Background: an optimization exercise with open tools, aiming at small area. Do not read the settings as production practice. RTL that was checked went through simulation tests only; none was proved equivalent to the original. The series may have gaps, and a smaller design here may also do less where the tests do not look. For runs 2 to 4, only the layout was checked, not whether the RTL still works.

## flow/run.sh

```bash
#!/bin/bash
# synth_recipe.tcl (not shown) runs the flow's synth.tcl, then flattens the netlist and writes it again
# the make line also repeats each setting of config.mk as NAME=value (left out here)
make -C /OpenROAD-flow-scripts/flow DESIGN_CONFIG=/design/flow/config.mk WORK_HOME=/design/flow/orfs CLKGATE_MAP_FILE= SYNTH_SCRIPT=/design/flow/synth_recipe.tcl finish
```

## flow/config.mk

```make
export PLATFORM = sky130hd
export DESIGN_NAME = audio_lpf
export DESIGN_NICKNAME = audio_lpf
export VERILOG_FILES = /design/flow/design.v
export SDC_FILE = /design/flow/constraint.sdc
export NUM_CORES = 4
export LEC_CHECK = 0
export CAP_MARGIN = 20
export CORE_MARGIN = 2
export CORE_UTILIZATION = 40
export SLEW_MARGIN = 20
export SYNTH_HIERARCHICAL = 1
```

## flow/constraint.sdc

```tcl
create_clock -name core_clock -period 10.0 [get_ports {clk}]
set_input_delay 2.0000 -clock core_clock [delete_from_list [all_inputs] [get_ports {clk}]]
set_output_delay 2.0000 -clock core_clock [all_outputs]
set_load 0.01 [all_outputs]
```

## flow/design.v

```verilog
module fir (
    input  wire               clk,
    input  wire               rst_n,
    input  wire               valid_in,
    input  wire signed [31:0] x_in,
    output reg                valid_out,
    output wire signed [31:0] y_out
);
    reg  [2:0]  ph;             
    reg  [18:0] acc0;
    wire [18:0] nxt0;
    reg  pl0, pm0;    
    reg  [18:0] acc1;
    wire [18:0] nxt1;
    reg  pl1, pm1;    
    reg  [17:0] acc2;
    wire [17:0] nxt2;
    reg  pl2, pm2;    
    reg  [13:0] acc3;
    wire [13:0] nxt3;
    reg  pl3, pm3;    
    wire vin = valid_in;
    wire [15:0] xv = x_in[15:0] & {16{vin}};    
    wire p0 = (ph == 3'd0);
    wire p1 = (ph == 3'd1);
    wire p2 = (ph == 3'd2);
    wire p3 = (ph == 3'd3);
    wire p4 = (ph == 3'd4);
    wire p5 = (ph == 3'd5);
    wire p6 = (ph == 3'd6);
    wire p7 = (ph == 3'd7);
    wire shift = vin & p0;
    wire s0_one0 = (p0 | p2 | p3 | p4 | p7);
    wire s0_two0 = (p1 | p6);
    wire s0_neg0 = (p0 | p1 | p2 | p6);
    wire n1 = (((s0_one0 & xv[0])) ^ s0_neg0);
    wire n2 = (((s0_one0 & xv[1]) | (s0_two0 & xv[0])) ^ s0_neg0);
    wire n3 = (((s0_one0 & xv[2]) | (s0_two0 & xv[1])) ^ s0_neg0);
    wire n4 = (((s0_one0 & xv[3]) | (s0_two0 & xv[2])) ^ s0_neg0);
    wire n5 = (((s0_one0 & xv[4]) | (s0_two0 & xv[3])) ^ s0_neg0);
    wire n6 = (((s0_one0 & xv[5]) | (s0_two0 & xv[4])) ^ s0_neg0);
    wire n7 = (((s0_one0 & xv[6]) | (s0_two0 & xv[5])) ^ s0_neg0);
    wire n8 = (((s0_one0 & xv[7]) | (s0_two0 & xv[6])) ^ s0_neg0);
    wire n9 = (((s0_one0 & xv[8]) | (s0_two0 & xv[7])) ^ s0_neg0);
    wire n10 = (((s0_one0 & xv[9]) | (s0_two0 & xv[8])) ^ s0_neg0);
    wire n11 = (((s0_one0 & xv[10]) | (s0_two0 & xv[9])) ^ s0_neg0);
    wire n12 = (((s0_one0 & xv[11]) | (s0_two0 & xv[10])) ^ s0_neg0);
    wire n13 = (((s0_one0 & xv[12]) | (s0_two0 & xv[11])) ^ s0_neg0);
    wire n14 = (((s0_one0 & xv[13]) | (s0_two0 & xv[12])) ^ s0_neg0);
    wire n15 = (((s0_one0 & xv[14]) | (s0_two0 & xv[13])) ^ s0_neg0);
    wire n16 = (((s0_one0 & xv[15]) | (s0_two0 & xv[14])) ^ s0_neg0);
    wire n17 = (((s0_one0 & xv[15]) | (s0_two0 & xv[15])) ^ s0_neg0);
    wire n18 = ~((((s0_one0 & xv[15]) | (s0_two0 & xv[15])) ^ s0_neg0));
    wire s0_one1 = (p0 | p1 | p3 | p4 | p5 | p6 | p7);
    wire s0_two1 = 1'b0;
    wire s0_neg1 = (p4 | p6 | p7);
    wire n19 = (((s0_one1 & xv[0])) ^ s0_neg1);
    wire n20 = (((s0_one1 & xv[1])) ^ s0_neg1);
    wire n21 = (((s0_one1 & xv[2])) ^ s0_neg1);
    wire n22 = (((s0_one1 & xv[3])) ^ s0_neg1);
    wire n23 = (((s0_one1 & xv[4])) ^ s0_neg1);
    wire n24 = (((s0_one1 & xv[5])) ^ s0_neg1);
    wire n25 = (((s0_one1 & xv[6])) ^ s0_neg1);
    wire n26 = (((s0_one1 & xv[7])) ^ s0_neg1);
    wire n27 = (((s0_one1 & xv[8])) ^ s0_neg1);
    wire n28 = (((s0_one1 & xv[9])) ^ s0_neg1);
    wire n29 = (((s0_one1 & xv[10])) ^ s0_neg1);
    wire n30 = (((s0_one1 & xv[11])) ^ s0_neg1);
    wire n31 = (((s0_one1 & xv[12])) ^ s0_neg1);
    wire n32 = (((s0_one1 & xv[13])) ^ s0_neg1);
    wire n33 = (((s0_one1 & xv[14])) ^ s0_neg1);
    wire n34 = (((s0_one1 & xv[15])) ^ s0_neg1);
    wire n35 = (((s0_one1 & xv[15])) ^ s0_neg1);
    wire n36 = ~((((s0_one1 & xv[15])) ^ s0_neg1));
    wire s0_one2 = (p0 | p4 | p5);
    wire s0_two2 = (p1 | p2 | p3);
    wire s0_neg2 = (p0 | p1 | p2 | p3 | p4 | p5);
    wire n37 = (((s0_one2 & xv[0])) ^ s0_neg2);
    wire n38 = (((s0_one2 & xv[1]) | (s0_two2 & xv[0])) ^ s0_neg2);
    wire n39 = (((s0_one2 & xv[2]) | (s0_two2 & xv[1])) ^ s0_neg2);
    wire n40 = (((s0_one2 & xv[3]) | (s0_two2 & xv[2])) ^ s0_neg2);
    wire n41 = (((s0_one2 & xv[4]) | (s0_two2 & xv[3])) ^ s0_neg2);
    wire n42 = (((s0_one2 & xv[5]) | (s0_two2 & xv[4])) ^ s0_neg2);
    wire n43 = (((s0_one2 & xv[6]) | (s0_two2 & xv[5])) ^ s0_neg2);
    wire n44 = (((s0_one2 & xv[7]) | (s0_two2 & xv[6])) ^ s0_neg2);
    wire n45 = (((s0_one2 & xv[8]) | (s0_two2 & xv[7])) ^ s0_neg2);
    wire n46 = (((s0_one2 & xv[9]) | (s0_two2 & xv[8])) ^ s0_neg2);
    wire n47 = (((s0_one2 & xv[10]) | (s0_two2 & xv[9])) ^ s0_neg2);
    wire n48 = (((s0_one2 & xv[11]) | (s0_two2 & xv[10])) ^ s0_neg2);
    wire n49 = (((s0_one2 & xv[12]) | (s0_two2 & xv[11])) ^ s0_neg2);
    wire n50 = (((s0_one2 & xv[13]) | (s0_two2 & xv[12])) ^ s0_neg2);
    wire n51 = (((s0_one2 & xv[14]) | (s0_two2 & xv[13])) ^ s0_neg2);
    wire n52 = (((s0_one2 & xv[15]) | (s0_two2 & xv[14])) ^ s0_neg2);
    wire n53 = (((s0_one2 & xv[15]) | (s0_two2 & xv[15])) ^ s0_neg2);
    wire n54 = ~((((s0_one2 & xv[15]) | (s0_two2 & xv[15])) ^ s0_neg2));
    wire s0_sb = ~xv[15];
    wire n55 = (shift ? acc1[0] : acc0[0]);
    wire n56 = (shift ? acc1[1] : acc0[1]);
    wire n57 = (shift ? acc1[2] : acc0[2]);
    wire n58 = (shift ? acc1[3] : acc0[3]);
    wire n59 = (shift ? acc1[4] : acc0[4]);
    wire n60 = (shift ? acc1[5] : acc0[5]);
    wire n61 = (shift ? acc1[6] : acc0[6]);
    wire n62 = (shift ? acc1[7] : acc0[7]);
    wire n63 = (shift ? acc1[8] : acc0[8]);
    wire n64 = (shift ? acc1[9] : acc0[9]);
    wire n65 = (shift ? acc1[10] : acc0[10]);
    wire n66 = (shift ? acc1[11] : acc0[11]);
    wire n67 = (shift ? acc1[12] : acc0[12]);
    wire n68 = (shift ? acc1[13] : acc0[13]);
    wire n69 = (shift ? acc1[14] : acc0[14]);
    wire n70 = (shift ? acc1[15] : acc0[15]);
    wire n71 = (shift ? acc1[16] : acc0[16]);
    wire n72 = (shift ? acc1[17] : acc0[17]);
    wire n73 = ~(shift ? acc1[18] : acc0[18]);
    wire n74 = (shift ? pl1 : pl0);
    wire n75 = (shift ? pm1 : pm0);
    wire n76 = ~n62;
    wire n77 = ~n62;
    wire n78 = ~n75;
    wire n79 = ~n67;
    wire n80 = ~n67;
    wire n81 = ~n67;
    wire n82 = ~n67;
    wire n83 = ~n67;
    wire n84 = ~n67;
    wire n85, n86;
    wire n87, n88;
    wire n89, n90;
    wire n91, n92;
    wire n93, n94;
    wire n95, n96;
    wire n97, n98;
    wire n99, n100;
    wire n101, n102;
    wire n103, n104;
    wire n105, n106;
    wire n107, n108;
    wire n109, n110;
    wire n111, n112;
    wire n113, n114;
    wire n115, n116;
    wire n117, n118;
    wire n119, n120;
    wire n121, n122;
    wire n123, n124;
    wire n125, n126;
    wire n127, n128;
    wire n129, n130;
    wire n131, n132;
    wire n133, n134;
    wire n135, n136;
    wire n137, n138;
    wire n139, n140;
    wire n141, n142;
    wire n143, n144;
    wire n145, n146;
    wire n147, n148;
    wire n149, n150;
    wire n151, n152;
    wire n153, n154;
    wire n155, n156;
    wire n157, n158;
    wire n159, n160;
    wire n161, n162;
    wire n163, n164;
    wire n165, n166;
    wire n167, n168;
    wire n169, n170;
    wire n171, n172;
    wire n173, n174;
    wire n175, n176;
    wire n177, n178;
    wire n179, n180;
    wire n181, n182;
    wire n183, n184;
    wire n185, n186;
    wire n187, n188;
    wire n189, n190;
    wire n191, n192;
    wire n193, n194;
    wire n195, n196;
    wire n197, n198;
    wire n199, n200;
    wire n201, n202;
    wire n203, n204;
    wire n205, n206;
    wire n207, n208;
    wire n209, n210;
    wire n211, n212;
    wire n213, n214;
    wire n215 = n157 & s0_sb;
    wire n216 = (n159 & n158) | (n159 & n215) | (n158 & n215);
    wire n217 = (n161 & n160) | (n161 & n216) | (n160 & n216);
    wire n218 = (n163 & n162) | (n163 & n217) | (n162 & n217);
    wire n219 = (n165 & n164) | (n165 & n218) | (n164 & n218);
    wire n220 = (n167 & n166) | (n167 & n219) | (n166 & n219);
    wire n221 = (n169 & n168) | (n169 & n220) | (n168 & n220);
    wire n222 = (n171 & n170) | (n171 & n221) | (n170 & n221);
    wire n223 = (n173 & n172) | (n173 & n222) | (n172 & n222);
    wire n224 = (n175 & n174) | (n175 & n223) | (n174 & n223);
    wire n225, n226;
    wire n227, n228;
    wire n229, n230;
    wire n231, n232;
    wire n233, n234;
    wire n235, n236;
    wire n237, n238;
    wire n239, n240;
    wire n241, n242;
    wire n243, n244;
    wire n245, n246;
    wire n247, n248;
    wire n249, n250;
    wire n251, n252;
    wire n253, n254;
    wire n255, n256;
    wire n257, n258;
    wire n259, n260;
    wire n261 = n213 ^ n212 ^ n260;
    wire s1_one0 = (p0 | p3 | p4 | p5 | p7);
    wire s1_two0 = (p1 | p2 | p6);
    wire s1_neg0 = (p0 | p1 | p2 | p5 | p6);
    wire n262 = (((s1_one0 & xv[0])) ^ s1_neg0);
    wire n263 = (((s1_one0 & xv[1]) | (s1_two0 & xv[0])) ^ s1_neg0);
    wire n264 = (((s1_one0 & xv[2]) | (s1_two0 & xv[1])) ^ s1_neg0);
    wire n265 = (((s1_one0 & xv[3]) | (s1_two0 & xv[2])) ^ s1_neg0);
    wire n266 = (((s1_one0 & xv[4]) | (s1_two0 & xv[3])) ^ s1_neg0);
    wire n267 = (((s1_one0 & xv[5]) | (s1_two0 & xv[4])) ^ s1_neg0);
    wire n268 = (((s1_one0 & xv[6]) | (s1_two0 & xv[5])) ^ s1_neg0);
    wire n269 = (((s1_one0 & xv[7]) | (s1_two0 & xv[6])) ^ s1_neg0);
    wire n270 = (((s1_one0 & xv[8]) | (s1_two0 & xv[7])) ^ s1_neg0);
    wire n271 = (((s1_one0 & xv[9]) | (s1_two0 & xv[8])) ^ s1_neg0);
    wire n272 = (((s1_one0 & xv[10]) | (s1_two0 & xv[9])) ^ s1_neg0);
    wire n273 = (((s1_one0 & xv[11]) | (s1_two0 & xv[10])) ^ s1_neg0);
    wire n274 = (((s1_one0 & xv[12]) | (s1_two0 & xv[11])) ^ s1_neg0);
    wire n275 = (((s1_one0 & xv[13]) | (s1_two0 & xv[12])) ^ s1_neg0);
    wire n276 = (((s1_one0 & xv[14]) | (s1_two0 & xv[13])) ^ s1_neg0);
    wire n277 = (((s1_one0 & xv[15]) | (s1_two0 & xv[14])) ^ s1_neg0);
    wire n278 = (((s1_one0 & xv[15]) | (s1_two0 & xv[15])) ^ s1_neg0);
    wire n279 = ~((((s1_one0 & xv[15]) | (s1_two0 & xv[15])) ^ s1_neg0));
    wire s1_one1 = (p0 | p3 | p5 | p7);
    wire s1_two1 = (p4);
    wire s1_neg1 = (p3 | p4 | p5);
    wire n280 = (((s1_one1 & xv[0])) ^ s1_neg1);
    wire n281 = (((s1_one1 & xv[1]) | (s1_two1 & xv[0])) ^ s1_neg1);
    wire n282 = (((s1_one1 & xv[2]) | (s1_two1 & xv[1])) ^ s1_neg1);
    wire n283 = (((s1_one1 & xv[3]) | (s1_two1 & xv[2])) ^ s1_neg1);
    wire n284 = (((s1_one1 & xv[4]) | (s1_two1 & xv[3])) ^ s1_neg1);
    wire n285 = (((s1_one1 & xv[5]) | (s1_two1 & xv[4])) ^ s1_neg1);
    wire n286 = (((s1_one1 & xv[6]) | (s1_two1 & xv[5])) ^ s1_neg1);
    wire n287 = (((s1_one1 & xv[7]) | (s1_two1 & xv[6])) ^ s1_neg1);
    wire n288 = (((s1_one1 & xv[8]) | (s1_two1 & xv[7])) ^ s1_neg1);
    wire n289 = (((s1_one1 & xv[9]) | (s1_two1 & xv[8])) ^ s1_neg1);
    wire n290 = (((s1_one1 & xv[10]) | (s1_two1 & xv[9])) ^ s1_neg1);
    wire n291 = (((s1_one1 & xv[11]) | (s1_two1 & xv[10])) ^ s1_neg1);
    wire n292 = (((s1_one1 & xv[12]) | (s1_two1 & xv[11])) ^ s1_neg1);
    wire n293 = (((s1_one1 & xv[13]) | (s1_two1 & xv[12])) ^ s1_neg1);
    wire n294 = (((s1_one1 & xv[14]) | (s1_two1 & xv[13])) ^ s1_neg1);
    wire n295 = (((s1_one1 & xv[15]) | (s1_two1 & xv[14])) ^ s1_neg1);
    wire n296 = (((s1_one1 & xv[15]) | (s1_two1 & xv[15])) ^ s1_neg1);
    wire n297 = ~((((s1_one1 & xv[15]) | (s1_two1 & xv[15])) ^ s1_neg1));
    wire s1_one2 = (p1 | p6 | p7);
    wire s1_two2 = (p3 | p5);
    wire s1_neg2 = (p3 | p5);
    wire n298 = (((s1_one2 & xv[0])) ^ s1_neg2);
    wire n299 = (((s1_one2 & xv[1]) | (s1_two2 & xv[0])) ^ s1_neg2);
    wire n300 = (((s1_one2 & xv[2]) | (s1_two2 & xv[1])) ^ s1_neg2);
    wire n301 = (((s1_one2 & xv[3]) | (s1_two2 & xv[2])) ^ s1_neg2);
    wire n302 = (((s1_one2 & xv[4]) | (s1_two2 & xv[3])) ^ s1_neg2);
    wire n303 = (((s1_one2 & xv[5]) | (s1_two2 & xv[4])) ^ s1_neg2);
    wire n304 = (((s1_one2 & xv[6]) | (s1_two2 & xv[5])) ^ s1_neg2);
    wire n305 = (((s1_one2 & xv[7]) | (s1_two2 & xv[6])) ^ s1_neg2);
    wire n306 = (((s1_one2 & xv[8]) | (s1_two2 & xv[7])) ^ s1_neg2);
    wire n307 = (((s1_one2 & xv[9]) | (s1_two2 & xv[8])) ^ s1_neg2);
    wire n308 = (((s1_one2 & xv[10]) | (s1_two2 & xv[9])) ^ s1_neg2);
    wire n309 = (((s1_one2 & xv[11]) | (s1_two2 & xv[10])) ^ s1_neg2);
    wire n310 = (((s1_one2 & xv[12]) | (s1_two2 & xv[11])) ^ s1_neg2);
    wire n311 = (((s1_one2 & xv[13]) | (s1_two2 & xv[12])) ^ s1_neg2);
    wire n312 = (((s1_one2 & xv[14]) | (s1_two2 & xv[13])) ^ s1_neg2);
    wire n313 = (((s1_one2 & xv[15]) | (s1_two2 & xv[14])) ^ s1_neg2);
    wire n314 = (((s1_one2 & xv[15]) | (s1_two2 & xv[15])) ^ s1_neg2);
    wire n315 = ~((((s1_one2 & xv[15]) | (s1_two2 & xv[15])) ^ s1_neg2));
    wire s1_one3 = (p0 | p2 | p5 | p6);
    wire s1_two3 = (p3);
    wire s1_neg3 = (p2 | p3 | p5);
    wire n316 = (((s1_one3 & xv[0])) ^ s1_neg3);
    wire n317 = (((s1_one3 & xv[1]) | (s1_two3 & xv[0])) ^ s1_neg3);
    wire n318 = (((s1_one3 & xv[2]) | (s1_two3 & xv[1])) ^ s1_neg3);
    wire n319 = (((s1_one3 & xv[3]) | (s1_two3 & xv[2])) ^ s1_neg3);
    wire n320 = (((s1_one3 & xv[4]) | (s1_two3 & xv[3])) ^ s1_neg3);
    wire n321 = (((s1_one3 & xv[5]) | (s1_two3 & xv[4])) ^ s1_neg3);
    wire n322 = (((s1_one3 & xv[6]) | (s1_two3 & xv[5])) ^ s1_neg3);
    wire n323 = (((s1_one3 & xv[7]) | (s1_two3 & xv[6])) ^ s1_neg3);
    wire n324 = (((s1_one3 & xv[8]) | (s1_two3 & xv[7])) ^ s1_neg3);
    wire n325 = (((s1_one3 & xv[9]) | (s1_two3 & xv[8])) ^ s1_neg3);
    wire n326 = (((s1_one3 & xv[10]) | (s1_two3 & xv[9])) ^ s1_neg3);
    wire n327 = (((s1_one3 & xv[11]) | (s1_two3 & xv[10])) ^ s1_neg3);
    wire n328 = (((s1_one3 & xv[12]) | (s1_two3 & xv[11])) ^ s1_neg3);
    wire n329 = (((s1_one3 & xv[13]) | (s1_two3 & xv[12])) ^ s1_neg3);
    wire n330 = (((s1_one3 & xv[14]) | (s1_two3 & xv[13])) ^ s1_neg3);
    wire n331 = (((s1_one3 & xv[15]) | (s1_two3 & xv[14])) ^ s1_neg3);
    wire n332 = (((s1_one3 & xv[15]) | (s1_two3 & xv[15])) ^ s1_neg3);
    wire n333 = ~((((s1_one3 & xv[15]) | (s1_two3 & xv[15])) ^ s1_neg3));
    wire s1_one4 = (p4 | p5);
    wire s1_two4 = (p0 | p1 | p2 | p3);
    wire s1_neg4 = 1'b0;
    wire n334 = (s1_one4 & xv[0]);
    wire n335 = (s1_one4 & xv[1]) | (s1_two4 & xv[0]);
    wire n336 = (s1_one4 & xv[2]) | (s1_two4 & xv[1]);
    wire n337 = (s1_one4 & xv[3]) | (s1_two4 & xv[2]);
    wire n338 = (s1_one4 & xv[4]) | (s1_two4 & xv[3]);
    wire n339 = (s1_one4 & xv[5]) | (s1_two4 & xv[4]);
    wire n340 = (s1_one4 & xv[6]) | (s1_two4 & xv[5]);
    wire n341 = (s1_one4 & xv[7]) | (s1_two4 & xv[6]);
    wire n342 = (s1_one4 & xv[8]) | (s1_two4 & xv[7]);
    wire n343 = (s1_one4 & xv[9]) | (s1_two4 & xv[8]);
    wire n344 = (s1_one4 & xv[10]) | (s1_two4 & xv[9]);
    wire n345 = (s1_one4 & xv[11]) | (s1_two4 & xv[10]);
    wire n346 = (s1_one4 & xv[12]) | (s1_two4 & xv[11]);
    wire n347 = (s1_one4 & xv[13]) | (s1_two4 & xv[12]);
    wire n348 = (s1_one4 & xv[14]) | (s1_two4 & xv[13]);
    wire n349 = (s1_one4 & xv[15]) | (s1_two4 & xv[14]);
    wire n350 = (s1_one4 & xv[15]) | (s1_two4 & xv[15]);
    wire n351 = ~((s1_one4 & xv[15]) | (s1_two4 & xv[15]));
    wire s1_sb = xv[15];
    wire n352 = (shift ? acc2[0] : acc1[0]);
    wire n353 = (shift ? acc2[1] : acc1[1]);
    wire n354 = (shift ? acc2[2] : acc1[2]);
    wire n355 = (shift ? acc2[3] : acc1[3]);
    wire n356 = (shift ? acc2[4] : acc1[4]);
    wire n357 = (shift ? acc2[5] : acc1[5]);
    wire n358 = (shift ? acc2[6] : acc1[6]);
    wire n359 = (shift ? acc2[7] : acc1[7]);
    wire n360 = (shift ? acc2[8] : acc1[8]);
    wire n361 = (shift ? acc2[9] : acc1[9]);
    wire n362 = (shift ? acc2[10] : acc1[10]);
    wire n363 = (shift ? acc2[11] : acc1[11]);
    wire n364 = (shift ? acc2[12] : acc1[12]);
    wire n365 = (shift ? acc2[13] : acc1[13]);
    wire n366 = (shift ? acc2[14] : acc1[14]);
    wire n367 = (shift ? acc2[15] : acc1[15]);
    wire n368 = (shift ? acc2[16] : acc1[16]);
    wire n369 = (shift ? acc2[17] : acc1[17]);
    wire n370 = ~(shift ? acc2[17] : acc1[18]);
    wire n371 = (shift ? pl2 : pl1);
    wire n372 = (shift ? pm2 : pm1);
    wire n373 = ~n359;
    wire n374 = ~n359;
    wire n375 = ~n372;
    wire n376 = ~n364;
    wire n377 = ~n366;
    wire n378 = ~n368;
    wire n379 = ~n368;
    wire n380, n381;
    wire n382, n383;
    wire n384, n385;
    wire n386, n387;
    wire n388, n389;
    wire n390, n391;
    wire n392, n393;
    wire n394, n395;
    wire n396, n397;
    wire n398, n399;
    wire n400, n401;
    wire n402, n403;
    wire n404, n405;
    wire n406, n407;
    wire n408, n409;
    wire n410, n411;
    wire n412, n413;
    wire n414, n415;
    wire n416, n417;
    wire n418, n419;
    wire n420, n421;
    wire n422, n423;
    wire n424, n425;
    wire n426, n427;
    wire n428, n429;
    wire n430, n431;
    wire n432, n433;
    wire n434, n435;
    wire n436, n437;
    wire n438, n439;
    wire n440, n441;
    wire n442, n443;
    wire n444, n445;
    wire n446, n447;
    wire n448, n449;
    wire n450, n451;
    wire n452, n453;
    wire n454, n455;
    wire n456, n457;
    wire n458, n459;
    wire n460, n461;
    wire n462, n463;
    wire n464, n465;
    wire n466, n467;
    wire n468, n469;
    wire n470, n471;
    wire n472, n473;
    wire n474, n475;
    wire n476, n477;
    wire n478, n479;
    wire n480, n481;
    wire n482, n483;
    wire n484, n485;
    wire n486, n487;
    wire n488, n489;
    wire n490, n491;
    wire n492, n493;
    wire n494, n495;
    wire n496, n497;
    wire n498, n499;
    wire n500, n501;
    wire n502, n503;
    wire n504, n505;
    wire n506, n507;
    wire n508, n509;
    wire n510, n511;
    wire n512, n513;
    wire n514, n515;
    wire n516, n517;
    wire n518, n519;
    wire n520, n521;
    wire n522, n523;
    wire n524, n525;
    wire n526, n527;
    wire n528, n529;
    wire n530, n531;
    wire n532, n533;
    wire n534, n535;
    wire n536, n537;
    wire n538, n539;
    wire n540, n541;
    wire n542, n543;
    wire n544, n545;
    wire n546, n547;
    wire n548, n549;
    wire n550, n551;
    wire n552, n553;
    wire n554, n555;
    wire n556, n557;
    wire n558, n559;
    wire n560, n561;
    wire n562, n563;
    wire n564, n565;
    wire n566, n567;
    wire n568, n569;
    wire n570, n571;
    wire n572, n573;
    wire n574, n575;
    wire n576, n577;
    wire n578 = n520 & s1_sb;
    wire n579 = (n522 & n521) | (n522 & n578) | (n521 & n578);
    wire n580 = (n524 & n523) | (n524 & n579) | (n523 & n579);
    wire n581 = (n526 & n525) | (n526 & n580) | (n525 & n580);
    wire n582 = (n528 & n527) | (n528 & n581) | (n527 & n581);
    wire n583 = (n530 & n529) | (n530 & n582) | (n529 & n582);
    wire n584 = (n532 & n531) | (n532 & n583) | (n531 & n583);
    wire n585 = (n534 & n533) | (n534 & n584) | (n533 & n584);
    wire n586 = (n536 & n535) | (n536 & n585) | (n535 & n585);
    wire n587 = (n538 & n537) | (n538 & n586) | (n537 & n586);
    wire n588, n589;
    wire n590, n591;
    wire n592, n593;
    wire n594, n595;
    wire n596, n597;
    wire n598, n599;
    wire n600, n601;
    wire n602, n603;
    wire n604, n605;
    wire n606, n607;
    wire n608, n609;
    wire n610, n611;
    wire n612, n613;
    wire n614, n615;
    wire n616, n617;
    wire n618, n619;
    wire n620, n621;
    wire n622, n623;
    wire n624 = n576 ^ n575 ^ n623;
    wire s2_one0 = (p0 | p2 | p3 | p4 | p7);
    wire s2_two0 = (p1 | p5 | p6);
    wire s2_neg0 = (p1 | p2 | p5 | p6 | p7);
    wire n625 = (((s2_one0 & xv[0])) ^ s2_neg0);
    wire n626 = (((s2_one0 & xv[1]) | (s2_two0 & xv[0])) ^ s2_neg0);
    wire n627 = (((s2_one0 & xv[2]) | (s2_two0 & xv[1])) ^ s2_neg0);
    wire n628 = (((s2_one0 & xv[3]) | (s2_two0 & xv[2])) ^ s2_neg0);
    wire n629 = (((s2_one0 & xv[4]) | (s2_two0 & xv[3])) ^ s2_neg0);
    wire n630 = (((s2_one0 & xv[5]) | (s2_two0 & xv[4])) ^ s2_neg0);
    wire n631 = (((s2_one0 & xv[6]) | (s2_two0 & xv[5])) ^ s2_neg0);
    wire n632 = (((s2_one0 & xv[7]) | (s2_two0 & xv[6])) ^ s2_neg0);
    wire n633 = (((s2_one0 & xv[8]) | (s2_two0 & xv[7])) ^ s2_neg0);
    wire n634 = (((s2_one0 & xv[9]) | (s2_two0 & xv[8])) ^ s2_neg0);
    wire n635 = (((s2_one0 & xv[10]) | (s2_two0 & xv[9])) ^ s2_neg0);
    wire n636 = (((s2_one0 & xv[11]) | (s2_two0 & xv[10])) ^ s2_neg0);
    wire n637 = (((s2_one0 & xv[12]) | (s2_two0 & xv[11])) ^ s2_neg0);
    wire n638 = (((s2_one0 & xv[13]) | (s2_two0 & xv[12])) ^ s2_neg0);
    wire n639 = (((s2_one0 & xv[14]) | (s2_two0 & xv[13])) ^ s2_neg0);
    wire n640 = (((s2_one0 & xv[15]) | (s2_two0 & xv[14])) ^ s2_neg0);
    wire n641 = (((s2_one0 & xv[15]) | (s2_two0 & xv[15])) ^ s2_neg0);
    wire n642 = ~((((s2_one0 & xv[15]) | (s2_two0 & xv[15])) ^ s2_neg0));
    wire s2_one1 = (p0 | p2 | p4 | p7);
    wire s2_two1 = (p3);
    wire s2_neg1 = (p2 | p3 | p4);
    wire n643 = (((s2_one1 & xv[0])) ^ s2_neg1);
    wire n644 = (((s2_one1 & xv[1]) | (s2_two1 & xv[0])) ^ s2_neg1);
    wire n645 = (((s2_one1 & xv[2]) | (s2_two1 & xv[1])) ^ s2_neg1);
    wire n646 = (((s2_one1 & xv[3]) | (s2_two1 & xv[2])) ^ s2_neg1);
    wire n647 = (((s2_one1 & xv[4]) | (s2_two1 & xv[3])) ^ s2_neg1);
    wire n648 = (((s2_one1 & xv[5]) | (s2_two1 & xv[4])) ^ s2_neg1);
    wire n649 = (((s2_one1 & xv[6]) | (s2_two1 & xv[5])) ^ s2_neg1);
    wire n650 = (((s2_one1 & xv[7]) | (s2_two1 & xv[6])) ^ s2_neg1);
    wire n651 = (((s2_one1 & xv[8]) | (s2_two1 & xv[7])) ^ s2_neg1);
    wire n652 = (((s2_one1 & xv[9]) | (s2_two1 & xv[8])) ^ s2_neg1);
    wire n653 = (((s2_one1 & xv[10]) | (s2_two1 & xv[9])) ^ s2_neg1);
    wire n654 = (((s2_one1 & xv[11]) | (s2_two1 & xv[10])) ^ s2_neg1);
    wire n655 = (((s2_one1 & xv[12]) | (s2_two1 & xv[11])) ^ s2_neg1);
    wire n656 = (((s2_one1 & xv[13]) | (s2_two1 & xv[12])) ^ s2_neg1);
    wire n657 = (((s2_one1 & xv[14]) | (s2_two1 & xv[13])) ^ s2_neg1);
    wire n658 = (((s2_one1 & xv[15]) | (s2_two1 & xv[14])) ^ s2_neg1);
    wire n659 = (((s2_one1 & xv[15]) | (s2_two1 & xv[15])) ^ s2_neg1);
    wire n660 = ~((((s2_one1 & xv[15]) | (s2_two1 & xv[15])) ^ s2_neg1));
    wire s2_one2 = (p0 | p1 | p6);
    wire s2_two2 = (p2 | p4);
    wire s2_neg2 = (p2 | p4);
    wire n661 = (((s2_one2 & xv[0])) ^ s2_neg2);
    wire n662 = (((s2_one2 & xv[1]) | (s2_two2 & xv[0])) ^ s2_neg2);
    wire n663 = (((s2_one2 & xv[2]) | (s2_two2 & xv[1])) ^ s2_neg2);
    wire n664 = (((s2_one2 & xv[3]) | (s2_two2 & xv[2])) ^ s2_neg2);
    wire n665 = (((s2_one2 & xv[4]) | (s2_two2 & xv[3])) ^ s2_neg2);
    wire n666 = (((s2_one2 & xv[5]) | (s2_two2 & xv[4])) ^ s2_neg2);
    wire n667 = (((s2_one2 & xv[6]) | (s2_two2 & xv[5])) ^ s2_neg2);
    wire n668 = (((s2_one2 & xv[7]) | (s2_two2 & xv[6])) ^ s2_neg2);
    wire n669 = (((s2_one2 & xv[8]) | (s2_two2 & xv[7])) ^ s2_neg2);
    wire n670 = (((s2_one2 & xv[9]) | (s2_two2 & xv[8])) ^ s2_neg2);
    wire n671 = (((s2_one2 & xv[10]) | (s2_two2 & xv[9])) ^ s2_neg2);
    wire n672 = (((s2_one2 & xv[11]) | (s2_two2 & xv[10])) ^ s2_neg2);
    wire n673 = (((s2_one2 & xv[12]) | (s2_two2 & xv[11])) ^ s2_neg2);
    wire n674 = (((s2_one2 & xv[13]) | (s2_two2 & xv[12])) ^ s2_neg2);
    wire n675 = (((s2_one2 & xv[14]) | (s2_two2 & xv[13])) ^ s2_neg2);
    wire n676 = (((s2_one2 & xv[15]) | (s2_two2 & xv[14])) ^ s2_neg2);
    wire n677 = (((s2_one2 & xv[15]) | (s2_two2 & xv[15])) ^ s2_neg2);
    wire n678 = ~((((s2_one2 & xv[15]) | (s2_two2 & xv[15])) ^ s2_neg2));
    wire s2_one3 = (p1 | p2 | p5 | p7);
    wire s2_two3 = (p4);
    wire s2_neg3 = (p2 | p4 | p5);
    wire n679 = (((s2_one3 & xv[0])) ^ s2_neg3);
    wire n680 = (((s2_one3 & xv[1]) | (s2_two3 & xv[0])) ^ s2_neg3);
    wire n681 = (((s2_one3 & xv[2]) | (s2_two3 & xv[1])) ^ s2_neg3);
    wire n682 = (((s2_one3 & xv[3]) | (s2_two3 & xv[2])) ^ s2_neg3);
    wire n683 = (((s2_one3 & xv[4]) | (s2_two3 & xv[3])) ^ s2_neg3);
    wire n684 = (((s2_one3 & xv[5]) | (s2_two3 & xv[4])) ^ s2_neg3);
    wire n685 = (((s2_one3 & xv[6]) | (s2_two3 & xv[5])) ^ s2_neg3);
    wire n686 = (((s2_one3 & xv[7]) | (s2_two3 & xv[6])) ^ s2_neg3);
    wire n687 = (((s2_one3 & xv[8]) | (s2_two3 & xv[7])) ^ s2_neg3);
    wire n688 = (((s2_one3 & xv[9]) | (s2_two3 & xv[8])) ^ s2_neg3);
    wire n689 = (((s2_one3 & xv[10]) | (s2_two3 & xv[9])) ^ s2_neg3);
    wire n690 = (((s2_one3 & xv[11]) | (s2_two3 & xv[10])) ^ s2_neg3);
    wire n691 = (((s2_one3 & xv[12]) | (s2_two3 & xv[11])) ^ s2_neg3);
    wire n692 = (((s2_one3 & xv[13]) | (s2_two3 & xv[12])) ^ s2_neg3);
    wire n693 = (((s2_one3 & xv[14]) | (s2_two3 & xv[13])) ^ s2_neg3);
    wire n694 = (((s2_one3 & xv[15]) | (s2_two3 & xv[14])) ^ s2_neg3);
    wire n695 = (((s2_one3 & xv[15]) | (s2_two3 & xv[15])) ^ s2_neg3);
    wire n696 = ~((((s2_one3 & xv[15]) | (s2_two3 & xv[15])) ^ s2_neg3));
    wire s2_one4 = (p2 | p3);
    wire s2_two4 = (p4 | p5 | p6 | p7);
    wire s2_neg4 = 1'b0;
    wire n697 = (s2_one4 & xv[0]);
    wire n698 = (s2_one4 & xv[1]) | (s2_two4 & xv[0]);
    wire n699 = (s2_one4 & xv[2]) | (s2_two4 & xv[1]);
    wire n700 = (s2_one4 & xv[3]) | (s2_two4 & xv[2]);
    wire n701 = (s2_one4 & xv[4]) | (s2_two4 & xv[3]);
    wire n702 = (s2_one4 & xv[5]) | (s2_two4 & xv[4]);
    wire n703 = (s2_one4 & xv[6]) | (s2_two4 & xv[5]);
    wire n704 = (s2_one4 & xv[7]) | (s2_two4 & xv[6]);
    wire n705 = (s2_one4 & xv[8]) | (s2_two4 & xv[7]);
    wire n706 = (s2_one4 & xv[9]) | (s2_two4 & xv[8]);
    wire n707 = (s2_one4 & xv[10]) | (s2_two4 & xv[9]);
    wire n708 = (s2_one4 & xv[11]) | (s2_two4 & xv[10]);
    wire n709 = (s2_one4 & xv[12]) | (s2_two4 & xv[11]);
    wire n710 = (s2_one4 & xv[13]) | (s2_two4 & xv[12]);
    wire n711 = (s2_one4 & xv[14]) | (s2_two4 & xv[13]);
    wire n712 = (s2_one4 & xv[15]) | (s2_two4 & xv[14]);
    wire n713 = (s2_one4 & xv[15]) | (s2_two4 & xv[15]);
    wire n714 = ~((s2_one4 & xv[15]) | (s2_two4 & xv[15]));
    wire s2_sb = xv[15];
    wire n715 = (shift ? acc3[0] : acc2[0]);
    wire n716 = (shift ? acc3[1] : acc2[1]);
    wire n717 = (shift ? acc3[2] : acc2[2]);
    wire n718 = (shift ? acc3[3] : acc2[3]);
    wire n719 = (shift ? acc3[4] : acc2[4]);
    wire n720 = (shift ? acc3[5] : acc2[5]);
    wire n721 = (shift ? acc3[6] : acc2[6]);
    wire n722 = (shift ? acc3[7] : acc2[7]);
    wire n723 = (shift ? acc3[8] : acc2[8]);
    wire n724 = (shift ? acc3[9] : acc2[9]);
    wire n725 = (shift ? acc3[10] : acc2[10]);
    wire n726 = (shift ? acc3[11] : acc2[11]);
    wire n727 = (shift ? acc3[12] : acc2[12]);
    wire n728 = (shift ? acc3[13] : acc2[13]);
    wire n729 = (shift ? acc3[13] : acc2[14]);
    wire n730 = (shift ? acc3[13] : acc2[15]);
    wire n731 = (shift ? acc3[13] : acc2[16]);
    wire n732 = ~(shift ? acc3[13] : acc2[17]);
    wire n733 = (shift ? pl3 : pl2);
    wire n734 = (shift ? pm3 : pm2);
    wire n735 = ~n722;
    wire n736 = ~n722;
    wire n737 = ~n734;
    wire n738 = ~n727;
    wire n739 = ~n729;
    wire n740 = ~n731;
    wire n741, n742;
    wire n743, n744;
    wire n745, n746;
    wire n747, n748;
    wire n749, n750;
    wire n751, n752;
    wire n753, n754;
    wire n755, n756;
    wire n757, n758;
    wire n759, n760;
    wire n761, n762;
    wire n763, n764;
    wire n765, n766;
    wire n767, n768;
    wire n769, n770;
    wire n771, n772;
    wire n773, n774;
    wire n775, n776;
    wire n777, n778;
    wire n779, n780;
    wire n781, n782;
    wire n783, n784;
    wire n785, n786;
    wire n787, n788;
    wire n789, n790;
    wire n791, n792;
    wire n793, n794;
    wire n795, n796;
    wire n797, n798;
    wire n799, n800;
    wire n801, n802;
    wire n803, n804;
    wire n805, n806;
    wire n807, n808;
    wire n809, n810;
    wire n811, n812;
    wire n813, n814;
    wire n815, n816;
    wire n817, n818;
    wire n819, n820;
    wire n821, n822;
    wire n823, n824;
    wire n825, n826;
    wire n827, n828;
    wire n829, n830;
    wire n831, n832;
    wire n833, n834;
    wire n835, n836;
    wire n837, n838;
    wire n839, n840;
    wire n841, n842;
    wire n843, n844;
    wire n845, n846;
    wire n847, n848;
    wire n849, n850;
    wire n851, n852;
    wire n853, n854;
    wire n855, n856;
    wire n857, n858;
    wire n859, n860;
    wire n861, n862;
    wire n863, n864;
    wire n865, n866;
    wire n867, n868;
    wire n869, n870;
    wire n871, n872;
    wire n873, n874;
    wire n875, n876;
    wire n877, n878;
    wire n879, n880;
    wire n881, n882;
    wire n883, n884;
    wire n885, n886;
    wire n887, n888;
    wire n889, n890;
    wire n891, n892;
    wire n893, n894;
    wire n895, n896;
    wire n897, n898;
    wire n899, n900;
    wire n901, n902;
    wire n903, n904;
    wire n905, n906;
    wire n907, n908;
    wire n909, n910;
    wire n911, n912;
    wire n913, n914;
    wire n915, n916;
    wire n917, n918;
    wire n919, n920;
    wire n921, n922;
    wire n923, n924;
    wire n925, n926;
    wire n927, n928;
    wire n929, n930;
    wire n931, n932;
    wire n933, n934;
    wire n935, n936;
    wire n937 = n881 & s2_sb;
    wire n938 = (n883 & n882) | (n883 & n937) | (n882 & n937);
    wire n939 = (n885 & n884) | (n885 & n938) | (n884 & n938);
    wire n940 = (n887 & n886) | (n887 & n939) | (n886 & n939);
    wire n941 = (n889 & n888) | (n889 & n940) | (n888 & n940);
    wire n942 = (n891 & n890) | (n891 & n941) | (n890 & n941);
    wire n943 = (n893 & n892) | (n893 & n942) | (n892 & n942);
    wire n944 = (n895 & n894) | (n895 & n943) | (n894 & n943);
    wire n945 = (n897 & n896) | (n897 & n944) | (n896 & n944);
    wire n946 = (n899 & n898) | (n899 & n945) | (n898 & n945);
    wire n947, n948;
    wire n949, n950;
    wire n951, n952;
    wire n953, n954;
    wire n955, n956;
    wire n957, n958;
    wire n959, n960;
    wire n961, n962;
    wire n963, n964;
    wire n965, n966;
    wire n967, n968;
    wire n969, n970;
    wire n971, n972;
    wire n973, n974;
    wire n975, n976;
    wire n977, n978;
    wire n979, n980;
    wire n981 = n935 ^ n934 ^ n980;
    wire s3_one0 = (p0 | p3 | p4 | p5 | p7);
    wire s3_two0 = (p1 | p6);
    wire s3_neg0 = (p1 | p5 | p6 | p7);
    wire n982 = (((s3_one0 & xv[0])) ^ s3_neg0);
    wire n983 = (((s3_one0 & xv[1]) | (s3_two0 & xv[0])) ^ s3_neg0);
    wire n984 = (((s3_one0 & xv[2]) | (s3_two0 & xv[1])) ^ s3_neg0);
    wire n985 = (((s3_one0 & xv[3]) | (s3_two0 & xv[2])) ^ s3_neg0);
    wire n986 = (((s3_one0 & xv[4]) | (s3_two0 & xv[3])) ^ s3_neg0);
    wire n987 = (((s3_one0 & xv[5]) | (s3_two0 & xv[4])) ^ s3_neg0);
    wire n988 = (((s3_one0 & xv[6]) | (s3_two0 & xv[5])) ^ s3_neg0);
    wire n989 = (((s3_one0 & xv[7]) | (s3_two0 & xv[6])) ^ s3_neg0);
    wire n990 = (((s3_one0 & xv[8]) | (s3_two0 & xv[7])) ^ s3_neg0);
    wire n991 = (((s3_one0 & xv[9]) | (s3_two0 & xv[8])) ^ s3_neg0);
    wire n992 = (((s3_one0 & xv[10]) | (s3_two0 & xv[9])) ^ s3_neg0);
    wire n993 = (((s3_one0 & xv[11]) | (s3_two0 & xv[10])) ^ s3_neg0);
    wire n994 = (((s3_one0 & xv[12]) | (s3_two0 & xv[11])) ^ s3_neg0);
    wire n995 = (((s3_one0 & xv[13]) | (s3_two0 & xv[12])) ^ s3_neg0);
    wire n996 = (((s3_one0 & xv[14]) | (s3_two0 & xv[13])) ^ s3_neg0);
    wire n997 = (((s3_one0 & xv[15]) | (s3_two0 & xv[14])) ^ s3_neg0);
    wire n998 = (((s3_one0 & xv[15]) | (s3_two0 & xv[15])) ^ s3_neg0);
    wire n999 = ~((((s3_one0 & xv[15]) | (s3_two0 & xv[15])) ^ s3_neg0));
    wire s3_one1 = (p0 | p1 | p2 | p3 | p4 | p6 | p7);
    wire s3_two1 = 1'b0;
    wire s3_neg1 = (p0 | p1 | p3);
    wire n1000 = (((s3_one1 & xv[0])) ^ s3_neg1);
    wire n1001 = (((s3_one1 & xv[1])) ^ s3_neg1);
    wire n1002 = (((s3_one1 & xv[2])) ^ s3_neg1);
    wire n1003 = (((s3_one1 & xv[3])) ^ s3_neg1);
    wire n1004 = (((s3_one1 & xv[4])) ^ s3_neg1);
    wire n1005 = (((s3_one1 & xv[5])) ^ s3_neg1);
    wire n1006 = (((s3_one1 & xv[6])) ^ s3_neg1);
    wire n1007 = (((s3_one1 & xv[7])) ^ s3_neg1);
    wire n1008 = (((s3_one1 & xv[8])) ^ s3_neg1);
    wire n1009 = (((s3_one1 & xv[9])) ^ s3_neg1);
    wire n1010 = (((s3_one1 & xv[10])) ^ s3_neg1);
    wire n1011 = (((s3_one1 & xv[11])) ^ s3_neg1);
    wire n1012 = (((s3_one1 & xv[12])) ^ s3_neg1);
    wire n1013 = (((s3_one1 & xv[13])) ^ s3_neg1);
    wire n1014 = (((s3_one1 & xv[14])) ^ s3_neg1);
    wire n1015 = (((s3_one1 & xv[15])) ^ s3_neg1);
    wire n1016 = (((s3_one1 & xv[15])) ^ s3_neg1);
    wire n1017 = ~((((s3_one1 & xv[15])) ^ s3_neg1));
    wire s3_one2 = (p2 | p3 | p7);
    wire s3_two2 = (p4 | p5 | p6);
    wire s3_neg2 = (p2 | p3 | p4 | p5 | p6 | p7);
    wire n1018 = (((s3_one2 & xv[0])) ^ s3_neg2);
    wire n1019 = (((s3_one2 & xv[1]) | (s3_two2 & xv[0])) ^ s3_neg2);
    wire n1020 = (((s3_one2 & xv[2]) | (s3_two2 & xv[1])) ^ s3_neg2);
    wire n1021 = (((s3_one2 & xv[3]) | (s3_two2 & xv[2])) ^ s3_neg2);
    wire n1022 = (((s3_one2 & xv[4]) | (s3_two2 & xv[3])) ^ s3_neg2);
    wire n1023 = (((s3_one2 & xv[5]) | (s3_two2 & xv[4])) ^ s3_neg2);
    wire n1024 = (((s3_one2 & xv[6]) | (s3_two2 & xv[5])) ^ s3_neg2);
    wire n1025 = (((s3_one2 & xv[7]) | (s3_two2 & xv[6])) ^ s3_neg2);
    wire n1026 = (((s3_one2 & xv[8]) | (s3_two2 & xv[7])) ^ s3_neg2);
    wire n1027 = (((s3_one2 & xv[9]) | (s3_two2 & xv[8])) ^ s3_neg2);
    wire n1028 = (((s3_one2 & xv[10]) | (s3_two2 & xv[9])) ^ s3_neg2);
    wire n1029 = (((s3_one2 & xv[11]) | (s3_two2 & xv[10])) ^ s3_neg2);
    wire n1030 = (((s3_one2 & xv[12]) | (s3_two2 & xv[11])) ^ s3_neg2);
    wire n1031 = (((s3_one2 & xv[13]) | (s3_two2 & xv[12])) ^ s3_neg2);
    wire n1032 = (((s3_one2 & xv[14]) | (s3_two2 & xv[13])) ^ s3_neg2);
    wire n1033 = (((s3_one2 & xv[15]) | (s3_two2 & xv[14])) ^ s3_neg2);
    wire n1034 = (((s3_one2 & xv[15]) | (s3_two2 & xv[15])) ^ s3_neg2);
    wire n1035 = ~((((s3_one2 & xv[15]) | (s3_two2 & xv[15])) ^ s3_neg2));
    wire s3_sb = ~xv[15];
    wire n1036 = (~shift & acc3[0]);
    wire n1037 = (~shift & acc3[1]);
    wire n1038 = (~shift & acc3[2]);
    wire n1039 = (~shift & acc3[3]);
    wire n1040 = (~shift & acc3[4]);
    wire n1041 = (~shift & acc3[5]);
    wire n1042 = (~shift & acc3[6]);
    wire n1043 = (~shift & acc3[7]);
    wire n1044 = (~shift & acc3[8]);
    wire n1045 = (~shift & acc3[9]);
    wire n1046 = (~shift & acc3[10]);
    wire n1047 = (~shift & acc3[11]);
    wire n1048 = (~shift & acc3[12]);
    wire n1049 = ~(~shift & acc3[13]);
    wire n1050 = (~shift & pl3);
    wire n1051 = (~shift & pm3);
    wire n1052 = ~n1043;
    wire n1053 = ~n1043;
    wire n1054 = ~n1051;
    wire n1055 = ~n1048;
    wire n1056, n1057;
    wire n1058, n1059;
    wire n1060, n1061;
    wire n1062, n1063;
    wire n1064, n1065;
    wire n1066, n1067;
    wire n1068, n1069;
    wire n1070, n1071;
    wire n1072, n1073;
    wire n1074, n1075;
    wire n1076, n1077;
    wire n1078, n1079;
    wire n1080, n1081;
    wire n1082, n1083;
    wire n1084, n1085;
    wire n1086, n1087;
    wire n1088, n1089;
    wire n1090, n1091;
    wire n1092, n1093;
    wire n1094, n1095;
    wire n1096, n1097;
    wire n1098, n1099;
    wire n1100, n1101;
    wire n1102, n1103;
    wire n1104, n1105;
    wire n1106, n1107;
    wire n1108, n1109;
    wire n1110, n1111;
    wire n1112, n1113;
    wire n1114, n1115;
    wire n1116, n1117;
    wire n1118, n1119;
    wire n1120, n1121;
    wire n1122, n1123;
    wire n1124, n1125;
    wire n1126, n1127;
    wire n1128, n1129;
    wire n1130, n1131;
    wire n1132, n1133;
    wire n1134, n1135;
    wire n1136, n1137;
    wire n1138, n1139;
    wire n1140, n1141;
    wire n1142, n1143;
    wire n1144, n1145;
    wire n1146, n1147;
    wire n1148, n1149;
    wire n1150, n1151;
    wire n1152, n1153;
    wire n1154, n1155;
    wire n1156, n1157;
    wire n1158, n1159;
    wire n1160, n1161;
    wire n1162, n1163;
    wire n1164, n1165;
    wire n1166, n1167;
    wire n1168, n1169;
    wire n1170, n1171;
    wire n1172, n1173;
    wire n1174, n1175;
    wire n1176 = n1128 & s3_sb;
    wire n1177 = (n1130 & n1129) | (n1130 & n1176) | (n1129 & n1176);
    wire n1178 = (n1132 & n1131) | (n1132 & n1177) | (n1131 & n1177);
    wire n1179 = (n1134 & n1133) | (n1134 & n1178) | (n1133 & n1178);
    wire n1180 = (n1136 & n1135) | (n1136 & n1179) | (n1135 & n1179);
    wire n1181 = (n1138 & n1137) | (n1138 & n1180) | (n1137 & n1180);
    wire n1182 = (n1140 & n1139) | (n1140 & n1181) | (n1139 & n1181);
    wire n1183 = (n1142 & n1141) | (n1142 & n1182) | (n1141 & n1182);
    wire n1184 = (n1144 & n1143) | (n1144 & n1183) | (n1143 & n1183);
    wire n1185 = (n1146 & n1145) | (n1146 & n1184) | (n1145 & n1184);
    wire n1186, n1187;
    wire n1188, n1189;
    wire n1190, n1191;
    wire n1192, n1193;
    wire n1194, n1195;
    wire n1196, n1197;
    wire n1198, n1199;
    wire n1200, n1201;
    wire n1202, n1203;
    wire n1204, n1205;
    wire n1206, n1207;
    wire n1208, n1209;
    wire n1210, n1211;
    wire n1212 = n1174 ^ n1173 ^ n1211;
    wire n1213, n1214;
    wire n1215, n1216;
    wire n1217, n1218;
    wire n1219, n1220;
    wire n1221, n1222;
    wire n1223, n1224;
    wire n1225, n1226;
    wire n1227, n1228;
    wire n1229, n1230;
    wire n1231, n1232;
    wire n1233, n1234;
    wire n1235, n1236;
    wire n1237, n1238;
    wire n1239, n1240;
    wire n1241, n1242;
    wire n1243, n1244;
    wire n1245, n1246;
    wire n1247, n1248;
    wire n1249 = acc0[18] ^ n1248;
    ha u_ha1 (.a(n5), .b(n21), .s(n85), .co(n86));
    ha u_ha2 (.a(n6), .b(n22), .s(n87), .co(n88));
    ha u_ha3 (.a(n7), .b(n23), .s(n89), .co(n90));
    ha u_ha4 (.a(n8), .b(n24), .s(n91), .co(n92));
    ha u_ha5 (.a(n9), .b(n25), .s(n93), .co(n94));
    ha u_ha6 (.a(n10), .b(n26), .s(n95), .co(n96));
    fa u_fa1 (.a(n11), .b(n27), .c(n43), .s(n97), .co(n98));
    ha u_ha7 (.a(n12), .b(n28), .s(n99), .co(n100));
    ha u_ha8 (.a(n13), .b(n29), .s(n101), .co(n102));
    ha u_ha9 (.a(n14), .b(n30), .s(n103), .co(n104));
    ha u_ha10 (.a(n15), .b(n31), .s(n105), .co(n106));
    ha u_ha11 (.a(n16), .b(n32), .s(n107), .co(n108));
    ha u_ha12 (.a(n17), .b(n33), .s(n109), .co(n110));
    ha u_ha13 (.a(n18), .b(n34), .s(n111), .co(n112));
    ha u_ha14 (.a(n35), .b(n51), .s(n113), .co(n114));
    ha u_ha15 (.a(n36), .b(n52), .s(n115), .co(n116));
    ha u_ha16 (.a(n3), .b(n19), .s(n117), .co(n118));
    ha u_ha17 (.a(n4), .b(n20), .s(n119), .co(n120));
    fa u_fa2 (.a(n85), .b(n37), .c(s0_neg2), .s(n121), .co(n122));
    fa u_fa3 (.a(n87), .b(n38), .c(s0_sb), .s(n123), .co(n124));
    fa u_fa4 (.a(n89), .b(n39), .c(s0_sb), .s(n125), .co(n126));
    fa u_fa5 (.a(n91), .b(n40), .c(s0_sb), .s(n127), .co(n128));
    fa u_fa6 (.a(n93), .b(n41), .c(s0_sb), .s(n129), .co(n130));
    fa u_fa7 (.a(n95), .b(n42), .c(s0_sb), .s(n131), .co(n132));
    fa u_fa8 (.a(n97), .b(n55), .c(n74), .s(n133), .co(n134));
    fa u_fa9 (.a(n99), .b(n44), .c(n56), .s(n135), .co(n136));
    fa u_fa10 (.a(n101), .b(n45), .c(n57), .s(n137), .co(n138));
    fa u_fa11 (.a(n103), .b(n46), .c(n58), .s(n139), .co(n140));
    fa u_fa12 (.a(n105), .b(n47), .c(n59), .s(n141), .co(n142));
    fa u_fa13 (.a(n107), .b(n48), .c(n60), .s(n143), .co(n144));
    fa u_fa14 (.a(n109), .b(n49), .c(n61), .s(n145), .co(n146));
    fa u_fa15 (.a(n111), .b(n50), .c(n76), .s(n147), .co(n148));
    fa u_fa16 (.a(n113), .b(n63), .c(n77), .s(n149), .co(n150));
    fa u_fa17 (.a(n115), .b(n64), .c(n62), .s(n151), .co(n152));
    fa u_fa18 (.a(n53), .b(n65), .c(n78), .s(n153), .co(n154));
    ha u_ha18 (.a(n54), .b(n66), .s(n155), .co(n156));
    ha u_ha19 (.a(n1), .b(s0_neg0), .s(n157), .co(n158));
    ha u_ha20 (.a(n2), .b(s0_sb), .s(n159), .co(n160));
    fa u_fa19 (.a(n117), .b(s0_neg1), .c(s0_sb), .s(n161), .co(n162));
    fa u_fa20 (.a(n119), .b(s0_sb), .c(n118), .s(n163), .co(n164));
    fa u_fa21 (.a(n121), .b(s0_sb), .c(n120), .s(n165), .co(n166));
    fa u_fa22 (.a(n123), .b(n86), .c(n122), .s(n167), .co(n168));
    fa u_fa23 (.a(n125), .b(n88), .c(n124), .s(n169), .co(n170));
    fa u_fa24 (.a(n127), .b(n90), .c(n126), .s(n171), .co(n172));
    fa u_fa25 (.a(n129), .b(n92), .c(n128), .s(n173), .co(n174));
    fa u_fa26 (.a(n131), .b(n94), .c(n130), .s(n175), .co(n176));
    fa u_fa27 (.a(n133), .b(n96), .c(n132), .s(n177), .co(n178));
    fa u_fa28 (.a(n135), .b(n98), .c(n134), .s(n179), .co(n180));
    fa u_fa29 (.a(n137), .b(n100), .c(n136), .s(n181), .co(n182));
    fa u_fa30 (.a(n139), .b(n102), .c(n138), .s(n183), .co(n184));
    fa u_fa31 (.a(n141), .b(n104), .c(n140), .s(n185), .co(n186));
    fa u_fa32 (.a(n143), .b(n106), .c(n142), .s(n187), .co(n188));
    fa u_fa33 (.a(n145), .b(n108), .c(n144), .s(n189), .co(n190));
    fa u_fa34 (.a(n147), .b(n110), .c(n146), .s(n191), .co(n192));
    fa u_fa35 (.a(n149), .b(n112), .c(n148), .s(n193), .co(n194));
    fa u_fa36 (.a(n151), .b(n114), .c(n150), .s(n195), .co(n196));
    fa u_fa37 (.a(n153), .b(n116), .c(n152), .s(n197), .co(n198));
    fa u_fa38 (.a(n155), .b(n75), .c(n154), .s(n199), .co(n200));
    ha u_ha21 (.a(n79), .b(n156), .s(n201), .co(n202));
    ha u_ha22 (.a(n68), .b(n80), .s(n203), .co(n204));
    ha u_ha23 (.a(n69), .b(n81), .s(n205), .co(n206));
    ha u_ha24 (.a(n70), .b(n82), .s(n207), .co(n208));
    ha u_ha25 (.a(n71), .b(n83), .s(n209), .co(n210));
    ha u_ha26 (.a(n72), .b(n84), .s(n211), .co(n212));
    ha u_ha27 (.a(n73), .b(n67), .s(n213), .co(n214));
    ha u_ha28 (.a(n177), .b(n176), .s(n225), .co(n226));
    fa u_fa39 (.a(n179), .b(n178), .c(n226), .s(n227), .co(n228));
    fa u_fa40 (.a(n181), .b(n180), .c(n228), .s(n229), .co(n230));
    fa u_fa41 (.a(n183), .b(n182), .c(n230), .s(n231), .co(n232));
    fa u_fa42 (.a(n185), .b(n184), .c(n232), .s(n233), .co(n234));
    fa u_fa43 (.a(n187), .b(n186), .c(n234), .s(n235), .co(n236));
    fa u_fa44 (.a(n189), .b(n188), .c(n236), .s(n237), .co(n238));
    fa u_fa45 (.a(n191), .b(n190), .c(n238), .s(n239), .co(n240));
    fa u_fa46 (.a(n193), .b(n192), .c(n240), .s(n241), .co(n242));
    fa u_fa47 (.a(n195), .b(n194), .c(n242), .s(n243), .co(n244));
    ha u_ha29 (.a(n197), .b(n196), .s(n245), .co(n246));
    fa u_fa48 (.a(n199), .b(n198), .c(n246), .s(n247), .co(n248));
    fa u_fa49 (.a(n201), .b(n200), .c(n248), .s(n249), .co(n250));
    fa u_fa50 (.a(n203), .b(n202), .c(n250), .s(n251), .co(n252));
    fa u_fa51 (.a(n205), .b(n204), .c(n252), .s(n253), .co(n254));
    fa u_fa52 (.a(n207), .b(n206), .c(n254), .s(n255), .co(n256));
    fa u_fa53 (.a(n209), .b(n208), .c(n256), .s(n257), .co(n258));
    fa u_fa54 (.a(n211), .b(n210), .c(n258), .s(n259), .co(n260));
    ha u_ha30 (.a(n272), .b(n288), .s(n380), .co(n381));
    ha u_ha31 (.a(n273), .b(n289), .s(n382), .co(n383));
    ha u_ha32 (.a(n274), .b(n290), .s(n384), .co(n385));
    ha u_ha33 (.a(n275), .b(n291), .s(n386), .co(n387));
    ha u_ha34 (.a(n276), .b(n292), .s(n388), .co(n389));
    ha u_ha35 (.a(n277), .b(n293), .s(n390), .co(n391));
    ha u_ha36 (.a(n278), .b(n294), .s(n392), .co(n393));
    ha u_ha37 (.a(n279), .b(n295), .s(n394), .co(n395));
    ha u_ha38 (.a(n296), .b(n312), .s(n396), .co(n397));
    ha u_ha39 (.a(n297), .b(n313), .s(n398), .co(n399));
    ha u_ha40 (.a(n266), .b(n282), .s(n400), .co(n401));
    ha u_ha41 (.a(n267), .b(n283), .s(n402), .co(n403));
    fa u_fa55 (.a(n268), .b(n284), .c(n300), .s(n404), .co(n405));
    ha u_ha42 (.a(n316), .b(s1_neg3), .s(n406), .co(n407));
    fa u_fa56 (.a(n269), .b(n285), .c(n301), .s(n408), .co(n409));
    ha u_ha43 (.a(n317), .b(s1_sb), .s(n410), .co(n411));
    fa u_fa57 (.a(n270), .b(n286), .c(n302), .s(n412), .co(n413));
    fa u_fa58 (.a(n318), .b(n334), .c(s1_sb), .s(n414), .co(n415));
    fa u_fa59 (.a(n271), .b(n287), .c(n303), .s(n416), .co(n417));
    fa u_fa60 (.a(n319), .b(n335), .c(s1_sb), .s(n418), .co(n419));
    fa u_fa61 (.a(n380), .b(n304), .c(n320), .s(n420), .co(n421));
    fa u_fa62 (.a(n336), .b(n352), .c(n371), .s(n422), .co(n423));
    fa u_fa63 (.a(n382), .b(n305), .c(n321), .s(n424), .co(n425));
    fa u_fa64 (.a(n337), .b(n353), .c(n381), .s(n426), .co(n427));
    fa u_fa65 (.a(n384), .b(n306), .c(n322), .s(n428), .co(n429));
    fa u_fa66 (.a(n338), .b(n354), .c(n383), .s(n430), .co(n431));
    fa u_fa67 (.a(n386), .b(n307), .c(n323), .s(n432), .co(n433));
    fa u_fa68 (.a(n339), .b(n355), .c(n385), .s(n434), .co(n435));
    fa u_fa69 (.a(n388), .b(n308), .c(n324), .s(n436), .co(n437));
    fa u_fa70 (.a(n340), .b(n356), .c(n387), .s(n438), .co(n439));
    fa u_fa71 (.a(n390), .b(n309), .c(n325), .s(n440), .co(n441));
    fa u_fa72 (.a(n341), .b(n357), .c(n389), .s(n442), .co(n443));
    fa u_fa73 (.a(n392), .b(n310), .c(n326), .s(n444), .co(n445));
    fa u_fa74 (.a(n342), .b(n358), .c(n391), .s(n446), .co(n447));
    fa u_fa75 (.a(n394), .b(n311), .c(n327), .s(n448), .co(n449));
    fa u_fa76 (.a(n343), .b(n373), .c(n393), .s(n450), .co(n451));
    fa u_fa77 (.a(n396), .b(n328), .c(n344), .s(n452), .co(n453));
    fa u_fa78 (.a(n360), .b(n374), .c(n395), .s(n454), .co(n455));
    fa u_fa79 (.a(n398), .b(n329), .c(n345), .s(n456), .co(n457));
    fa u_fa80 (.a(n361), .b(n359), .c(n397), .s(n458), .co(n459));
    fa u_fa81 (.a(n314), .b(n330), .c(n346), .s(n460), .co(n461));
    fa u_fa82 (.a(n362), .b(n375), .c(n399), .s(n462), .co(n463));
    fa u_fa83 (.a(n315), .b(n331), .c(n347), .s(n464), .co(n465));
    ha u_ha44 (.a(n363), .b(n372), .s(n466), .co(n467));
    ha u_ha45 (.a(n332), .b(n348), .s(n468), .co(n469));
    ha u_ha46 (.a(n333), .b(n349), .s(n470), .co(n471));
    ha u_ha47 (.a(n264), .b(n280), .s(n472), .co(n473));
    ha u_ha48 (.a(n265), .b(n281), .s(n474), .co(n475));
    fa u_fa84 (.a(n400), .b(n298), .c(s1_neg2), .s(n476), .co(n477));
    fa u_fa85 (.a(n402), .b(n299), .c(s1_sb), .s(n478), .co(n479));
    fa u_fa86 (.a(n404), .b(n406), .c(s1_sb), .s(n480), .co(n481));
    fa u_fa87 (.a(n408), .b(n410), .c(n405), .s(n482), .co(n483));
    fa u_fa88 (.a(n412), .b(n414), .c(n409), .s(n484), .co(n485));
    fa u_fa89 (.a(n416), .b(n418), .c(n413), .s(n486), .co(n487));
    fa u_fa90 (.a(n420), .b(n422), .c(n417), .s(n488), .co(n489));
    fa u_fa91 (.a(n424), .b(n426), .c(n421), .s(n490), .co(n491));
    fa u_fa92 (.a(n428), .b(n430), .c(n425), .s(n492), .co(n493));
    fa u_fa93 (.a(n432), .b(n434), .c(n429), .s(n494), .co(n495));
    fa u_fa94 (.a(n436), .b(n438), .c(n433), .s(n496), .co(n497));
    fa u_fa95 (.a(n440), .b(n442), .c(n437), .s(n498), .co(n499));
    fa u_fa96 (.a(n444), .b(n446), .c(n441), .s(n500), .co(n501));
    fa u_fa97 (.a(n448), .b(n450), .c(n445), .s(n502), .co(n503));
    fa u_fa98 (.a(n452), .b(n454), .c(n449), .s(n504), .co(n505));
    fa u_fa99 (.a(n456), .b(n458), .c(n453), .s(n506), .co(n507));
    fa u_fa100 (.a(n460), .b(n462), .c(n457), .s(n508), .co(n509));
    fa u_fa101 (.a(n464), .b(n466), .c(n461), .s(n510), .co(n511));
    fa u_fa102 (.a(n468), .b(n376), .c(n465), .s(n512), .co(n513));
    fa u_fa103 (.a(n470), .b(n365), .c(n364), .s(n514), .co(n515));
    ha u_ha49 (.a(n350), .b(n377), .s(n516), .co(n517));
    ha u_ha50 (.a(n351), .b(n367), .s(n518), .co(n519));
    ha u_ha51 (.a(n262), .b(s1_neg0), .s(n520), .co(n521));
    ha u_ha52 (.a(n263), .b(s1_sb), .s(n522), .co(n523));
    fa u_fa104 (.a(n472), .b(s1_neg1), .c(s1_sb), .s(n524), .co(n525));
    fa u_fa105 (.a(n474), .b(s1_sb), .c(n473), .s(n526), .co(n527));
    fa u_fa106 (.a(n476), .b(s1_sb), .c(n475), .s(n528), .co(n529));
    fa u_fa107 (.a(n478), .b(n401), .c(n477), .s(n530), .co(n531));
    fa u_fa108 (.a(n480), .b(n403), .c(n479), .s(n532), .co(n533));
    fa u_fa109 (.a(n482), .b(n407), .c(n481), .s(n534), .co(n535));
    fa u_fa110 (.a(n484), .b(n411), .c(n483), .s(n536), .co(n537));
    fa u_fa111 (.a(n486), .b(n415), .c(n485), .s(n538), .co(n539));
    fa u_fa112 (.a(n488), .b(n419), .c(n487), .s(n540), .co(n541));
    fa u_fa113 (.a(n490), .b(n423), .c(n489), .s(n542), .co(n543));
    fa u_fa114 (.a(n492), .b(n427), .c(n491), .s(n544), .co(n545));
    fa u_fa115 (.a(n494), .b(n431), .c(n493), .s(n546), .co(n547));
    fa u_fa116 (.a(n496), .b(n435), .c(n495), .s(n548), .co(n549));
    fa u_fa117 (.a(n498), .b(n439), .c(n497), .s(n550), .co(n551));
    fa u_fa118 (.a(n500), .b(n443), .c(n499), .s(n552), .co(n553));
    fa u_fa119 (.a(n502), .b(n447), .c(n501), .s(n554), .co(n555));
    fa u_fa120 (.a(n504), .b(n451), .c(n503), .s(n556), .co(n557));
    fa u_fa121 (.a(n506), .b(n455), .c(n505), .s(n558), .co(n559));
    fa u_fa122 (.a(n508), .b(n459), .c(n507), .s(n560), .co(n561));
    fa u_fa123 (.a(n510), .b(n463), .c(n509), .s(n562), .co(n563));
    fa u_fa124 (.a(n512), .b(n467), .c(n511), .s(n564), .co(n565));
    fa u_fa125 (.a(n514), .b(n469), .c(n513), .s(n566), .co(n567));
    fa u_fa126 (.a(n516), .b(n471), .c(n515), .s(n568), .co(n569));
    fa u_fa127 (.a(n518), .b(n366), .c(n517), .s(n570), .co(n571));
    ha u_ha53 (.a(n378), .b(n519), .s(n572), .co(n573));
    ha u_ha54 (.a(n369), .b(n379), .s(n574), .co(n575));
    ha u_ha55 (.a(n370), .b(n368), .s(n576), .co(n577));
    ha u_ha56 (.a(n540), .b(n539), .s(n588), .co(n589));
    fa u_fa128 (.a(n542), .b(n541), .c(n589), .s(n590), .co(n591));
    fa u_fa129 (.a(n544), .b(n543), .c(n591), .s(n592), .co(n593));
    fa u_fa130 (.a(n546), .b(n545), .c(n593), .s(n594), .co(n595));
    fa u_fa131 (.a(n548), .b(n547), .c(n595), .s(n596), .co(n597));
    fa u_fa132 (.a(n550), .b(n549), .c(n597), .s(n598), .co(n599));
    fa u_fa133 (.a(n552), .b(n551), .c(n599), .s(n600), .co(n601));
    fa u_fa134 (.a(n554), .b(n553), .c(n601), .s(n602), .co(n603));
    fa u_fa135 (.a(n556), .b(n555), .c(n603), .s(n604), .co(n605));
    fa u_fa136 (.a(n558), .b(n557), .c(n605), .s(n606), .co(n607));
    ha u_ha57 (.a(n560), .b(n559), .s(n608), .co(n609));
    fa u_fa137 (.a(n562), .b(n561), .c(n609), .s(n610), .co(n611));
    fa u_fa138 (.a(n564), .b(n563), .c(n611), .s(n612), .co(n613));
    fa u_fa139 (.a(n566), .b(n565), .c(n613), .s(n614), .co(n615));
    fa u_fa140 (.a(n568), .b(n567), .c(n615), .s(n616), .co(n617));
    fa u_fa141 (.a(n570), .b(n569), .c(n617), .s(n618), .co(n619));
    fa u_fa142 (.a(n572), .b(n571), .c(n619), .s(n620), .co(n621));
    fa u_fa143 (.a(n574), .b(n573), .c(n621), .s(n622), .co(n623));
    ha u_ha58 (.a(n635), .b(n651), .s(n741), .co(n742));
    ha u_ha59 (.a(n636), .b(n652), .s(n743), .co(n744));
    ha u_ha60 (.a(n637), .b(n653), .s(n745), .co(n746));
    ha u_ha61 (.a(n638), .b(n654), .s(n747), .co(n748));
    ha u_ha62 (.a(n639), .b(n655), .s(n749), .co(n750));
    ha u_ha63 (.a(n640), .b(n656), .s(n751), .co(n752));
    ha u_ha64 (.a(n641), .b(n657), .s(n753), .co(n754));
    ha u_ha65 (.a(n642), .b(n658), .s(n755), .co(n756));
    ha u_ha66 (.a(n659), .b(n675), .s(n757), .co(n758));
    ha u_ha67 (.a(n660), .b(n676), .s(n759), .co(n760));
    ha u_ha68 (.a(n629), .b(n645), .s(n761), .co(n762));
    ha u_ha69 (.a(n630), .b(n646), .s(n763), .co(n764));
    fa u_fa144 (.a(n631), .b(n647), .c(n663), .s(n765), .co(n766));
    ha u_ha70 (.a(n679), .b(s2_neg3), .s(n767), .co(n768));
    fa u_fa145 (.a(n632), .b(n648), .c(n664), .s(n769), .co(n770));
    ha u_ha71 (.a(n680), .b(s2_sb), .s(n771), .co(n772));
    fa u_fa146 (.a(n633), .b(n649), .c(n665), .s(n773), .co(n774));
    fa u_fa147 (.a(n681), .b(n697), .c(s2_sb), .s(n775), .co(n776));
    fa u_fa148 (.a(n634), .b(n650), .c(n666), .s(n777), .co(n778));
    fa u_fa149 (.a(n682), .b(n698), .c(s2_sb), .s(n779), .co(n780));
    fa u_fa150 (.a(n741), .b(n667), .c(n683), .s(n781), .co(n782));
    fa u_fa151 (.a(n699), .b(n715), .c(n733), .s(n783), .co(n784));
    fa u_fa152 (.a(n743), .b(n668), .c(n684), .s(n785), .co(n786));
    fa u_fa153 (.a(n700), .b(n716), .c(n742), .s(n787), .co(n788));
    fa u_fa154 (.a(n745), .b(n669), .c(n685), .s(n789), .co(n790));
    fa u_fa155 (.a(n701), .b(n717), .c(n744), .s(n791), .co(n792));
    fa u_fa156 (.a(n747), .b(n670), .c(n686), .s(n793), .co(n794));
    fa u_fa157 (.a(n702), .b(n718), .c(n746), .s(n795), .co(n796));
    fa u_fa158 (.a(n749), .b(n671), .c(n687), .s(n797), .co(n798));
    fa u_fa159 (.a(n703), .b(n719), .c(n748), .s(n799), .co(n800));
    fa u_fa160 (.a(n751), .b(n672), .c(n688), .s(n801), .co(n802));
    fa u_fa161 (.a(n704), .b(n720), .c(n750), .s(n803), .co(n804));
    fa u_fa162 (.a(n753), .b(n673), .c(n689), .s(n805), .co(n806));
    fa u_fa163 (.a(n705), .b(n721), .c(n752), .s(n807), .co(n808));
    fa u_fa164 (.a(n755), .b(n674), .c(n690), .s(n809), .co(n810));
    fa u_fa165 (.a(n706), .b(n735), .c(n754), .s(n811), .co(n812));
    fa u_fa166 (.a(n757), .b(n691), .c(n707), .s(n813), .co(n814));
    fa u_fa167 (.a(n723), .b(n736), .c(n756), .s(n815), .co(n816));
    fa u_fa168 (.a(n759), .b(n692), .c(n708), .s(n817), .co(n818));
    fa u_fa169 (.a(n724), .b(n722), .c(n758), .s(n819), .co(n820));
    fa u_fa170 (.a(n677), .b(n693), .c(n709), .s(n821), .co(n822));
    fa u_fa171 (.a(n725), .b(n737), .c(n760), .s(n823), .co(n824));
    fa u_fa172 (.a(n678), .b(n694), .c(n710), .s(n825), .co(n826));
    ha u_ha72 (.a(n726), .b(n734), .s(n827), .co(n828));
    ha u_ha73 (.a(n695), .b(n711), .s(n829), .co(n830));
    ha u_ha74 (.a(n696), .b(n712), .s(n831), .co(n832));
    ha u_ha75 (.a(n627), .b(n643), .s(n833), .co(n834));
    ha u_ha76 (.a(n628), .b(n644), .s(n835), .co(n836));
    fa u_fa173 (.a(n761), .b(n661), .c(s2_neg2), .s(n837), .co(n838));
    fa u_fa174 (.a(n763), .b(n662), .c(s2_sb), .s(n839), .co(n840));
    fa u_fa175 (.a(n765), .b(n767), .c(s2_sb), .s(n841), .co(n842));
    fa u_fa176 (.a(n769), .b(n771), .c(n766), .s(n843), .co(n844));
    fa u_fa177 (.a(n773), .b(n775), .c(n770), .s(n845), .co(n846));
    fa u_fa178 (.a(n777), .b(n779), .c(n774), .s(n847), .co(n848));
    fa u_fa179 (.a(n781), .b(n783), .c(n778), .s(n849), .co(n850));
    fa u_fa180 (.a(n785), .b(n787), .c(n782), .s(n851), .co(n852));
    fa u_fa181 (.a(n789), .b(n791), .c(n786), .s(n853), .co(n854));
    fa u_fa182 (.a(n793), .b(n795), .c(n790), .s(n855), .co(n856));
    fa u_fa183 (.a(n797), .b(n799), .c(n794), .s(n857), .co(n858));
    fa u_fa184 (.a(n801), .b(n803), .c(n798), .s(n859), .co(n860));
    fa u_fa185 (.a(n805), .b(n807), .c(n802), .s(n861), .co(n862));
    fa u_fa186 (.a(n809), .b(n811), .c(n806), .s(n863), .co(n864));
    fa u_fa187 (.a(n813), .b(n815), .c(n810), .s(n865), .co(n866));
    fa u_fa188 (.a(n817), .b(n819), .c(n814), .s(n867), .co(n868));
    fa u_fa189 (.a(n821), .b(n823), .c(n818), .s(n869), .co(n870));
    fa u_fa190 (.a(n825), .b(n827), .c(n822), .s(n871), .co(n872));
    fa u_fa191 (.a(n829), .b(n738), .c(n826), .s(n873), .co(n874));
    fa u_fa192 (.a(n831), .b(n728), .c(n727), .s(n875), .co(n876));
    ha u_ha77 (.a(n713), .b(n739), .s(n877), .co(n878));
    ha u_ha78 (.a(n714), .b(n730), .s(n879), .co(n880));
    ha u_ha79 (.a(n625), .b(s2_neg0), .s(n881), .co(n882));
    ha u_ha80 (.a(n626), .b(s2_sb), .s(n883), .co(n884));
    fa u_fa193 (.a(n833), .b(s2_neg1), .c(s2_sb), .s(n885), .co(n886));
    fa u_fa194 (.a(n835), .b(s2_sb), .c(n834), .s(n887), .co(n888));
    fa u_fa195 (.a(n837), .b(s2_sb), .c(n836), .s(n889), .co(n890));
    fa u_fa196 (.a(n839), .b(n762), .c(n838), .s(n891), .co(n892));
    fa u_fa197 (.a(n841), .b(n764), .c(n840), .s(n893), .co(n894));
    fa u_fa198 (.a(n843), .b(n768), .c(n842), .s(n895), .co(n896));
    fa u_fa199 (.a(n845), .b(n772), .c(n844), .s(n897), .co(n898));
    fa u_fa200 (.a(n847), .b(n776), .c(n846), .s(n899), .co(n900));
    fa u_fa201 (.a(n849), .b(n780), .c(n848), .s(n901), .co(n902));
    fa u_fa202 (.a(n851), .b(n784), .c(n850), .s(n903), .co(n904));
    fa u_fa203 (.a(n853), .b(n788), .c(n852), .s(n905), .co(n906));
    fa u_fa204 (.a(n855), .b(n792), .c(n854), .s(n907), .co(n908));
    fa u_fa205 (.a(n857), .b(n796), .c(n856), .s(n909), .co(n910));
    fa u_fa206 (.a(n859), .b(n800), .c(n858), .s(n911), .co(n912));
    fa u_fa207 (.a(n861), .b(n804), .c(n860), .s(n913), .co(n914));
    fa u_fa208 (.a(n863), .b(n808), .c(n862), .s(n915), .co(n916));
    fa u_fa209 (.a(n865), .b(n812), .c(n864), .s(n917), .co(n918));
    fa u_fa210 (.a(n867), .b(n816), .c(n866), .s(n919), .co(n920));
    fa u_fa211 (.a(n869), .b(n820), .c(n868), .s(n921), .co(n922));
    fa u_fa212 (.a(n871), .b(n824), .c(n870), .s(n923), .co(n924));
    fa u_fa213 (.a(n873), .b(n828), .c(n872), .s(n925), .co(n926));
    fa u_fa214 (.a(n875), .b(n830), .c(n874), .s(n927), .co(n928));
    fa u_fa215 (.a(n877), .b(n832), .c(n876), .s(n929), .co(n930));
    fa u_fa216 (.a(n879), .b(n729), .c(n878), .s(n931), .co(n932));
    ha u_ha81 (.a(n740), .b(n880), .s(n933), .co(n934));
    ha u_ha82 (.a(n732), .b(n731), .s(n935), .co(n936));
    ha u_ha83 (.a(n901), .b(n900), .s(n947), .co(n948));
    fa u_fa217 (.a(n903), .b(n902), .c(n948), .s(n949), .co(n950));
    fa u_fa218 (.a(n905), .b(n904), .c(n950), .s(n951), .co(n952));
    fa u_fa219 (.a(n907), .b(n906), .c(n952), .s(n953), .co(n954));
    fa u_fa220 (.a(n909), .b(n908), .c(n954), .s(n955), .co(n956));
    fa u_fa221 (.a(n911), .b(n910), .c(n956), .s(n957), .co(n958));
    fa u_fa222 (.a(n913), .b(n912), .c(n958), .s(n959), .co(n960));
    fa u_fa223 (.a(n915), .b(n914), .c(n960), .s(n961), .co(n962));
    fa u_fa224 (.a(n917), .b(n916), .c(n962), .s(n963), .co(n964));
    fa u_fa225 (.a(n919), .b(n918), .c(n964), .s(n965), .co(n966));
    ha u_ha84 (.a(n921), .b(n920), .s(n967), .co(n968));
    fa u_fa226 (.a(n923), .b(n922), .c(n968), .s(n969), .co(n970));
    fa u_fa227 (.a(n925), .b(n924), .c(n970), .s(n971), .co(n972));
    fa u_fa228 (.a(n927), .b(n926), .c(n972), .s(n973), .co(n974));
    fa u_fa229 (.a(n929), .b(n928), .c(n974), .s(n975), .co(n976));
    fa u_fa230 (.a(n931), .b(n930), .c(n976), .s(n977), .co(n978));
    fa u_fa231 (.a(n933), .b(n932), .c(n978), .s(n979), .co(n980));
    ha u_ha85 (.a(n986), .b(n1002), .s(n1056), .co(n1057));
    ha u_ha86 (.a(n987), .b(n1003), .s(n1058), .co(n1059));
    ha u_ha87 (.a(n988), .b(n1004), .s(n1060), .co(n1061));
    ha u_ha88 (.a(n989), .b(n1005), .s(n1062), .co(n1063));
    ha u_ha89 (.a(n990), .b(n1006), .s(n1064), .co(n1065));
    ha u_ha90 (.a(n991), .b(n1007), .s(n1066), .co(n1067));
    fa u_fa232 (.a(n992), .b(n1008), .c(n1024), .s(n1068), .co(n1069));
    ha u_ha91 (.a(n993), .b(n1009), .s(n1070), .co(n1071));
    ha u_ha92 (.a(n994), .b(n1010), .s(n1072), .co(n1073));
    ha u_ha93 (.a(n995), .b(n1011), .s(n1074), .co(n1075));
    ha u_ha94 (.a(n996), .b(n1012), .s(n1076), .co(n1077));
    ha u_ha95 (.a(n997), .b(n1013), .s(n1078), .co(n1079));
    ha u_ha96 (.a(n998), .b(n1014), .s(n1080), .co(n1081));
    ha u_ha97 (.a(n999), .b(n1015), .s(n1082), .co(n1083));
    ha u_ha98 (.a(n1016), .b(n1032), .s(n1084), .co(n1085));
    ha u_ha99 (.a(n1017), .b(n1033), .s(n1086), .co(n1087));
    ha u_ha100 (.a(n984), .b(n1000), .s(n1088), .co(n1089));
    ha u_ha101 (.a(n985), .b(n1001), .s(n1090), .co(n1091));
    fa u_fa233 (.a(n1056), .b(n1018), .c(s3_neg2), .s(n1092), .co(n1093));
    fa u_fa234 (.a(n1058), .b(n1019), .c(s3_sb), .s(n1094), .co(n1095));
    fa u_fa235 (.a(n1060), .b(n1020), .c(s3_sb), .s(n1096), .co(n1097));
    fa u_fa236 (.a(n1062), .b(n1021), .c(s3_sb), .s(n1098), .co(n1099));
    fa u_fa237 (.a(n1064), .b(n1022), .c(s3_sb), .s(n1100), .co(n1101));
    fa u_fa238 (.a(n1066), .b(n1023), .c(s3_sb), .s(n1102), .co(n1103));
    fa u_fa239 (.a(n1068), .b(n1036), .c(n1050), .s(n1104), .co(n1105));
    fa u_fa240 (.a(n1070), .b(n1025), .c(n1037), .s(n1106), .co(n1107));
    fa u_fa241 (.a(n1072), .b(n1026), .c(n1038), .s(n1108), .co(n1109));
    fa u_fa242 (.a(n1074), .b(n1027), .c(n1039), .s(n1110), .co(n1111));
    fa u_fa243 (.a(n1076), .b(n1028), .c(n1040), .s(n1112), .co(n1113));
    fa u_fa244 (.a(n1078), .b(n1029), .c(n1041), .s(n1114), .co(n1115));
    fa u_fa245 (.a(n1080), .b(n1030), .c(n1042), .s(n1116), .co(n1117));
    fa u_fa246 (.a(n1082), .b(n1031), .c(n1052), .s(n1118), .co(n1119));
    fa u_fa247 (.a(n1084), .b(n1044), .c(n1053), .s(n1120), .co(n1121));
    fa u_fa248 (.a(n1086), .b(n1045), .c(n1043), .s(n1122), .co(n1123));
    fa u_fa249 (.a(n1034), .b(n1046), .c(n1054), .s(n1124), .co(n1125));
    ha u_ha102 (.a(n1035), .b(n1047), .s(n1126), .co(n1127));
    ha u_ha103 (.a(n982), .b(s3_neg0), .s(n1128), .co(n1129));
    ha u_ha104 (.a(n983), .b(s3_sb), .s(n1130), .co(n1131));
    fa u_fa250 (.a(n1088), .b(s3_neg1), .c(s3_sb), .s(n1132), .co(n1133));
    fa u_fa251 (.a(n1090), .b(s3_sb), .c(n1089), .s(n1134), .co(n1135));
    fa u_fa252 (.a(n1092), .b(s3_sb), .c(n1091), .s(n1136), .co(n1137));
    fa u_fa253 (.a(n1094), .b(n1057), .c(n1093), .s(n1138), .co(n1139));
    fa u_fa254 (.a(n1096), .b(n1059), .c(n1095), .s(n1140), .co(n1141));
    fa u_fa255 (.a(n1098), .b(n1061), .c(n1097), .s(n1142), .co(n1143));
    fa u_fa256 (.a(n1100), .b(n1063), .c(n1099), .s(n1144), .co(n1145));
    fa u_fa257 (.a(n1102), .b(n1065), .c(n1101), .s(n1146), .co(n1147));
    fa u_fa258 (.a(n1104), .b(n1067), .c(n1103), .s(n1148), .co(n1149));
    fa u_fa259 (.a(n1106), .b(n1069), .c(n1105), .s(n1150), .co(n1151));
    fa u_fa260 (.a(n1108), .b(n1071), .c(n1107), .s(n1152), .co(n1153));
    fa u_fa261 (.a(n1110), .b(n1073), .c(n1109), .s(n1154), .co(n1155));
    fa u_fa262 (.a(n1112), .b(n1075), .c(n1111), .s(n1156), .co(n1157));
    fa u_fa263 (.a(n1114), .b(n1077), .c(n1113), .s(n1158), .co(n1159));
    fa u_fa264 (.a(n1116), .b(n1079), .c(n1115), .s(n1160), .co(n1161));
    fa u_fa265 (.a(n1118), .b(n1081), .c(n1117), .s(n1162), .co(n1163));
    fa u_fa266 (.a(n1120), .b(n1083), .c(n1119), .s(n1164), .co(n1165));
    fa u_fa267 (.a(n1122), .b(n1085), .c(n1121), .s(n1166), .co(n1167));
    fa u_fa268 (.a(n1124), .b(n1087), .c(n1123), .s(n1168), .co(n1169));
    fa u_fa269 (.a(n1126), .b(n1051), .c(n1125), .s(n1170), .co(n1171));
    ha u_ha105 (.a(n1055), .b(n1127), .s(n1172), .co(n1173));
    ha u_ha106 (.a(n1049), .b(n1048), .s(n1174), .co(n1175));
    ha u_ha107 (.a(n1148), .b(n1147), .s(n1186), .co(n1187));
    fa u_fa270 (.a(n1150), .b(n1149), .c(n1187), .s(n1188), .co(n1189));
    fa u_fa271 (.a(n1152), .b(n1151), .c(n1189), .s(n1190), .co(n1191));
    fa u_fa272 (.a(n1154), .b(n1153), .c(n1191), .s(n1192), .co(n1193));
    fa u_fa273 (.a(n1156), .b(n1155), .c(n1193), .s(n1194), .co(n1195));
    fa u_fa274 (.a(n1158), .b(n1157), .c(n1195), .s(n1196), .co(n1197));
    fa u_fa275 (.a(n1160), .b(n1159), .c(n1197), .s(n1198), .co(n1199));
    fa u_fa276 (.a(n1162), .b(n1161), .c(n1199), .s(n1200), .co(n1201));
    fa u_fa277 (.a(n1164), .b(n1163), .c(n1201), .s(n1202), .co(n1203));
    fa u_fa278 (.a(n1166), .b(n1165), .c(n1203), .s(n1204), .co(n1205));
    ha u_ha108 (.a(n1168), .b(n1167), .s(n1206), .co(n1207));
    fa u_fa279 (.a(n1170), .b(n1169), .c(n1207), .s(n1208), .co(n1209));
    fa u_fa280 (.a(n1172), .b(n1171), .c(n1209), .s(n1210), .co(n1211));
    ha u_ha109 (.a(acc0[0]), .b(pl0), .s(n1213), .co(n1214));
    ha u_ha110 (.a(acc0[1]), .b(n1214), .s(n1215), .co(n1216));
    ha u_ha111 (.a(acc0[2]), .b(n1216), .s(n1217), .co(n1218));
    ha u_ha112 (.a(acc0[3]), .b(n1218), .s(n1219), .co(n1220));
    ha u_ha113 (.a(acc0[4]), .b(n1220), .s(n1221), .co(n1222));
    ha u_ha114 (.a(acc0[5]), .b(n1222), .s(n1223), .co(n1224));
    ha u_ha115 (.a(acc0[6]), .b(n1224), .s(n1225), .co(n1226));
    ha u_ha116 (.a(acc0[7]), .b(n1226), .s(n1227), .co(n1228));
    ha u_ha117 (.a(acc0[8]), .b(n1228), .s(n1229), .co(n1230));
    ha u_ha118 (.a(acc0[9]), .b(n1230), .s(n1231), .co(n1232));
    fa u_fa281 (.a(acc0[10]), .b(n1232), .c(pm0), .s(n1233), .co(n1234));
    ha u_ha119 (.a(acc0[11]), .b(n1234), .s(n1235), .co(n1236));
    ha u_ha120 (.a(acc0[12]), .b(n1236), .s(n1237), .co(n1238));
    ha u_ha121 (.a(acc0[13]), .b(n1238), .s(n1239), .co(n1240));
    ha u_ha122 (.a(acc0[14]), .b(n1240), .s(n1241), .co(n1242));
    ha u_ha123 (.a(acc0[15]), .b(n1242), .s(n1243), .co(n1244));
    ha u_ha124 (.a(acc0[16]), .b(n1244), .s(n1245), .co(n1246));
    ha u_ha125 (.a(acc0[17]), .b(n1246), .s(n1247), .co(n1248));
    assign nxt0 = {n261, n259, n257, n255, n253, n251, n249, n247, n245, n243, n241, n239, n237, n235, n233, n231, n229, n227, n225};
    assign nxt1 = {n624, n622, n620, n618, n616, n614, n612, n610, n608, n606, n604, n602, n600, n598, n596, n594, n592, n590, n588};
    assign nxt2 = {n981, n979, n977, n975, n973, n971, n969, n967, n965, n963, n961, n959, n957, n955, n953, n951, n949, n947};
    assign nxt3 = {n1212, n1210, n1208, n1206, n1204, n1202, n1200, n1198, n1196, n1194, n1192, n1190, n1188, n1186};
    always @(posedge clk) begin
        acc0 <= nxt0;
        pl0  <= n224;
        pm0  <= n244;
    end
    always @(posedge clk or negedge rst_n) begin
        if (!rst_n) begin
            ph        <= 3'd0;
            acc1 <= 19'd0;
            pl1 <= 1'b0;
            pm1 <= 1'b0;
            acc2 <= 18'd0;
            pl2 <= 1'b0;
            pm2 <= 1'b0;
            acc3 <= 14'd0;
            pl3 <= 1'b0;
            pm3 <= 1'b0;
            valid_out <= 1'b0;
        end else begin
            if (vin) ph <= ph + 3'd1;
            acc1 <= nxt1;
            pl1 <= n587;
            pm1 <= n607;
            acc2 <= nxt2;
            pl2 <= n946;
            pm2 <= n966;
            acc3 <= nxt3;
            pl3 <= n1185;
            pm3 <= n1205;
            valid_out <= vin & p7;
        end
    end
    wire [18:0] y = {n1249, n1247, n1245, n1243, n1241, n1239, n1237, n1235, n1233, n1231, n1229, n1227, n1225, n1223, n1221, n1219, n1217, n1215, n1213};
    assign y_out = {{13{y[18]}}, y};
endmodule
module fa (input wire a, input wire b, input wire c, output wire s, output wire co);
    assign s  = a ^ b ^ c;
    assign co = (a & b) | (a & c) | (b & c);
endmodule
module ha (input wire a, input wire b, output wire s, output wire co);
    assign s  = a ^ b;
    assign co = a & b;
endmodule
module audio_lpf (
    input  wire               clk,
    input  wire               rst_n,
    input  wire               valid_in,
    input  wire signed [31:0] x_in,
    output wire               valid_out,
    output wire signed [31:0] y_out
);
    fir u_fir_lpr (
        .clk(clk), .rst_n(rst_n), .valid_in(valid_in), .x_in(x_in),
        .valid_out(valid_out), .y_out(y_out));
endmodule
```

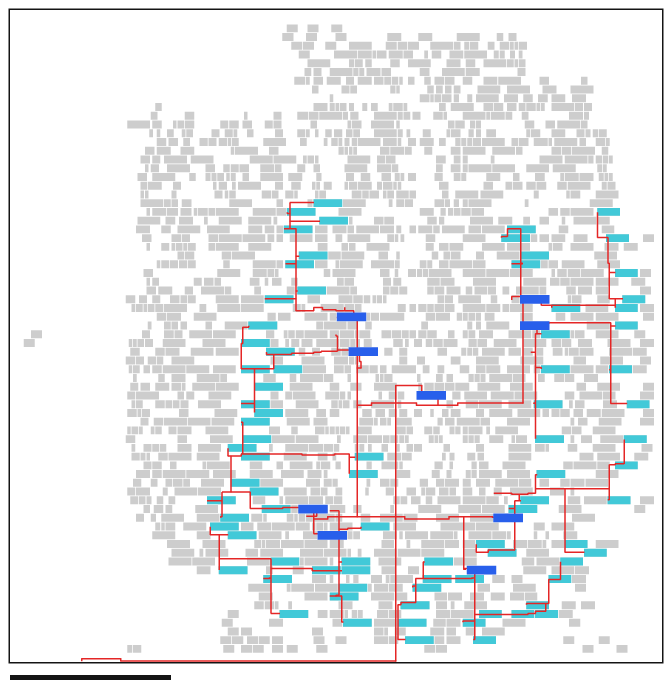
Fig. 1. Clock distribution (run 1).
Scale bar: 50 µm.
Key: flip-flops = cyan [count 82]; clock-net drivers = blue [count 9]; clock wires = red [length 1360 µm]
There are 10 routed clock nets.
clock latency on the worst-skew pair: 350 ps
skew final: 6.642 ps

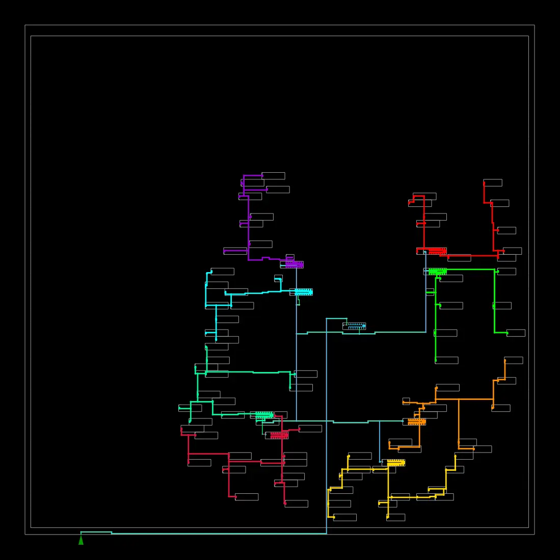
Fig. 2. CTS result over the die (run 1).
CTS Buf Count: 9
Seq cells: 82

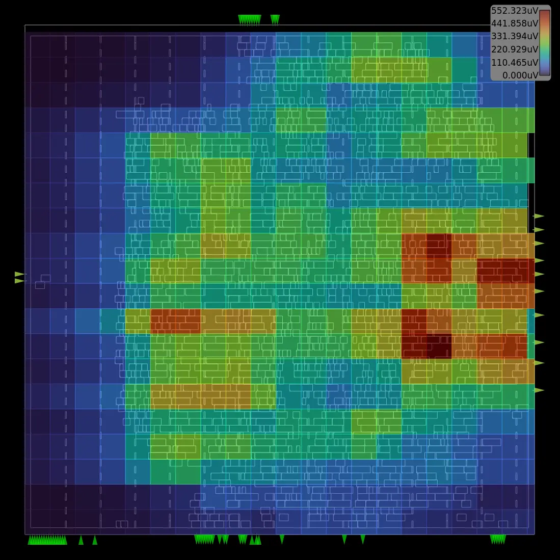
Fig. 3. Static IR drop (run 1).

==> reports/qor.yml, run 1 <==
period_needed_ps: 9391
worstMarginPinSlew_ps: 1074
cp.arrival_ps: 9620
syn2layout_area_growth_pct: 7.297
synth_nets: 1965
antenna_found_initial: 0
start_kind: "input port"
die_w_um: 202.9
cp_num_buf_inv: 1
hold_viol_final: 0
synthArstFlopShare_pct: 74.39
wl_per_cell_um: 20.88
critPathTopFamily: "adder cells"
vias: 11623
ys_top_cells_by_area: "fa_1 36%, ha_1 10%, dfrtp_1 9.6%"
root_buffer: "clkbuf_16"
setup-tns-final_ps: 0
ys_warn_count: 7
synth_area_um2: 15830
clock.fmax_mhz: 106.5
synth-main-ff-cell: "dfrtp_1"
overflow: 0
cts_resized: 0
grt.total_usage_pct: 21.12
slowest_stage: "clkdlybuf4s50_1"
drt_iter0_drc: 998
rsz0062_at_grt: "false"
ant_nets: 0
netlist.area_leader.share_pct: 35.54
period_share_pct: 93.91
path_common_cell: "fa_1"
path_cells: "clkdlybuf4s50_1 > nand2_1 > o22ai_1 > xnor2_1 > ha_1 > fa_1 > fa_1 > fa_1 > ha_1 > fa_1 > fa_1 > fa_1 > fa_1 > fa_1 > fa_1 > fa_1 > fa_1 > fa_1"
n_fill_cell: 3570
core_um2: 38830
fin_area_um2: 16980
outcome: "finished clean"
finalNetCount: 1927
critPathKind: "input port to register"
start_util_pct: 40.76
place_congestion: 0.9145
grt_max_degree: 62
drt_wl_total_um: 41810
utilization_pct: 43.74
chipHeight_um: 202.9
clock-sinks: 82
post_cts_buffers: 0
synth_edf_count: 0
syn_inst: 1517
tritoncts: "built"
drive_gt1_share_pct: 11.79
h-tree-depth: 3
drc_errors: 0
grt_pass1_vias: 12450
die_area_um2: 41170
cts.path.max_buffers: 2
relSlewSlack_pct: 28.39
ys_types: 52
hold_path_class: "register to register"
synth_area_per_cell_um2: 10.43
layout_commonest_cell: "fa_1"
num_rows: 72
yosysSeqAreaShare_pct: 12.30
crit_required_ps: 10230
hpwl_um: 32650
diodes: 0
critPathMaxFanout: 17
grt_pass1_wl_um: 68050
ys_seq_elements: 82
clk_pin_slew_ps: 70
mostFrequentLayoutCells: "281 x fa_1, 153 x o22ai_1, 143 x xnor2_1"
hold_ws_ps: 707.9
slowest_delay_ps: 910
slew_violations: 0
numPortBuffers: 51
pin_count: 68
setup_viol: 0
placedInstanceArea_um2: 16680
via_per_inst: 5.806
drt_first_pass_iters: 5
crit_path_end_kind: "register"
cap_violations: 0
yosys.area.top_type: "fa_1"
cts_hold_buf: 0
run 1: flip-flops by register name, indices dropped and copies added, names as in the netlist:
register,cells
u_fir_lpr.valid_out,1
u_fir_lpr.acc0,19
u_fir_lpr.ph,3
u_fir_lpr.acc3,14
u_fir_lpr.pm3,1
u_fir_lpr.pm0,1
u_fir_lpr.pl1,1
u_fir_lpr.acc2,18
u_fir_lpr.pl2,1
u_fir_lpr.pm2,1
u_fir_lpr.pl0,1
u_fir_lpr.acc1,19
u_fir_lpr.pl3,1
u_fir_lpr.pm1,1
run 1: kinds of logic after synthesis:
logic type,count (synthesis),share of synthesized area [%]
compound gates,335,14.37
fa+ha+maj,413,45.98
buf+inv,209,6.554
xor+xnor,162,8.965
flops,82,12.30
mux,58,4.016
simple gates,258,7.811
run 1: layout make-up:
cell class              instances  area [µm²]  area share [%]
inverters                      37       138.9          0.8179
clock inverters                 5       41.29          0.2431
well taps                     518       648.1           3.817
repair buffers                123        1059           6.233
multi-input cells            1226       12880           75.87
flip-flops and latches         82        1947           11.46
clock buffers                  11       264.0           1.555
run 1: per-module statistics from Yosys (local to each module, per instance), excerpt:
module	times used	cell area, µm²
fa	281	20.02
fir	1	8637
ha	125	12.51
run 1: routing by layer:
layer	vias up	track usage (%)	share of wire, %
li1	5194	-	-
met1	5957	29.10	44
met2	406	34.09	47
met3	66	2.552	5.7
met4	0	8.160	3.2
met5	-	0	0
run 1: metrics by stage:
step	std cells	setup slack (ps)
after floorplan	1517	1480
after global placement	1986	381.5
after detailed placement	1986	341.7
after CTS	2002	717.6
after global routing	2002	391.8
final	2002	609.1
run 1: Yosys cell counts (4+ instances only):
| cell | count |
|---|---|
| buf_6 | 6 |
| o211ai_1 | 20 |
| and2_1 | 32 |
| a22o_1 | 4 |
| buf_1 | 12 |
| dfrtp_1 | 61 |
| xor2_1 | 19 |
| a211oi_1 | 5 |
| clkbuf_1 | 70 |
| mux2i_1 | 14 |
| fa_1 | 281 |
| mux2_2 | 44 |
| a21o_1 | 4 |
| or3_1 | 6 |
| a22oi_2 | 8 |
| nand2_1 | 84 |
| a22oi_1 | 17 |
| buf_4 | 41 |
| o31ai_1 | 14 |
| o22ai_1 | 153 |
| a21oi_1 | 20 |
| ha_1 | 132 |
| a221oi_1 | 30 |
| o21ai_0 | 45 |
| buf_2 | 43 |
| nand3_1 | 22 |
| nor3_1 | 19 |
| nor2_1 | 70 |
| dfxtp_1 | 21 |
| nor2b_1 | 4 |
| inv_1 | 34 |
| xnor2_1 | 143 |
run 1: worst register-to-register path, stage by stage (launching register included):
cell and delay, ps:
dfrtp_1 800, inv_1 250, ha_2 510, buf_4 410
nor2b_2 600, xnor2_1 160, ha_1 320, fa_1 510
fa_1 520, fa_1 490, ha_1 230, fa_1 380
fa_1 410, fa_1 410, fa_1 400, fa_1 400
fa_1 400, fa_1 400, fa_1 410, fa_1 430
run 1: final timing paths:
| path | start | to | slack (ps) | cells past startpoint |
|---|---|---|---|---|
| hold reg to reg | u_fir_lpr.ph[0] | u_fir_lpr.ph[0] | 710 | 1 |
| min in group asynchronous | rst_n | u_fir_lpr.acc2[12] | 1820 | 2 |
| setup / recovery | valid_in | u_fir_lpr.acc1[9] | 610 | 18 |
| setup reg to reg | u_fir_lpr.ph[2] | u_fir_lpr.acc1[9] | 1440 | 19 |
| hold / removal | u_fir_lpr.ph[0] | u_fir_lpr.ph[0] | 710 | 1 |
| max in group asynchronous | rst_n | u_fir_lpr.acc1[4] | 7650 | 2 |
Fig. 4: run 1, floorplan with the power grid
Scale bar: 50 µm. Pins as bars on the die edge.
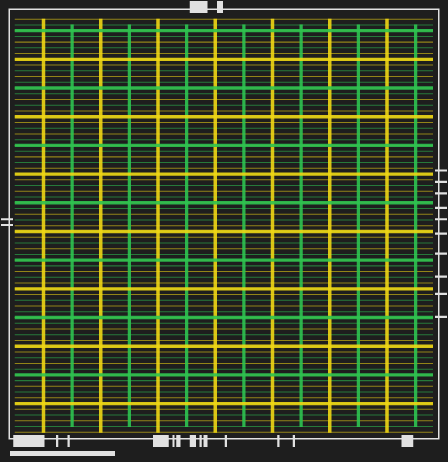

## Run 2: files that changed since run 1, shown whole
==> flow/design.v <==
module fir (
    input  wire               clk,
    input  wire               rst_n,
    input  wire               valid_in,
    input  wire signed [31:0] x_in,
    output reg                valid_out,
    output wire signed [31:0] y_out
);
    reg  [2:0]  ph;             
    reg  [18:0] acc0;
    wire [18:0] nxt0;
    reg  pl0, pm0;    
    reg  [18:0] acc1;
    wire [18:0] nxt1;
    reg  pl1, pm1;    
    reg  [17:0] acc2;
    wire [17:0] nxt2;
    reg  pl2, pm2;    
    reg  [13:0] acc3;
    wire [13:0] nxt3;
    reg  pl3, pm3;    
    wire vin = valid_in;
    wire [15:0] xv = x_in[15:0] & {16{vin}};    
    wire p0 = (ph == 3'd0);
    wire p1 = (ph == 3'd1);
    wire p2 = (ph == 3'd2);
    wire p3 = (ph == 3'd3);
    wire p4 = (ph == 3'd4);
    wire p5 = (ph == 3'd5);
    wire p6 = (ph == 3'd6);
    wire p7 = (ph == 3'd7);
    wire shift = vin & p0;
    wire s0_one0 = (p0 | p2 | p3 | p4 | p7);
    wire s0_two0 = (p1 | p6);
    wire s0_neg0 = (p0 | p1 | p2 | p6);
    wire n1 = (((s0_one0 & xv[0])) ^ s0_neg0);
    wire n2 = (((s0_one0 & xv[1]) | (s0_two0 & xv[0])) ^ s0_neg0);
    wire n3 = (((s0_one0 & xv[2]) | (s0_two0 & xv[1])) ^ s0_neg0);
    wire n4 = (((s0_one0 & xv[3]) | (s0_two0 & xv[2])) ^ s0_neg0);
    wire n5 = (((s0_one0 & xv[4]) | (s0_two0 & xv[3])) ^ s0_neg0);
    wire n6 = (((s0_one0 & xv[5]) | (s0_two0 & xv[4])) ^ s0_neg0);
    wire n7 = (((s0_one0 & xv[6]) | (s0_two0 & xv[5])) ^ s0_neg0);
    wire n8 = (((s0_one0 & xv[7]) | (s0_two0 & xv[6])) ^ s0_neg0);
    wire n9 = (((s0_one0 & xv[8]) | (s0_two0 & xv[7])) ^ s0_neg0);
    wire n10 = (((s0_one0 & xv[9]) | (s0_two0 & xv[8])) ^ s0_neg0);
    wire n11 = (((s0_one0 & xv[10]) | (s0_two0 & xv[9])) ^ s0_neg0);
    wire n12 = (((s0_one0 & xv[11]) | (s0_two0 & xv[10])) ^ s0_neg0);
    wire n13 = (((s0_one0 & xv[12]) | (s0_two0 & xv[11])) ^ s0_neg0);
    wire n14 = (((s0_one0 & xv[13]) | (s0_two0 & xv[12])) ^ s0_neg0);
    wire n15 = (((s0_one0 & xv[14]) | (s0_two0 & xv[13])) ^ s0_neg0);
    wire n16 = (((s0_one0 & xv[15]) | (s0_two0 & xv[14])) ^ s0_neg0);
    wire n17 = (((s0_one0 & xv[15]) | (s0_two0 & xv[15])) ^ s0_neg0);
    wire n18 = ~((((s0_one0 & xv[15]) | (s0_two0 & xv[15])) ^ s0_neg0));
    wire s0_one1 = (p0 | p1 | p3 | p4 | p5 | p6 | p7);
    wire s0_two1 = 1'b0;
    wire s0_neg1 = (p4 | p6 | p7);
    wire n19 = (((s0_one1 & xv[0])) ^ s0_neg1);
    wire n20 = (((s0_one1 & xv[1])) ^ s0_neg1);
    wire n21 = (((s0_one1 & xv[2])) ^ s0_neg1);
    wire n22 = (((s0_one1 & xv[3])) ^ s0_neg1);
    wire n23 = (((s0_one1 & xv[4])) ^ s0_neg1);
    wire n24 = (((s0_one1 & xv[5])) ^ s0_neg1);
    wire n25 = (((s0_one1 & xv[6])) ^ s0_neg1);
    wire n26 = (((s0_one1 & xv[7])) ^ s0_neg1);
    wire n27 = (((s0_one1 & xv[8])) ^ s0_neg1);
    wire n28 = (((s0_one1 & xv[9])) ^ s0_neg1);
    wire n29 = (((s0_one1 & xv[10])) ^ s0_neg1);
    wire n30 = (((s0_one1 & xv[11])) ^ s0_neg1);
    wire n31 = (((s0_one1 & xv[12])) ^ s0_neg1);
    wire n32 = (((s0_one1 & xv[13])) ^ s0_neg1);
    wire n33 = (((s0_one1 & xv[14])) ^ s0_neg1);
    wire n34 = (((s0_one1 & xv[15])) ^ s0_neg1);
    wire n35 = (((s0_one1 & xv[15])) ^ s0_neg1);
    wire n36 = ~((((s0_one1 & xv[15])) ^ s0_neg1));
    wire s0_one2 = (p0 | p4 | p5);
    wire s0_two2 = (p1 | p2 | p3);
    wire s0_neg2 = (p0 | p1 | p2 | p3 | p4 | p5);
    wire n37 = (((s0_one2 & xv[0])) ^ s0_neg2);
    wire n38 = (((s0_one2 & xv[1]) | (s0_two2 & xv[0])) ^ s0_neg2);
    wire n39 = (((s0_one2 & xv[2]) | (s0_two2 & xv[1])) ^ s0_neg2);
    wire n40 = (((s0_one2 & xv[3]) | (s0_two2 & xv[2])) ^ s0_neg2);
    wire n41 = (((s0_one2 & xv[4]) | (s0_two2 & xv[3])) ^ s0_neg2);
    wire n42 = (((s0_one2 & xv[5]) | (s0_two2 & xv[4])) ^ s0_neg2);
    wire n43 = (((s0_one2 & xv[6]) | (s0_two2 & xv[5])) ^ s0_neg2);
    wire n44 = (((s0_one2 & xv[7]) | (s0_two2 & xv[6])) ^ s0_neg2);
    wire n45 = (((s0_one2 & xv[8]) | (s0_two2 & xv[7])) ^ s0_neg2);
    wire n46 = (((s0_one2 & xv[9]) | (s0_two2 & xv[8])) ^ s0_neg2);
    wire n47 = (((s0_one2 & xv[10]) | (s0_two2 & xv[9])) ^ s0_neg2);
    wire n48 = (((s0_one2 & xv[11]) | (s0_two2 & xv[10])) ^ s0_neg2);
    wire n49 = (((s0_one2 & xv[12]) | (s0_two2 & xv[11])) ^ s0_neg2);
    wire n50 = (((s0_one2 & xv[13]) | (s0_two2 & xv[12])) ^ s0_neg2);
    wire n51 = (((s0_one2 & xv[14]) | (s0_two2 & xv[13])) ^ s0_neg2);
    wire n52 = (((s0_one2 & xv[15]) | (s0_two2 & xv[14])) ^ s0_neg2);
    wire n53 = (((s0_one2 & xv[15]) | (s0_two2 & xv[15])) ^ s0_neg2);
    wire n54 = ~((((s0_one2 & xv[15]) | (s0_two2 & xv[15])) ^ s0_neg2));
    wire s0_sb = ~xv[15];
    wire n55 = (shift ? acc1[0] : acc0[0]);
    wire n56 = (shift ? acc1[1] : acc0[1]);
    wire n57 = (shift ? acc1[2] : acc0[2]);
    wire n58 = (shift ? acc1[3] : acc0[3]);
    wire n59 = (shift ? acc1[4] : acc0[4]);
    wire n60 = (shift ? acc1[5] : acc0[5]);
    wire n61 = (shift ? acc1[6] : acc0[6]);
    wire n62 = (shift ? acc1[7] : acc0[7]);
    wire n63 = (shift ? acc1[8] : acc0[8]);
    wire n64 = (shift ? acc1[9] : acc0[9]);
    wire n65 = (shift ? acc1[10] : acc0[10]);
    wire n66 = (shift ? acc1[11] : acc0[11]);
    wire n67 = (shift ? acc1[12] : acc0[12]);
    wire n68 = (shift ? acc1[13] : acc0[13]);
    wire n69 = (shift ? acc1[14] : acc0[14]);
    wire n70 = (shift ? acc1[15] : acc0[15]);
    wire n71 = (shift ? acc1[16] : acc0[16]);
    wire n72 = (shift ? acc1[17] : acc0[17]);
    wire n73 = ~(shift ? acc1[18] : acc0[18]);
    wire n74 = (shift ? pl1 : pl0);
    wire n75 = (shift ? pm1 : pm0);
    wire n76 = ~n18;
    wire n77 = ~n35;
    wire n78 = ~n53;
    wire n79 = ~n67;
    wire n80 = ~n68;
    wire n81 = ~n69;
    wire n82 = ~n70;
    wire n83 = ~n71;
    wire n84 = ~n72;
    wire n85 = (s0_neg0 & s0_sb) | (s0_neg0 & n1) | (s0_sb & n1);
    wire n86 = (s0_sb & n2) | (s0_sb & n85) | (n2 & n85);
    wire n87, n88;
    wire n89 = (n19 & n87) | (n19 & n86) | (n87 & n86);
    wire n90, n91;
    wire n92 = (n88 & n90) | (n88 & n89) | (n90 & n89);
    wire n93, n94;
    wire n95, n96;
    wire n97 = (n93 & n95) | (n93 & n92) | (n95 & n92);
    wire n98, n99;
    wire n100, n101;
    wire n102 = (n96 & n100) | (n96 & n97) | (n100 & n97);
    wire n103, n104;
    wire n105, n106;
    wire n107 = (n101 & n105) | (n101 & n102) | (n105 & n102);
    wire n108, n109;
    wire n110, n111;
    wire n112 = (n106 & n110) | (n106 & n107) | (n110 & n107);
    wire n113, n114;
    wire n115, n116;
    wire n117 = (n111 & n115) | (n111 & n112) | (n115 & n112);
    wire n118, n119;
    wire n120, n121;
    wire n122 = (n116 & n120) | (n116 & n117) | (n120 & n117);
    wire n123, n124;
    wire n125, n126;
    wire n127, n128;
    wire n129, n130;
    wire n131, n132;
    wire n133, n134;
    wire n135, n136;
    wire n137, n138;
    wire n139, n140;
    wire n141, n142;
    wire n143, n144;
    wire n145, n146;
    wire n147, n148;
    wire n149, n150;
    wire n151, n152;
    wire n153, n154;
    wire n155, n156;
    wire n157, n158;
    wire n159, n160;
    wire n161, n162;
    wire n163, n164;
    wire n165, n166;
    wire n167, n168;
    wire n169, n170;
    wire n171, n172;
    wire n173, n174;
    wire n175, n176;
    wire n177, n178;
    wire n179, n180;
    wire n181, n182;
    wire n183, n184;
    wire n185, n186;
    wire n187, n188;
    wire n189, n190;
    wire n191, n192;
    wire n193, n194;
    wire n195, n196;
    wire n197, n198;
    wire n199, n200;
    wire n201, n202;
    wire n203 = n73 ^ n72 ^ n202;
    wire s1_one0 = (p0 | p3 | p4 | p5 | p7);
    wire s1_two0 = (p1 | p2 | p6);
    wire s1_neg0 = (p0 | p5);
    wire n204 = (((s1_one0 & xv[0])) ^ s1_neg0);
    wire n205 = (((s1_one0 & xv[1]) | (s1_two0 & xv[0])) ^ s1_neg0);
    wire n206 = (((s1_one0 & xv[2]) | (s1_two0 & xv[1])) ^ s1_neg0);
    wire n207 = (((s1_one0 & xv[3]) | (s1_two0 & xv[2])) ^ s1_neg0);
    wire n208 = (((s1_one0 & xv[4]) | (s1_two0 & xv[3])) ^ s1_neg0);
    wire n209 = (((s1_one0 & xv[5]) | (s1_two0 & xv[4])) ^ s1_neg0);
    wire n210 = (((s1_one0 & xv[6]) | (s1_two0 & xv[5])) ^ s1_neg0);
    wire n211 = (((s1_one0 & xv[7]) | (s1_two0 & xv[6])) ^ s1_neg0);
    wire n212 = (((s1_one0 & xv[8]) | (s1_two0 & xv[7])) ^ s1_neg0);
    wire n213 = (((s1_one0 & xv[9]) | (s1_two0 & xv[8])) ^ s1_neg0);
    wire n214 = (((s1_one0 & xv[10]) | (s1_two0 & xv[9])) ^ s1_neg0);
    wire n215 = (((s1_one0 & xv[11]) | (s1_two0 & xv[10])) ^ s1_neg0);
    wire n216 = (((s1_one0 & xv[12]) | (s1_two0 & xv[11])) ^ s1_neg0);
    wire n217 = (((s1_one0 & xv[13]) | (s1_two0 & xv[12])) ^ s1_neg0);
    wire n218 = (((s1_one0 & xv[14]) | (s1_two0 & xv[13])) ^ s1_neg0);
    wire n219 = (((s1_one0 & xv[15]) | (s1_two0 & xv[14])) ^ s1_neg0);
    wire n220 = ~((((s1_one0 & xv[15]) | (s1_two0 & xv[15])) ^ s1_neg0));
    wire s1_one1 = (p0 | p1 | p2 | p3 | p5 | p6 | p7);
    wire s1_two1 = (p4);
    wire s1_neg1 = (p1 | p2 | p3 | p5 | p6);
    wire n221 = (((s1_one1 & xv[0])) ^ s1_neg1);
    wire n222 = (((s1_one1 & xv[1]) | (s1_two1 & xv[0])) ^ s1_neg1);
    wire n223 = (((s1_one1 & xv[2]) | (s1_two1 & xv[1])) ^ s1_neg1);
    wire n224 = (((s1_one1 & xv[3]) | (s1_two1 & xv[2])) ^ s1_neg1);
    wire n225 = (((s1_one1 & xv[4]) | (s1_two1 & xv[3])) ^ s1_neg1);
    wire n226 = (((s1_one1 & xv[5]) | (s1_two1 & xv[4])) ^ s1_neg1);
    wire n227 = (((s1_one1 & xv[6]) | (s1_two1 & xv[5])) ^ s1_neg1);
    wire n228 = (((s1_one1 & xv[7]) | (s1_two1 & xv[6])) ^ s1_neg1);
    wire n229 = (((s1_one1 & xv[8]) | (s1_two1 & xv[7])) ^ s1_neg1);
    wire n230 = (((s1_one1 & xv[9]) | (s1_two1 & xv[8])) ^ s1_neg1);
    wire n231 = (((s1_one1 & xv[10]) | (s1_two1 & xv[9])) ^ s1_neg1);
    wire n232 = (((s1_one1 & xv[11]) | (s1_two1 & xv[10])) ^ s1_neg1);
    wire n233 = (((s1_one1 & xv[12]) | (s1_two1 & xv[11])) ^ s1_neg1);
    wire n234 = (((s1_one1 & xv[13]) | (s1_two1 & xv[12])) ^ s1_neg1);
    wire n235 = (((s1_one1 & xv[14]) | (s1_two1 & xv[13])) ^ s1_neg1);
    wire n236 = (((s1_one1 & xv[15]) | (s1_two1 & xv[14])) ^ s1_neg1);
    wire n237 = ~((((s1_one1 & xv[15]) | (s1_two1 & xv[15])) ^ s1_neg1));
    wire s1_one2 = (p1 | p4 | p6 | p7);
    wire s1_two2 = (p3 | p5);
    wire s1_neg2 = (p4);
    wire n238 = (((s1_one2 & xv[0])) ^ s1_neg2);
    wire n239 = (((s1_one2 & xv[1]) | (s1_two2 & xv[0])) ^ s1_neg2);
    wire n240 = (((s1_one2 & xv[2]) | (s1_two2 & xv[1])) ^ s1_neg2);
    wire n241 = (((s1_one2 & xv[3]) | (s1_two2 & xv[2])) ^ s1_neg2);
    wire n242 = (((s1_one2 & xv[4]) | (s1_two2 & xv[3])) ^ s1_neg2);
    wire n243 = (((s1_one2 & xv[5]) | (s1_two2 & xv[4])) ^ s1_neg2);
    wire n244 = (((s1_one2 & xv[6]) | (s1_two2 & xv[5])) ^ s1_neg2);
    wire n245 = (((s1_one2 & xv[7]) | (s1_two2 & xv[6])) ^ s1_neg2);
    wire n246 = (((s1_one2 & xv[8]) | (s1_two2 & xv[7])) ^ s1_neg2);
    wire n247 = (((s1_one2 & xv[9]) | (s1_two2 & xv[8])) ^ s1_neg2);
    wire n248 = (((s1_one2 & xv[10]) | (s1_two2 & xv[9])) ^ s1_neg2);
    wire n249 = (((s1_one2 & xv[11]) | (s1_two2 & xv[10])) ^ s1_neg2);
    wire n250 = (((s1_one2 & xv[12]) | (s1_two2 & xv[11])) ^ s1_neg2);
    wire n251 = (((s1_one2 & xv[13]) | (s1_two2 & xv[12])) ^ s1_neg2);
    wire n252 = (((s1_one2 & xv[14]) | (s1_two2 & xv[13])) ^ s1_neg2);
    wire n253 = (((s1_one2 & xv[15]) | (s1_two2 & xv[14])) ^ s1_neg2);
    wire n254 = ~((((s1_one2 & xv[15]) | (s1_two2 & xv[15])) ^ s1_neg2));
    wire s1_one3 = (p0 | p2 | p3 | p6);
    wire s1_two3 = (p5);
    wire s1_neg3 = (p2);
    wire n255 = (((s1_one3 & xv[0])) ^ s1_neg3);
    wire n256 = (((s1_one3 & xv[1]) | (s1_two3 & xv[0])) ^ s1_neg3);
    wire n257 = (((s1_one3 & xv[2]) | (s1_two3 & xv[1])) ^ s1_neg3);
    wire n258 = (((s1_one3 & xv[3]) | (s1_two3 & xv[2])) ^ s1_neg3);
    wire n259 = (((s1_one3 & xv[4]) | (s1_two3 & xv[3])) ^ s1_neg3);
    wire n260 = (((s1_one3 & xv[5]) | (s1_two3 & xv[4])) ^ s1_neg3);
    wire n261 = (((s1_one3 & xv[6]) | (s1_two3 & xv[5])) ^ s1_neg3);
    wire n262 = (((s1_one3 & xv[7]) | (s1_two3 & xv[6])) ^ s1_neg3);
    wire n263 = (((s1_one3 & xv[8]) | (s1_two3 & xv[7])) ^ s1_neg3);
    wire n264 = (((s1_one3 & xv[9]) | (s1_two3 & xv[8])) ^ s1_neg3);
    wire n265 = (((s1_one3 & xv[10]) | (s1_two3 & xv[9])) ^ s1_neg3);
    wire n266 = (((s1_one3 & xv[11]) | (s1_two3 & xv[10])) ^ s1_neg3);
    wire n267 = (((s1_one3 & xv[12]) | (s1_two3 & xv[11])) ^ s1_neg3);
    wire n268 = (((s1_one3 & xv[13]) | (s1_two3 & xv[12])) ^ s1_neg3);
    wire n269 = (((s1_one3 & xv[14]) | (s1_two3 & xv[13])) ^ s1_neg3);
    wire n270 = (((s1_one3 & xv[15]) | (s1_two3 & xv[14])) ^ s1_neg3);
    wire n271 = ~((((s1_one3 & xv[15]) | (s1_two3 & xv[15])) ^ s1_neg3));
    wire s1_one4 = (p3 | p4);
    wire s1_two4 = (p0 | p1 | p2);
    wire s1_neg4 = 1'b0;
    wire n272 = (s1_one4 & xv[0]);
    wire n273 = (s1_one4 & xv[1]) | (s1_two4 & xv[0]);
    wire n274 = (s1_one4 & xv[2]) | (s1_two4 & xv[1]);
    wire n275 = (s1_one4 & xv[3]) | (s1_two4 & xv[2]);
    wire n276 = (s1_one4 & xv[4]) | (s1_two4 & xv[3]);
    wire n277 = (s1_one4 & xv[5]) | (s1_two4 & xv[4]);
    wire n278 = (s1_one4 & xv[6]) | (s1_two4 & xv[5]);
    wire n279 = (s1_one4 & xv[7]) | (s1_two4 & xv[6]);
    wire n280 = (s1_one4 & xv[8]) | (s1_two4 & xv[7]);
    wire n281 = (s1_one4 & xv[9]) | (s1_two4 & xv[8]);
    wire n282 = (s1_one4 & xv[10]) | (s1_two4 & xv[9]);
    wire n283 = (s1_one4 & xv[11]) | (s1_two4 & xv[10]);
    wire n284 = (s1_one4 & xv[12]) | (s1_two4 & xv[11]);
    wire n285 = (s1_one4 & xv[13]) | (s1_two4 & xv[12]);
    wire n286 = (s1_one4 & xv[14]) | (s1_two4 & xv[13]);
    wire n287 = (s1_one4 & xv[15]) | (s1_two4 & xv[14]);
    wire n288 = ~((s1_one4 & xv[15]) | (s1_two4 & xv[15]));
    wire s1_sb = xv[15];
    wire n289 = (shift ? acc2[0] : acc1[0]);
    wire n290 = (shift ? acc2[1] : acc1[1]);
    wire n291 = (shift ? acc2[2] : acc1[2]);
    wire n292 = (shift ? acc2[3] : acc1[3]);
    wire n293 = (shift ? acc2[4] : acc1[4]);
    wire n294 = (shift ? acc2[5] : acc1[5]);
    wire n295 = (shift ? acc2[6] : acc1[6]);
    wire n296 = (shift ? acc2[7] : acc1[7]);
    wire n297 = (shift ? acc2[8] : acc1[8]);
    wire n298 = (shift ? acc2[9] : acc1[9]);
    wire n299 = (shift ? acc2[10] : acc1[10]);
    wire n300 = (shift ? acc2[11] : acc1[11]);
    wire n301 = (shift ? acc2[12] : acc1[12]);
    wire n302 = (shift ? acc2[13] : acc1[13]);
    wire n303 = (shift ? acc2[14] : acc1[14]);
    wire n304 = (shift ? acc2[15] : acc1[15]);
    wire n305 = (shift ? acc2[16] : acc1[16]);
    wire n306 = (shift ? acc2[17] : acc1[17]);
    wire n307 = ~(shift ? acc2[17] : acc1[18]);
    wire n308 = (shift ? pl2 : pl1);
    wire n309 = (shift ? pm2 : pm1);
    wire n310 = ~n220;
    wire n311 = ~n236;
    wire n312 = ~n253;
    wire n313 = ~n270;
    wire n314 = ~n287;
    wire n315 = ~n304;
    wire n316 = ~n305;
    wire n317 = ~n306;
    wire n318 = (s1_neg0 & s1_sb) | (s1_neg0 & n204) | (s1_sb & n204);
    wire n319 = (s1_sb & n205) | (s1_sb & n318) | (n205 & n318);
    wire n320, n321;
    wire n322 = (n221 & n320) | (n221 & n319) | (n320 & n319);
    wire n323, n324;
    wire n325 = (n321 & n323) | (n321 & n322) | (n323 & n322);
    wire n326, n327;
    wire n328, n329;
    wire n330 = (n326 & n328) | (n326 & n325) | (n328 & n325);
    wire n331, n332;
    wire n333, n334;
    wire n335 = (n329 & n333) | (n329 & n330) | (n333 & n330);
    wire n336, n337;
    wire n338, n339;
    wire n340, n341;
    wire n342 = (n334 & n340) | (n334 & n335) | (n340 & n335);
    wire n343, n344;
    wire n345, n346;
    wire n347, n348;
    wire n349 = (n345 & n347) | (n345 & n342) | (n347 & n342);
    wire n350, n351;
    wire n352, n353;
    wire n354, n355;
    wire n356, n357;
    wire n358 = n356 & n349;
    wire n359, n360;
    wire n361, n362;
    wire n363, n364;
    wire n365, n366;
    wire n367 = (n365 & n357) | (n365 & n358) | (n357 & n358);
    wire n368, n369;
    wire n370, n371;
    wire n372, n373;
    wire n374, n375;
    wire n376, n377;
    wire n378, n379;
    wire n380, n381;
    wire n382, n383;
    wire n384, n385;
    wire n386, n387;
    wire n388, n389;
    wire n390, n391;
    wire n392, n393;
    wire n394, n395;
    wire n396, n397;
    wire n398, n399;
    wire n400, n401;
    wire n402, n403;
    wire n404, n405;
    wire n406, n407;
    wire n408, n409;
    wire n410, n411;
    wire n412, n413;
    wire n414, n415;
    wire n416, n417;
    wire n418, n419;
    wire n420, n421;
    wire n422, n423;
    wire n424, n425;
    wire n426, n427;
    wire n428, n429;
    wire n430, n431;
    wire n432, n433;
    wire n434, n435;
    wire n436, n437;
    wire n438, n439;
    wire n440, n441;
    wire n442, n443;
    wire n444, n445;
    wire n446, n447;
    wire n448, n449;
    wire n450, n451;
    wire n452, n453;
    wire n454, n455;
    wire n456, n457;
    wire n458, n459;
    wire n460, n461;
    wire n462, n463;
    wire n464, n465;
    wire n466, n467;
    wire n468, n469;
    wire n470, n471;
    wire n472, n473;
    wire n474, n475;
    wire n476, n477;
    wire n478, n479;
    wire n480, n481;
    wire n482, n483;
    wire n484, n485;
    wire n486, n487;
    wire n488, n489;
    wire n490, n491;
    wire n492, n493;
    wire n494, n495;
    wire n496, n497;
    wire n498, n499;
    wire n500 = n307 ^ n306 ^ n499;
    wire s2_one0 = (p0 | p2 | p3 | p4 | p7);
    wire s2_two0 = (p1 | p5 | p6);
    wire s2_neg0 = (p2 | p7);
    wire n501 = (((s2_one0 & xv[0])) ^ s2_neg0);
    wire n502 = (((s2_one0 & xv[1]) | (s2_two0 & xv[0])) ^ s2_neg0);
    wire n503 = (((s2_one0 & xv[2]) | (s2_two0 & xv[1])) ^ s2_neg0);
    wire n504 = (((s2_one0 & xv[3]) | (s2_two0 & xv[2])) ^ s2_neg0);
    wire n505 = (((s2_one0 & xv[4]) | (s2_two0 & xv[3])) ^ s2_neg0);
    wire n506 = (((s2_one0 & xv[5]) | (s2_two0 & xv[4])) ^ s2_neg0);
    wire n507 = (((s2_one0 & xv[6]) | (s2_two0 & xv[5])) ^ s2_neg0);
    wire n508 = (((s2_one0 & xv[7]) | (s2_two0 & xv[6])) ^ s2_neg0);
    wire n509 = (((s2_one0 & xv[8]) | (s2_two0 & xv[7])) ^ s2_neg0);
    wire n510 = (((s2_one0 & xv[9]) | (s2_two0 & xv[8])) ^ s2_neg0);
    wire n511 = (((s2_one0 & xv[10]) | (s2_two0 & xv[9])) ^ s2_neg0);
    wire n512 = (((s2_one0 & xv[11]) | (s2_two0 & xv[10])) ^ s2_neg0);
    wire n513 = (((s2_one0 & xv[12]) | (s2_two0 & xv[11])) ^ s2_neg0);
    wire n514 = (((s2_one0 & xv[13]) | (s2_two0 & xv[12])) ^ s2_neg0);
    wire n515 = (((s2_one0 & xv[14]) | (s2_two0 & xv[13])) ^ s2_neg0);
    wire n516 = (((s2_one0 & xv[15]) | (s2_two0 & xv[14])) ^ s2_neg0);
    wire n517 = ~((((s2_one0 & xv[15]) | (s2_two0 & xv[15])) ^ s2_neg0));
    wire s2_one1 = (p0 | p1 | p2 | p4 | p5 | p6 | p7);
    wire s2_two1 = (p3);
    wire s2_neg1 = (p1 | p2 | p4 | p5 | p6);
    wire n518 = (((s2_one1 & xv[0])) ^ s2_neg1);
    wire n519 = (((s2_one1 & xv[1]) | (s2_two1 & xv[0])) ^ s2_neg1);
    wire n520 = (((s2_one1 & xv[2]) | (s2_two1 & xv[1])) ^ s2_neg1);
    wire n521 = (((s2_one1 & xv[3]) | (s2_two1 & xv[2])) ^ s2_neg1);
    wire n522 = (((s2_one1 & xv[4]) | (s2_two1 & xv[3])) ^ s2_neg1);
    wire n523 = (((s2_one1 & xv[5]) | (s2_two1 & xv[4])) ^ s2_neg1);
    wire n524 = (((s2_one1 & xv[6]) | (s2_two1 & xv[5])) ^ s2_neg1);
    wire n525 = (((s2_one1 & xv[7]) | (s2_two1 & xv[6])) ^ s2_neg1);
    wire n526 = (((s2_one1 & xv[8]) | (s2_two1 & xv[7])) ^ s2_neg1);
    wire n527 = (((s2_one1 & xv[9]) | (s2_two1 & xv[8])) ^ s2_neg1);
    wire n528 = (((s2_one1 & xv[10]) | (s2_two1 & xv[9])) ^ s2_neg1);
    wire n529 = (((s2_one1 & xv[11]) | (s2_two1 & xv[10])) ^ s2_neg1);
    wire n530 = (((s2_one1 & xv[12]) | (s2_two1 & xv[11])) ^ s2_neg1);
    wire n531 = (((s2_one1 & xv[13]) | (s2_two1 & xv[12])) ^ s2_neg1);
    wire n532 = (((s2_one1 & xv[14]) | (s2_two1 & xv[13])) ^ s2_neg1);
    wire n533 = (((s2_one1 & xv[15]) | (s2_two1 & xv[14])) ^ s2_neg1);
    wire n534 = ~((((s2_one1 & xv[15]) | (s2_two1 & xv[15])) ^ s2_neg1));
    wire s2_one2 = (p0 | p1 | p3 | p6);
    wire s2_two2 = (p2 | p4);
    wire s2_neg2 = (p3);
    wire n535 = (((s2_one2 & xv[0])) ^ s2_neg2);
    wire n536 = (((s2_one2 & xv[1]) | (s2_two2 & xv[0])) ^ s2_neg2);
    wire n537 = (((s2_one2 & xv[2]) | (s2_two2 & xv[1])) ^ s2_neg2);
    wire n538 = (((s2_one2 & xv[3]) | (s2_two2 & xv[2])) ^ s2_neg2);
    wire n539 = (((s2_one2 & xv[4]) | (s2_two2 & xv[3])) ^ s2_neg2);
    wire n540 = (((s2_one2 & xv[5]) | (s2_two2 & xv[4])) ^ s2_neg2);
    wire n541 = (((s2_one2 & xv[6]) | (s2_two2 & xv[5])) ^ s2_neg2);
    wire n542 = (((s2_one2 & xv[7]) | (s2_two2 & xv[6])) ^ s2_neg2);
    wire n543 = (((s2_one2 & xv[8]) | (s2_two2 & xv[7])) ^ s2_neg2);
    wire n544 = (((s2_one2 & xv[9]) | (s2_two2 & xv[8])) ^ s2_neg2);
    wire n545 = (((s2_one2 & xv[10]) | (s2_two2 & xv[9])) ^ s2_neg2);
    wire n546 = (((s2_one2 & xv[11]) | (s2_two2 & xv[10])) ^ s2_neg2);
    wire n547 = (((s2_one2 & xv[12]) | (s2_two2 & xv[11])) ^ s2_neg2);
    wire n548 = (((s2_one2 & xv[13]) | (s2_two2 & xv[12])) ^ s2_neg2);
    wire n549 = (((s2_one2 & xv[14]) | (s2_two2 & xv[13])) ^ s2_neg2);
    wire n550 = (((s2_one2 & xv[15]) | (s2_two2 & xv[14])) ^ s2_neg2);
    wire n551 = ~((((s2_one2 & xv[15]) | (s2_two2 & xv[15])) ^ s2_neg2));
    wire s2_one3 = (p1 | p4 | p5 | p7);
    wire s2_two3 = (p2);
    wire s2_neg3 = (p5);
    wire n552 = (((s2_one3 & xv[0])) ^ s2_neg3);
    wire n553 = (((s2_one3 & xv[1]) | (s2_two3 & xv[0])) ^ s2_neg3);
    wire n554 = (((s2_one3 & xv[2]) | (s2_two3 & xv[1])) ^ s2_neg3);
    wire n555 = (((s2_one3 & xv[3]) | (s2_two3 & xv[2])) ^ s2_neg3);
    wire n556 = (((s2_one3 & xv[4]) | (s2_two3 & xv[3])) ^ s2_neg3);
    wire n557 = (((s2_one3 & xv[5]) | (s2_two3 & xv[4])) ^ s2_neg3);
    wire n558 = (((s2_one3 & xv[6]) | (s2_two3 & xv[5])) ^ s2_neg3);
    wire n559 = (((s2_one3 & xv[7]) | (s2_two3 & xv[6])) ^ s2_neg3);
    wire n560 = (((s2_one3 & xv[8]) | (s2_two3 & xv[7])) ^ s2_neg3);
    wire n561 = (((s2_one3 & xv[9]) | (s2_two3 & xv[8])) ^ s2_neg3);
    wire n562 = (((s2_one3 & xv[10]) | (s2_two3 & xv[9])) ^ s2_neg3);
    wire n563 = (((s2_one3 & xv[11]) | (s2_two3 & xv[10])) ^ s2_neg3);
    wire n564 = (((s2_one3 & xv[12]) | (s2_two3 & xv[11])) ^ s2_neg3);
    wire n565 = (((s2_one3 & xv[13]) | (s2_two3 & xv[12])) ^ s2_neg3);
    wire n566 = (((s2_one3 & xv[14]) | (s2_two3 & xv[13])) ^ s2_neg3);
    wire n567 = (((s2_one3 & xv[15]) | (s2_two3 & xv[14])) ^ s2_neg3);
    wire n568 = ~((((s2_one3 & xv[15]) | (s2_two3 & xv[15])) ^ s2_neg3));
    wire s2_one4 = (p3 | p4);
    wire s2_two4 = (p5 | p6 | p7);
    wire s2_neg4 = 1'b0;
    wire n569 = (s2_one4 & xv[0]);
    wire n570 = (s2_one4 & xv[1]) | (s2_two4 & xv[0]);
    wire n571 = (s2_one4 & xv[2]) | (s2_two4 & xv[1]);
    wire n572 = (s2_one4 & xv[3]) | (s2_two4 & xv[2]);
    wire n573 = (s2_one4 & xv[4]) | (s2_two4 & xv[3]);
    wire n574 = (s2_one4 & xv[5]) | (s2_two4 & xv[4]);
    wire n575 = (s2_one4 & xv[6]) | (s2_two4 & xv[5]);
    wire n576 = (s2_one4 & xv[7]) | (s2_two4 & xv[6]);
    wire n577 = (s2_one4 & xv[8]) | (s2_two4 & xv[7]);
    wire n578 = (s2_one4 & xv[9]) | (s2_two4 & xv[8]);
    wire n579 = (s2_one4 & xv[10]) | (s2_two4 & xv[9]);
    wire n580 = (s2_one4 & xv[11]) | (s2_two4 & xv[10]);
    wire n581 = (s2_one4 & xv[12]) | (s2_two4 & xv[11]);
    wire n582 = (s2_one4 & xv[13]) | (s2_two4 & xv[12]);
    wire n583 = (s2_one4 & xv[14]) | (s2_two4 & xv[13]);
    wire n584 = (s2_one4 & xv[15]) | (s2_two4 & xv[14]);
    wire n585 = ~((s2_one4 & xv[15]) | (s2_two4 & xv[15]));
    wire s2_sb = xv[15];
    wire n586 = (shift ? acc3[0] : acc2[0]);
    wire n587 = (shift ? acc3[1] : acc2[1]);
    wire n588 = (shift ? acc3[2] : acc2[2]);
    wire n589 = (shift ? acc3[3] : acc2[3]);
    wire n590 = (shift ? acc3[4] : acc2[4]);
    wire n591 = (shift ? acc3[5] : acc2[5]);
    wire n592 = (shift ? acc3[6] : acc2[6]);
    wire n593 = (shift ? acc3[7] : acc2[7]);
    wire n594 = (shift ? acc3[8] : acc2[8]);
    wire n595 = (shift ? acc3[9] : acc2[9]);
    wire n596 = (shift ? acc3[10] : acc2[10]);
    wire n597 = (shift ? acc3[11] : acc2[11]);
    wire n598 = (shift ? acc3[12] : acc2[12]);
    wire n599 = (shift ? acc3[13] : acc2[13]);
    wire n600 = (shift ? acc3[13] : acc2[14]);
    wire n601 = (shift ? acc3[13] : acc2[15]);
    wire n602 = (shift ? acc3[13] : acc2[16]);
    wire n603 = ~(shift ? acc3[13] : acc2[17]);
    wire n604 = (shift ? pl3 : pl2);
    wire n605 = (shift ? pm3 : pm2);
    wire n606 = ~n517;
    wire n607 = ~n533;
    wire n608 = ~n550;
    wire n609 = ~n567;
    wire n610 = ~n584;
    wire n611 = ~n601;
    wire n612 = ~n602;
    wire n613 = (s2_neg0 & s2_sb) | (s2_neg0 & n501) | (s2_sb & n501);
    wire n614 = (s2_sb & n502) | (s2_sb & n613) | (n502 & n613);
    wire n615, n616;
    wire n617 = (n518 & n615) | (n518 & n614) | (n615 & n614);
    wire n618, n619;
    wire n620 = (n616 & n618) | (n616 & n617) | (n618 & n617);
    wire n621, n622;
    wire n623, n624;
    wire n625 = (n621 & n623) | (n621 & n620) | (n623 & n620);
    wire n626, n627;
    wire n628, n629;
    wire n630 = (n624 & n628) | (n624 & n625) | (n628 & n625);
    wire n631, n632;
    wire n633, n634;
    wire n635, n636;
    wire n637 = (n629 & n635) | (n629 & n630) | (n635 & n630);
    wire n638, n639;
    wire n640, n641;
    wire n642, n643;
    wire n644 = (n640 & n642) | (n640 & n637) | (n642 & n637);
    wire n645, n646;
    wire n647, n648;
    wire n649, n650;
    wire n651, n652;
    wire n653 = n651 & n644;
    wire n654, n655;
    wire n656, n657;
    wire n658, n659;
    wire n660, n661;
    wire n662 = (n660 & n652) | (n660 & n653) | (n652 & n653);
    wire n663, n664;
    wire n665, n666;
    wire n667, n668;
    wire n669, n670;
    wire n671, n672;
    wire n673, n674;
    wire n675, n676;
    wire n677, n678;
    wire n679, n680;
    wire n681, n682;
    wire n683, n684;
    wire n685, n686;
    wire n687, n688;
    wire n689, n690;
    wire n691, n692;
    wire n693, n694;
    wire n695, n696;
    wire n697, n698;
    wire n699, n700;
    wire n701, n702;
    wire n703, n704;
    wire n705, n706;
    wire n707, n708;
    wire n709, n710;
    wire n711, n712;
    wire n713, n714;
    wire n715, n716;
    wire n717, n718;
    wire n719, n720;
    wire n721, n722;
    wire n723, n724;
    wire n725, n726;
    wire n727, n728;
    wire n729, n730;
    wire n731, n732;
    wire n733, n734;
    wire n735, n736;
    wire n737, n738;
    wire n739, n740;
    wire n741, n742;
    wire n743, n744;
    wire n745, n746;
    wire n747, n748;
    wire n749, n750;
    wire n751, n752;
    wire n753, n754;
    wire n755, n756;
    wire n757, n758;
    wire n759, n760;
    wire n761, n762;
    wire n763, n764;
    wire n765, n766;
    wire n767, n768;
    wire n769, n770;
    wire n771, n772;
    wire n773, n774;
    wire n775, n776;
    wire n777, n778;
    wire n779, n780;
    wire n781, n782;
    wire n783, n784;
    wire n785, n786;
    wire n787, n788;
    wire n789, n790;
    wire n791, n792;
    wire n793 = n603 ^ n602 ^ n792;
    wire s3_one0 = (p0 | p3 | p4 | p5 | p7);
    wire s3_two0 = (p1 | p6);
    wire s3_neg0 = (p1 | p5 | p6 | p7);
    wire n794 = (((s3_one0 & xv[0])) ^ s3_neg0);
    wire n795 = (((s3_one0 & xv[1]) | (s3_two0 & xv[0])) ^ s3_neg0);
    wire n796 = (((s3_one0 & xv[2]) | (s3_two0 & xv[1])) ^ s3_neg0);
    wire n797 = (((s3_one0 & xv[3]) | (s3_two0 & xv[2])) ^ s3_neg0);
    wire n798 = (((s3_one0 & xv[4]) | (s3_two0 & xv[3])) ^ s3_neg0);
    wire n799 = (((s3_one0 & xv[5]) | (s3_two0 & xv[4])) ^ s3_neg0);
    wire n800 = (((s3_one0 & xv[6]) | (s3_two0 & xv[5])) ^ s3_neg0);
    wire n801 = (((s3_one0 & xv[7]) | (s3_two0 & xv[6])) ^ s3_neg0);
    wire n802 = (((s3_one0 & xv[8]) | (s3_two0 & xv[7])) ^ s3_neg0);
    wire n803 = (((s3_one0 & xv[9]) | (s3_two0 & xv[8])) ^ s3_neg0);
    wire n804 = (((s3_one0 & xv[10]) | (s3_two0 & xv[9])) ^ s3_neg0);
    wire n805 = (((s3_one0 & xv[11]) | (s3_two0 & xv[10])) ^ s3_neg0);
    wire n806 = (((s3_one0 & xv[12]) | (s3_two0 & xv[11])) ^ s3_neg0);
    wire n807 = (((s3_one0 & xv[13]) | (s3_two0 & xv[12])) ^ s3_neg0);
    wire n808 = (((s3_one0 & xv[14]) | (s3_two0 & xv[13])) ^ s3_neg0);
    wire n809 = (((s3_one0 & xv[15]) | (s3_two0 & xv[14])) ^ s3_neg0);
    wire n810 = (((s3_one0 & xv[15]) | (s3_two0 & xv[15])) ^ s3_neg0);
    wire n811 = ~((((s3_one0 & xv[15]) | (s3_two0 & xv[15])) ^ s3_neg0));
    wire s3_one1 = (p0 | p1 | p2 | p3 | p4 | p6 | p7);
    wire s3_two1 = 1'b0;
    wire s3_neg1 = (p0 | p1 | p3);
    wire n812 = (((s3_one1 & xv[0])) ^ s3_neg1);
    wire n813 = (((s3_one1 & xv[1])) ^ s3_neg1);
    wire n814 = (((s3_one1 & xv[2])) ^ s3_neg1);
    wire n815 = (((s3_one1 & xv[3])) ^ s3_neg1);
    wire n816 = (((s3_one1 & xv[4])) ^ s3_neg1);
    wire n817 = (((s3_one1 & xv[5])) ^ s3_neg1);
    wire n818 = (((s3_one1 & xv[6])) ^ s3_neg1);
    wire n819 = (((s3_one1 & xv[7])) ^ s3_neg1);
    wire n820 = (((s3_one1 & xv[8])) ^ s3_neg1);
    wire n821 = (((s3_one1 & xv[9])) ^ s3_neg1);
    wire n822 = (((s3_one1 & xv[10])) ^ s3_neg1);
    wire n823 = (((s3_one1 & xv[11])) ^ s3_neg1);
    wire n824 = (((s3_one1 & xv[12])) ^ s3_neg1);
    wire n825 = (((s3_one1 & xv[13])) ^ s3_neg1);
    wire n826 = (((s3_one1 & xv[14])) ^ s3_neg1);
    wire n827 = (((s3_one1 & xv[15])) ^ s3_neg1);
    wire n828 = (((s3_one1 & xv[15])) ^ s3_neg1);
    wire n829 = ~((((s3_one1 & xv[15])) ^ s3_neg1));
    wire s3_one2 = (p2 | p3 | p7);
    wire s3_two2 = (p4 | p5 | p6);
    wire s3_neg2 = (p2 | p3 | p4 | p5 | p6 | p7);
    wire n830 = (((s3_one2 & xv[0])) ^ s3_neg2);
    wire n831 = (((s3_one2 & xv[1]) | (s3_two2 & xv[0])) ^ s3_neg2);
    wire n832 = (((s3_one2 & xv[2]) | (s3_two2 & xv[1])) ^ s3_neg2);
    wire n833 = (((s3_one2 & xv[3]) | (s3_two2 & xv[2])) ^ s3_neg2);
    wire n834 = (((s3_one2 & xv[4]) | (s3_two2 & xv[3])) ^ s3_neg2);
    wire n835 = (((s3_one2 & xv[5]) | (s3_two2 & xv[4])) ^ s3_neg2);
    wire n836 = (((s3_one2 & xv[6]) | (s3_two2 & xv[5])) ^ s3_neg2);
    wire n837 = (((s3_one2 & xv[7]) | (s3_two2 & xv[6])) ^ s3_neg2);
    wire n838 = (((s3_one2 & xv[8]) | (s3_two2 & xv[7])) ^ s3_neg2);
    wire n839 = (((s3_one2 & xv[9]) | (s3_two2 & xv[8])) ^ s3_neg2);
    wire n840 = (((s3_one2 & xv[10]) | (s3_two2 & xv[9])) ^ s3_neg2);
    wire n841 = (((s3_one2 & xv[11]) | (s3_two2 & xv[10])) ^ s3_neg2);
    wire n842 = (((s3_one2 & xv[12]) | (s3_two2 & xv[11])) ^ s3_neg2);
    wire n843 = (((s3_one2 & xv[13]) | (s3_two2 & xv[12])) ^ s3_neg2);
    wire n844 = (((s3_one2 & xv[14]) | (s3_two2 & xv[13])) ^ s3_neg2);
    wire n845 = (((s3_one2 & xv[15]) | (s3_two2 & xv[14])) ^ s3_neg2);
    wire n846 = (((s3_one2 & xv[15]) | (s3_two2 & xv[15])) ^ s3_neg2);
    wire n847 = ~((((s3_one2 & xv[15]) | (s3_two2 & xv[15])) ^ s3_neg2));
    wire s3_sb = ~xv[15];
    wire n848 = (~shift & acc3[0]);
    wire n849 = (~shift & acc3[1]);
    wire n850 = (~shift & acc3[2]);
    wire n851 = (~shift & acc3[3]);
    wire n852 = (~shift & acc3[4]);
    wire n853 = (~shift & acc3[5]);
    wire n854 = (~shift & acc3[6]);
    wire n855 = (~shift & acc3[7]);
    wire n856 = (~shift & acc3[8]);
    wire n857 = (~shift & acc3[9]);
    wire n858 = (~shift & acc3[10]);
    wire n859 = (~shift & acc3[11]);
    wire n860 = (~shift & acc3[12]);
    wire n861 = ~(~shift & acc3[13]);
    wire n862 = (~shift & pl3);
    wire n863 = (~shift & pm3);
    wire n864 = ~n811;
    wire n865 = ~n828;
    wire n866 = ~n846;
    wire n867 = ~n860;
    wire n868 = (s3_neg0 & s3_sb) | (s3_neg0 & n794) | (s3_sb & n794);
    wire n869 = (s3_sb & n795) | (s3_sb & n868) | (n795 & n868);
    wire n870, n871;
    wire n872 = (n812 & n870) | (n812 & n869) | (n870 & n869);
    wire n873, n874;
    wire n875 = (n871 & n873) | (n871 & n872) | (n873 & n872);
    wire n876, n877;
    wire n878, n879;
    wire n880 = (n876 & n878) | (n876 & n875) | (n878 & n875);
    wire n881, n882;
    wire n883, n884;
    wire n885 = (n879 & n883) | (n879 & n880) | (n883 & n880);
    wire n886, n887;
    wire n888, n889;
    wire n890 = (n884 & n888) | (n884 & n885) | (n888 & n885);
    wire n891, n892;
    wire n893, n894;
    wire n895 = (n889 & n893) | (n889 & n890) | (n893 & n890);
    wire n896, n897;
    wire n898, n899;
    wire n900 = (n894 & n898) | (n894 & n895) | (n898 & n895);
    wire n901, n902;
    wire n903, n904;
    wire n905 = (n899 & n903) | (n899 & n900) | (n903 & n900);
    wire n906, n907;
    wire n908, n909;
    wire n910, n911;
    wire n912, n913;
    wire n914, n915;
    wire n916, n917;
    wire n918, n919;
    wire n920, n921;
    wire n922, n923;
    wire n924, n925;
    wire n926, n927;
    wire n928, n929;
    wire n930, n931;
    wire n932, n933;
    wire n934, n935;
    wire n936, n937;
    wire n938, n939;
    wire n940, n941;
    wire n942, n943;
    wire n944, n945;
    wire n946, n947;
    wire n948, n949;
    wire n950, n951;
    wire n952, n953;
    wire n954, n955;
    wire n956, n957;
    wire n958, n959;
    wire n960, n961;
    wire n962, n963;
    wire n964, n965;
    wire n966, n967;
    wire n968, n969;
    wire n970, n971;
    wire n972, n973;
    wire n974, n975;
    wire n976 = n861 ^ n860 ^ n975;
    wire n977, n978;
    wire n979, n980;
    wire n981, n982;
    wire n983, n984;
    wire n985, n986;
    wire n987, n988;
    wire n989, n990;
    wire n991, n992;
    wire n993, n994;
    wire n995, n996;
    wire n997, n998;
    wire n999, n1000;
    wire n1001, n1002;
    wire n1003, n1004;
    wire n1005, n1006;
    wire n1007, n1008;
    wire n1009, n1010;
    wire n1011, n1012;
    wire n1013 = acc0[18] ^ n1012;
    fa u_fa1 (.a(s0_neg1), .b(s0_sb), .c(n3), .s(n87), .co(n88));
    fa u_fa2 (.a(s0_sb), .b(n4), .c(n20), .s(n90), .co(n91));
    fa u_fa3 (.a(s0_neg2), .b(s0_sb), .c(n5), .s(n93), .co(n94));
    fa u_fa4 (.a(n21), .b(n37), .c(n91), .s(n95), .co(n96));
    fa u_fa5 (.a(s0_sb), .b(n6), .c(n22), .s(n98), .co(n99));
    fa u_fa6 (.a(n38), .b(n94), .c(n98), .s(n100), .co(n101));
    fa u_fa7 (.a(s0_sb), .b(n7), .c(n23), .s(n103), .co(n104));
    fa u_fa8 (.a(n39), .b(n99), .c(n103), .s(n105), .co(n106));
    fa u_fa9 (.a(s0_sb), .b(n8), .c(n24), .s(n108), .co(n109));
    fa u_fa10 (.a(n40), .b(n104), .c(n108), .s(n110), .co(n111));
    fa u_fa11 (.a(s0_sb), .b(n9), .c(n25), .s(n113), .co(n114));
    fa u_fa12 (.a(n41), .b(n109), .c(n113), .s(n115), .co(n116));
    fa u_fa13 (.a(s0_sb), .b(n10), .c(n26), .s(n118), .co(n119));
    fa u_fa14 (.a(n42), .b(n114), .c(n118), .s(n120), .co(n121));
    fa u_fa15 (.a(n11), .b(n27), .c(n43), .s(n123), .co(n124));
    fa u_fa16 (.a(n55), .b(n74), .c(n119), .s(n125), .co(n126));
    fa u_fa17 (.a(n123), .b(n121), .c(n125), .s(n127), .co(n128));
    fa u_fa18 (.a(n12), .b(n28), .c(n44), .s(n129), .co(n130));
    fa u_fa19 (.a(n56), .b(n124), .c(n129), .s(n131), .co(n132));
    fa u_fa20 (.a(n126), .b(n131), .c(n128), .s(n133), .co(n134));
    fa u_fa21 (.a(n13), .b(n29), .c(n45), .s(n135), .co(n136));
    fa u_fa22 (.a(n57), .b(n130), .c(n135), .s(n137), .co(n138));
    fa u_fa23 (.a(n132), .b(n137), .c(n134), .s(n139), .co(n140));
    fa u_fa24 (.a(n14), .b(n30), .c(n46), .s(n141), .co(n142));
    fa u_fa25 (.a(n58), .b(n136), .c(n141), .s(n143), .co(n144));
    fa u_fa26 (.a(n138), .b(n143), .c(n140), .s(n145), .co(n146));
    fa u_fa27 (.a(n15), .b(n31), .c(n47), .s(n147), .co(n148));
    fa u_fa28 (.a(n59), .b(n142), .c(n147), .s(n149), .co(n150));
    fa u_fa29 (.a(n144), .b(n149), .c(n146), .s(n151), .co(n152));
    fa u_fa30 (.a(n16), .b(n32), .c(n48), .s(n153), .co(n154));
    fa u_fa31 (.a(n60), .b(n148), .c(n153), .s(n155), .co(n156));
    fa u_fa32 (.a(n150), .b(n155), .c(n152), .s(n157), .co(n158));
    fa u_fa33 (.a(n17), .b(n33), .c(n49), .s(n159), .co(n160));
    fa u_fa34 (.a(n61), .b(n154), .c(n159), .s(n161), .co(n162));
    fa u_fa35 (.a(n156), .b(n161), .c(n158), .s(n163), .co(n164));
    fa u_fa36 (.a(n34), .b(n50), .c(n62), .s(n165), .co(n166));
    fa u_fa37 (.a(n76), .b(n160), .c(n165), .s(n167), .co(n168));
    fa u_fa38 (.a(n162), .b(n167), .c(n164), .s(n169), .co(n170));
    fa u_fa39 (.a(n51), .b(n63), .c(n18), .s(n171), .co(n172));
    fa u_fa40 (.a(n77), .b(n166), .c(n171), .s(n173), .co(n174));
    fa u_fa41 (.a(n168), .b(n173), .c(n170), .s(n175), .co(n176));
    fa u_fa42 (.a(n36), .b(n52), .c(n64), .s(n177), .co(n178));
    fa u_fa43 (.a(n35), .b(n172), .c(n177), .s(n179), .co(n180));
    fa u_fa44 (.a(n174), .b(n179), .c(n176), .s(n181), .co(n182));
    fa u_fa45 (.a(n65), .b(n75), .c(n78), .s(n183), .co(n184));
    fa u_fa46 (.a(n178), .b(n183), .c(n180), .s(n185), .co(n186));
    fa u_fa47 (.a(n54), .b(n66), .c(n53), .s(n187), .co(n188));
    fa u_fa48 (.a(n184), .b(n187), .c(n186), .s(n189), .co(n190));
    fa u_fa49 (.a(n79), .b(n188), .c(n190), .s(n191), .co(n192));
    fa u_fa50 (.a(n67), .b(n80), .c(n192), .s(n193), .co(n194));
    fa u_fa51 (.a(n68), .b(n81), .c(n194), .s(n195), .co(n196));
    fa u_fa52 (.a(n69), .b(n82), .c(n196), .s(n197), .co(n198));
    fa u_fa53 (.a(n70), .b(n83), .c(n198), .s(n199), .co(n200));
    fa u_fa54 (.a(n71), .b(n84), .c(n200), .s(n201), .co(n202));
    fa u_fa55 (.a(s1_neg1), .b(s1_sb), .c(n206), .s(n320), .co(n321));
    fa u_fa56 (.a(s1_sb), .b(n207), .c(n222), .s(n323), .co(n324));
    fa u_fa57 (.a(s1_neg2), .b(s1_sb), .c(n208), .s(n326), .co(n327));
    fa u_fa58 (.a(n223), .b(n238), .c(n324), .s(n328), .co(n329));
    fa u_fa59 (.a(s1_sb), .b(n209), .c(n224), .s(n331), .co(n332));
    fa u_fa60 (.a(n239), .b(n327), .c(n331), .s(n333), .co(n334));
    fa u_fa61 (.a(s1_neg3), .b(s1_sb), .c(n210), .s(n336), .co(n337));
    fa u_fa62 (.a(n225), .b(n240), .c(n255), .s(n338), .co(n339));
    fa u_fa63 (.a(n332), .b(n336), .c(n338), .s(n340), .co(n341));
    fa u_fa64 (.a(s1_sb), .b(n211), .c(n226), .s(n343), .co(n344));
    fa u_fa65 (.a(n241), .b(n256), .c(n337), .s(n345), .co(n346));
    fa u_fa66 (.a(n339), .b(n343), .c(n341), .s(n347), .co(n348));
    fa u_fa67 (.a(s1_sb), .b(n212), .c(n227), .s(n350), .co(n351));
    fa u_fa68 (.a(n242), .b(n257), .c(n272), .s(n352), .co(n353));
    fa u_fa69 (.a(n344), .b(n350), .c(n352), .s(n354), .co(n355));
    fa u_fa70 (.a(n346), .b(n354), .c(n348), .s(n356), .co(n357));
    fa u_fa71 (.a(s1_sb), .b(n213), .c(n228), .s(n359), .co(n360));
    fa u_fa72 (.a(n243), .b(n258), .c(n273), .s(n361), .co(n362));
    fa u_fa73 (.a(n351), .b(n353), .c(n359), .s(n363), .co(n364));
    fa u_fa74 (.a(n361), .b(n355), .c(n363), .s(n365), .co(n366));
    fa u_fa75 (.a(n214), .b(n229), .c(n244), .s(n368), .co(n369));
    fa u_fa76 (.a(n259), .b(n274), .c(n289), .s(n370), .co(n371));
    fa u_fa77 (.a(n308), .b(n360), .c(n362), .s(n372), .co(n373));
    fa u_fa78 (.a(n368), .b(n370), .c(n364), .s(n374), .co(n375));
    fa u_fa79 (.a(n372), .b(n366), .c(n374), .s(n376), .co(n377));
    fa u_fa80 (.a(n215), .b(n230), .c(n245), .s(n378), .co(n379));
    fa u_fa81 (.a(n260), .b(n275), .c(n290), .s(n380), .co(n381));
    fa u_fa82 (.a(n369), .b(n371), .c(n378), .s(n382), .co(n383));
    fa u_fa83 (.a(n380), .b(n373), .c(n382), .s(n384), .co(n385));
    fa u_fa84 (.a(n375), .b(n384), .c(n377), .s(n386), .co(n387));
    fa u_fa85 (.a(n216), .b(n231), .c(n246), .s(n388), .co(n389));
    fa u_fa86 (.a(n261), .b(n276), .c(n291), .s(n390), .co(n391));
    fa u_fa87 (.a(n379), .b(n381), .c(n388), .s(n392), .co(n393));
    fa u_fa88 (.a(n390), .b(n383), .c(n392), .s(n394), .co(n395));
    fa u_fa89 (.a(n385), .b(n394), .c(n387), .s(n396), .co(n397));
    fa u_fa90 (.a(n217), .b(n232), .c(n247), .s(n398), .co(n399));
    fa u_fa91 (.a(n262), .b(n277), .c(n292), .s(n400), .co(n401));
    fa u_fa92 (.a(n389), .b(n391), .c(n398), .s(n402), .co(n403));
    fa u_fa93 (.a(n400), .b(n393), .c(n402), .s(n404), .co(n405));
    fa u_fa94 (.a(n395), .b(n404), .c(n397), .s(n406), .co(n407));
    fa u_fa95 (.a(n218), .b(n233), .c(n248), .s(n408), .co(n409));
    fa u_fa96 (.a(n263), .b(n278), .c(n293), .s(n410), .co(n411));
    fa u_fa97 (.a(n399), .b(n401), .c(n408), .s(n412), .co(n413));
    fa u_fa98 (.a(n410), .b(n403), .c(n412), .s(n414), .co(n415));
    fa u_fa99 (.a(n405), .b(n414), .c(n407), .s(n416), .co(n417));
    fa u_fa100 (.a(n219), .b(n234), .c(n249), .s(n418), .co(n419));
    fa u_fa101 (.a(n264), .b(n279), .c(n294), .s(n420), .co(n421));
    fa u_fa102 (.a(n409), .b(n411), .c(n418), .s(n422), .co(n423));
    fa u_fa103 (.a(n420), .b(n413), .c(n422), .s(n424), .co(n425));
    fa u_fa104 (.a(n415), .b(n424), .c(n417), .s(n426), .co(n427));
    fa u_fa105 (.a(n235), .b(n250), .c(n265), .s(n428), .co(n429));
    fa u_fa106 (.a(n280), .b(n295), .c(n310), .s(n430), .co(n431));
    fa u_fa107 (.a(n419), .b(n421), .c(n428), .s(n432), .co(n433));
    fa u_fa108 (.a(n430), .b(n423), .c(n432), .s(n434), .co(n435));
    fa u_fa109 (.a(n425), .b(n434), .c(n427), .s(n436), .co(n437));
    fa u_fa110 (.a(n251), .b(n266), .c(n281), .s(n438), .co(n439));
    fa u_fa111 (.a(n296), .b(n220), .c(n311), .s(n440), .co(n441));
    fa u_fa112 (.a(n429), .b(n431), .c(n438), .s(n442), .co(n443));
    fa u_fa113 (.a(n440), .b(n433), .c(n442), .s(n444), .co(n445));
    fa u_fa114 (.a(n435), .b(n444), .c(n437), .s(n446), .co(n447));
    fa u_fa115 (.a(n237), .b(n252), .c(n267), .s(n448), .co(n449));
    fa u_fa116 (.a(n282), .b(n297), .c(n236), .s(n450), .co(n451));
    fa u_fa117 (.a(n439), .b(n441), .c(n448), .s(n452), .co(n453));
    fa u_fa118 (.a(n450), .b(n443), .c(n452), .s(n454), .co(n455));
    fa u_fa119 (.a(n445), .b(n454), .c(n447), .s(n456), .co(n457));
    fa u_fa120 (.a(n268), .b(n283), .c(n298), .s(n458), .co(n459));
    fa u_fa121 (.a(n312), .b(n449), .c(n451), .s(n460), .co(n461));
    fa u_fa122 (.a(n458), .b(n453), .c(n460), .s(n462), .co(n463));
    fa u_fa123 (.a(n455), .b(n462), .c(n457), .s(n464), .co(n465));
    fa u_fa124 (.a(n254), .b(n269), .c(n284), .s(n466), .co(n467));
    fa u_fa125 (.a(n299), .b(n309), .c(n253), .s(n468), .co(n469));
    fa u_fa126 (.a(n459), .b(n466), .c(n468), .s(n470), .co(n471));
    fa u_fa127 (.a(n461), .b(n470), .c(n463), .s(n472), .co(n473));
    fa u_fa128 (.a(n285), .b(n300), .c(n313), .s(n474), .co(n475));
    fa u_fa129 (.a(n467), .b(n469), .c(n474), .s(n476), .co(n477));
    fa u_fa130 (.a(n471), .b(n476), .c(n473), .s(n478), .co(n479));
    fa u_fa131 (.a(n271), .b(n286), .c(n301), .s(n480), .co(n481));
    fa u_fa132 (.a(n270), .b(n475), .c(n480), .s(n482), .co(n483));
    fa u_fa133 (.a(n477), .b(n482), .c(n479), .s(n484), .co(n485));
    fa u_fa134 (.a(n302), .b(n314), .c(n481), .s(n486), .co(n487));
    fa u_fa135 (.a(n483), .b(n486), .c(n485), .s(n488), .co(n489));
    fa u_fa136 (.a(n288), .b(n303), .c(n287), .s(n490), .co(n491));
    fa u_fa137 (.a(n490), .b(n487), .c(n489), .s(n492), .co(n493));
    fa u_fa138 (.a(n315), .b(n491), .c(n493), .s(n494), .co(n495));
    fa u_fa139 (.a(n304), .b(n316), .c(n495), .s(n496), .co(n497));
    fa u_fa140 (.a(n305), .b(n317), .c(n497), .s(n498), .co(n499));
    fa u_fa141 (.a(s2_neg1), .b(s2_sb), .c(n503), .s(n615), .co(n616));
    fa u_fa142 (.a(s2_sb), .b(n504), .c(n519), .s(n618), .co(n619));
    fa u_fa143 (.a(s2_neg2), .b(s2_sb), .c(n505), .s(n621), .co(n622));
    fa u_fa144 (.a(n520), .b(n535), .c(n619), .s(n623), .co(n624));
    fa u_fa145 (.a(s2_sb), .b(n506), .c(n521), .s(n626), .co(n627));
    fa u_fa146 (.a(n536), .b(n622), .c(n626), .s(n628), .co(n629));
    fa u_fa147 (.a(s2_neg3), .b(s2_sb), .c(n507), .s(n631), .co(n632));
    fa u_fa148 (.a(n522), .b(n537), .c(n552), .s(n633), .co(n634));
    fa u_fa149 (.a(n627), .b(n631), .c(n633), .s(n635), .co(n636));
    fa u_fa150 (.a(s2_sb), .b(n508), .c(n523), .s(n638), .co(n639));
    fa u_fa151 (.a(n538), .b(n553), .c(n632), .s(n640), .co(n641));
    fa u_fa152 (.a(n634), .b(n638), .c(n636), .s(n642), .co(n643));
    fa u_fa153 (.a(s2_sb), .b(n509), .c(n524), .s(n645), .co(n646));
    fa u_fa154 (.a(n539), .b(n554), .c(n569), .s(n647), .co(n648));
    fa u_fa155 (.a(n639), .b(n645), .c(n647), .s(n649), .co(n650));
    fa u_fa156 (.a(n641), .b(n649), .c(n643), .s(n651), .co(n652));
    fa u_fa157 (.a(s2_sb), .b(n510), .c(n525), .s(n654), .co(n655));
    fa u_fa158 (.a(n540), .b(n555), .c(n570), .s(n656), .co(n657));
    fa u_fa159 (.a(n646), .b(n648), .c(n654), .s(n658), .co(n659));
    fa u_fa160 (.a(n656), .b(n650), .c(n658), .s(n660), .co(n661));
    fa u_fa161 (.a(n511), .b(n526), .c(n541), .s(n663), .co(n664));
    fa u_fa162 (.a(n556), .b(n571), .c(n586), .s(n665), .co(n666));
    fa u_fa163 (.a(n604), .b(n655), .c(n657), .s(n667), .co(n668));
    fa u_fa164 (.a(n663), .b(n665), .c(n659), .s(n669), .co(n670));
    fa u_fa165 (.a(n667), .b(n661), .c(n669), .s(n671), .co(n672));
    fa u_fa166 (.a(n512), .b(n527), .c(n542), .s(n673), .co(n674));
    fa u_fa167 (.a(n557), .b(n572), .c(n587), .s(n675), .co(n676));
    fa u_fa168 (.a(n664), .b(n666), .c(n673), .s(n677), .co(n678));
    fa u_fa169 (.a(n675), .b(n668), .c(n677), .s(n679), .co(n680));
    fa u_fa170 (.a(n670), .b(n679), .c(n672), .s(n681), .co(n682));
    fa u_fa171 (.a(n513), .b(n528), .c(n543), .s(n683), .co(n684));
    fa u_fa172 (.a(n558), .b(n573), .c(n588), .s(n685), .co(n686));
    fa u_fa173 (.a(n674), .b(n676), .c(n683), .s(n687), .co(n688));
    fa u_fa174 (.a(n685), .b(n678), .c(n687), .s(n689), .co(n690));
    fa u_fa175 (.a(n680), .b(n689), .c(n682), .s(n691), .co(n692));
    fa u_fa176 (.a(n514), .b(n529), .c(n544), .s(n693), .co(n694));
    fa u_fa177 (.a(n559), .b(n574), .c(n589), .s(n695), .co(n696));
    fa u_fa178 (.a(n684), .b(n686), .c(n693), .s(n697), .co(n698));
    fa u_fa179 (.a(n695), .b(n688), .c(n697), .s(n699), .co(n700));
    fa u_fa180 (.a(n690), .b(n699), .c(n692), .s(n701), .co(n702));
    fa u_fa181 (.a(n515), .b(n530), .c(n545), .s(n703), .co(n704));
    fa u_fa182 (.a(n560), .b(n575), .c(n590), .s(n705), .co(n706));
    fa u_fa183 (.a(n694), .b(n696), .c(n703), .s(n707), .co(n708));
    fa u_fa184 (.a(n705), .b(n698), .c(n707), .s(n709), .co(n710));
    fa u_fa185 (.a(n700), .b(n709), .c(n702), .s(n711), .co(n712));
    fa u_fa186 (.a(n516), .b(n531), .c(n546), .s(n713), .co(n714));
    fa u_fa187 (.a(n561), .b(n576), .c(n591), .s(n715), .co(n716));
    fa u_fa188 (.a(n704), .b(n706), .c(n713), .s(n717), .co(n718));
    fa u_fa189 (.a(n715), .b(n708), .c(n717), .s(n719), .co(n720));
    fa u_fa190 (.a(n710), .b(n719), .c(n712), .s(n721), .co(n722));
    fa u_fa191 (.a(n532), .b(n547), .c(n562), .s(n723), .co(n724));
    fa u_fa192 (.a(n577), .b(n592), .c(n606), .s(n725), .co(n726));
    fa u_fa193 (.a(n714), .b(n716), .c(n723), .s(n727), .co(n728));
    fa u_fa194 (.a(n725), .b(n718), .c(n727), .s(n729), .co(n730));
    fa u_fa195 (.a(n720), .b(n729), .c(n722), .s(n731), .co(n732));
    fa u_fa196 (.a(n548), .b(n563), .c(n578), .s(n733), .co(n734));
    fa u_fa197 (.a(n593), .b(n517), .c(n607), .s(n735), .co(n736));
    fa u_fa198 (.a(n724), .b(n726), .c(n733), .s(n737), .co(n738));
    fa u_fa199 (.a(n735), .b(n728), .c(n737), .s(n739), .co(n740));
    fa u_fa200 (.a(n730), .b(n739), .c(n732), .s(n741), .co(n742));
    fa u_fa201 (.a(n534), .b(n549), .c(n564), .s(n743), .co(n744));
    fa u_fa202 (.a(n579), .b(n594), .c(n533), .s(n745), .co(n746));
    fa u_fa203 (.a(n734), .b(n736), .c(n743), .s(n747), .co(n748));
    fa u_fa204 (.a(n745), .b(n738), .c(n747), .s(n749), .co(n750));
    fa u_fa205 (.a(n740), .b(n749), .c(n742), .s(n751), .co(n752));
    fa u_fa206 (.a(n565), .b(n580), .c(n595), .s(n753), .co(n754));
    fa u_fa207 (.a(n608), .b(n744), .c(n746), .s(n755), .co(n756));
    fa u_fa208 (.a(n753), .b(n748), .c(n755), .s(n757), .co(n758));
    fa u_fa209 (.a(n750), .b(n757), .c(n752), .s(n759), .co(n760));
    fa u_fa210 (.a(n551), .b(n566), .c(n581), .s(n761), .co(n762));
    fa u_fa211 (.a(n596), .b(n605), .c(n550), .s(n763), .co(n764));
    fa u_fa212 (.a(n754), .b(n761), .c(n763), .s(n765), .co(n766));
    fa u_fa213 (.a(n756), .b(n765), .c(n758), .s(n767), .co(n768));
    fa u_fa214 (.a(n582), .b(n597), .c(n609), .s(n769), .co(n770));
    fa u_fa215 (.a(n762), .b(n764), .c(n769), .s(n771), .co(n772));
    fa u_fa216 (.a(n766), .b(n771), .c(n768), .s(n773), .co(n774));
    fa u_fa217 (.a(n568), .b(n583), .c(n598), .s(n775), .co(n776));
    fa u_fa218 (.a(n567), .b(n770), .c(n775), .s(n777), .co(n778));
    fa u_fa219 (.a(n772), .b(n777), .c(n774), .s(n779), .co(n780));
    fa u_fa220 (.a(n599), .b(n610), .c(n776), .s(n781), .co(n782));
    fa u_fa221 (.a(n778), .b(n781), .c(n780), .s(n783), .co(n784));
    fa u_fa222 (.a(n585), .b(n600), .c(n584), .s(n785), .co(n786));
    fa u_fa223 (.a(n785), .b(n782), .c(n784), .s(n787), .co(n788));
    fa u_fa224 (.a(n611), .b(n786), .c(n788), .s(n789), .co(n790));
    fa u_fa225 (.a(n601), .b(n612), .c(n790), .s(n791), .co(n792));
    fa u_fa226 (.a(s3_neg1), .b(s3_sb), .c(n796), .s(n870), .co(n871));
    fa u_fa227 (.a(s3_sb), .b(n797), .c(n813), .s(n873), .co(n874));
    fa u_fa228 (.a(s3_neg2), .b(s3_sb), .c(n798), .s(n876), .co(n877));
    fa u_fa229 (.a(n814), .b(n830), .c(n874), .s(n878), .co(n879));
    fa u_fa230 (.a(s3_sb), .b(n799), .c(n815), .s(n881), .co(n882));
    fa u_fa231 (.a(n831), .b(n877), .c(n881), .s(n883), .co(n884));
    fa u_fa232 (.a(s3_sb), .b(n800), .c(n816), .s(n886), .co(n887));
    fa u_fa233 (.a(n832), .b(n882), .c(n886), .s(n888), .co(n889));
    fa u_fa234 (.a(s3_sb), .b(n801), .c(n817), .s(n891), .co(n892));
    fa u_fa235 (.a(n833), .b(n887), .c(n891), .s(n893), .co(n894));
    fa u_fa236 (.a(s3_sb), .b(n802), .c(n818), .s(n896), .co(n897));
    fa u_fa237 (.a(n834), .b(n892), .c(n896), .s(n898), .co(n899));
    fa u_fa238 (.a(s3_sb), .b(n803), .c(n819), .s(n901), .co(n902));
    fa u_fa239 (.a(n835), .b(n897), .c(n901), .s(n903), .co(n904));
    fa u_fa240 (.a(n804), .b(n820), .c(n836), .s(n906), .co(n907));
    fa u_fa241 (.a(n848), .b(n862), .c(n902), .s(n908), .co(n909));
    fa u_fa242 (.a(n906), .b(n904), .c(n908), .s(n910), .co(n911));
    fa u_fa243 (.a(n805), .b(n821), .c(n837), .s(n912), .co(n913));
    fa u_fa244 (.a(n849), .b(n907), .c(n912), .s(n914), .co(n915));
    fa u_fa245 (.a(n909), .b(n914), .c(n911), .s(n916), .co(n917));
    fa u_fa246 (.a(n806), .b(n822), .c(n838), .s(n918), .co(n919));
    fa u_fa247 (.a(n850), .b(n913), .c(n918), .s(n920), .co(n921));
    fa u_fa248 (.a(n915), .b(n920), .c(n917), .s(n922), .co(n923));
    fa u_fa249 (.a(n807), .b(n823), .c(n839), .s(n924), .co(n925));
    fa u_fa250 (.a(n851), .b(n919), .c(n924), .s(n926), .co(n927));
    fa u_fa251 (.a(n921), .b(n926), .c(n923), .s(n928), .co(n929));
    fa u_fa252 (.a(n808), .b(n824), .c(n840), .s(n930), .co(n931));
    fa u_fa253 (.a(n852), .b(n925), .c(n930), .s(n932), .co(n933));
    fa u_fa254 (.a(n927), .b(n932), .c(n929), .s(n934), .co(n935));
    fa u_fa255 (.a(n809), .b(n825), .c(n841), .s(n936), .co(n937));
    fa u_fa256 (.a(n853), .b(n931), .c(n936), .s(n938), .co(n939));
    fa u_fa257 (.a(n933), .b(n938), .c(n935), .s(n940), .co(n941));
    fa u_fa258 (.a(n810), .b(n826), .c(n842), .s(n942), .co(n943));
    fa u_fa259 (.a(n854), .b(n937), .c(n942), .s(n944), .co(n945));
    fa u_fa260 (.a(n939), .b(n944), .c(n941), .s(n946), .co(n947));
    fa u_fa261 (.a(n827), .b(n843), .c(n855), .s(n948), .co(n949));
    fa u_fa262 (.a(n864), .b(n943), .c(n948), .s(n950), .co(n951));
    fa u_fa263 (.a(n945), .b(n950), .c(n947), .s(n952), .co(n953));
    fa u_fa264 (.a(n844), .b(n856), .c(n811), .s(n954), .co(n955));
    fa u_fa265 (.a(n865), .b(n949), .c(n954), .s(n956), .co(n957));
    fa u_fa266 (.a(n951), .b(n956), .c(n953), .s(n958), .co(n959));
    fa u_fa267 (.a(n829), .b(n845), .c(n857), .s(n960), .co(n961));
    fa u_fa268 (.a(n828), .b(n955), .c(n960), .s(n962), .co(n963));
    fa u_fa269 (.a(n957), .b(n962), .c(n959), .s(n964), .co(n965));
    fa u_fa270 (.a(n858), .b(n863), .c(n866), .s(n966), .co(n967));
    fa u_fa271 (.a(n961), .b(n966), .c(n963), .s(n968), .co(n969));
    fa u_fa272 (.a(n847), .b(n859), .c(n846), .s(n970), .co(n971));
    fa u_fa273 (.a(n967), .b(n970), .c(n969), .s(n972), .co(n973));
    fa u_fa274 (.a(n867), .b(n971), .c(n973), .s(n974), .co(n975));
    ha u_ha1 (.a(acc0[0]), .b(pl0), .s(n977), .co(n978));
    ha u_ha2 (.a(acc0[1]), .b(n978), .s(n979), .co(n980));
    ha u_ha3 (.a(acc0[2]), .b(n980), .s(n981), .co(n982));
    ha u_ha4 (.a(acc0[3]), .b(n982), .s(n983), .co(n984));
    ha u_ha5 (.a(acc0[4]), .b(n984), .s(n985), .co(n986));
    ha u_ha6 (.a(acc0[5]), .b(n986), .s(n987), .co(n988));
    ha u_ha7 (.a(acc0[6]), .b(n988), .s(n989), .co(n990));
    ha u_ha8 (.a(acc0[7]), .b(n990), .s(n991), .co(n992));
    ha u_ha9 (.a(acc0[8]), .b(n992), .s(n993), .co(n994));
    ha u_ha10 (.a(acc0[9]), .b(n994), .s(n995), .co(n996));
    fa u_fa275 (.a(acc0[10]), .b(n996), .c(pm0), .s(n997), .co(n998));
    ha u_ha11 (.a(acc0[11]), .b(n998), .s(n999), .co(n1000));
    ha u_ha12 (.a(acc0[12]), .b(n1000), .s(n1001), .co(n1002));
    ha u_ha13 (.a(acc0[13]), .b(n1002), .s(n1003), .co(n1004));
    ha u_ha14 (.a(acc0[14]), .b(n1004), .s(n1005), .co(n1006));
    ha u_ha15 (.a(acc0[15]), .b(n1006), .s(n1007), .co(n1008));
    ha u_ha16 (.a(acc0[16]), .b(n1008), .s(n1009), .co(n1010));
    ha u_ha17 (.a(acc0[17]), .b(n1010), .s(n1011), .co(n1012));
    assign nxt0 = {n203, n201, n199, n197, n195, n193, n191, n189, n185, n181, n175, n169, n163, n157, n151, n145, n139, n133, n127};
    assign nxt1 = {n500, n498, n496, n494, n492, n488, n484, n478, n472, n464, n456, n446, n436, n426, n416, n406, n396, n386, n376};
    assign nxt2 = {n793, n791, n789, n787, n783, n779, n773, n767, n759, n751, n741, n731, n721, n711, n701, n691, n681, n671};
    assign nxt3 = {n976, n974, n972, n968, n964, n958, n952, n946, n940, n934, n928, n922, n916, n910};
    always @(posedge clk) begin
        acc0 <= nxt0;
        pl0  <= n122;
        pm0  <= n182;
    end
    always @(posedge clk or negedge rst_n) begin
        if (!rst_n) begin
            ph        <= 3'd0;
            acc1 <= 19'd0;
            pl1 <= 1'b0;
            pm1 <= 1'b0;
            acc2 <= 18'd0;
            pl2 <= 1'b0;
            pm2 <= 1'b0;
            acc3 <= 14'd0;
            pl3 <= 1'b0;
            pm3 <= 1'b0;
            valid_out <= 1'b0;
        end else begin
            if (vin) ph <= ph + 3'd1;
            acc1 <= nxt1;
            pl1 <= n367;
            pm1 <= n465;
            acc2 <= nxt2;
            pl2 <= n662;
            pm2 <= n760;
            acc3 <= nxt3;
            pl3 <= n905;
            pm3 <= n965;
            valid_out <= vin & p7;
        end
    end
    wire [18:0] y = {n1013, n1011, n1009, n1007, n1005, n1003, n1001, n999, n997, n995, n993, n991, n989, n987, n985, n983, n981, n979, n977};
    assign y_out = {{13{y[18]}}, y};
endmodule
module fa (input wire a, input wire b, input wire c, output wire s, output wire co);
    assign s  = a ^ b ^ c;
    assign co = (a & b) | (a & c) | (b & c);
endmodule
module ha (input wire a, input wire b, output wire s, output wire co);
    assign s  = a ^ b;
    assign co = a & b;
endmodule
module audio_lpf (
    input  wire               clk,
    input  wire               rst_n,
    input  wire               valid_in,
    input  wire signed [31:0] x_in,
    output wire               valid_out,
    output wire signed [31:0] y_out
);
    fir u_fir_lpr (
        .clk(clk), .rst_n(rst_n), .valid_in(valid_in), .x_in(x_in),
        .valid_out(valid_out), .y_out(y_out));
endmodule
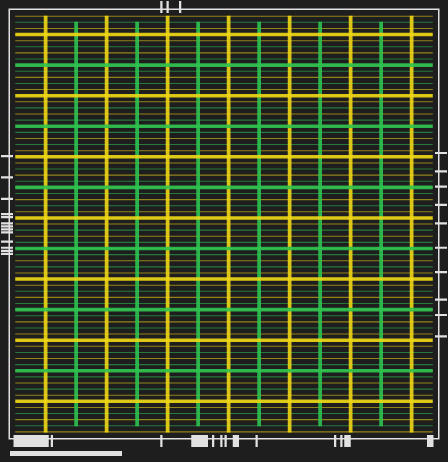
Fig. 5. Floorplan with the power grid (run 2).
Scale bar: 50 µm. Pins as bars on the die edge.
Key: VSS = yellow; VDD = green
69 met1 rails follow the rows. 68 signal pins sit on the boundary.

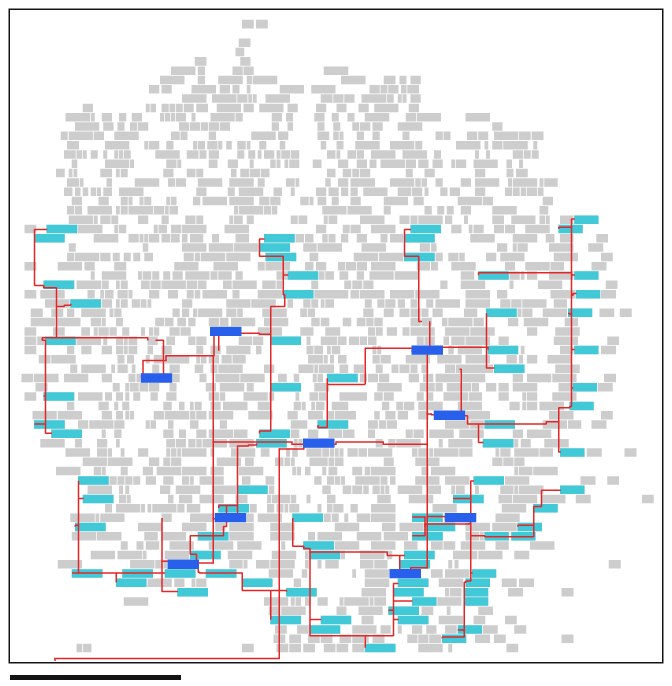
Fig. 6. Clock distribution (run 2).
Scale bar: 50 µm.
Key: clock-net drivers = blue [count 9]; clock wires = red [length 1380 µm]; flip-flops = cyan [count 82]
There are 10 routed clock nets.
clock latency on the worst-skew pair: 360 ps

==> run 2 against run 1 <==
Net effect:
- hold slack lost 110 ps
- global-route usage is 1.2 points higher
- routed wire length shrank 7.4%
- critical path depth fell by 1
- non-clock buffer count grew 1
- die area decreased by 12%
- flip-flop and latch count unchanged
- setup slack better by 210 ps
- critical path type unchanged
==> reports/qor.yml, run 2 <==
outcome: "finished clean"
synthArstFlopShare_pct: 74.39
ys_warn_count: 7
cap_violations: 0
ant_nets: 0
ys_seq_elements: 82
synthTopCellsByCount: "275 x fa_1, 150 x o22ai_1, 98 x xnor2_1, 95 x clkbuf_1, 79 x nand2_1"
drt_wl_total_um: 38730
yosys.area.top_type: "fa_1"
core_um2: 34370
top_regs: "u_fir_lpr.acc0 x19, u_fir_lpr.acc1 x19, u_fir_lpr.acc2 x18"
synth_most_common_cell: "fa_1"
critPathKind: "input port to register"
synth_nets: 1664
path_common_cell: "fa_1"
cp.arrival_ps: 9420
start_kind: "input port"
antenna_found_initial: 0
die_w_um: 190.4
slew_violations: 0
tritoncts: "built"
r2r_slack_ps: 1680
fin_skew_ps: 9.548
critPathTopFamily: "adder cells"
ys_types: 60
wl_per_cell_um: 22.02
ys_top_cells_by_area: "fa_1 40%, dfrtp_1 11%, o22ai_1 6.7%"
die_area_um2: 36270
period_share_pct: 91.83
slowest_delay_ps: 900
numPortBuffers: 51
clock.fmax_mhz: 108.9
cts.path.max_buffers: 2
num_rows: 68
relSlewSlack_pct: 32.95
grt.total_usage_pct: 22.32
overflow: 0
hold_viol_final: 0
hold_path_class: "register to register"
path_cells: "clkdlybuf4s50_1 > nand2_1 > o22ai_1 > xnor2_1 > fa_1 > fa_1 > fa_1 > fa_1 > fa_1 > fa_1 > fa_1 > fa_1 > fa_1 > fa_1 > fa_1 > fa_1 > fa_1"
synth_area_per_cell_um2: 10.45
worstMarginPinSlew_ps: 984.7
cts_resized: 0
syn2layout_area_growth_pct: 8.486
yosysSeqAreaShare_pct: 14.00
period_needed_ps: 9183
grt_pass1_wl_um: 62850
drt_iter0_drc: 806
synth-main-ff-cell: "dfrtp_1"
cts_buffers: 9
mostFrequentLayoutCells: "275 x fa_1, 150 x o22ai_1, 98 x xnor2_1"
via_per_inst: 5.808
clock-sinks: 82
n_fill_cell: 3272
synth_area_um2: 13900
pin_count: 68
slowest_stage: "clkdlybuf4s50_1"
fin_cells: 1759
drt_first_pass_iters: 5
layout_commonest_cell: "fa_1"
crit_required_ps: 10230
netlist.area_leader.share_pct: 39.59
diodes: 0
start_util_pct: 40.45
drc_errors: 0
chipHeight_um: 190.4
hpwl_um: 29120
cp_num_buf_inv: 1
h-tree-depth: 3
place_congestion: 0.9112
crit_path_end_kind: "register"
drive_gt1_share_pct: 12.42
setup_viol: 0
critPathMaxFanout: 17
-- run 2: cell types whose count changed in the layout (fill, tap and decap cells not counted), moves of 12 or more --
cell / previous run / this run
a221oi_1: 30 / 47
o21ai_0: 45 / 12
a22oi_1: 17 / 0
nor2_1: 69 / 56
nand3_1: 22 / 2
ha_1: 131 / 23
xor2_1: 19 / 71
o211ai_1: 20 / 3
nor3_1: 19 / 3
a21oi_1: 17 / 55
xnor2_1: 143 / 98
o31ai_1: 14 / 2
-- run 2: final cells by class --
type / count / area [µm²] / share of cell area [%]
Inverter: 37 / 138.9 / 0.9207
Sequential cell: 82 / 1947 / 12.91
Timing Repair Buffer: 124 / 1054 / 6.984
Multi-Input combinational cell: 1045 / 11070 / 73.40
Clock inverter: 7 / 78.83 / 0.5226
Clock buffer: 9 / 225.2 / 1.493
Tap cell: 455 / 569.3 / 3.774
-- run 2: path summary, 6_finish.rpt --
kind	startpoint	to	cells past startpoint
max in group asynchronous	rst_n	u_fir_lpr.acc1[8]	2
setup reg to reg	u_fir_lpr.ph[1]	u_fir_lpr.acc1[9]	21
hold reg to reg	u_fir_lpr.acc2[17]	u_fir_lpr.acc2[17]	3
min in group asynchronous	rst_n	u_fir_lpr.acc3[6]	2
hold / removal	u_fir_lpr.acc2[17]	u_fir_lpr.acc2[17]	3
setup / recovery	valid_in	u_fir_lpr.acc1[9]	17
-- run 2: per-layer routing --
metal | up-vias | wire (µm) | track usage (%)
met4 | 0 | 709 | 6.202
met5 | - | 0 | 0
met2 | 450 | 17880 | 34.90
met1 | 5257 | 16610 | 31.50
met3 | 51 | 3526 | 4.564
li1 | 4458 | - | -
-- run 2: per-module statistics from Yosys (local to each module, per instance), a selection --
module / cells / flip-flops and latches / cell area, µm² / times used
fa: 1 / 0 / 20.02 / 275
fir: 1038 / 82 / 8187 / 1
ha: 1 / 0 / 12.51 / 17
-- run 2: worst min-delay path, delay by kind of cell (launching register included) --
kind	cells	cell delay, ps
xor+xnor	2	130
simple gates	1	70
flops	1	360
-- run 2: logic make-up (layout without fill, tap and decap cells) --
group	after synthesis	count (layout)	synth area share [%]
DFF	82	82	14.00
and+or+nand+nor	207	207	6.947
buffers and inverters	203	177	6.695
muxes	64	64	5.111
xor gates and xnor gates	169	169	10.65
AOI/OAI and AO/OA	296	296	14.11
adders and majority gates	309	309	42.49
-- run 2: metrics by stage --
step | worst slack (ps) | cell area (µm²) | hold slack, ps | utilization, %
3_3_place_gp | 593.9 | 14780 | 589.5 | 43.00
3_5_place_dp | 525.0 | 14780 | 591.8 | 43.00
6_report | 817.0 | 15080 | 599.7 | 43.88
4_1_cts | 912.1 | 15080 | 604.7 | 43.88
2_1_floorplan | 1232 | 13900 | 560.9 | -
5_1_grt | 648.2 | 15080 | 630.3 | 43.88
Fig. 7: run 2, pin placement
Pins as bars across the die edge, other pins in gray.
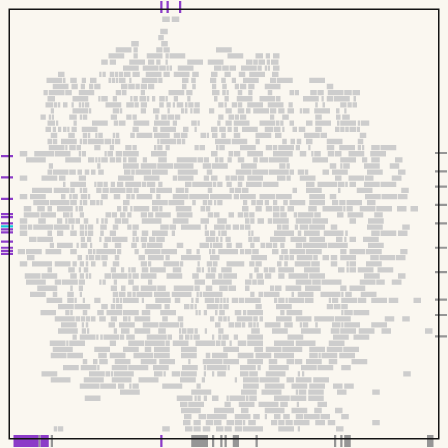

==> run 3: too many edits to list; what changed since run 2 <==
flow/design.v: 1156 -> 1306 lines; modules unchanged: 1
  fir: edited, 1136 -> 1294 lines
  removed: fa, ha
--- a/flow/config.mk
+++ b/flow/config.mk
@@ -10,3 +10,2 @@
 export CORE_UTILIZATION = 40
 export SLEW_MARGIN = 20
-export SYNTH_HIERARCHICAL = 1
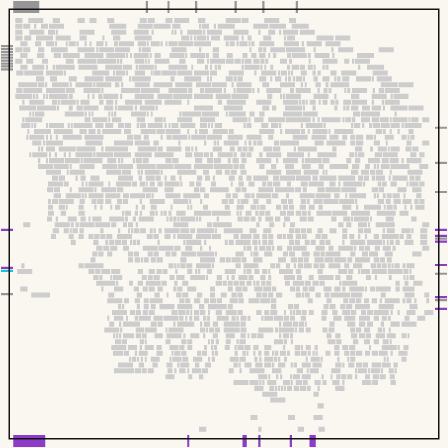
Fig. 8. Pin placement (run 3).
Pins as bars across the die edge, other pins in gray.
Key: valid_in = cyan [pins 1, direction input, edge left]; x_in = purple [pins 32, direction input, edge 24 bottom, 6 right, 2 left]
All pins by edge: 24 bottom, 19 top, 13 left, 12 right.

==> run 3 against run 2 <==
Net effect:
- now fails the layout checks on setup timing
- routed wire length up 18%
- highest routed layer is now met5
- global-route usage increased by 1.8 points
- flip-flop and latch count decreased by 8
- sequential share of layout area fell by 3.5 points
- final cell count increased by 32%
- via count grew 22%
- setup slack worse by 2100 ps
- register-to-register slack got worse by 2300 ps
- core utilization up 5.7 points
- die area grew 9.6%
- first-iteration DRC count is 15% lower
==> reports/qor.yml, run 3 <==
hold_path_class: "register to register"
tritoncts: "built"
grt.total_usage_pct: 24.14
diodes: 0
crit_required_ps: 10300
mostFrequentLayoutCells: "249 x inv_1, 245 x buf_4, 190 x fa_1"
utilization_pct: 49.63
die_w_um: 199.4
cts_buffers: 9
ys_types: 69
hold_viol_final: 0
grt_pass1_vias: 13240
cap_violations: 0
clk_pin_slew_ps: 60
top_regs: "u_fir_lpr.acc0 x19, u_fir_lpr.acc1 x19, u_fir_lpr.acc2 x18"
syn_inst: 1644
synth_nets: 2039
place_congestion: 0.9112
violations: "setup timing"
vias: 12479
ant_nets: 0
outcome: "failed layout checks"
critPathMaxFanout: 7
ys_warn_count: 1
drt_iter0_drc: 687
grt_max_degree: 56
syn2layout_area_growth_pct: 22.45
slew_violations: 0
drt_wl_total_um: 45590
synthArstFlopShare_pct: 74.32
grt_pass1_wl_um: 72970
layout_commonest_cell: "inv_1"
synth_edf_count: 0
synth_most_common_cell: "inv_1"
r2r_start: "u_fir_lpr.ph[0]"
rsz0062_at_grt: "true"
clock-sinks: 74
drt_first_pass_iters: 5
core_um2: 37670
slowest_stage: "fa_1"
synth_area_per_cell_um2: 9.286
via_per_inst: 5.360
relSlewSlack_pct: 44.99
chipHeight_um: 199.4
drive_gt1_share_pct: 26.86
synthTopCellsByCount: "276 x inv_1, 252 x fa_1, 116 x nand2_1, 108 x ha_1, 82 x clkbuf_1"
drc_errors: 0
start_util_pct: 40.53
critPathKind: "input port to register"
clock.fmax_mhz: 88.69
period_needed_ps: 11280
netlist.area_leader.share_pct: 33.05
wl_per_cell_um: 19.58
overflow: 0
fin_skew_ps: 11.54
crit_path_end_kind: "register"
period_share_pct: 112.8
die_area_um2: 39740
ys_top_cells_by_area: "fa_1 33%, dfrtp_1 9.0%, ha_1 8.9%"
startpoint: "valid_in"
hpwl_um: 36170
ys_seq_elements: 74
path_common_cell: "fa_2"
worstMarginPinSlew_ps: 825.1
finalNetCount: 2207
clock_latency_ps: 360
setup_viol: 15
numPortBuffers: 51
cp_num_buf_inv: 9
layout_setup_ws_ps: -1276
num_rows: 71
start_kind: "input port"
yosysSeqAreaShare_pct: 11.51
synth-main-ff-cell: "dfrtp_1"
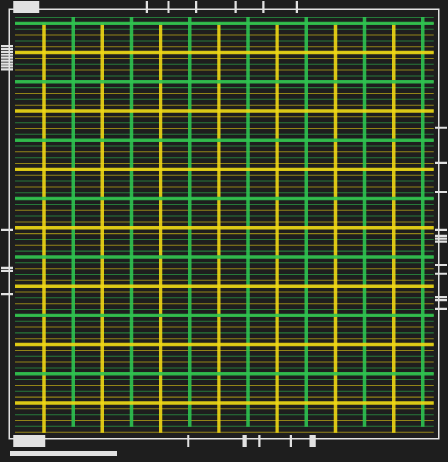
Fig. 9. Floorplan with the power grid (run 3).
Scale bar: 50 µm. Pins as bars on the die edge.
Key: VSS = yellow; VDD = green
72 met1 rails follow the rows. The core has 71 rows. 68 signal pins sit on the boundary. 14 straps on met5. 14 straps on met4.

-- run 3: cell types whose count changed in the layout (fill, tap and decap cells not counted), sizes merged, moves of 24 or more --
cell,change
xnor2,-41
nand2,+37
ha,+84
buf,+199
inv,+238
a211oi,+29
o22ai,-144
xor2,-30
mux2,-24
a22oi,+76
o21ai,+27
-- run 3: final timing paths --
path | to | slack (ps) | depth (start not counted)
max reg2reg | u_fir_lpr.acc1[17] | -650 | 38
max in group asynchronous | u_fir_lpr.acc2[0] | 7650 | 2
min in group asynchronous | u_fir_lpr.acc1[0] | 1790 | 2
min | u_fir_lpr.acc2[17] | 590 | 3
max | u_fir_lpr.acc1[17] | -1280 | 35
min reg2reg | u_fir_lpr.acc2[17] | 590 | 3
-- run 3: cell families after synthesis --
group / share of synthesized area, %
adder cells (fa/ha/maj): 42.09
flip-flops: 11.51
buffers and inverters: 11.97
AO/OA/AOI/OAI: 17.73
multiplexers: 4.336
XOR/XNOR: 5.622
AND/OR/NAND/NOR: 6.745
-- run 3: worst min-delay path: cells and delay by family (launching register included) --
family / cells / cell delay (ps)
xor+xnor: 2 / 130
simple gates: 1 / 80
flops: 1 / 350
-- run 3: area by class of cell --
type / count / area, µm²
Tap cell: 511 / 639.4
Timing Repair Buffer: 322 / 2719
Clock inverter: 6 / 73.82
Fill cell: 3564 / 18970
Clock buffer: 10 / 239.0
Inverter: 278 / 1044
Sequential cell: 74 / 1757
Multi-Input combinational cell: 1127 / 12220
-- run 3: routing by layer --
layer / vias to the layer above / GRT usage, % / wire length, µm
met5: - / 0 / 13
met4: 2 / 9.328 / 1882
met3: 93 / 4.051 / 3338
met2: 442 / 39.41 / 20900
met1: 6214 / 32.13 / 19460
li1: 5728 / - / -
-- run 3: metrics by stage --
stage / instance area (µm²) / worst slack, ps / std cells / hold slack (ps) / setup TNS [ps]
CTS: 18510 / -1368 / 2323 / 609.8 / -11570
global placement: 17810 / -2199 / 2288 / 587.7 / -29820
floorplan: 15660 / -1498 / 1644 / 491.4 / -8996
global route: 18690 / -1506 / 2328 / 653.4 / -12950
finish: 18690 / -1276 / 2328 / 591.2 / -9158
detailed placement: 17810 / -2244 / 2288 / 593.2 / -31510
-- run 3: what timing repair did --
action,CTS,global route
hold buffers,0,0
buffers inserted,20,7
setup endpoints to repair,24,20
cloned,1,1
pin swaps,18,31
resized for setup,68,52
endpoints found under the hold margin,0,0
Fig. 10: run 3, routed metal, one color a layer
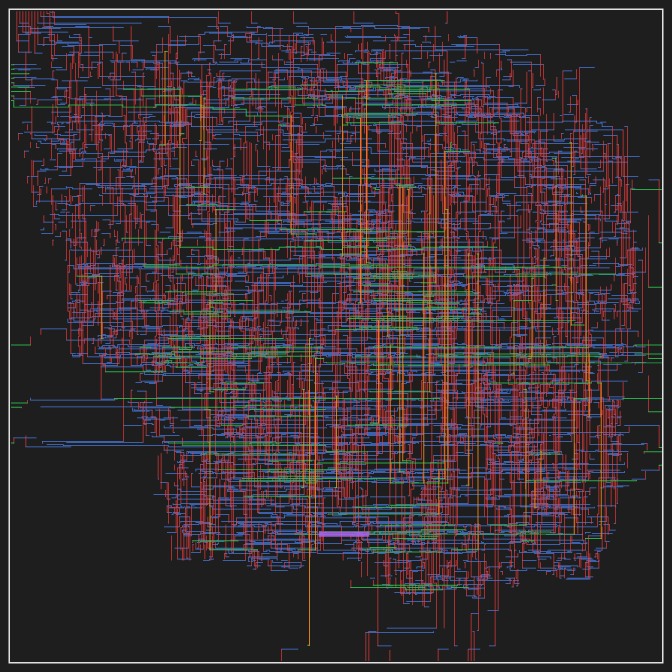

## Run 4: large edit since run 3, in outline
flow/design.v: 1306 -> 1176 lines; modules unchanged: 1
  fir: edited, 1294 -> 1160 lines
  fa: new, 4 lines
==> module fa as of run 4 <==
module fa (input wire a, input wire b, input wire c, output wire s, output wire co);
    assign s  = a ^ b ^ c;
    assign co = (a & b) | (a & c) | (b & c);
endmodule
--- a/flow/config.mk
+++ b/flow/config.mk
@@ -10,2 +10,3 @@
 export CORE_UTILIZATION = 40
 export SLEW_MARGIN = 20
+export SYNTH_HIERARCHICAL = 1
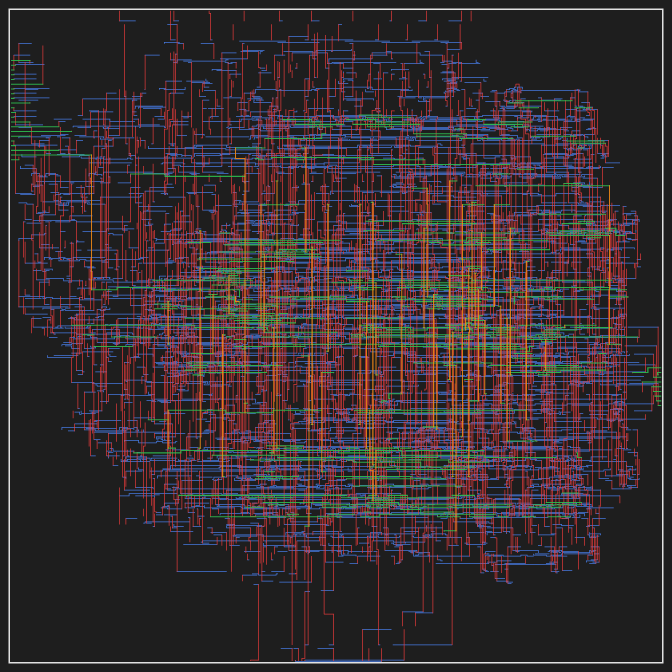
Fig. 11. Routed metal, one color a layer (run 4).
Key: M3 = green [wire length 3730 µm]; M2 = red [wire length 20.1 mm]; M4 = orange [wire length 1680 µm]; M1 = blue [wire length 16500 µm]

==> run 4 against run 3 <==
Net effect:
- now clean on timing, DRC and antenna
- routed wire length down 7.9%
- design area is 22% lower
- largest cell class unchanged
- die area is 11% lower
- critical path type unchanged
==> reports/qor.yml, run 4 <==
outcome: "finished clean"
path_cells: "clkdlybuf4s50_1 > and2_1 > a21oi_1 > fa_1 > fa_1 > fa_1 > fa_1 > fa_1 > fa_1 > fa_1 > fa_1 > fa_1 > fa_1 > fa_1 > fa_1 > fa_1"
path_common_cell: "fa_1"
grt.total_usage_pct: 24.70
synth_most_common_cell: "fa_1"
period_needed_ps: 9029
synthTopCellsByCount: "275 x fa_1, 213 x a21oi_1, 200 x nand2_1, 126 x clkbuf_1, 111 x nor2_1"
hold_viol_final: 0
startpoint: "valid_in"
yosysSeqAreaShare_pct: 14.97
cts_hold_buf: 0
worst-r2r-cell-count: 21
r2r_start: "u_fir_lpr.ph[1]"
post_cts_buffers: 0
synth_nets: 1813
ys_warn_count: 7
clock-sinks: 82
grt_max_degree: 65
min-delay-start: "u_fir_lpr.acc1[18]"
layout_commonest_cell: "fa_1"
drt_wl_total_um: 42010
syn2layout_area_growth_pct: 8.582
cp.arrival_ps: 9320
slowest_stage: "clkdlybuf4s50_1"
drt_first_pass_iters: 8
h-tree-depth: 3
n_fill_cell: 3301
ys_top_cells_by_area: "fa_1 41%, dfstp_2 11%, a21oi_1 7.9%"
multi_input_area_um2: 10470
pin_count: 68
clk_pin_slew_ps: 60
die_area_um2: 35200
drive_gt1_share_pct: 11.23
synthArstFlopShare_pct: 74.39
antenna_found_initial: 0
slew_violations: 0
slowest_delay_ps: 860
ant_nets: 0
fin_skew_ps: 14.09
fin_cells: 1890
ys_seq_elements: 82
synth-main-ff-cell: "dfstp_2"
die_w_um: 187.6
wl_per_cell_um: 22.23
synth_edf_count: 0
cts.path.max_buffers: 2
syn_inst: 1479
grt_pass1_vias: 12144
vias: 11452
place_inst: 1874
period_share_pct: 90.29
start_util_pct: 40.42
utilization_pct: 43.89
synth_area_per_cell_um2: 9.118
tritoncts: "built"
overflow: 0
grt_pass1_wl_um: 67630
num_rows: 67
cts_buffers: 9
diodes: 0
critPathMaxFanout: 15
placedInstanceArea_um2: 14330
mostFrequentLayoutCells: "275 x fa_1, 213 x a21oi_1, 198 x nand2_1"
fin_area_um2: 14640
drt_iter0_drc: 1149
root_buffer: "clkbuf_16"
cap_violations: 0
hpwl_um: 32020
r2r_slack_ps: 1750
crit_required_ps: 10290
via_per_inst: 6.059
top_regs: "u_fir_lpr.acc0 x19, u_fir_lpr.acc1 x19, u_fir_lpr.acc2 x18"
setup-tns-final_ps: 0
r2r-end: "u_fir_lpr.acc2[9]"
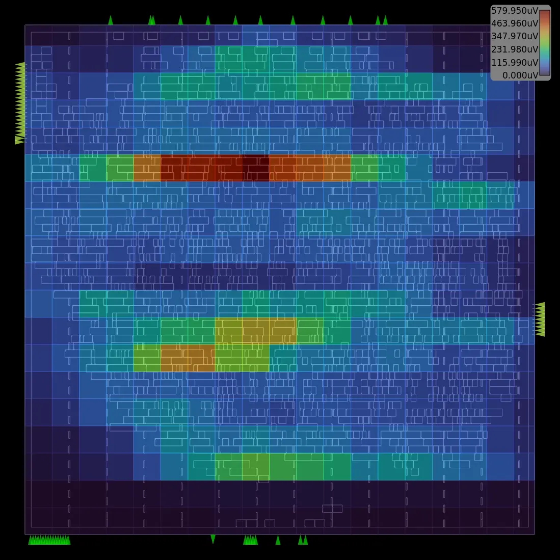
Fig. 12. Static IR drop (run 4).

==> run 4: cell types whose count changed in the layout (fill, tap and decap cells not counted), sizes merged, moves of 39 or more <==
| cell | before | now |
|---|---|---|
| nand2 | 117 | 200 |
| dfrtp | 55 | 4 |
| o22ai | 6 | 53 |
| xnor2 | 57 | 8 |
| inv | 279 | 56 |
| ha | 108 | 24 |
| a22oi | 76 | 35 |
| dfstp | 0 | 57 |
| nor2 | 39 | 111 |
| a21oi | 65 | 214 |
| buf | 273 | 73 |
| xor2 | 41 | 2 |
==> run 4: metrics by stage <==
stage,worst slack (ps),hold slack [ps]
after floorplan,939.6,559.8
after global placement,661.9,632.0
after detailed placement,670.3,638.5
after CTS,1056,648.1
after global routing,821.3,687.4
final,971.2,656.1
==> run 4: cells by family after synthesis <==
group | count (synthesis) | synth area share, %
flops | 82 | 14.97
buf+inv | 233 | 7.497
simple gates | 386 | 12.11
compound gates | 451 | 20.27
fa+ha+maj | 306 | 43.58
mux | 11 | 0.9278
xor+xnor | 10 | 0.6495
==> run 4: per-layer routing <==
metal / track usage [%] / wire (µm) / part of all wire [%]
met5: 0 / 0 / 0
met3: 4.342 / 3727 / 8.9
met2: 39.90 / 20100 / 48
met4: 10.21 / 1683 / 4.0
met1: 32.96 / 16500 / 39
==> run 4: worst max path at each step <==
| stage | end | cells after the start |
|---|---|---|
| detailed placement | u_fir_lpr.acc1[9] | 16 |
| global placement | u_fir_lpr.acc1[9] | 16 |
| finish | u_fir_lpr.acc2[9] | 16 |
| floorplan | u_fir_lpr.acc1[9] | 17 |
| CTS | u_fir_lpr.acc1[9] | 16 |
| global route | u_fir_lpr.acc2[9] | 19 |
==> run 4: worst max-delay path, delay by kind of cell <==
family	cells	cell delay, ps
fa+ha+maj	13	5460
buf+inv	1	860
simple gates	1	760
compound gates	1	240
==> run 4: modules after synthesis, one instance, submodules excluded, a selection <==
module	flip-flops and latches	times used	cells	area [µm²]
fa	0	275	1	20.02
fir	82	1	1204	7980
==> run 4: final cells by class <==
type | instances | area share [%]
repair buffers | 123 | 7.314
inverters | 57 | 1.461
multi-input cells | 1164 | 71.48
clock inverters | 4 | 0.5212
well taps | 448 | 3.828
flip-flops and latches | 82 | 13.78
clock buffers | 12 | 1.615

==> screenshots <==
CTS result over the die.
shot_01.png
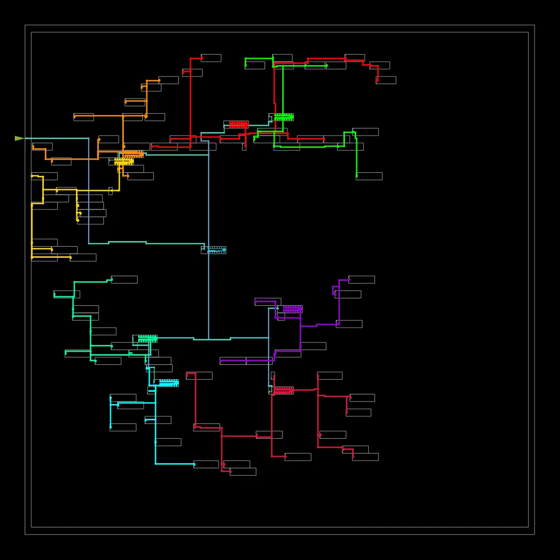
shot_02.png
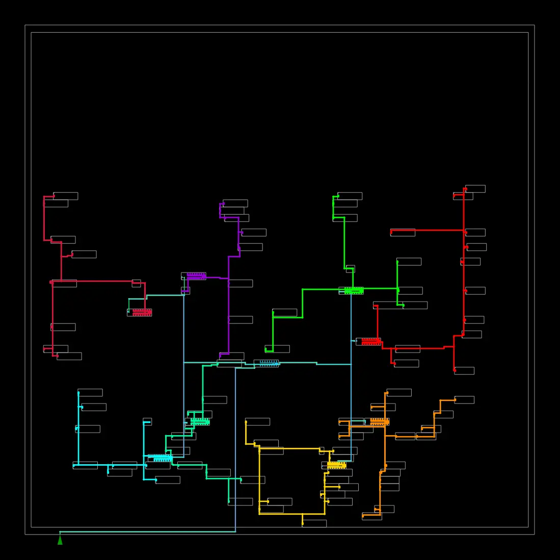
shot_03.png
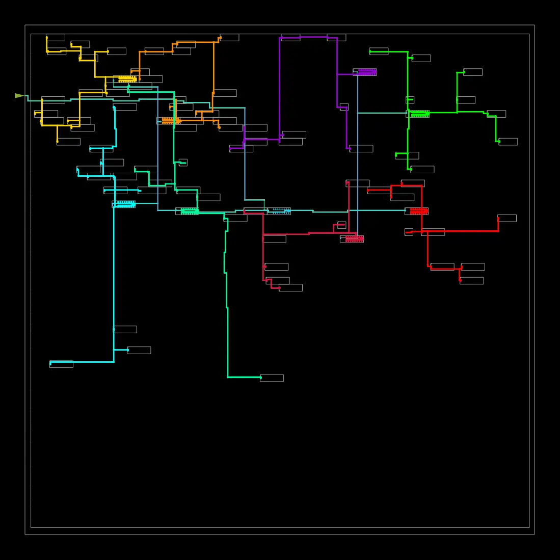
shot_03.png comes from run 3.
shot_01.png comes from run 4.
shot_02.png comes from run 2.

separate check: timing with driven ports:
No port has a modelled driver above. Below, the same layouts with a new extraction and two added sets of constraints. Step 1: set_driving_cell puts a clkbuf_16 on clk and a buf_2 on each other input, an assumption about the parent block. Step 2 times the ports against the registers' clock, not the clock port: input delays grow and output delays shrink by t, the midpoint of the rising clock arrivals with the driver on. a / b / c = no drivers / after step 1 / after step 2; a / b = the first two.
| run | t, ns | slack for setup (ns) | worst setup path at the end | worst data-port slew with drivers (ns) | cell pins on the clock port's net |
|---|---|---|---|---|---|
| run 1 | 0.402 | 0.609 / 0.637 / 0.235 | input to register | 0.04 | 1 |
| run 2 | 0.396 | 0.817 / 0.836 / 0.440 | input to register | 0.03 | 1 |
| run 3 | 0.406 | -1.276 / -1.272 / -1.679 | input to register | 0.06 | 1 |
| run 4 | 0.393 | 0.971 / 0.981 / 0.588 | input to register | 0.05 | 1 |
For run 3, which loses most, drivers alone change the setup slack by +0.004 ns; drivers and shift together by -0.403 ns.
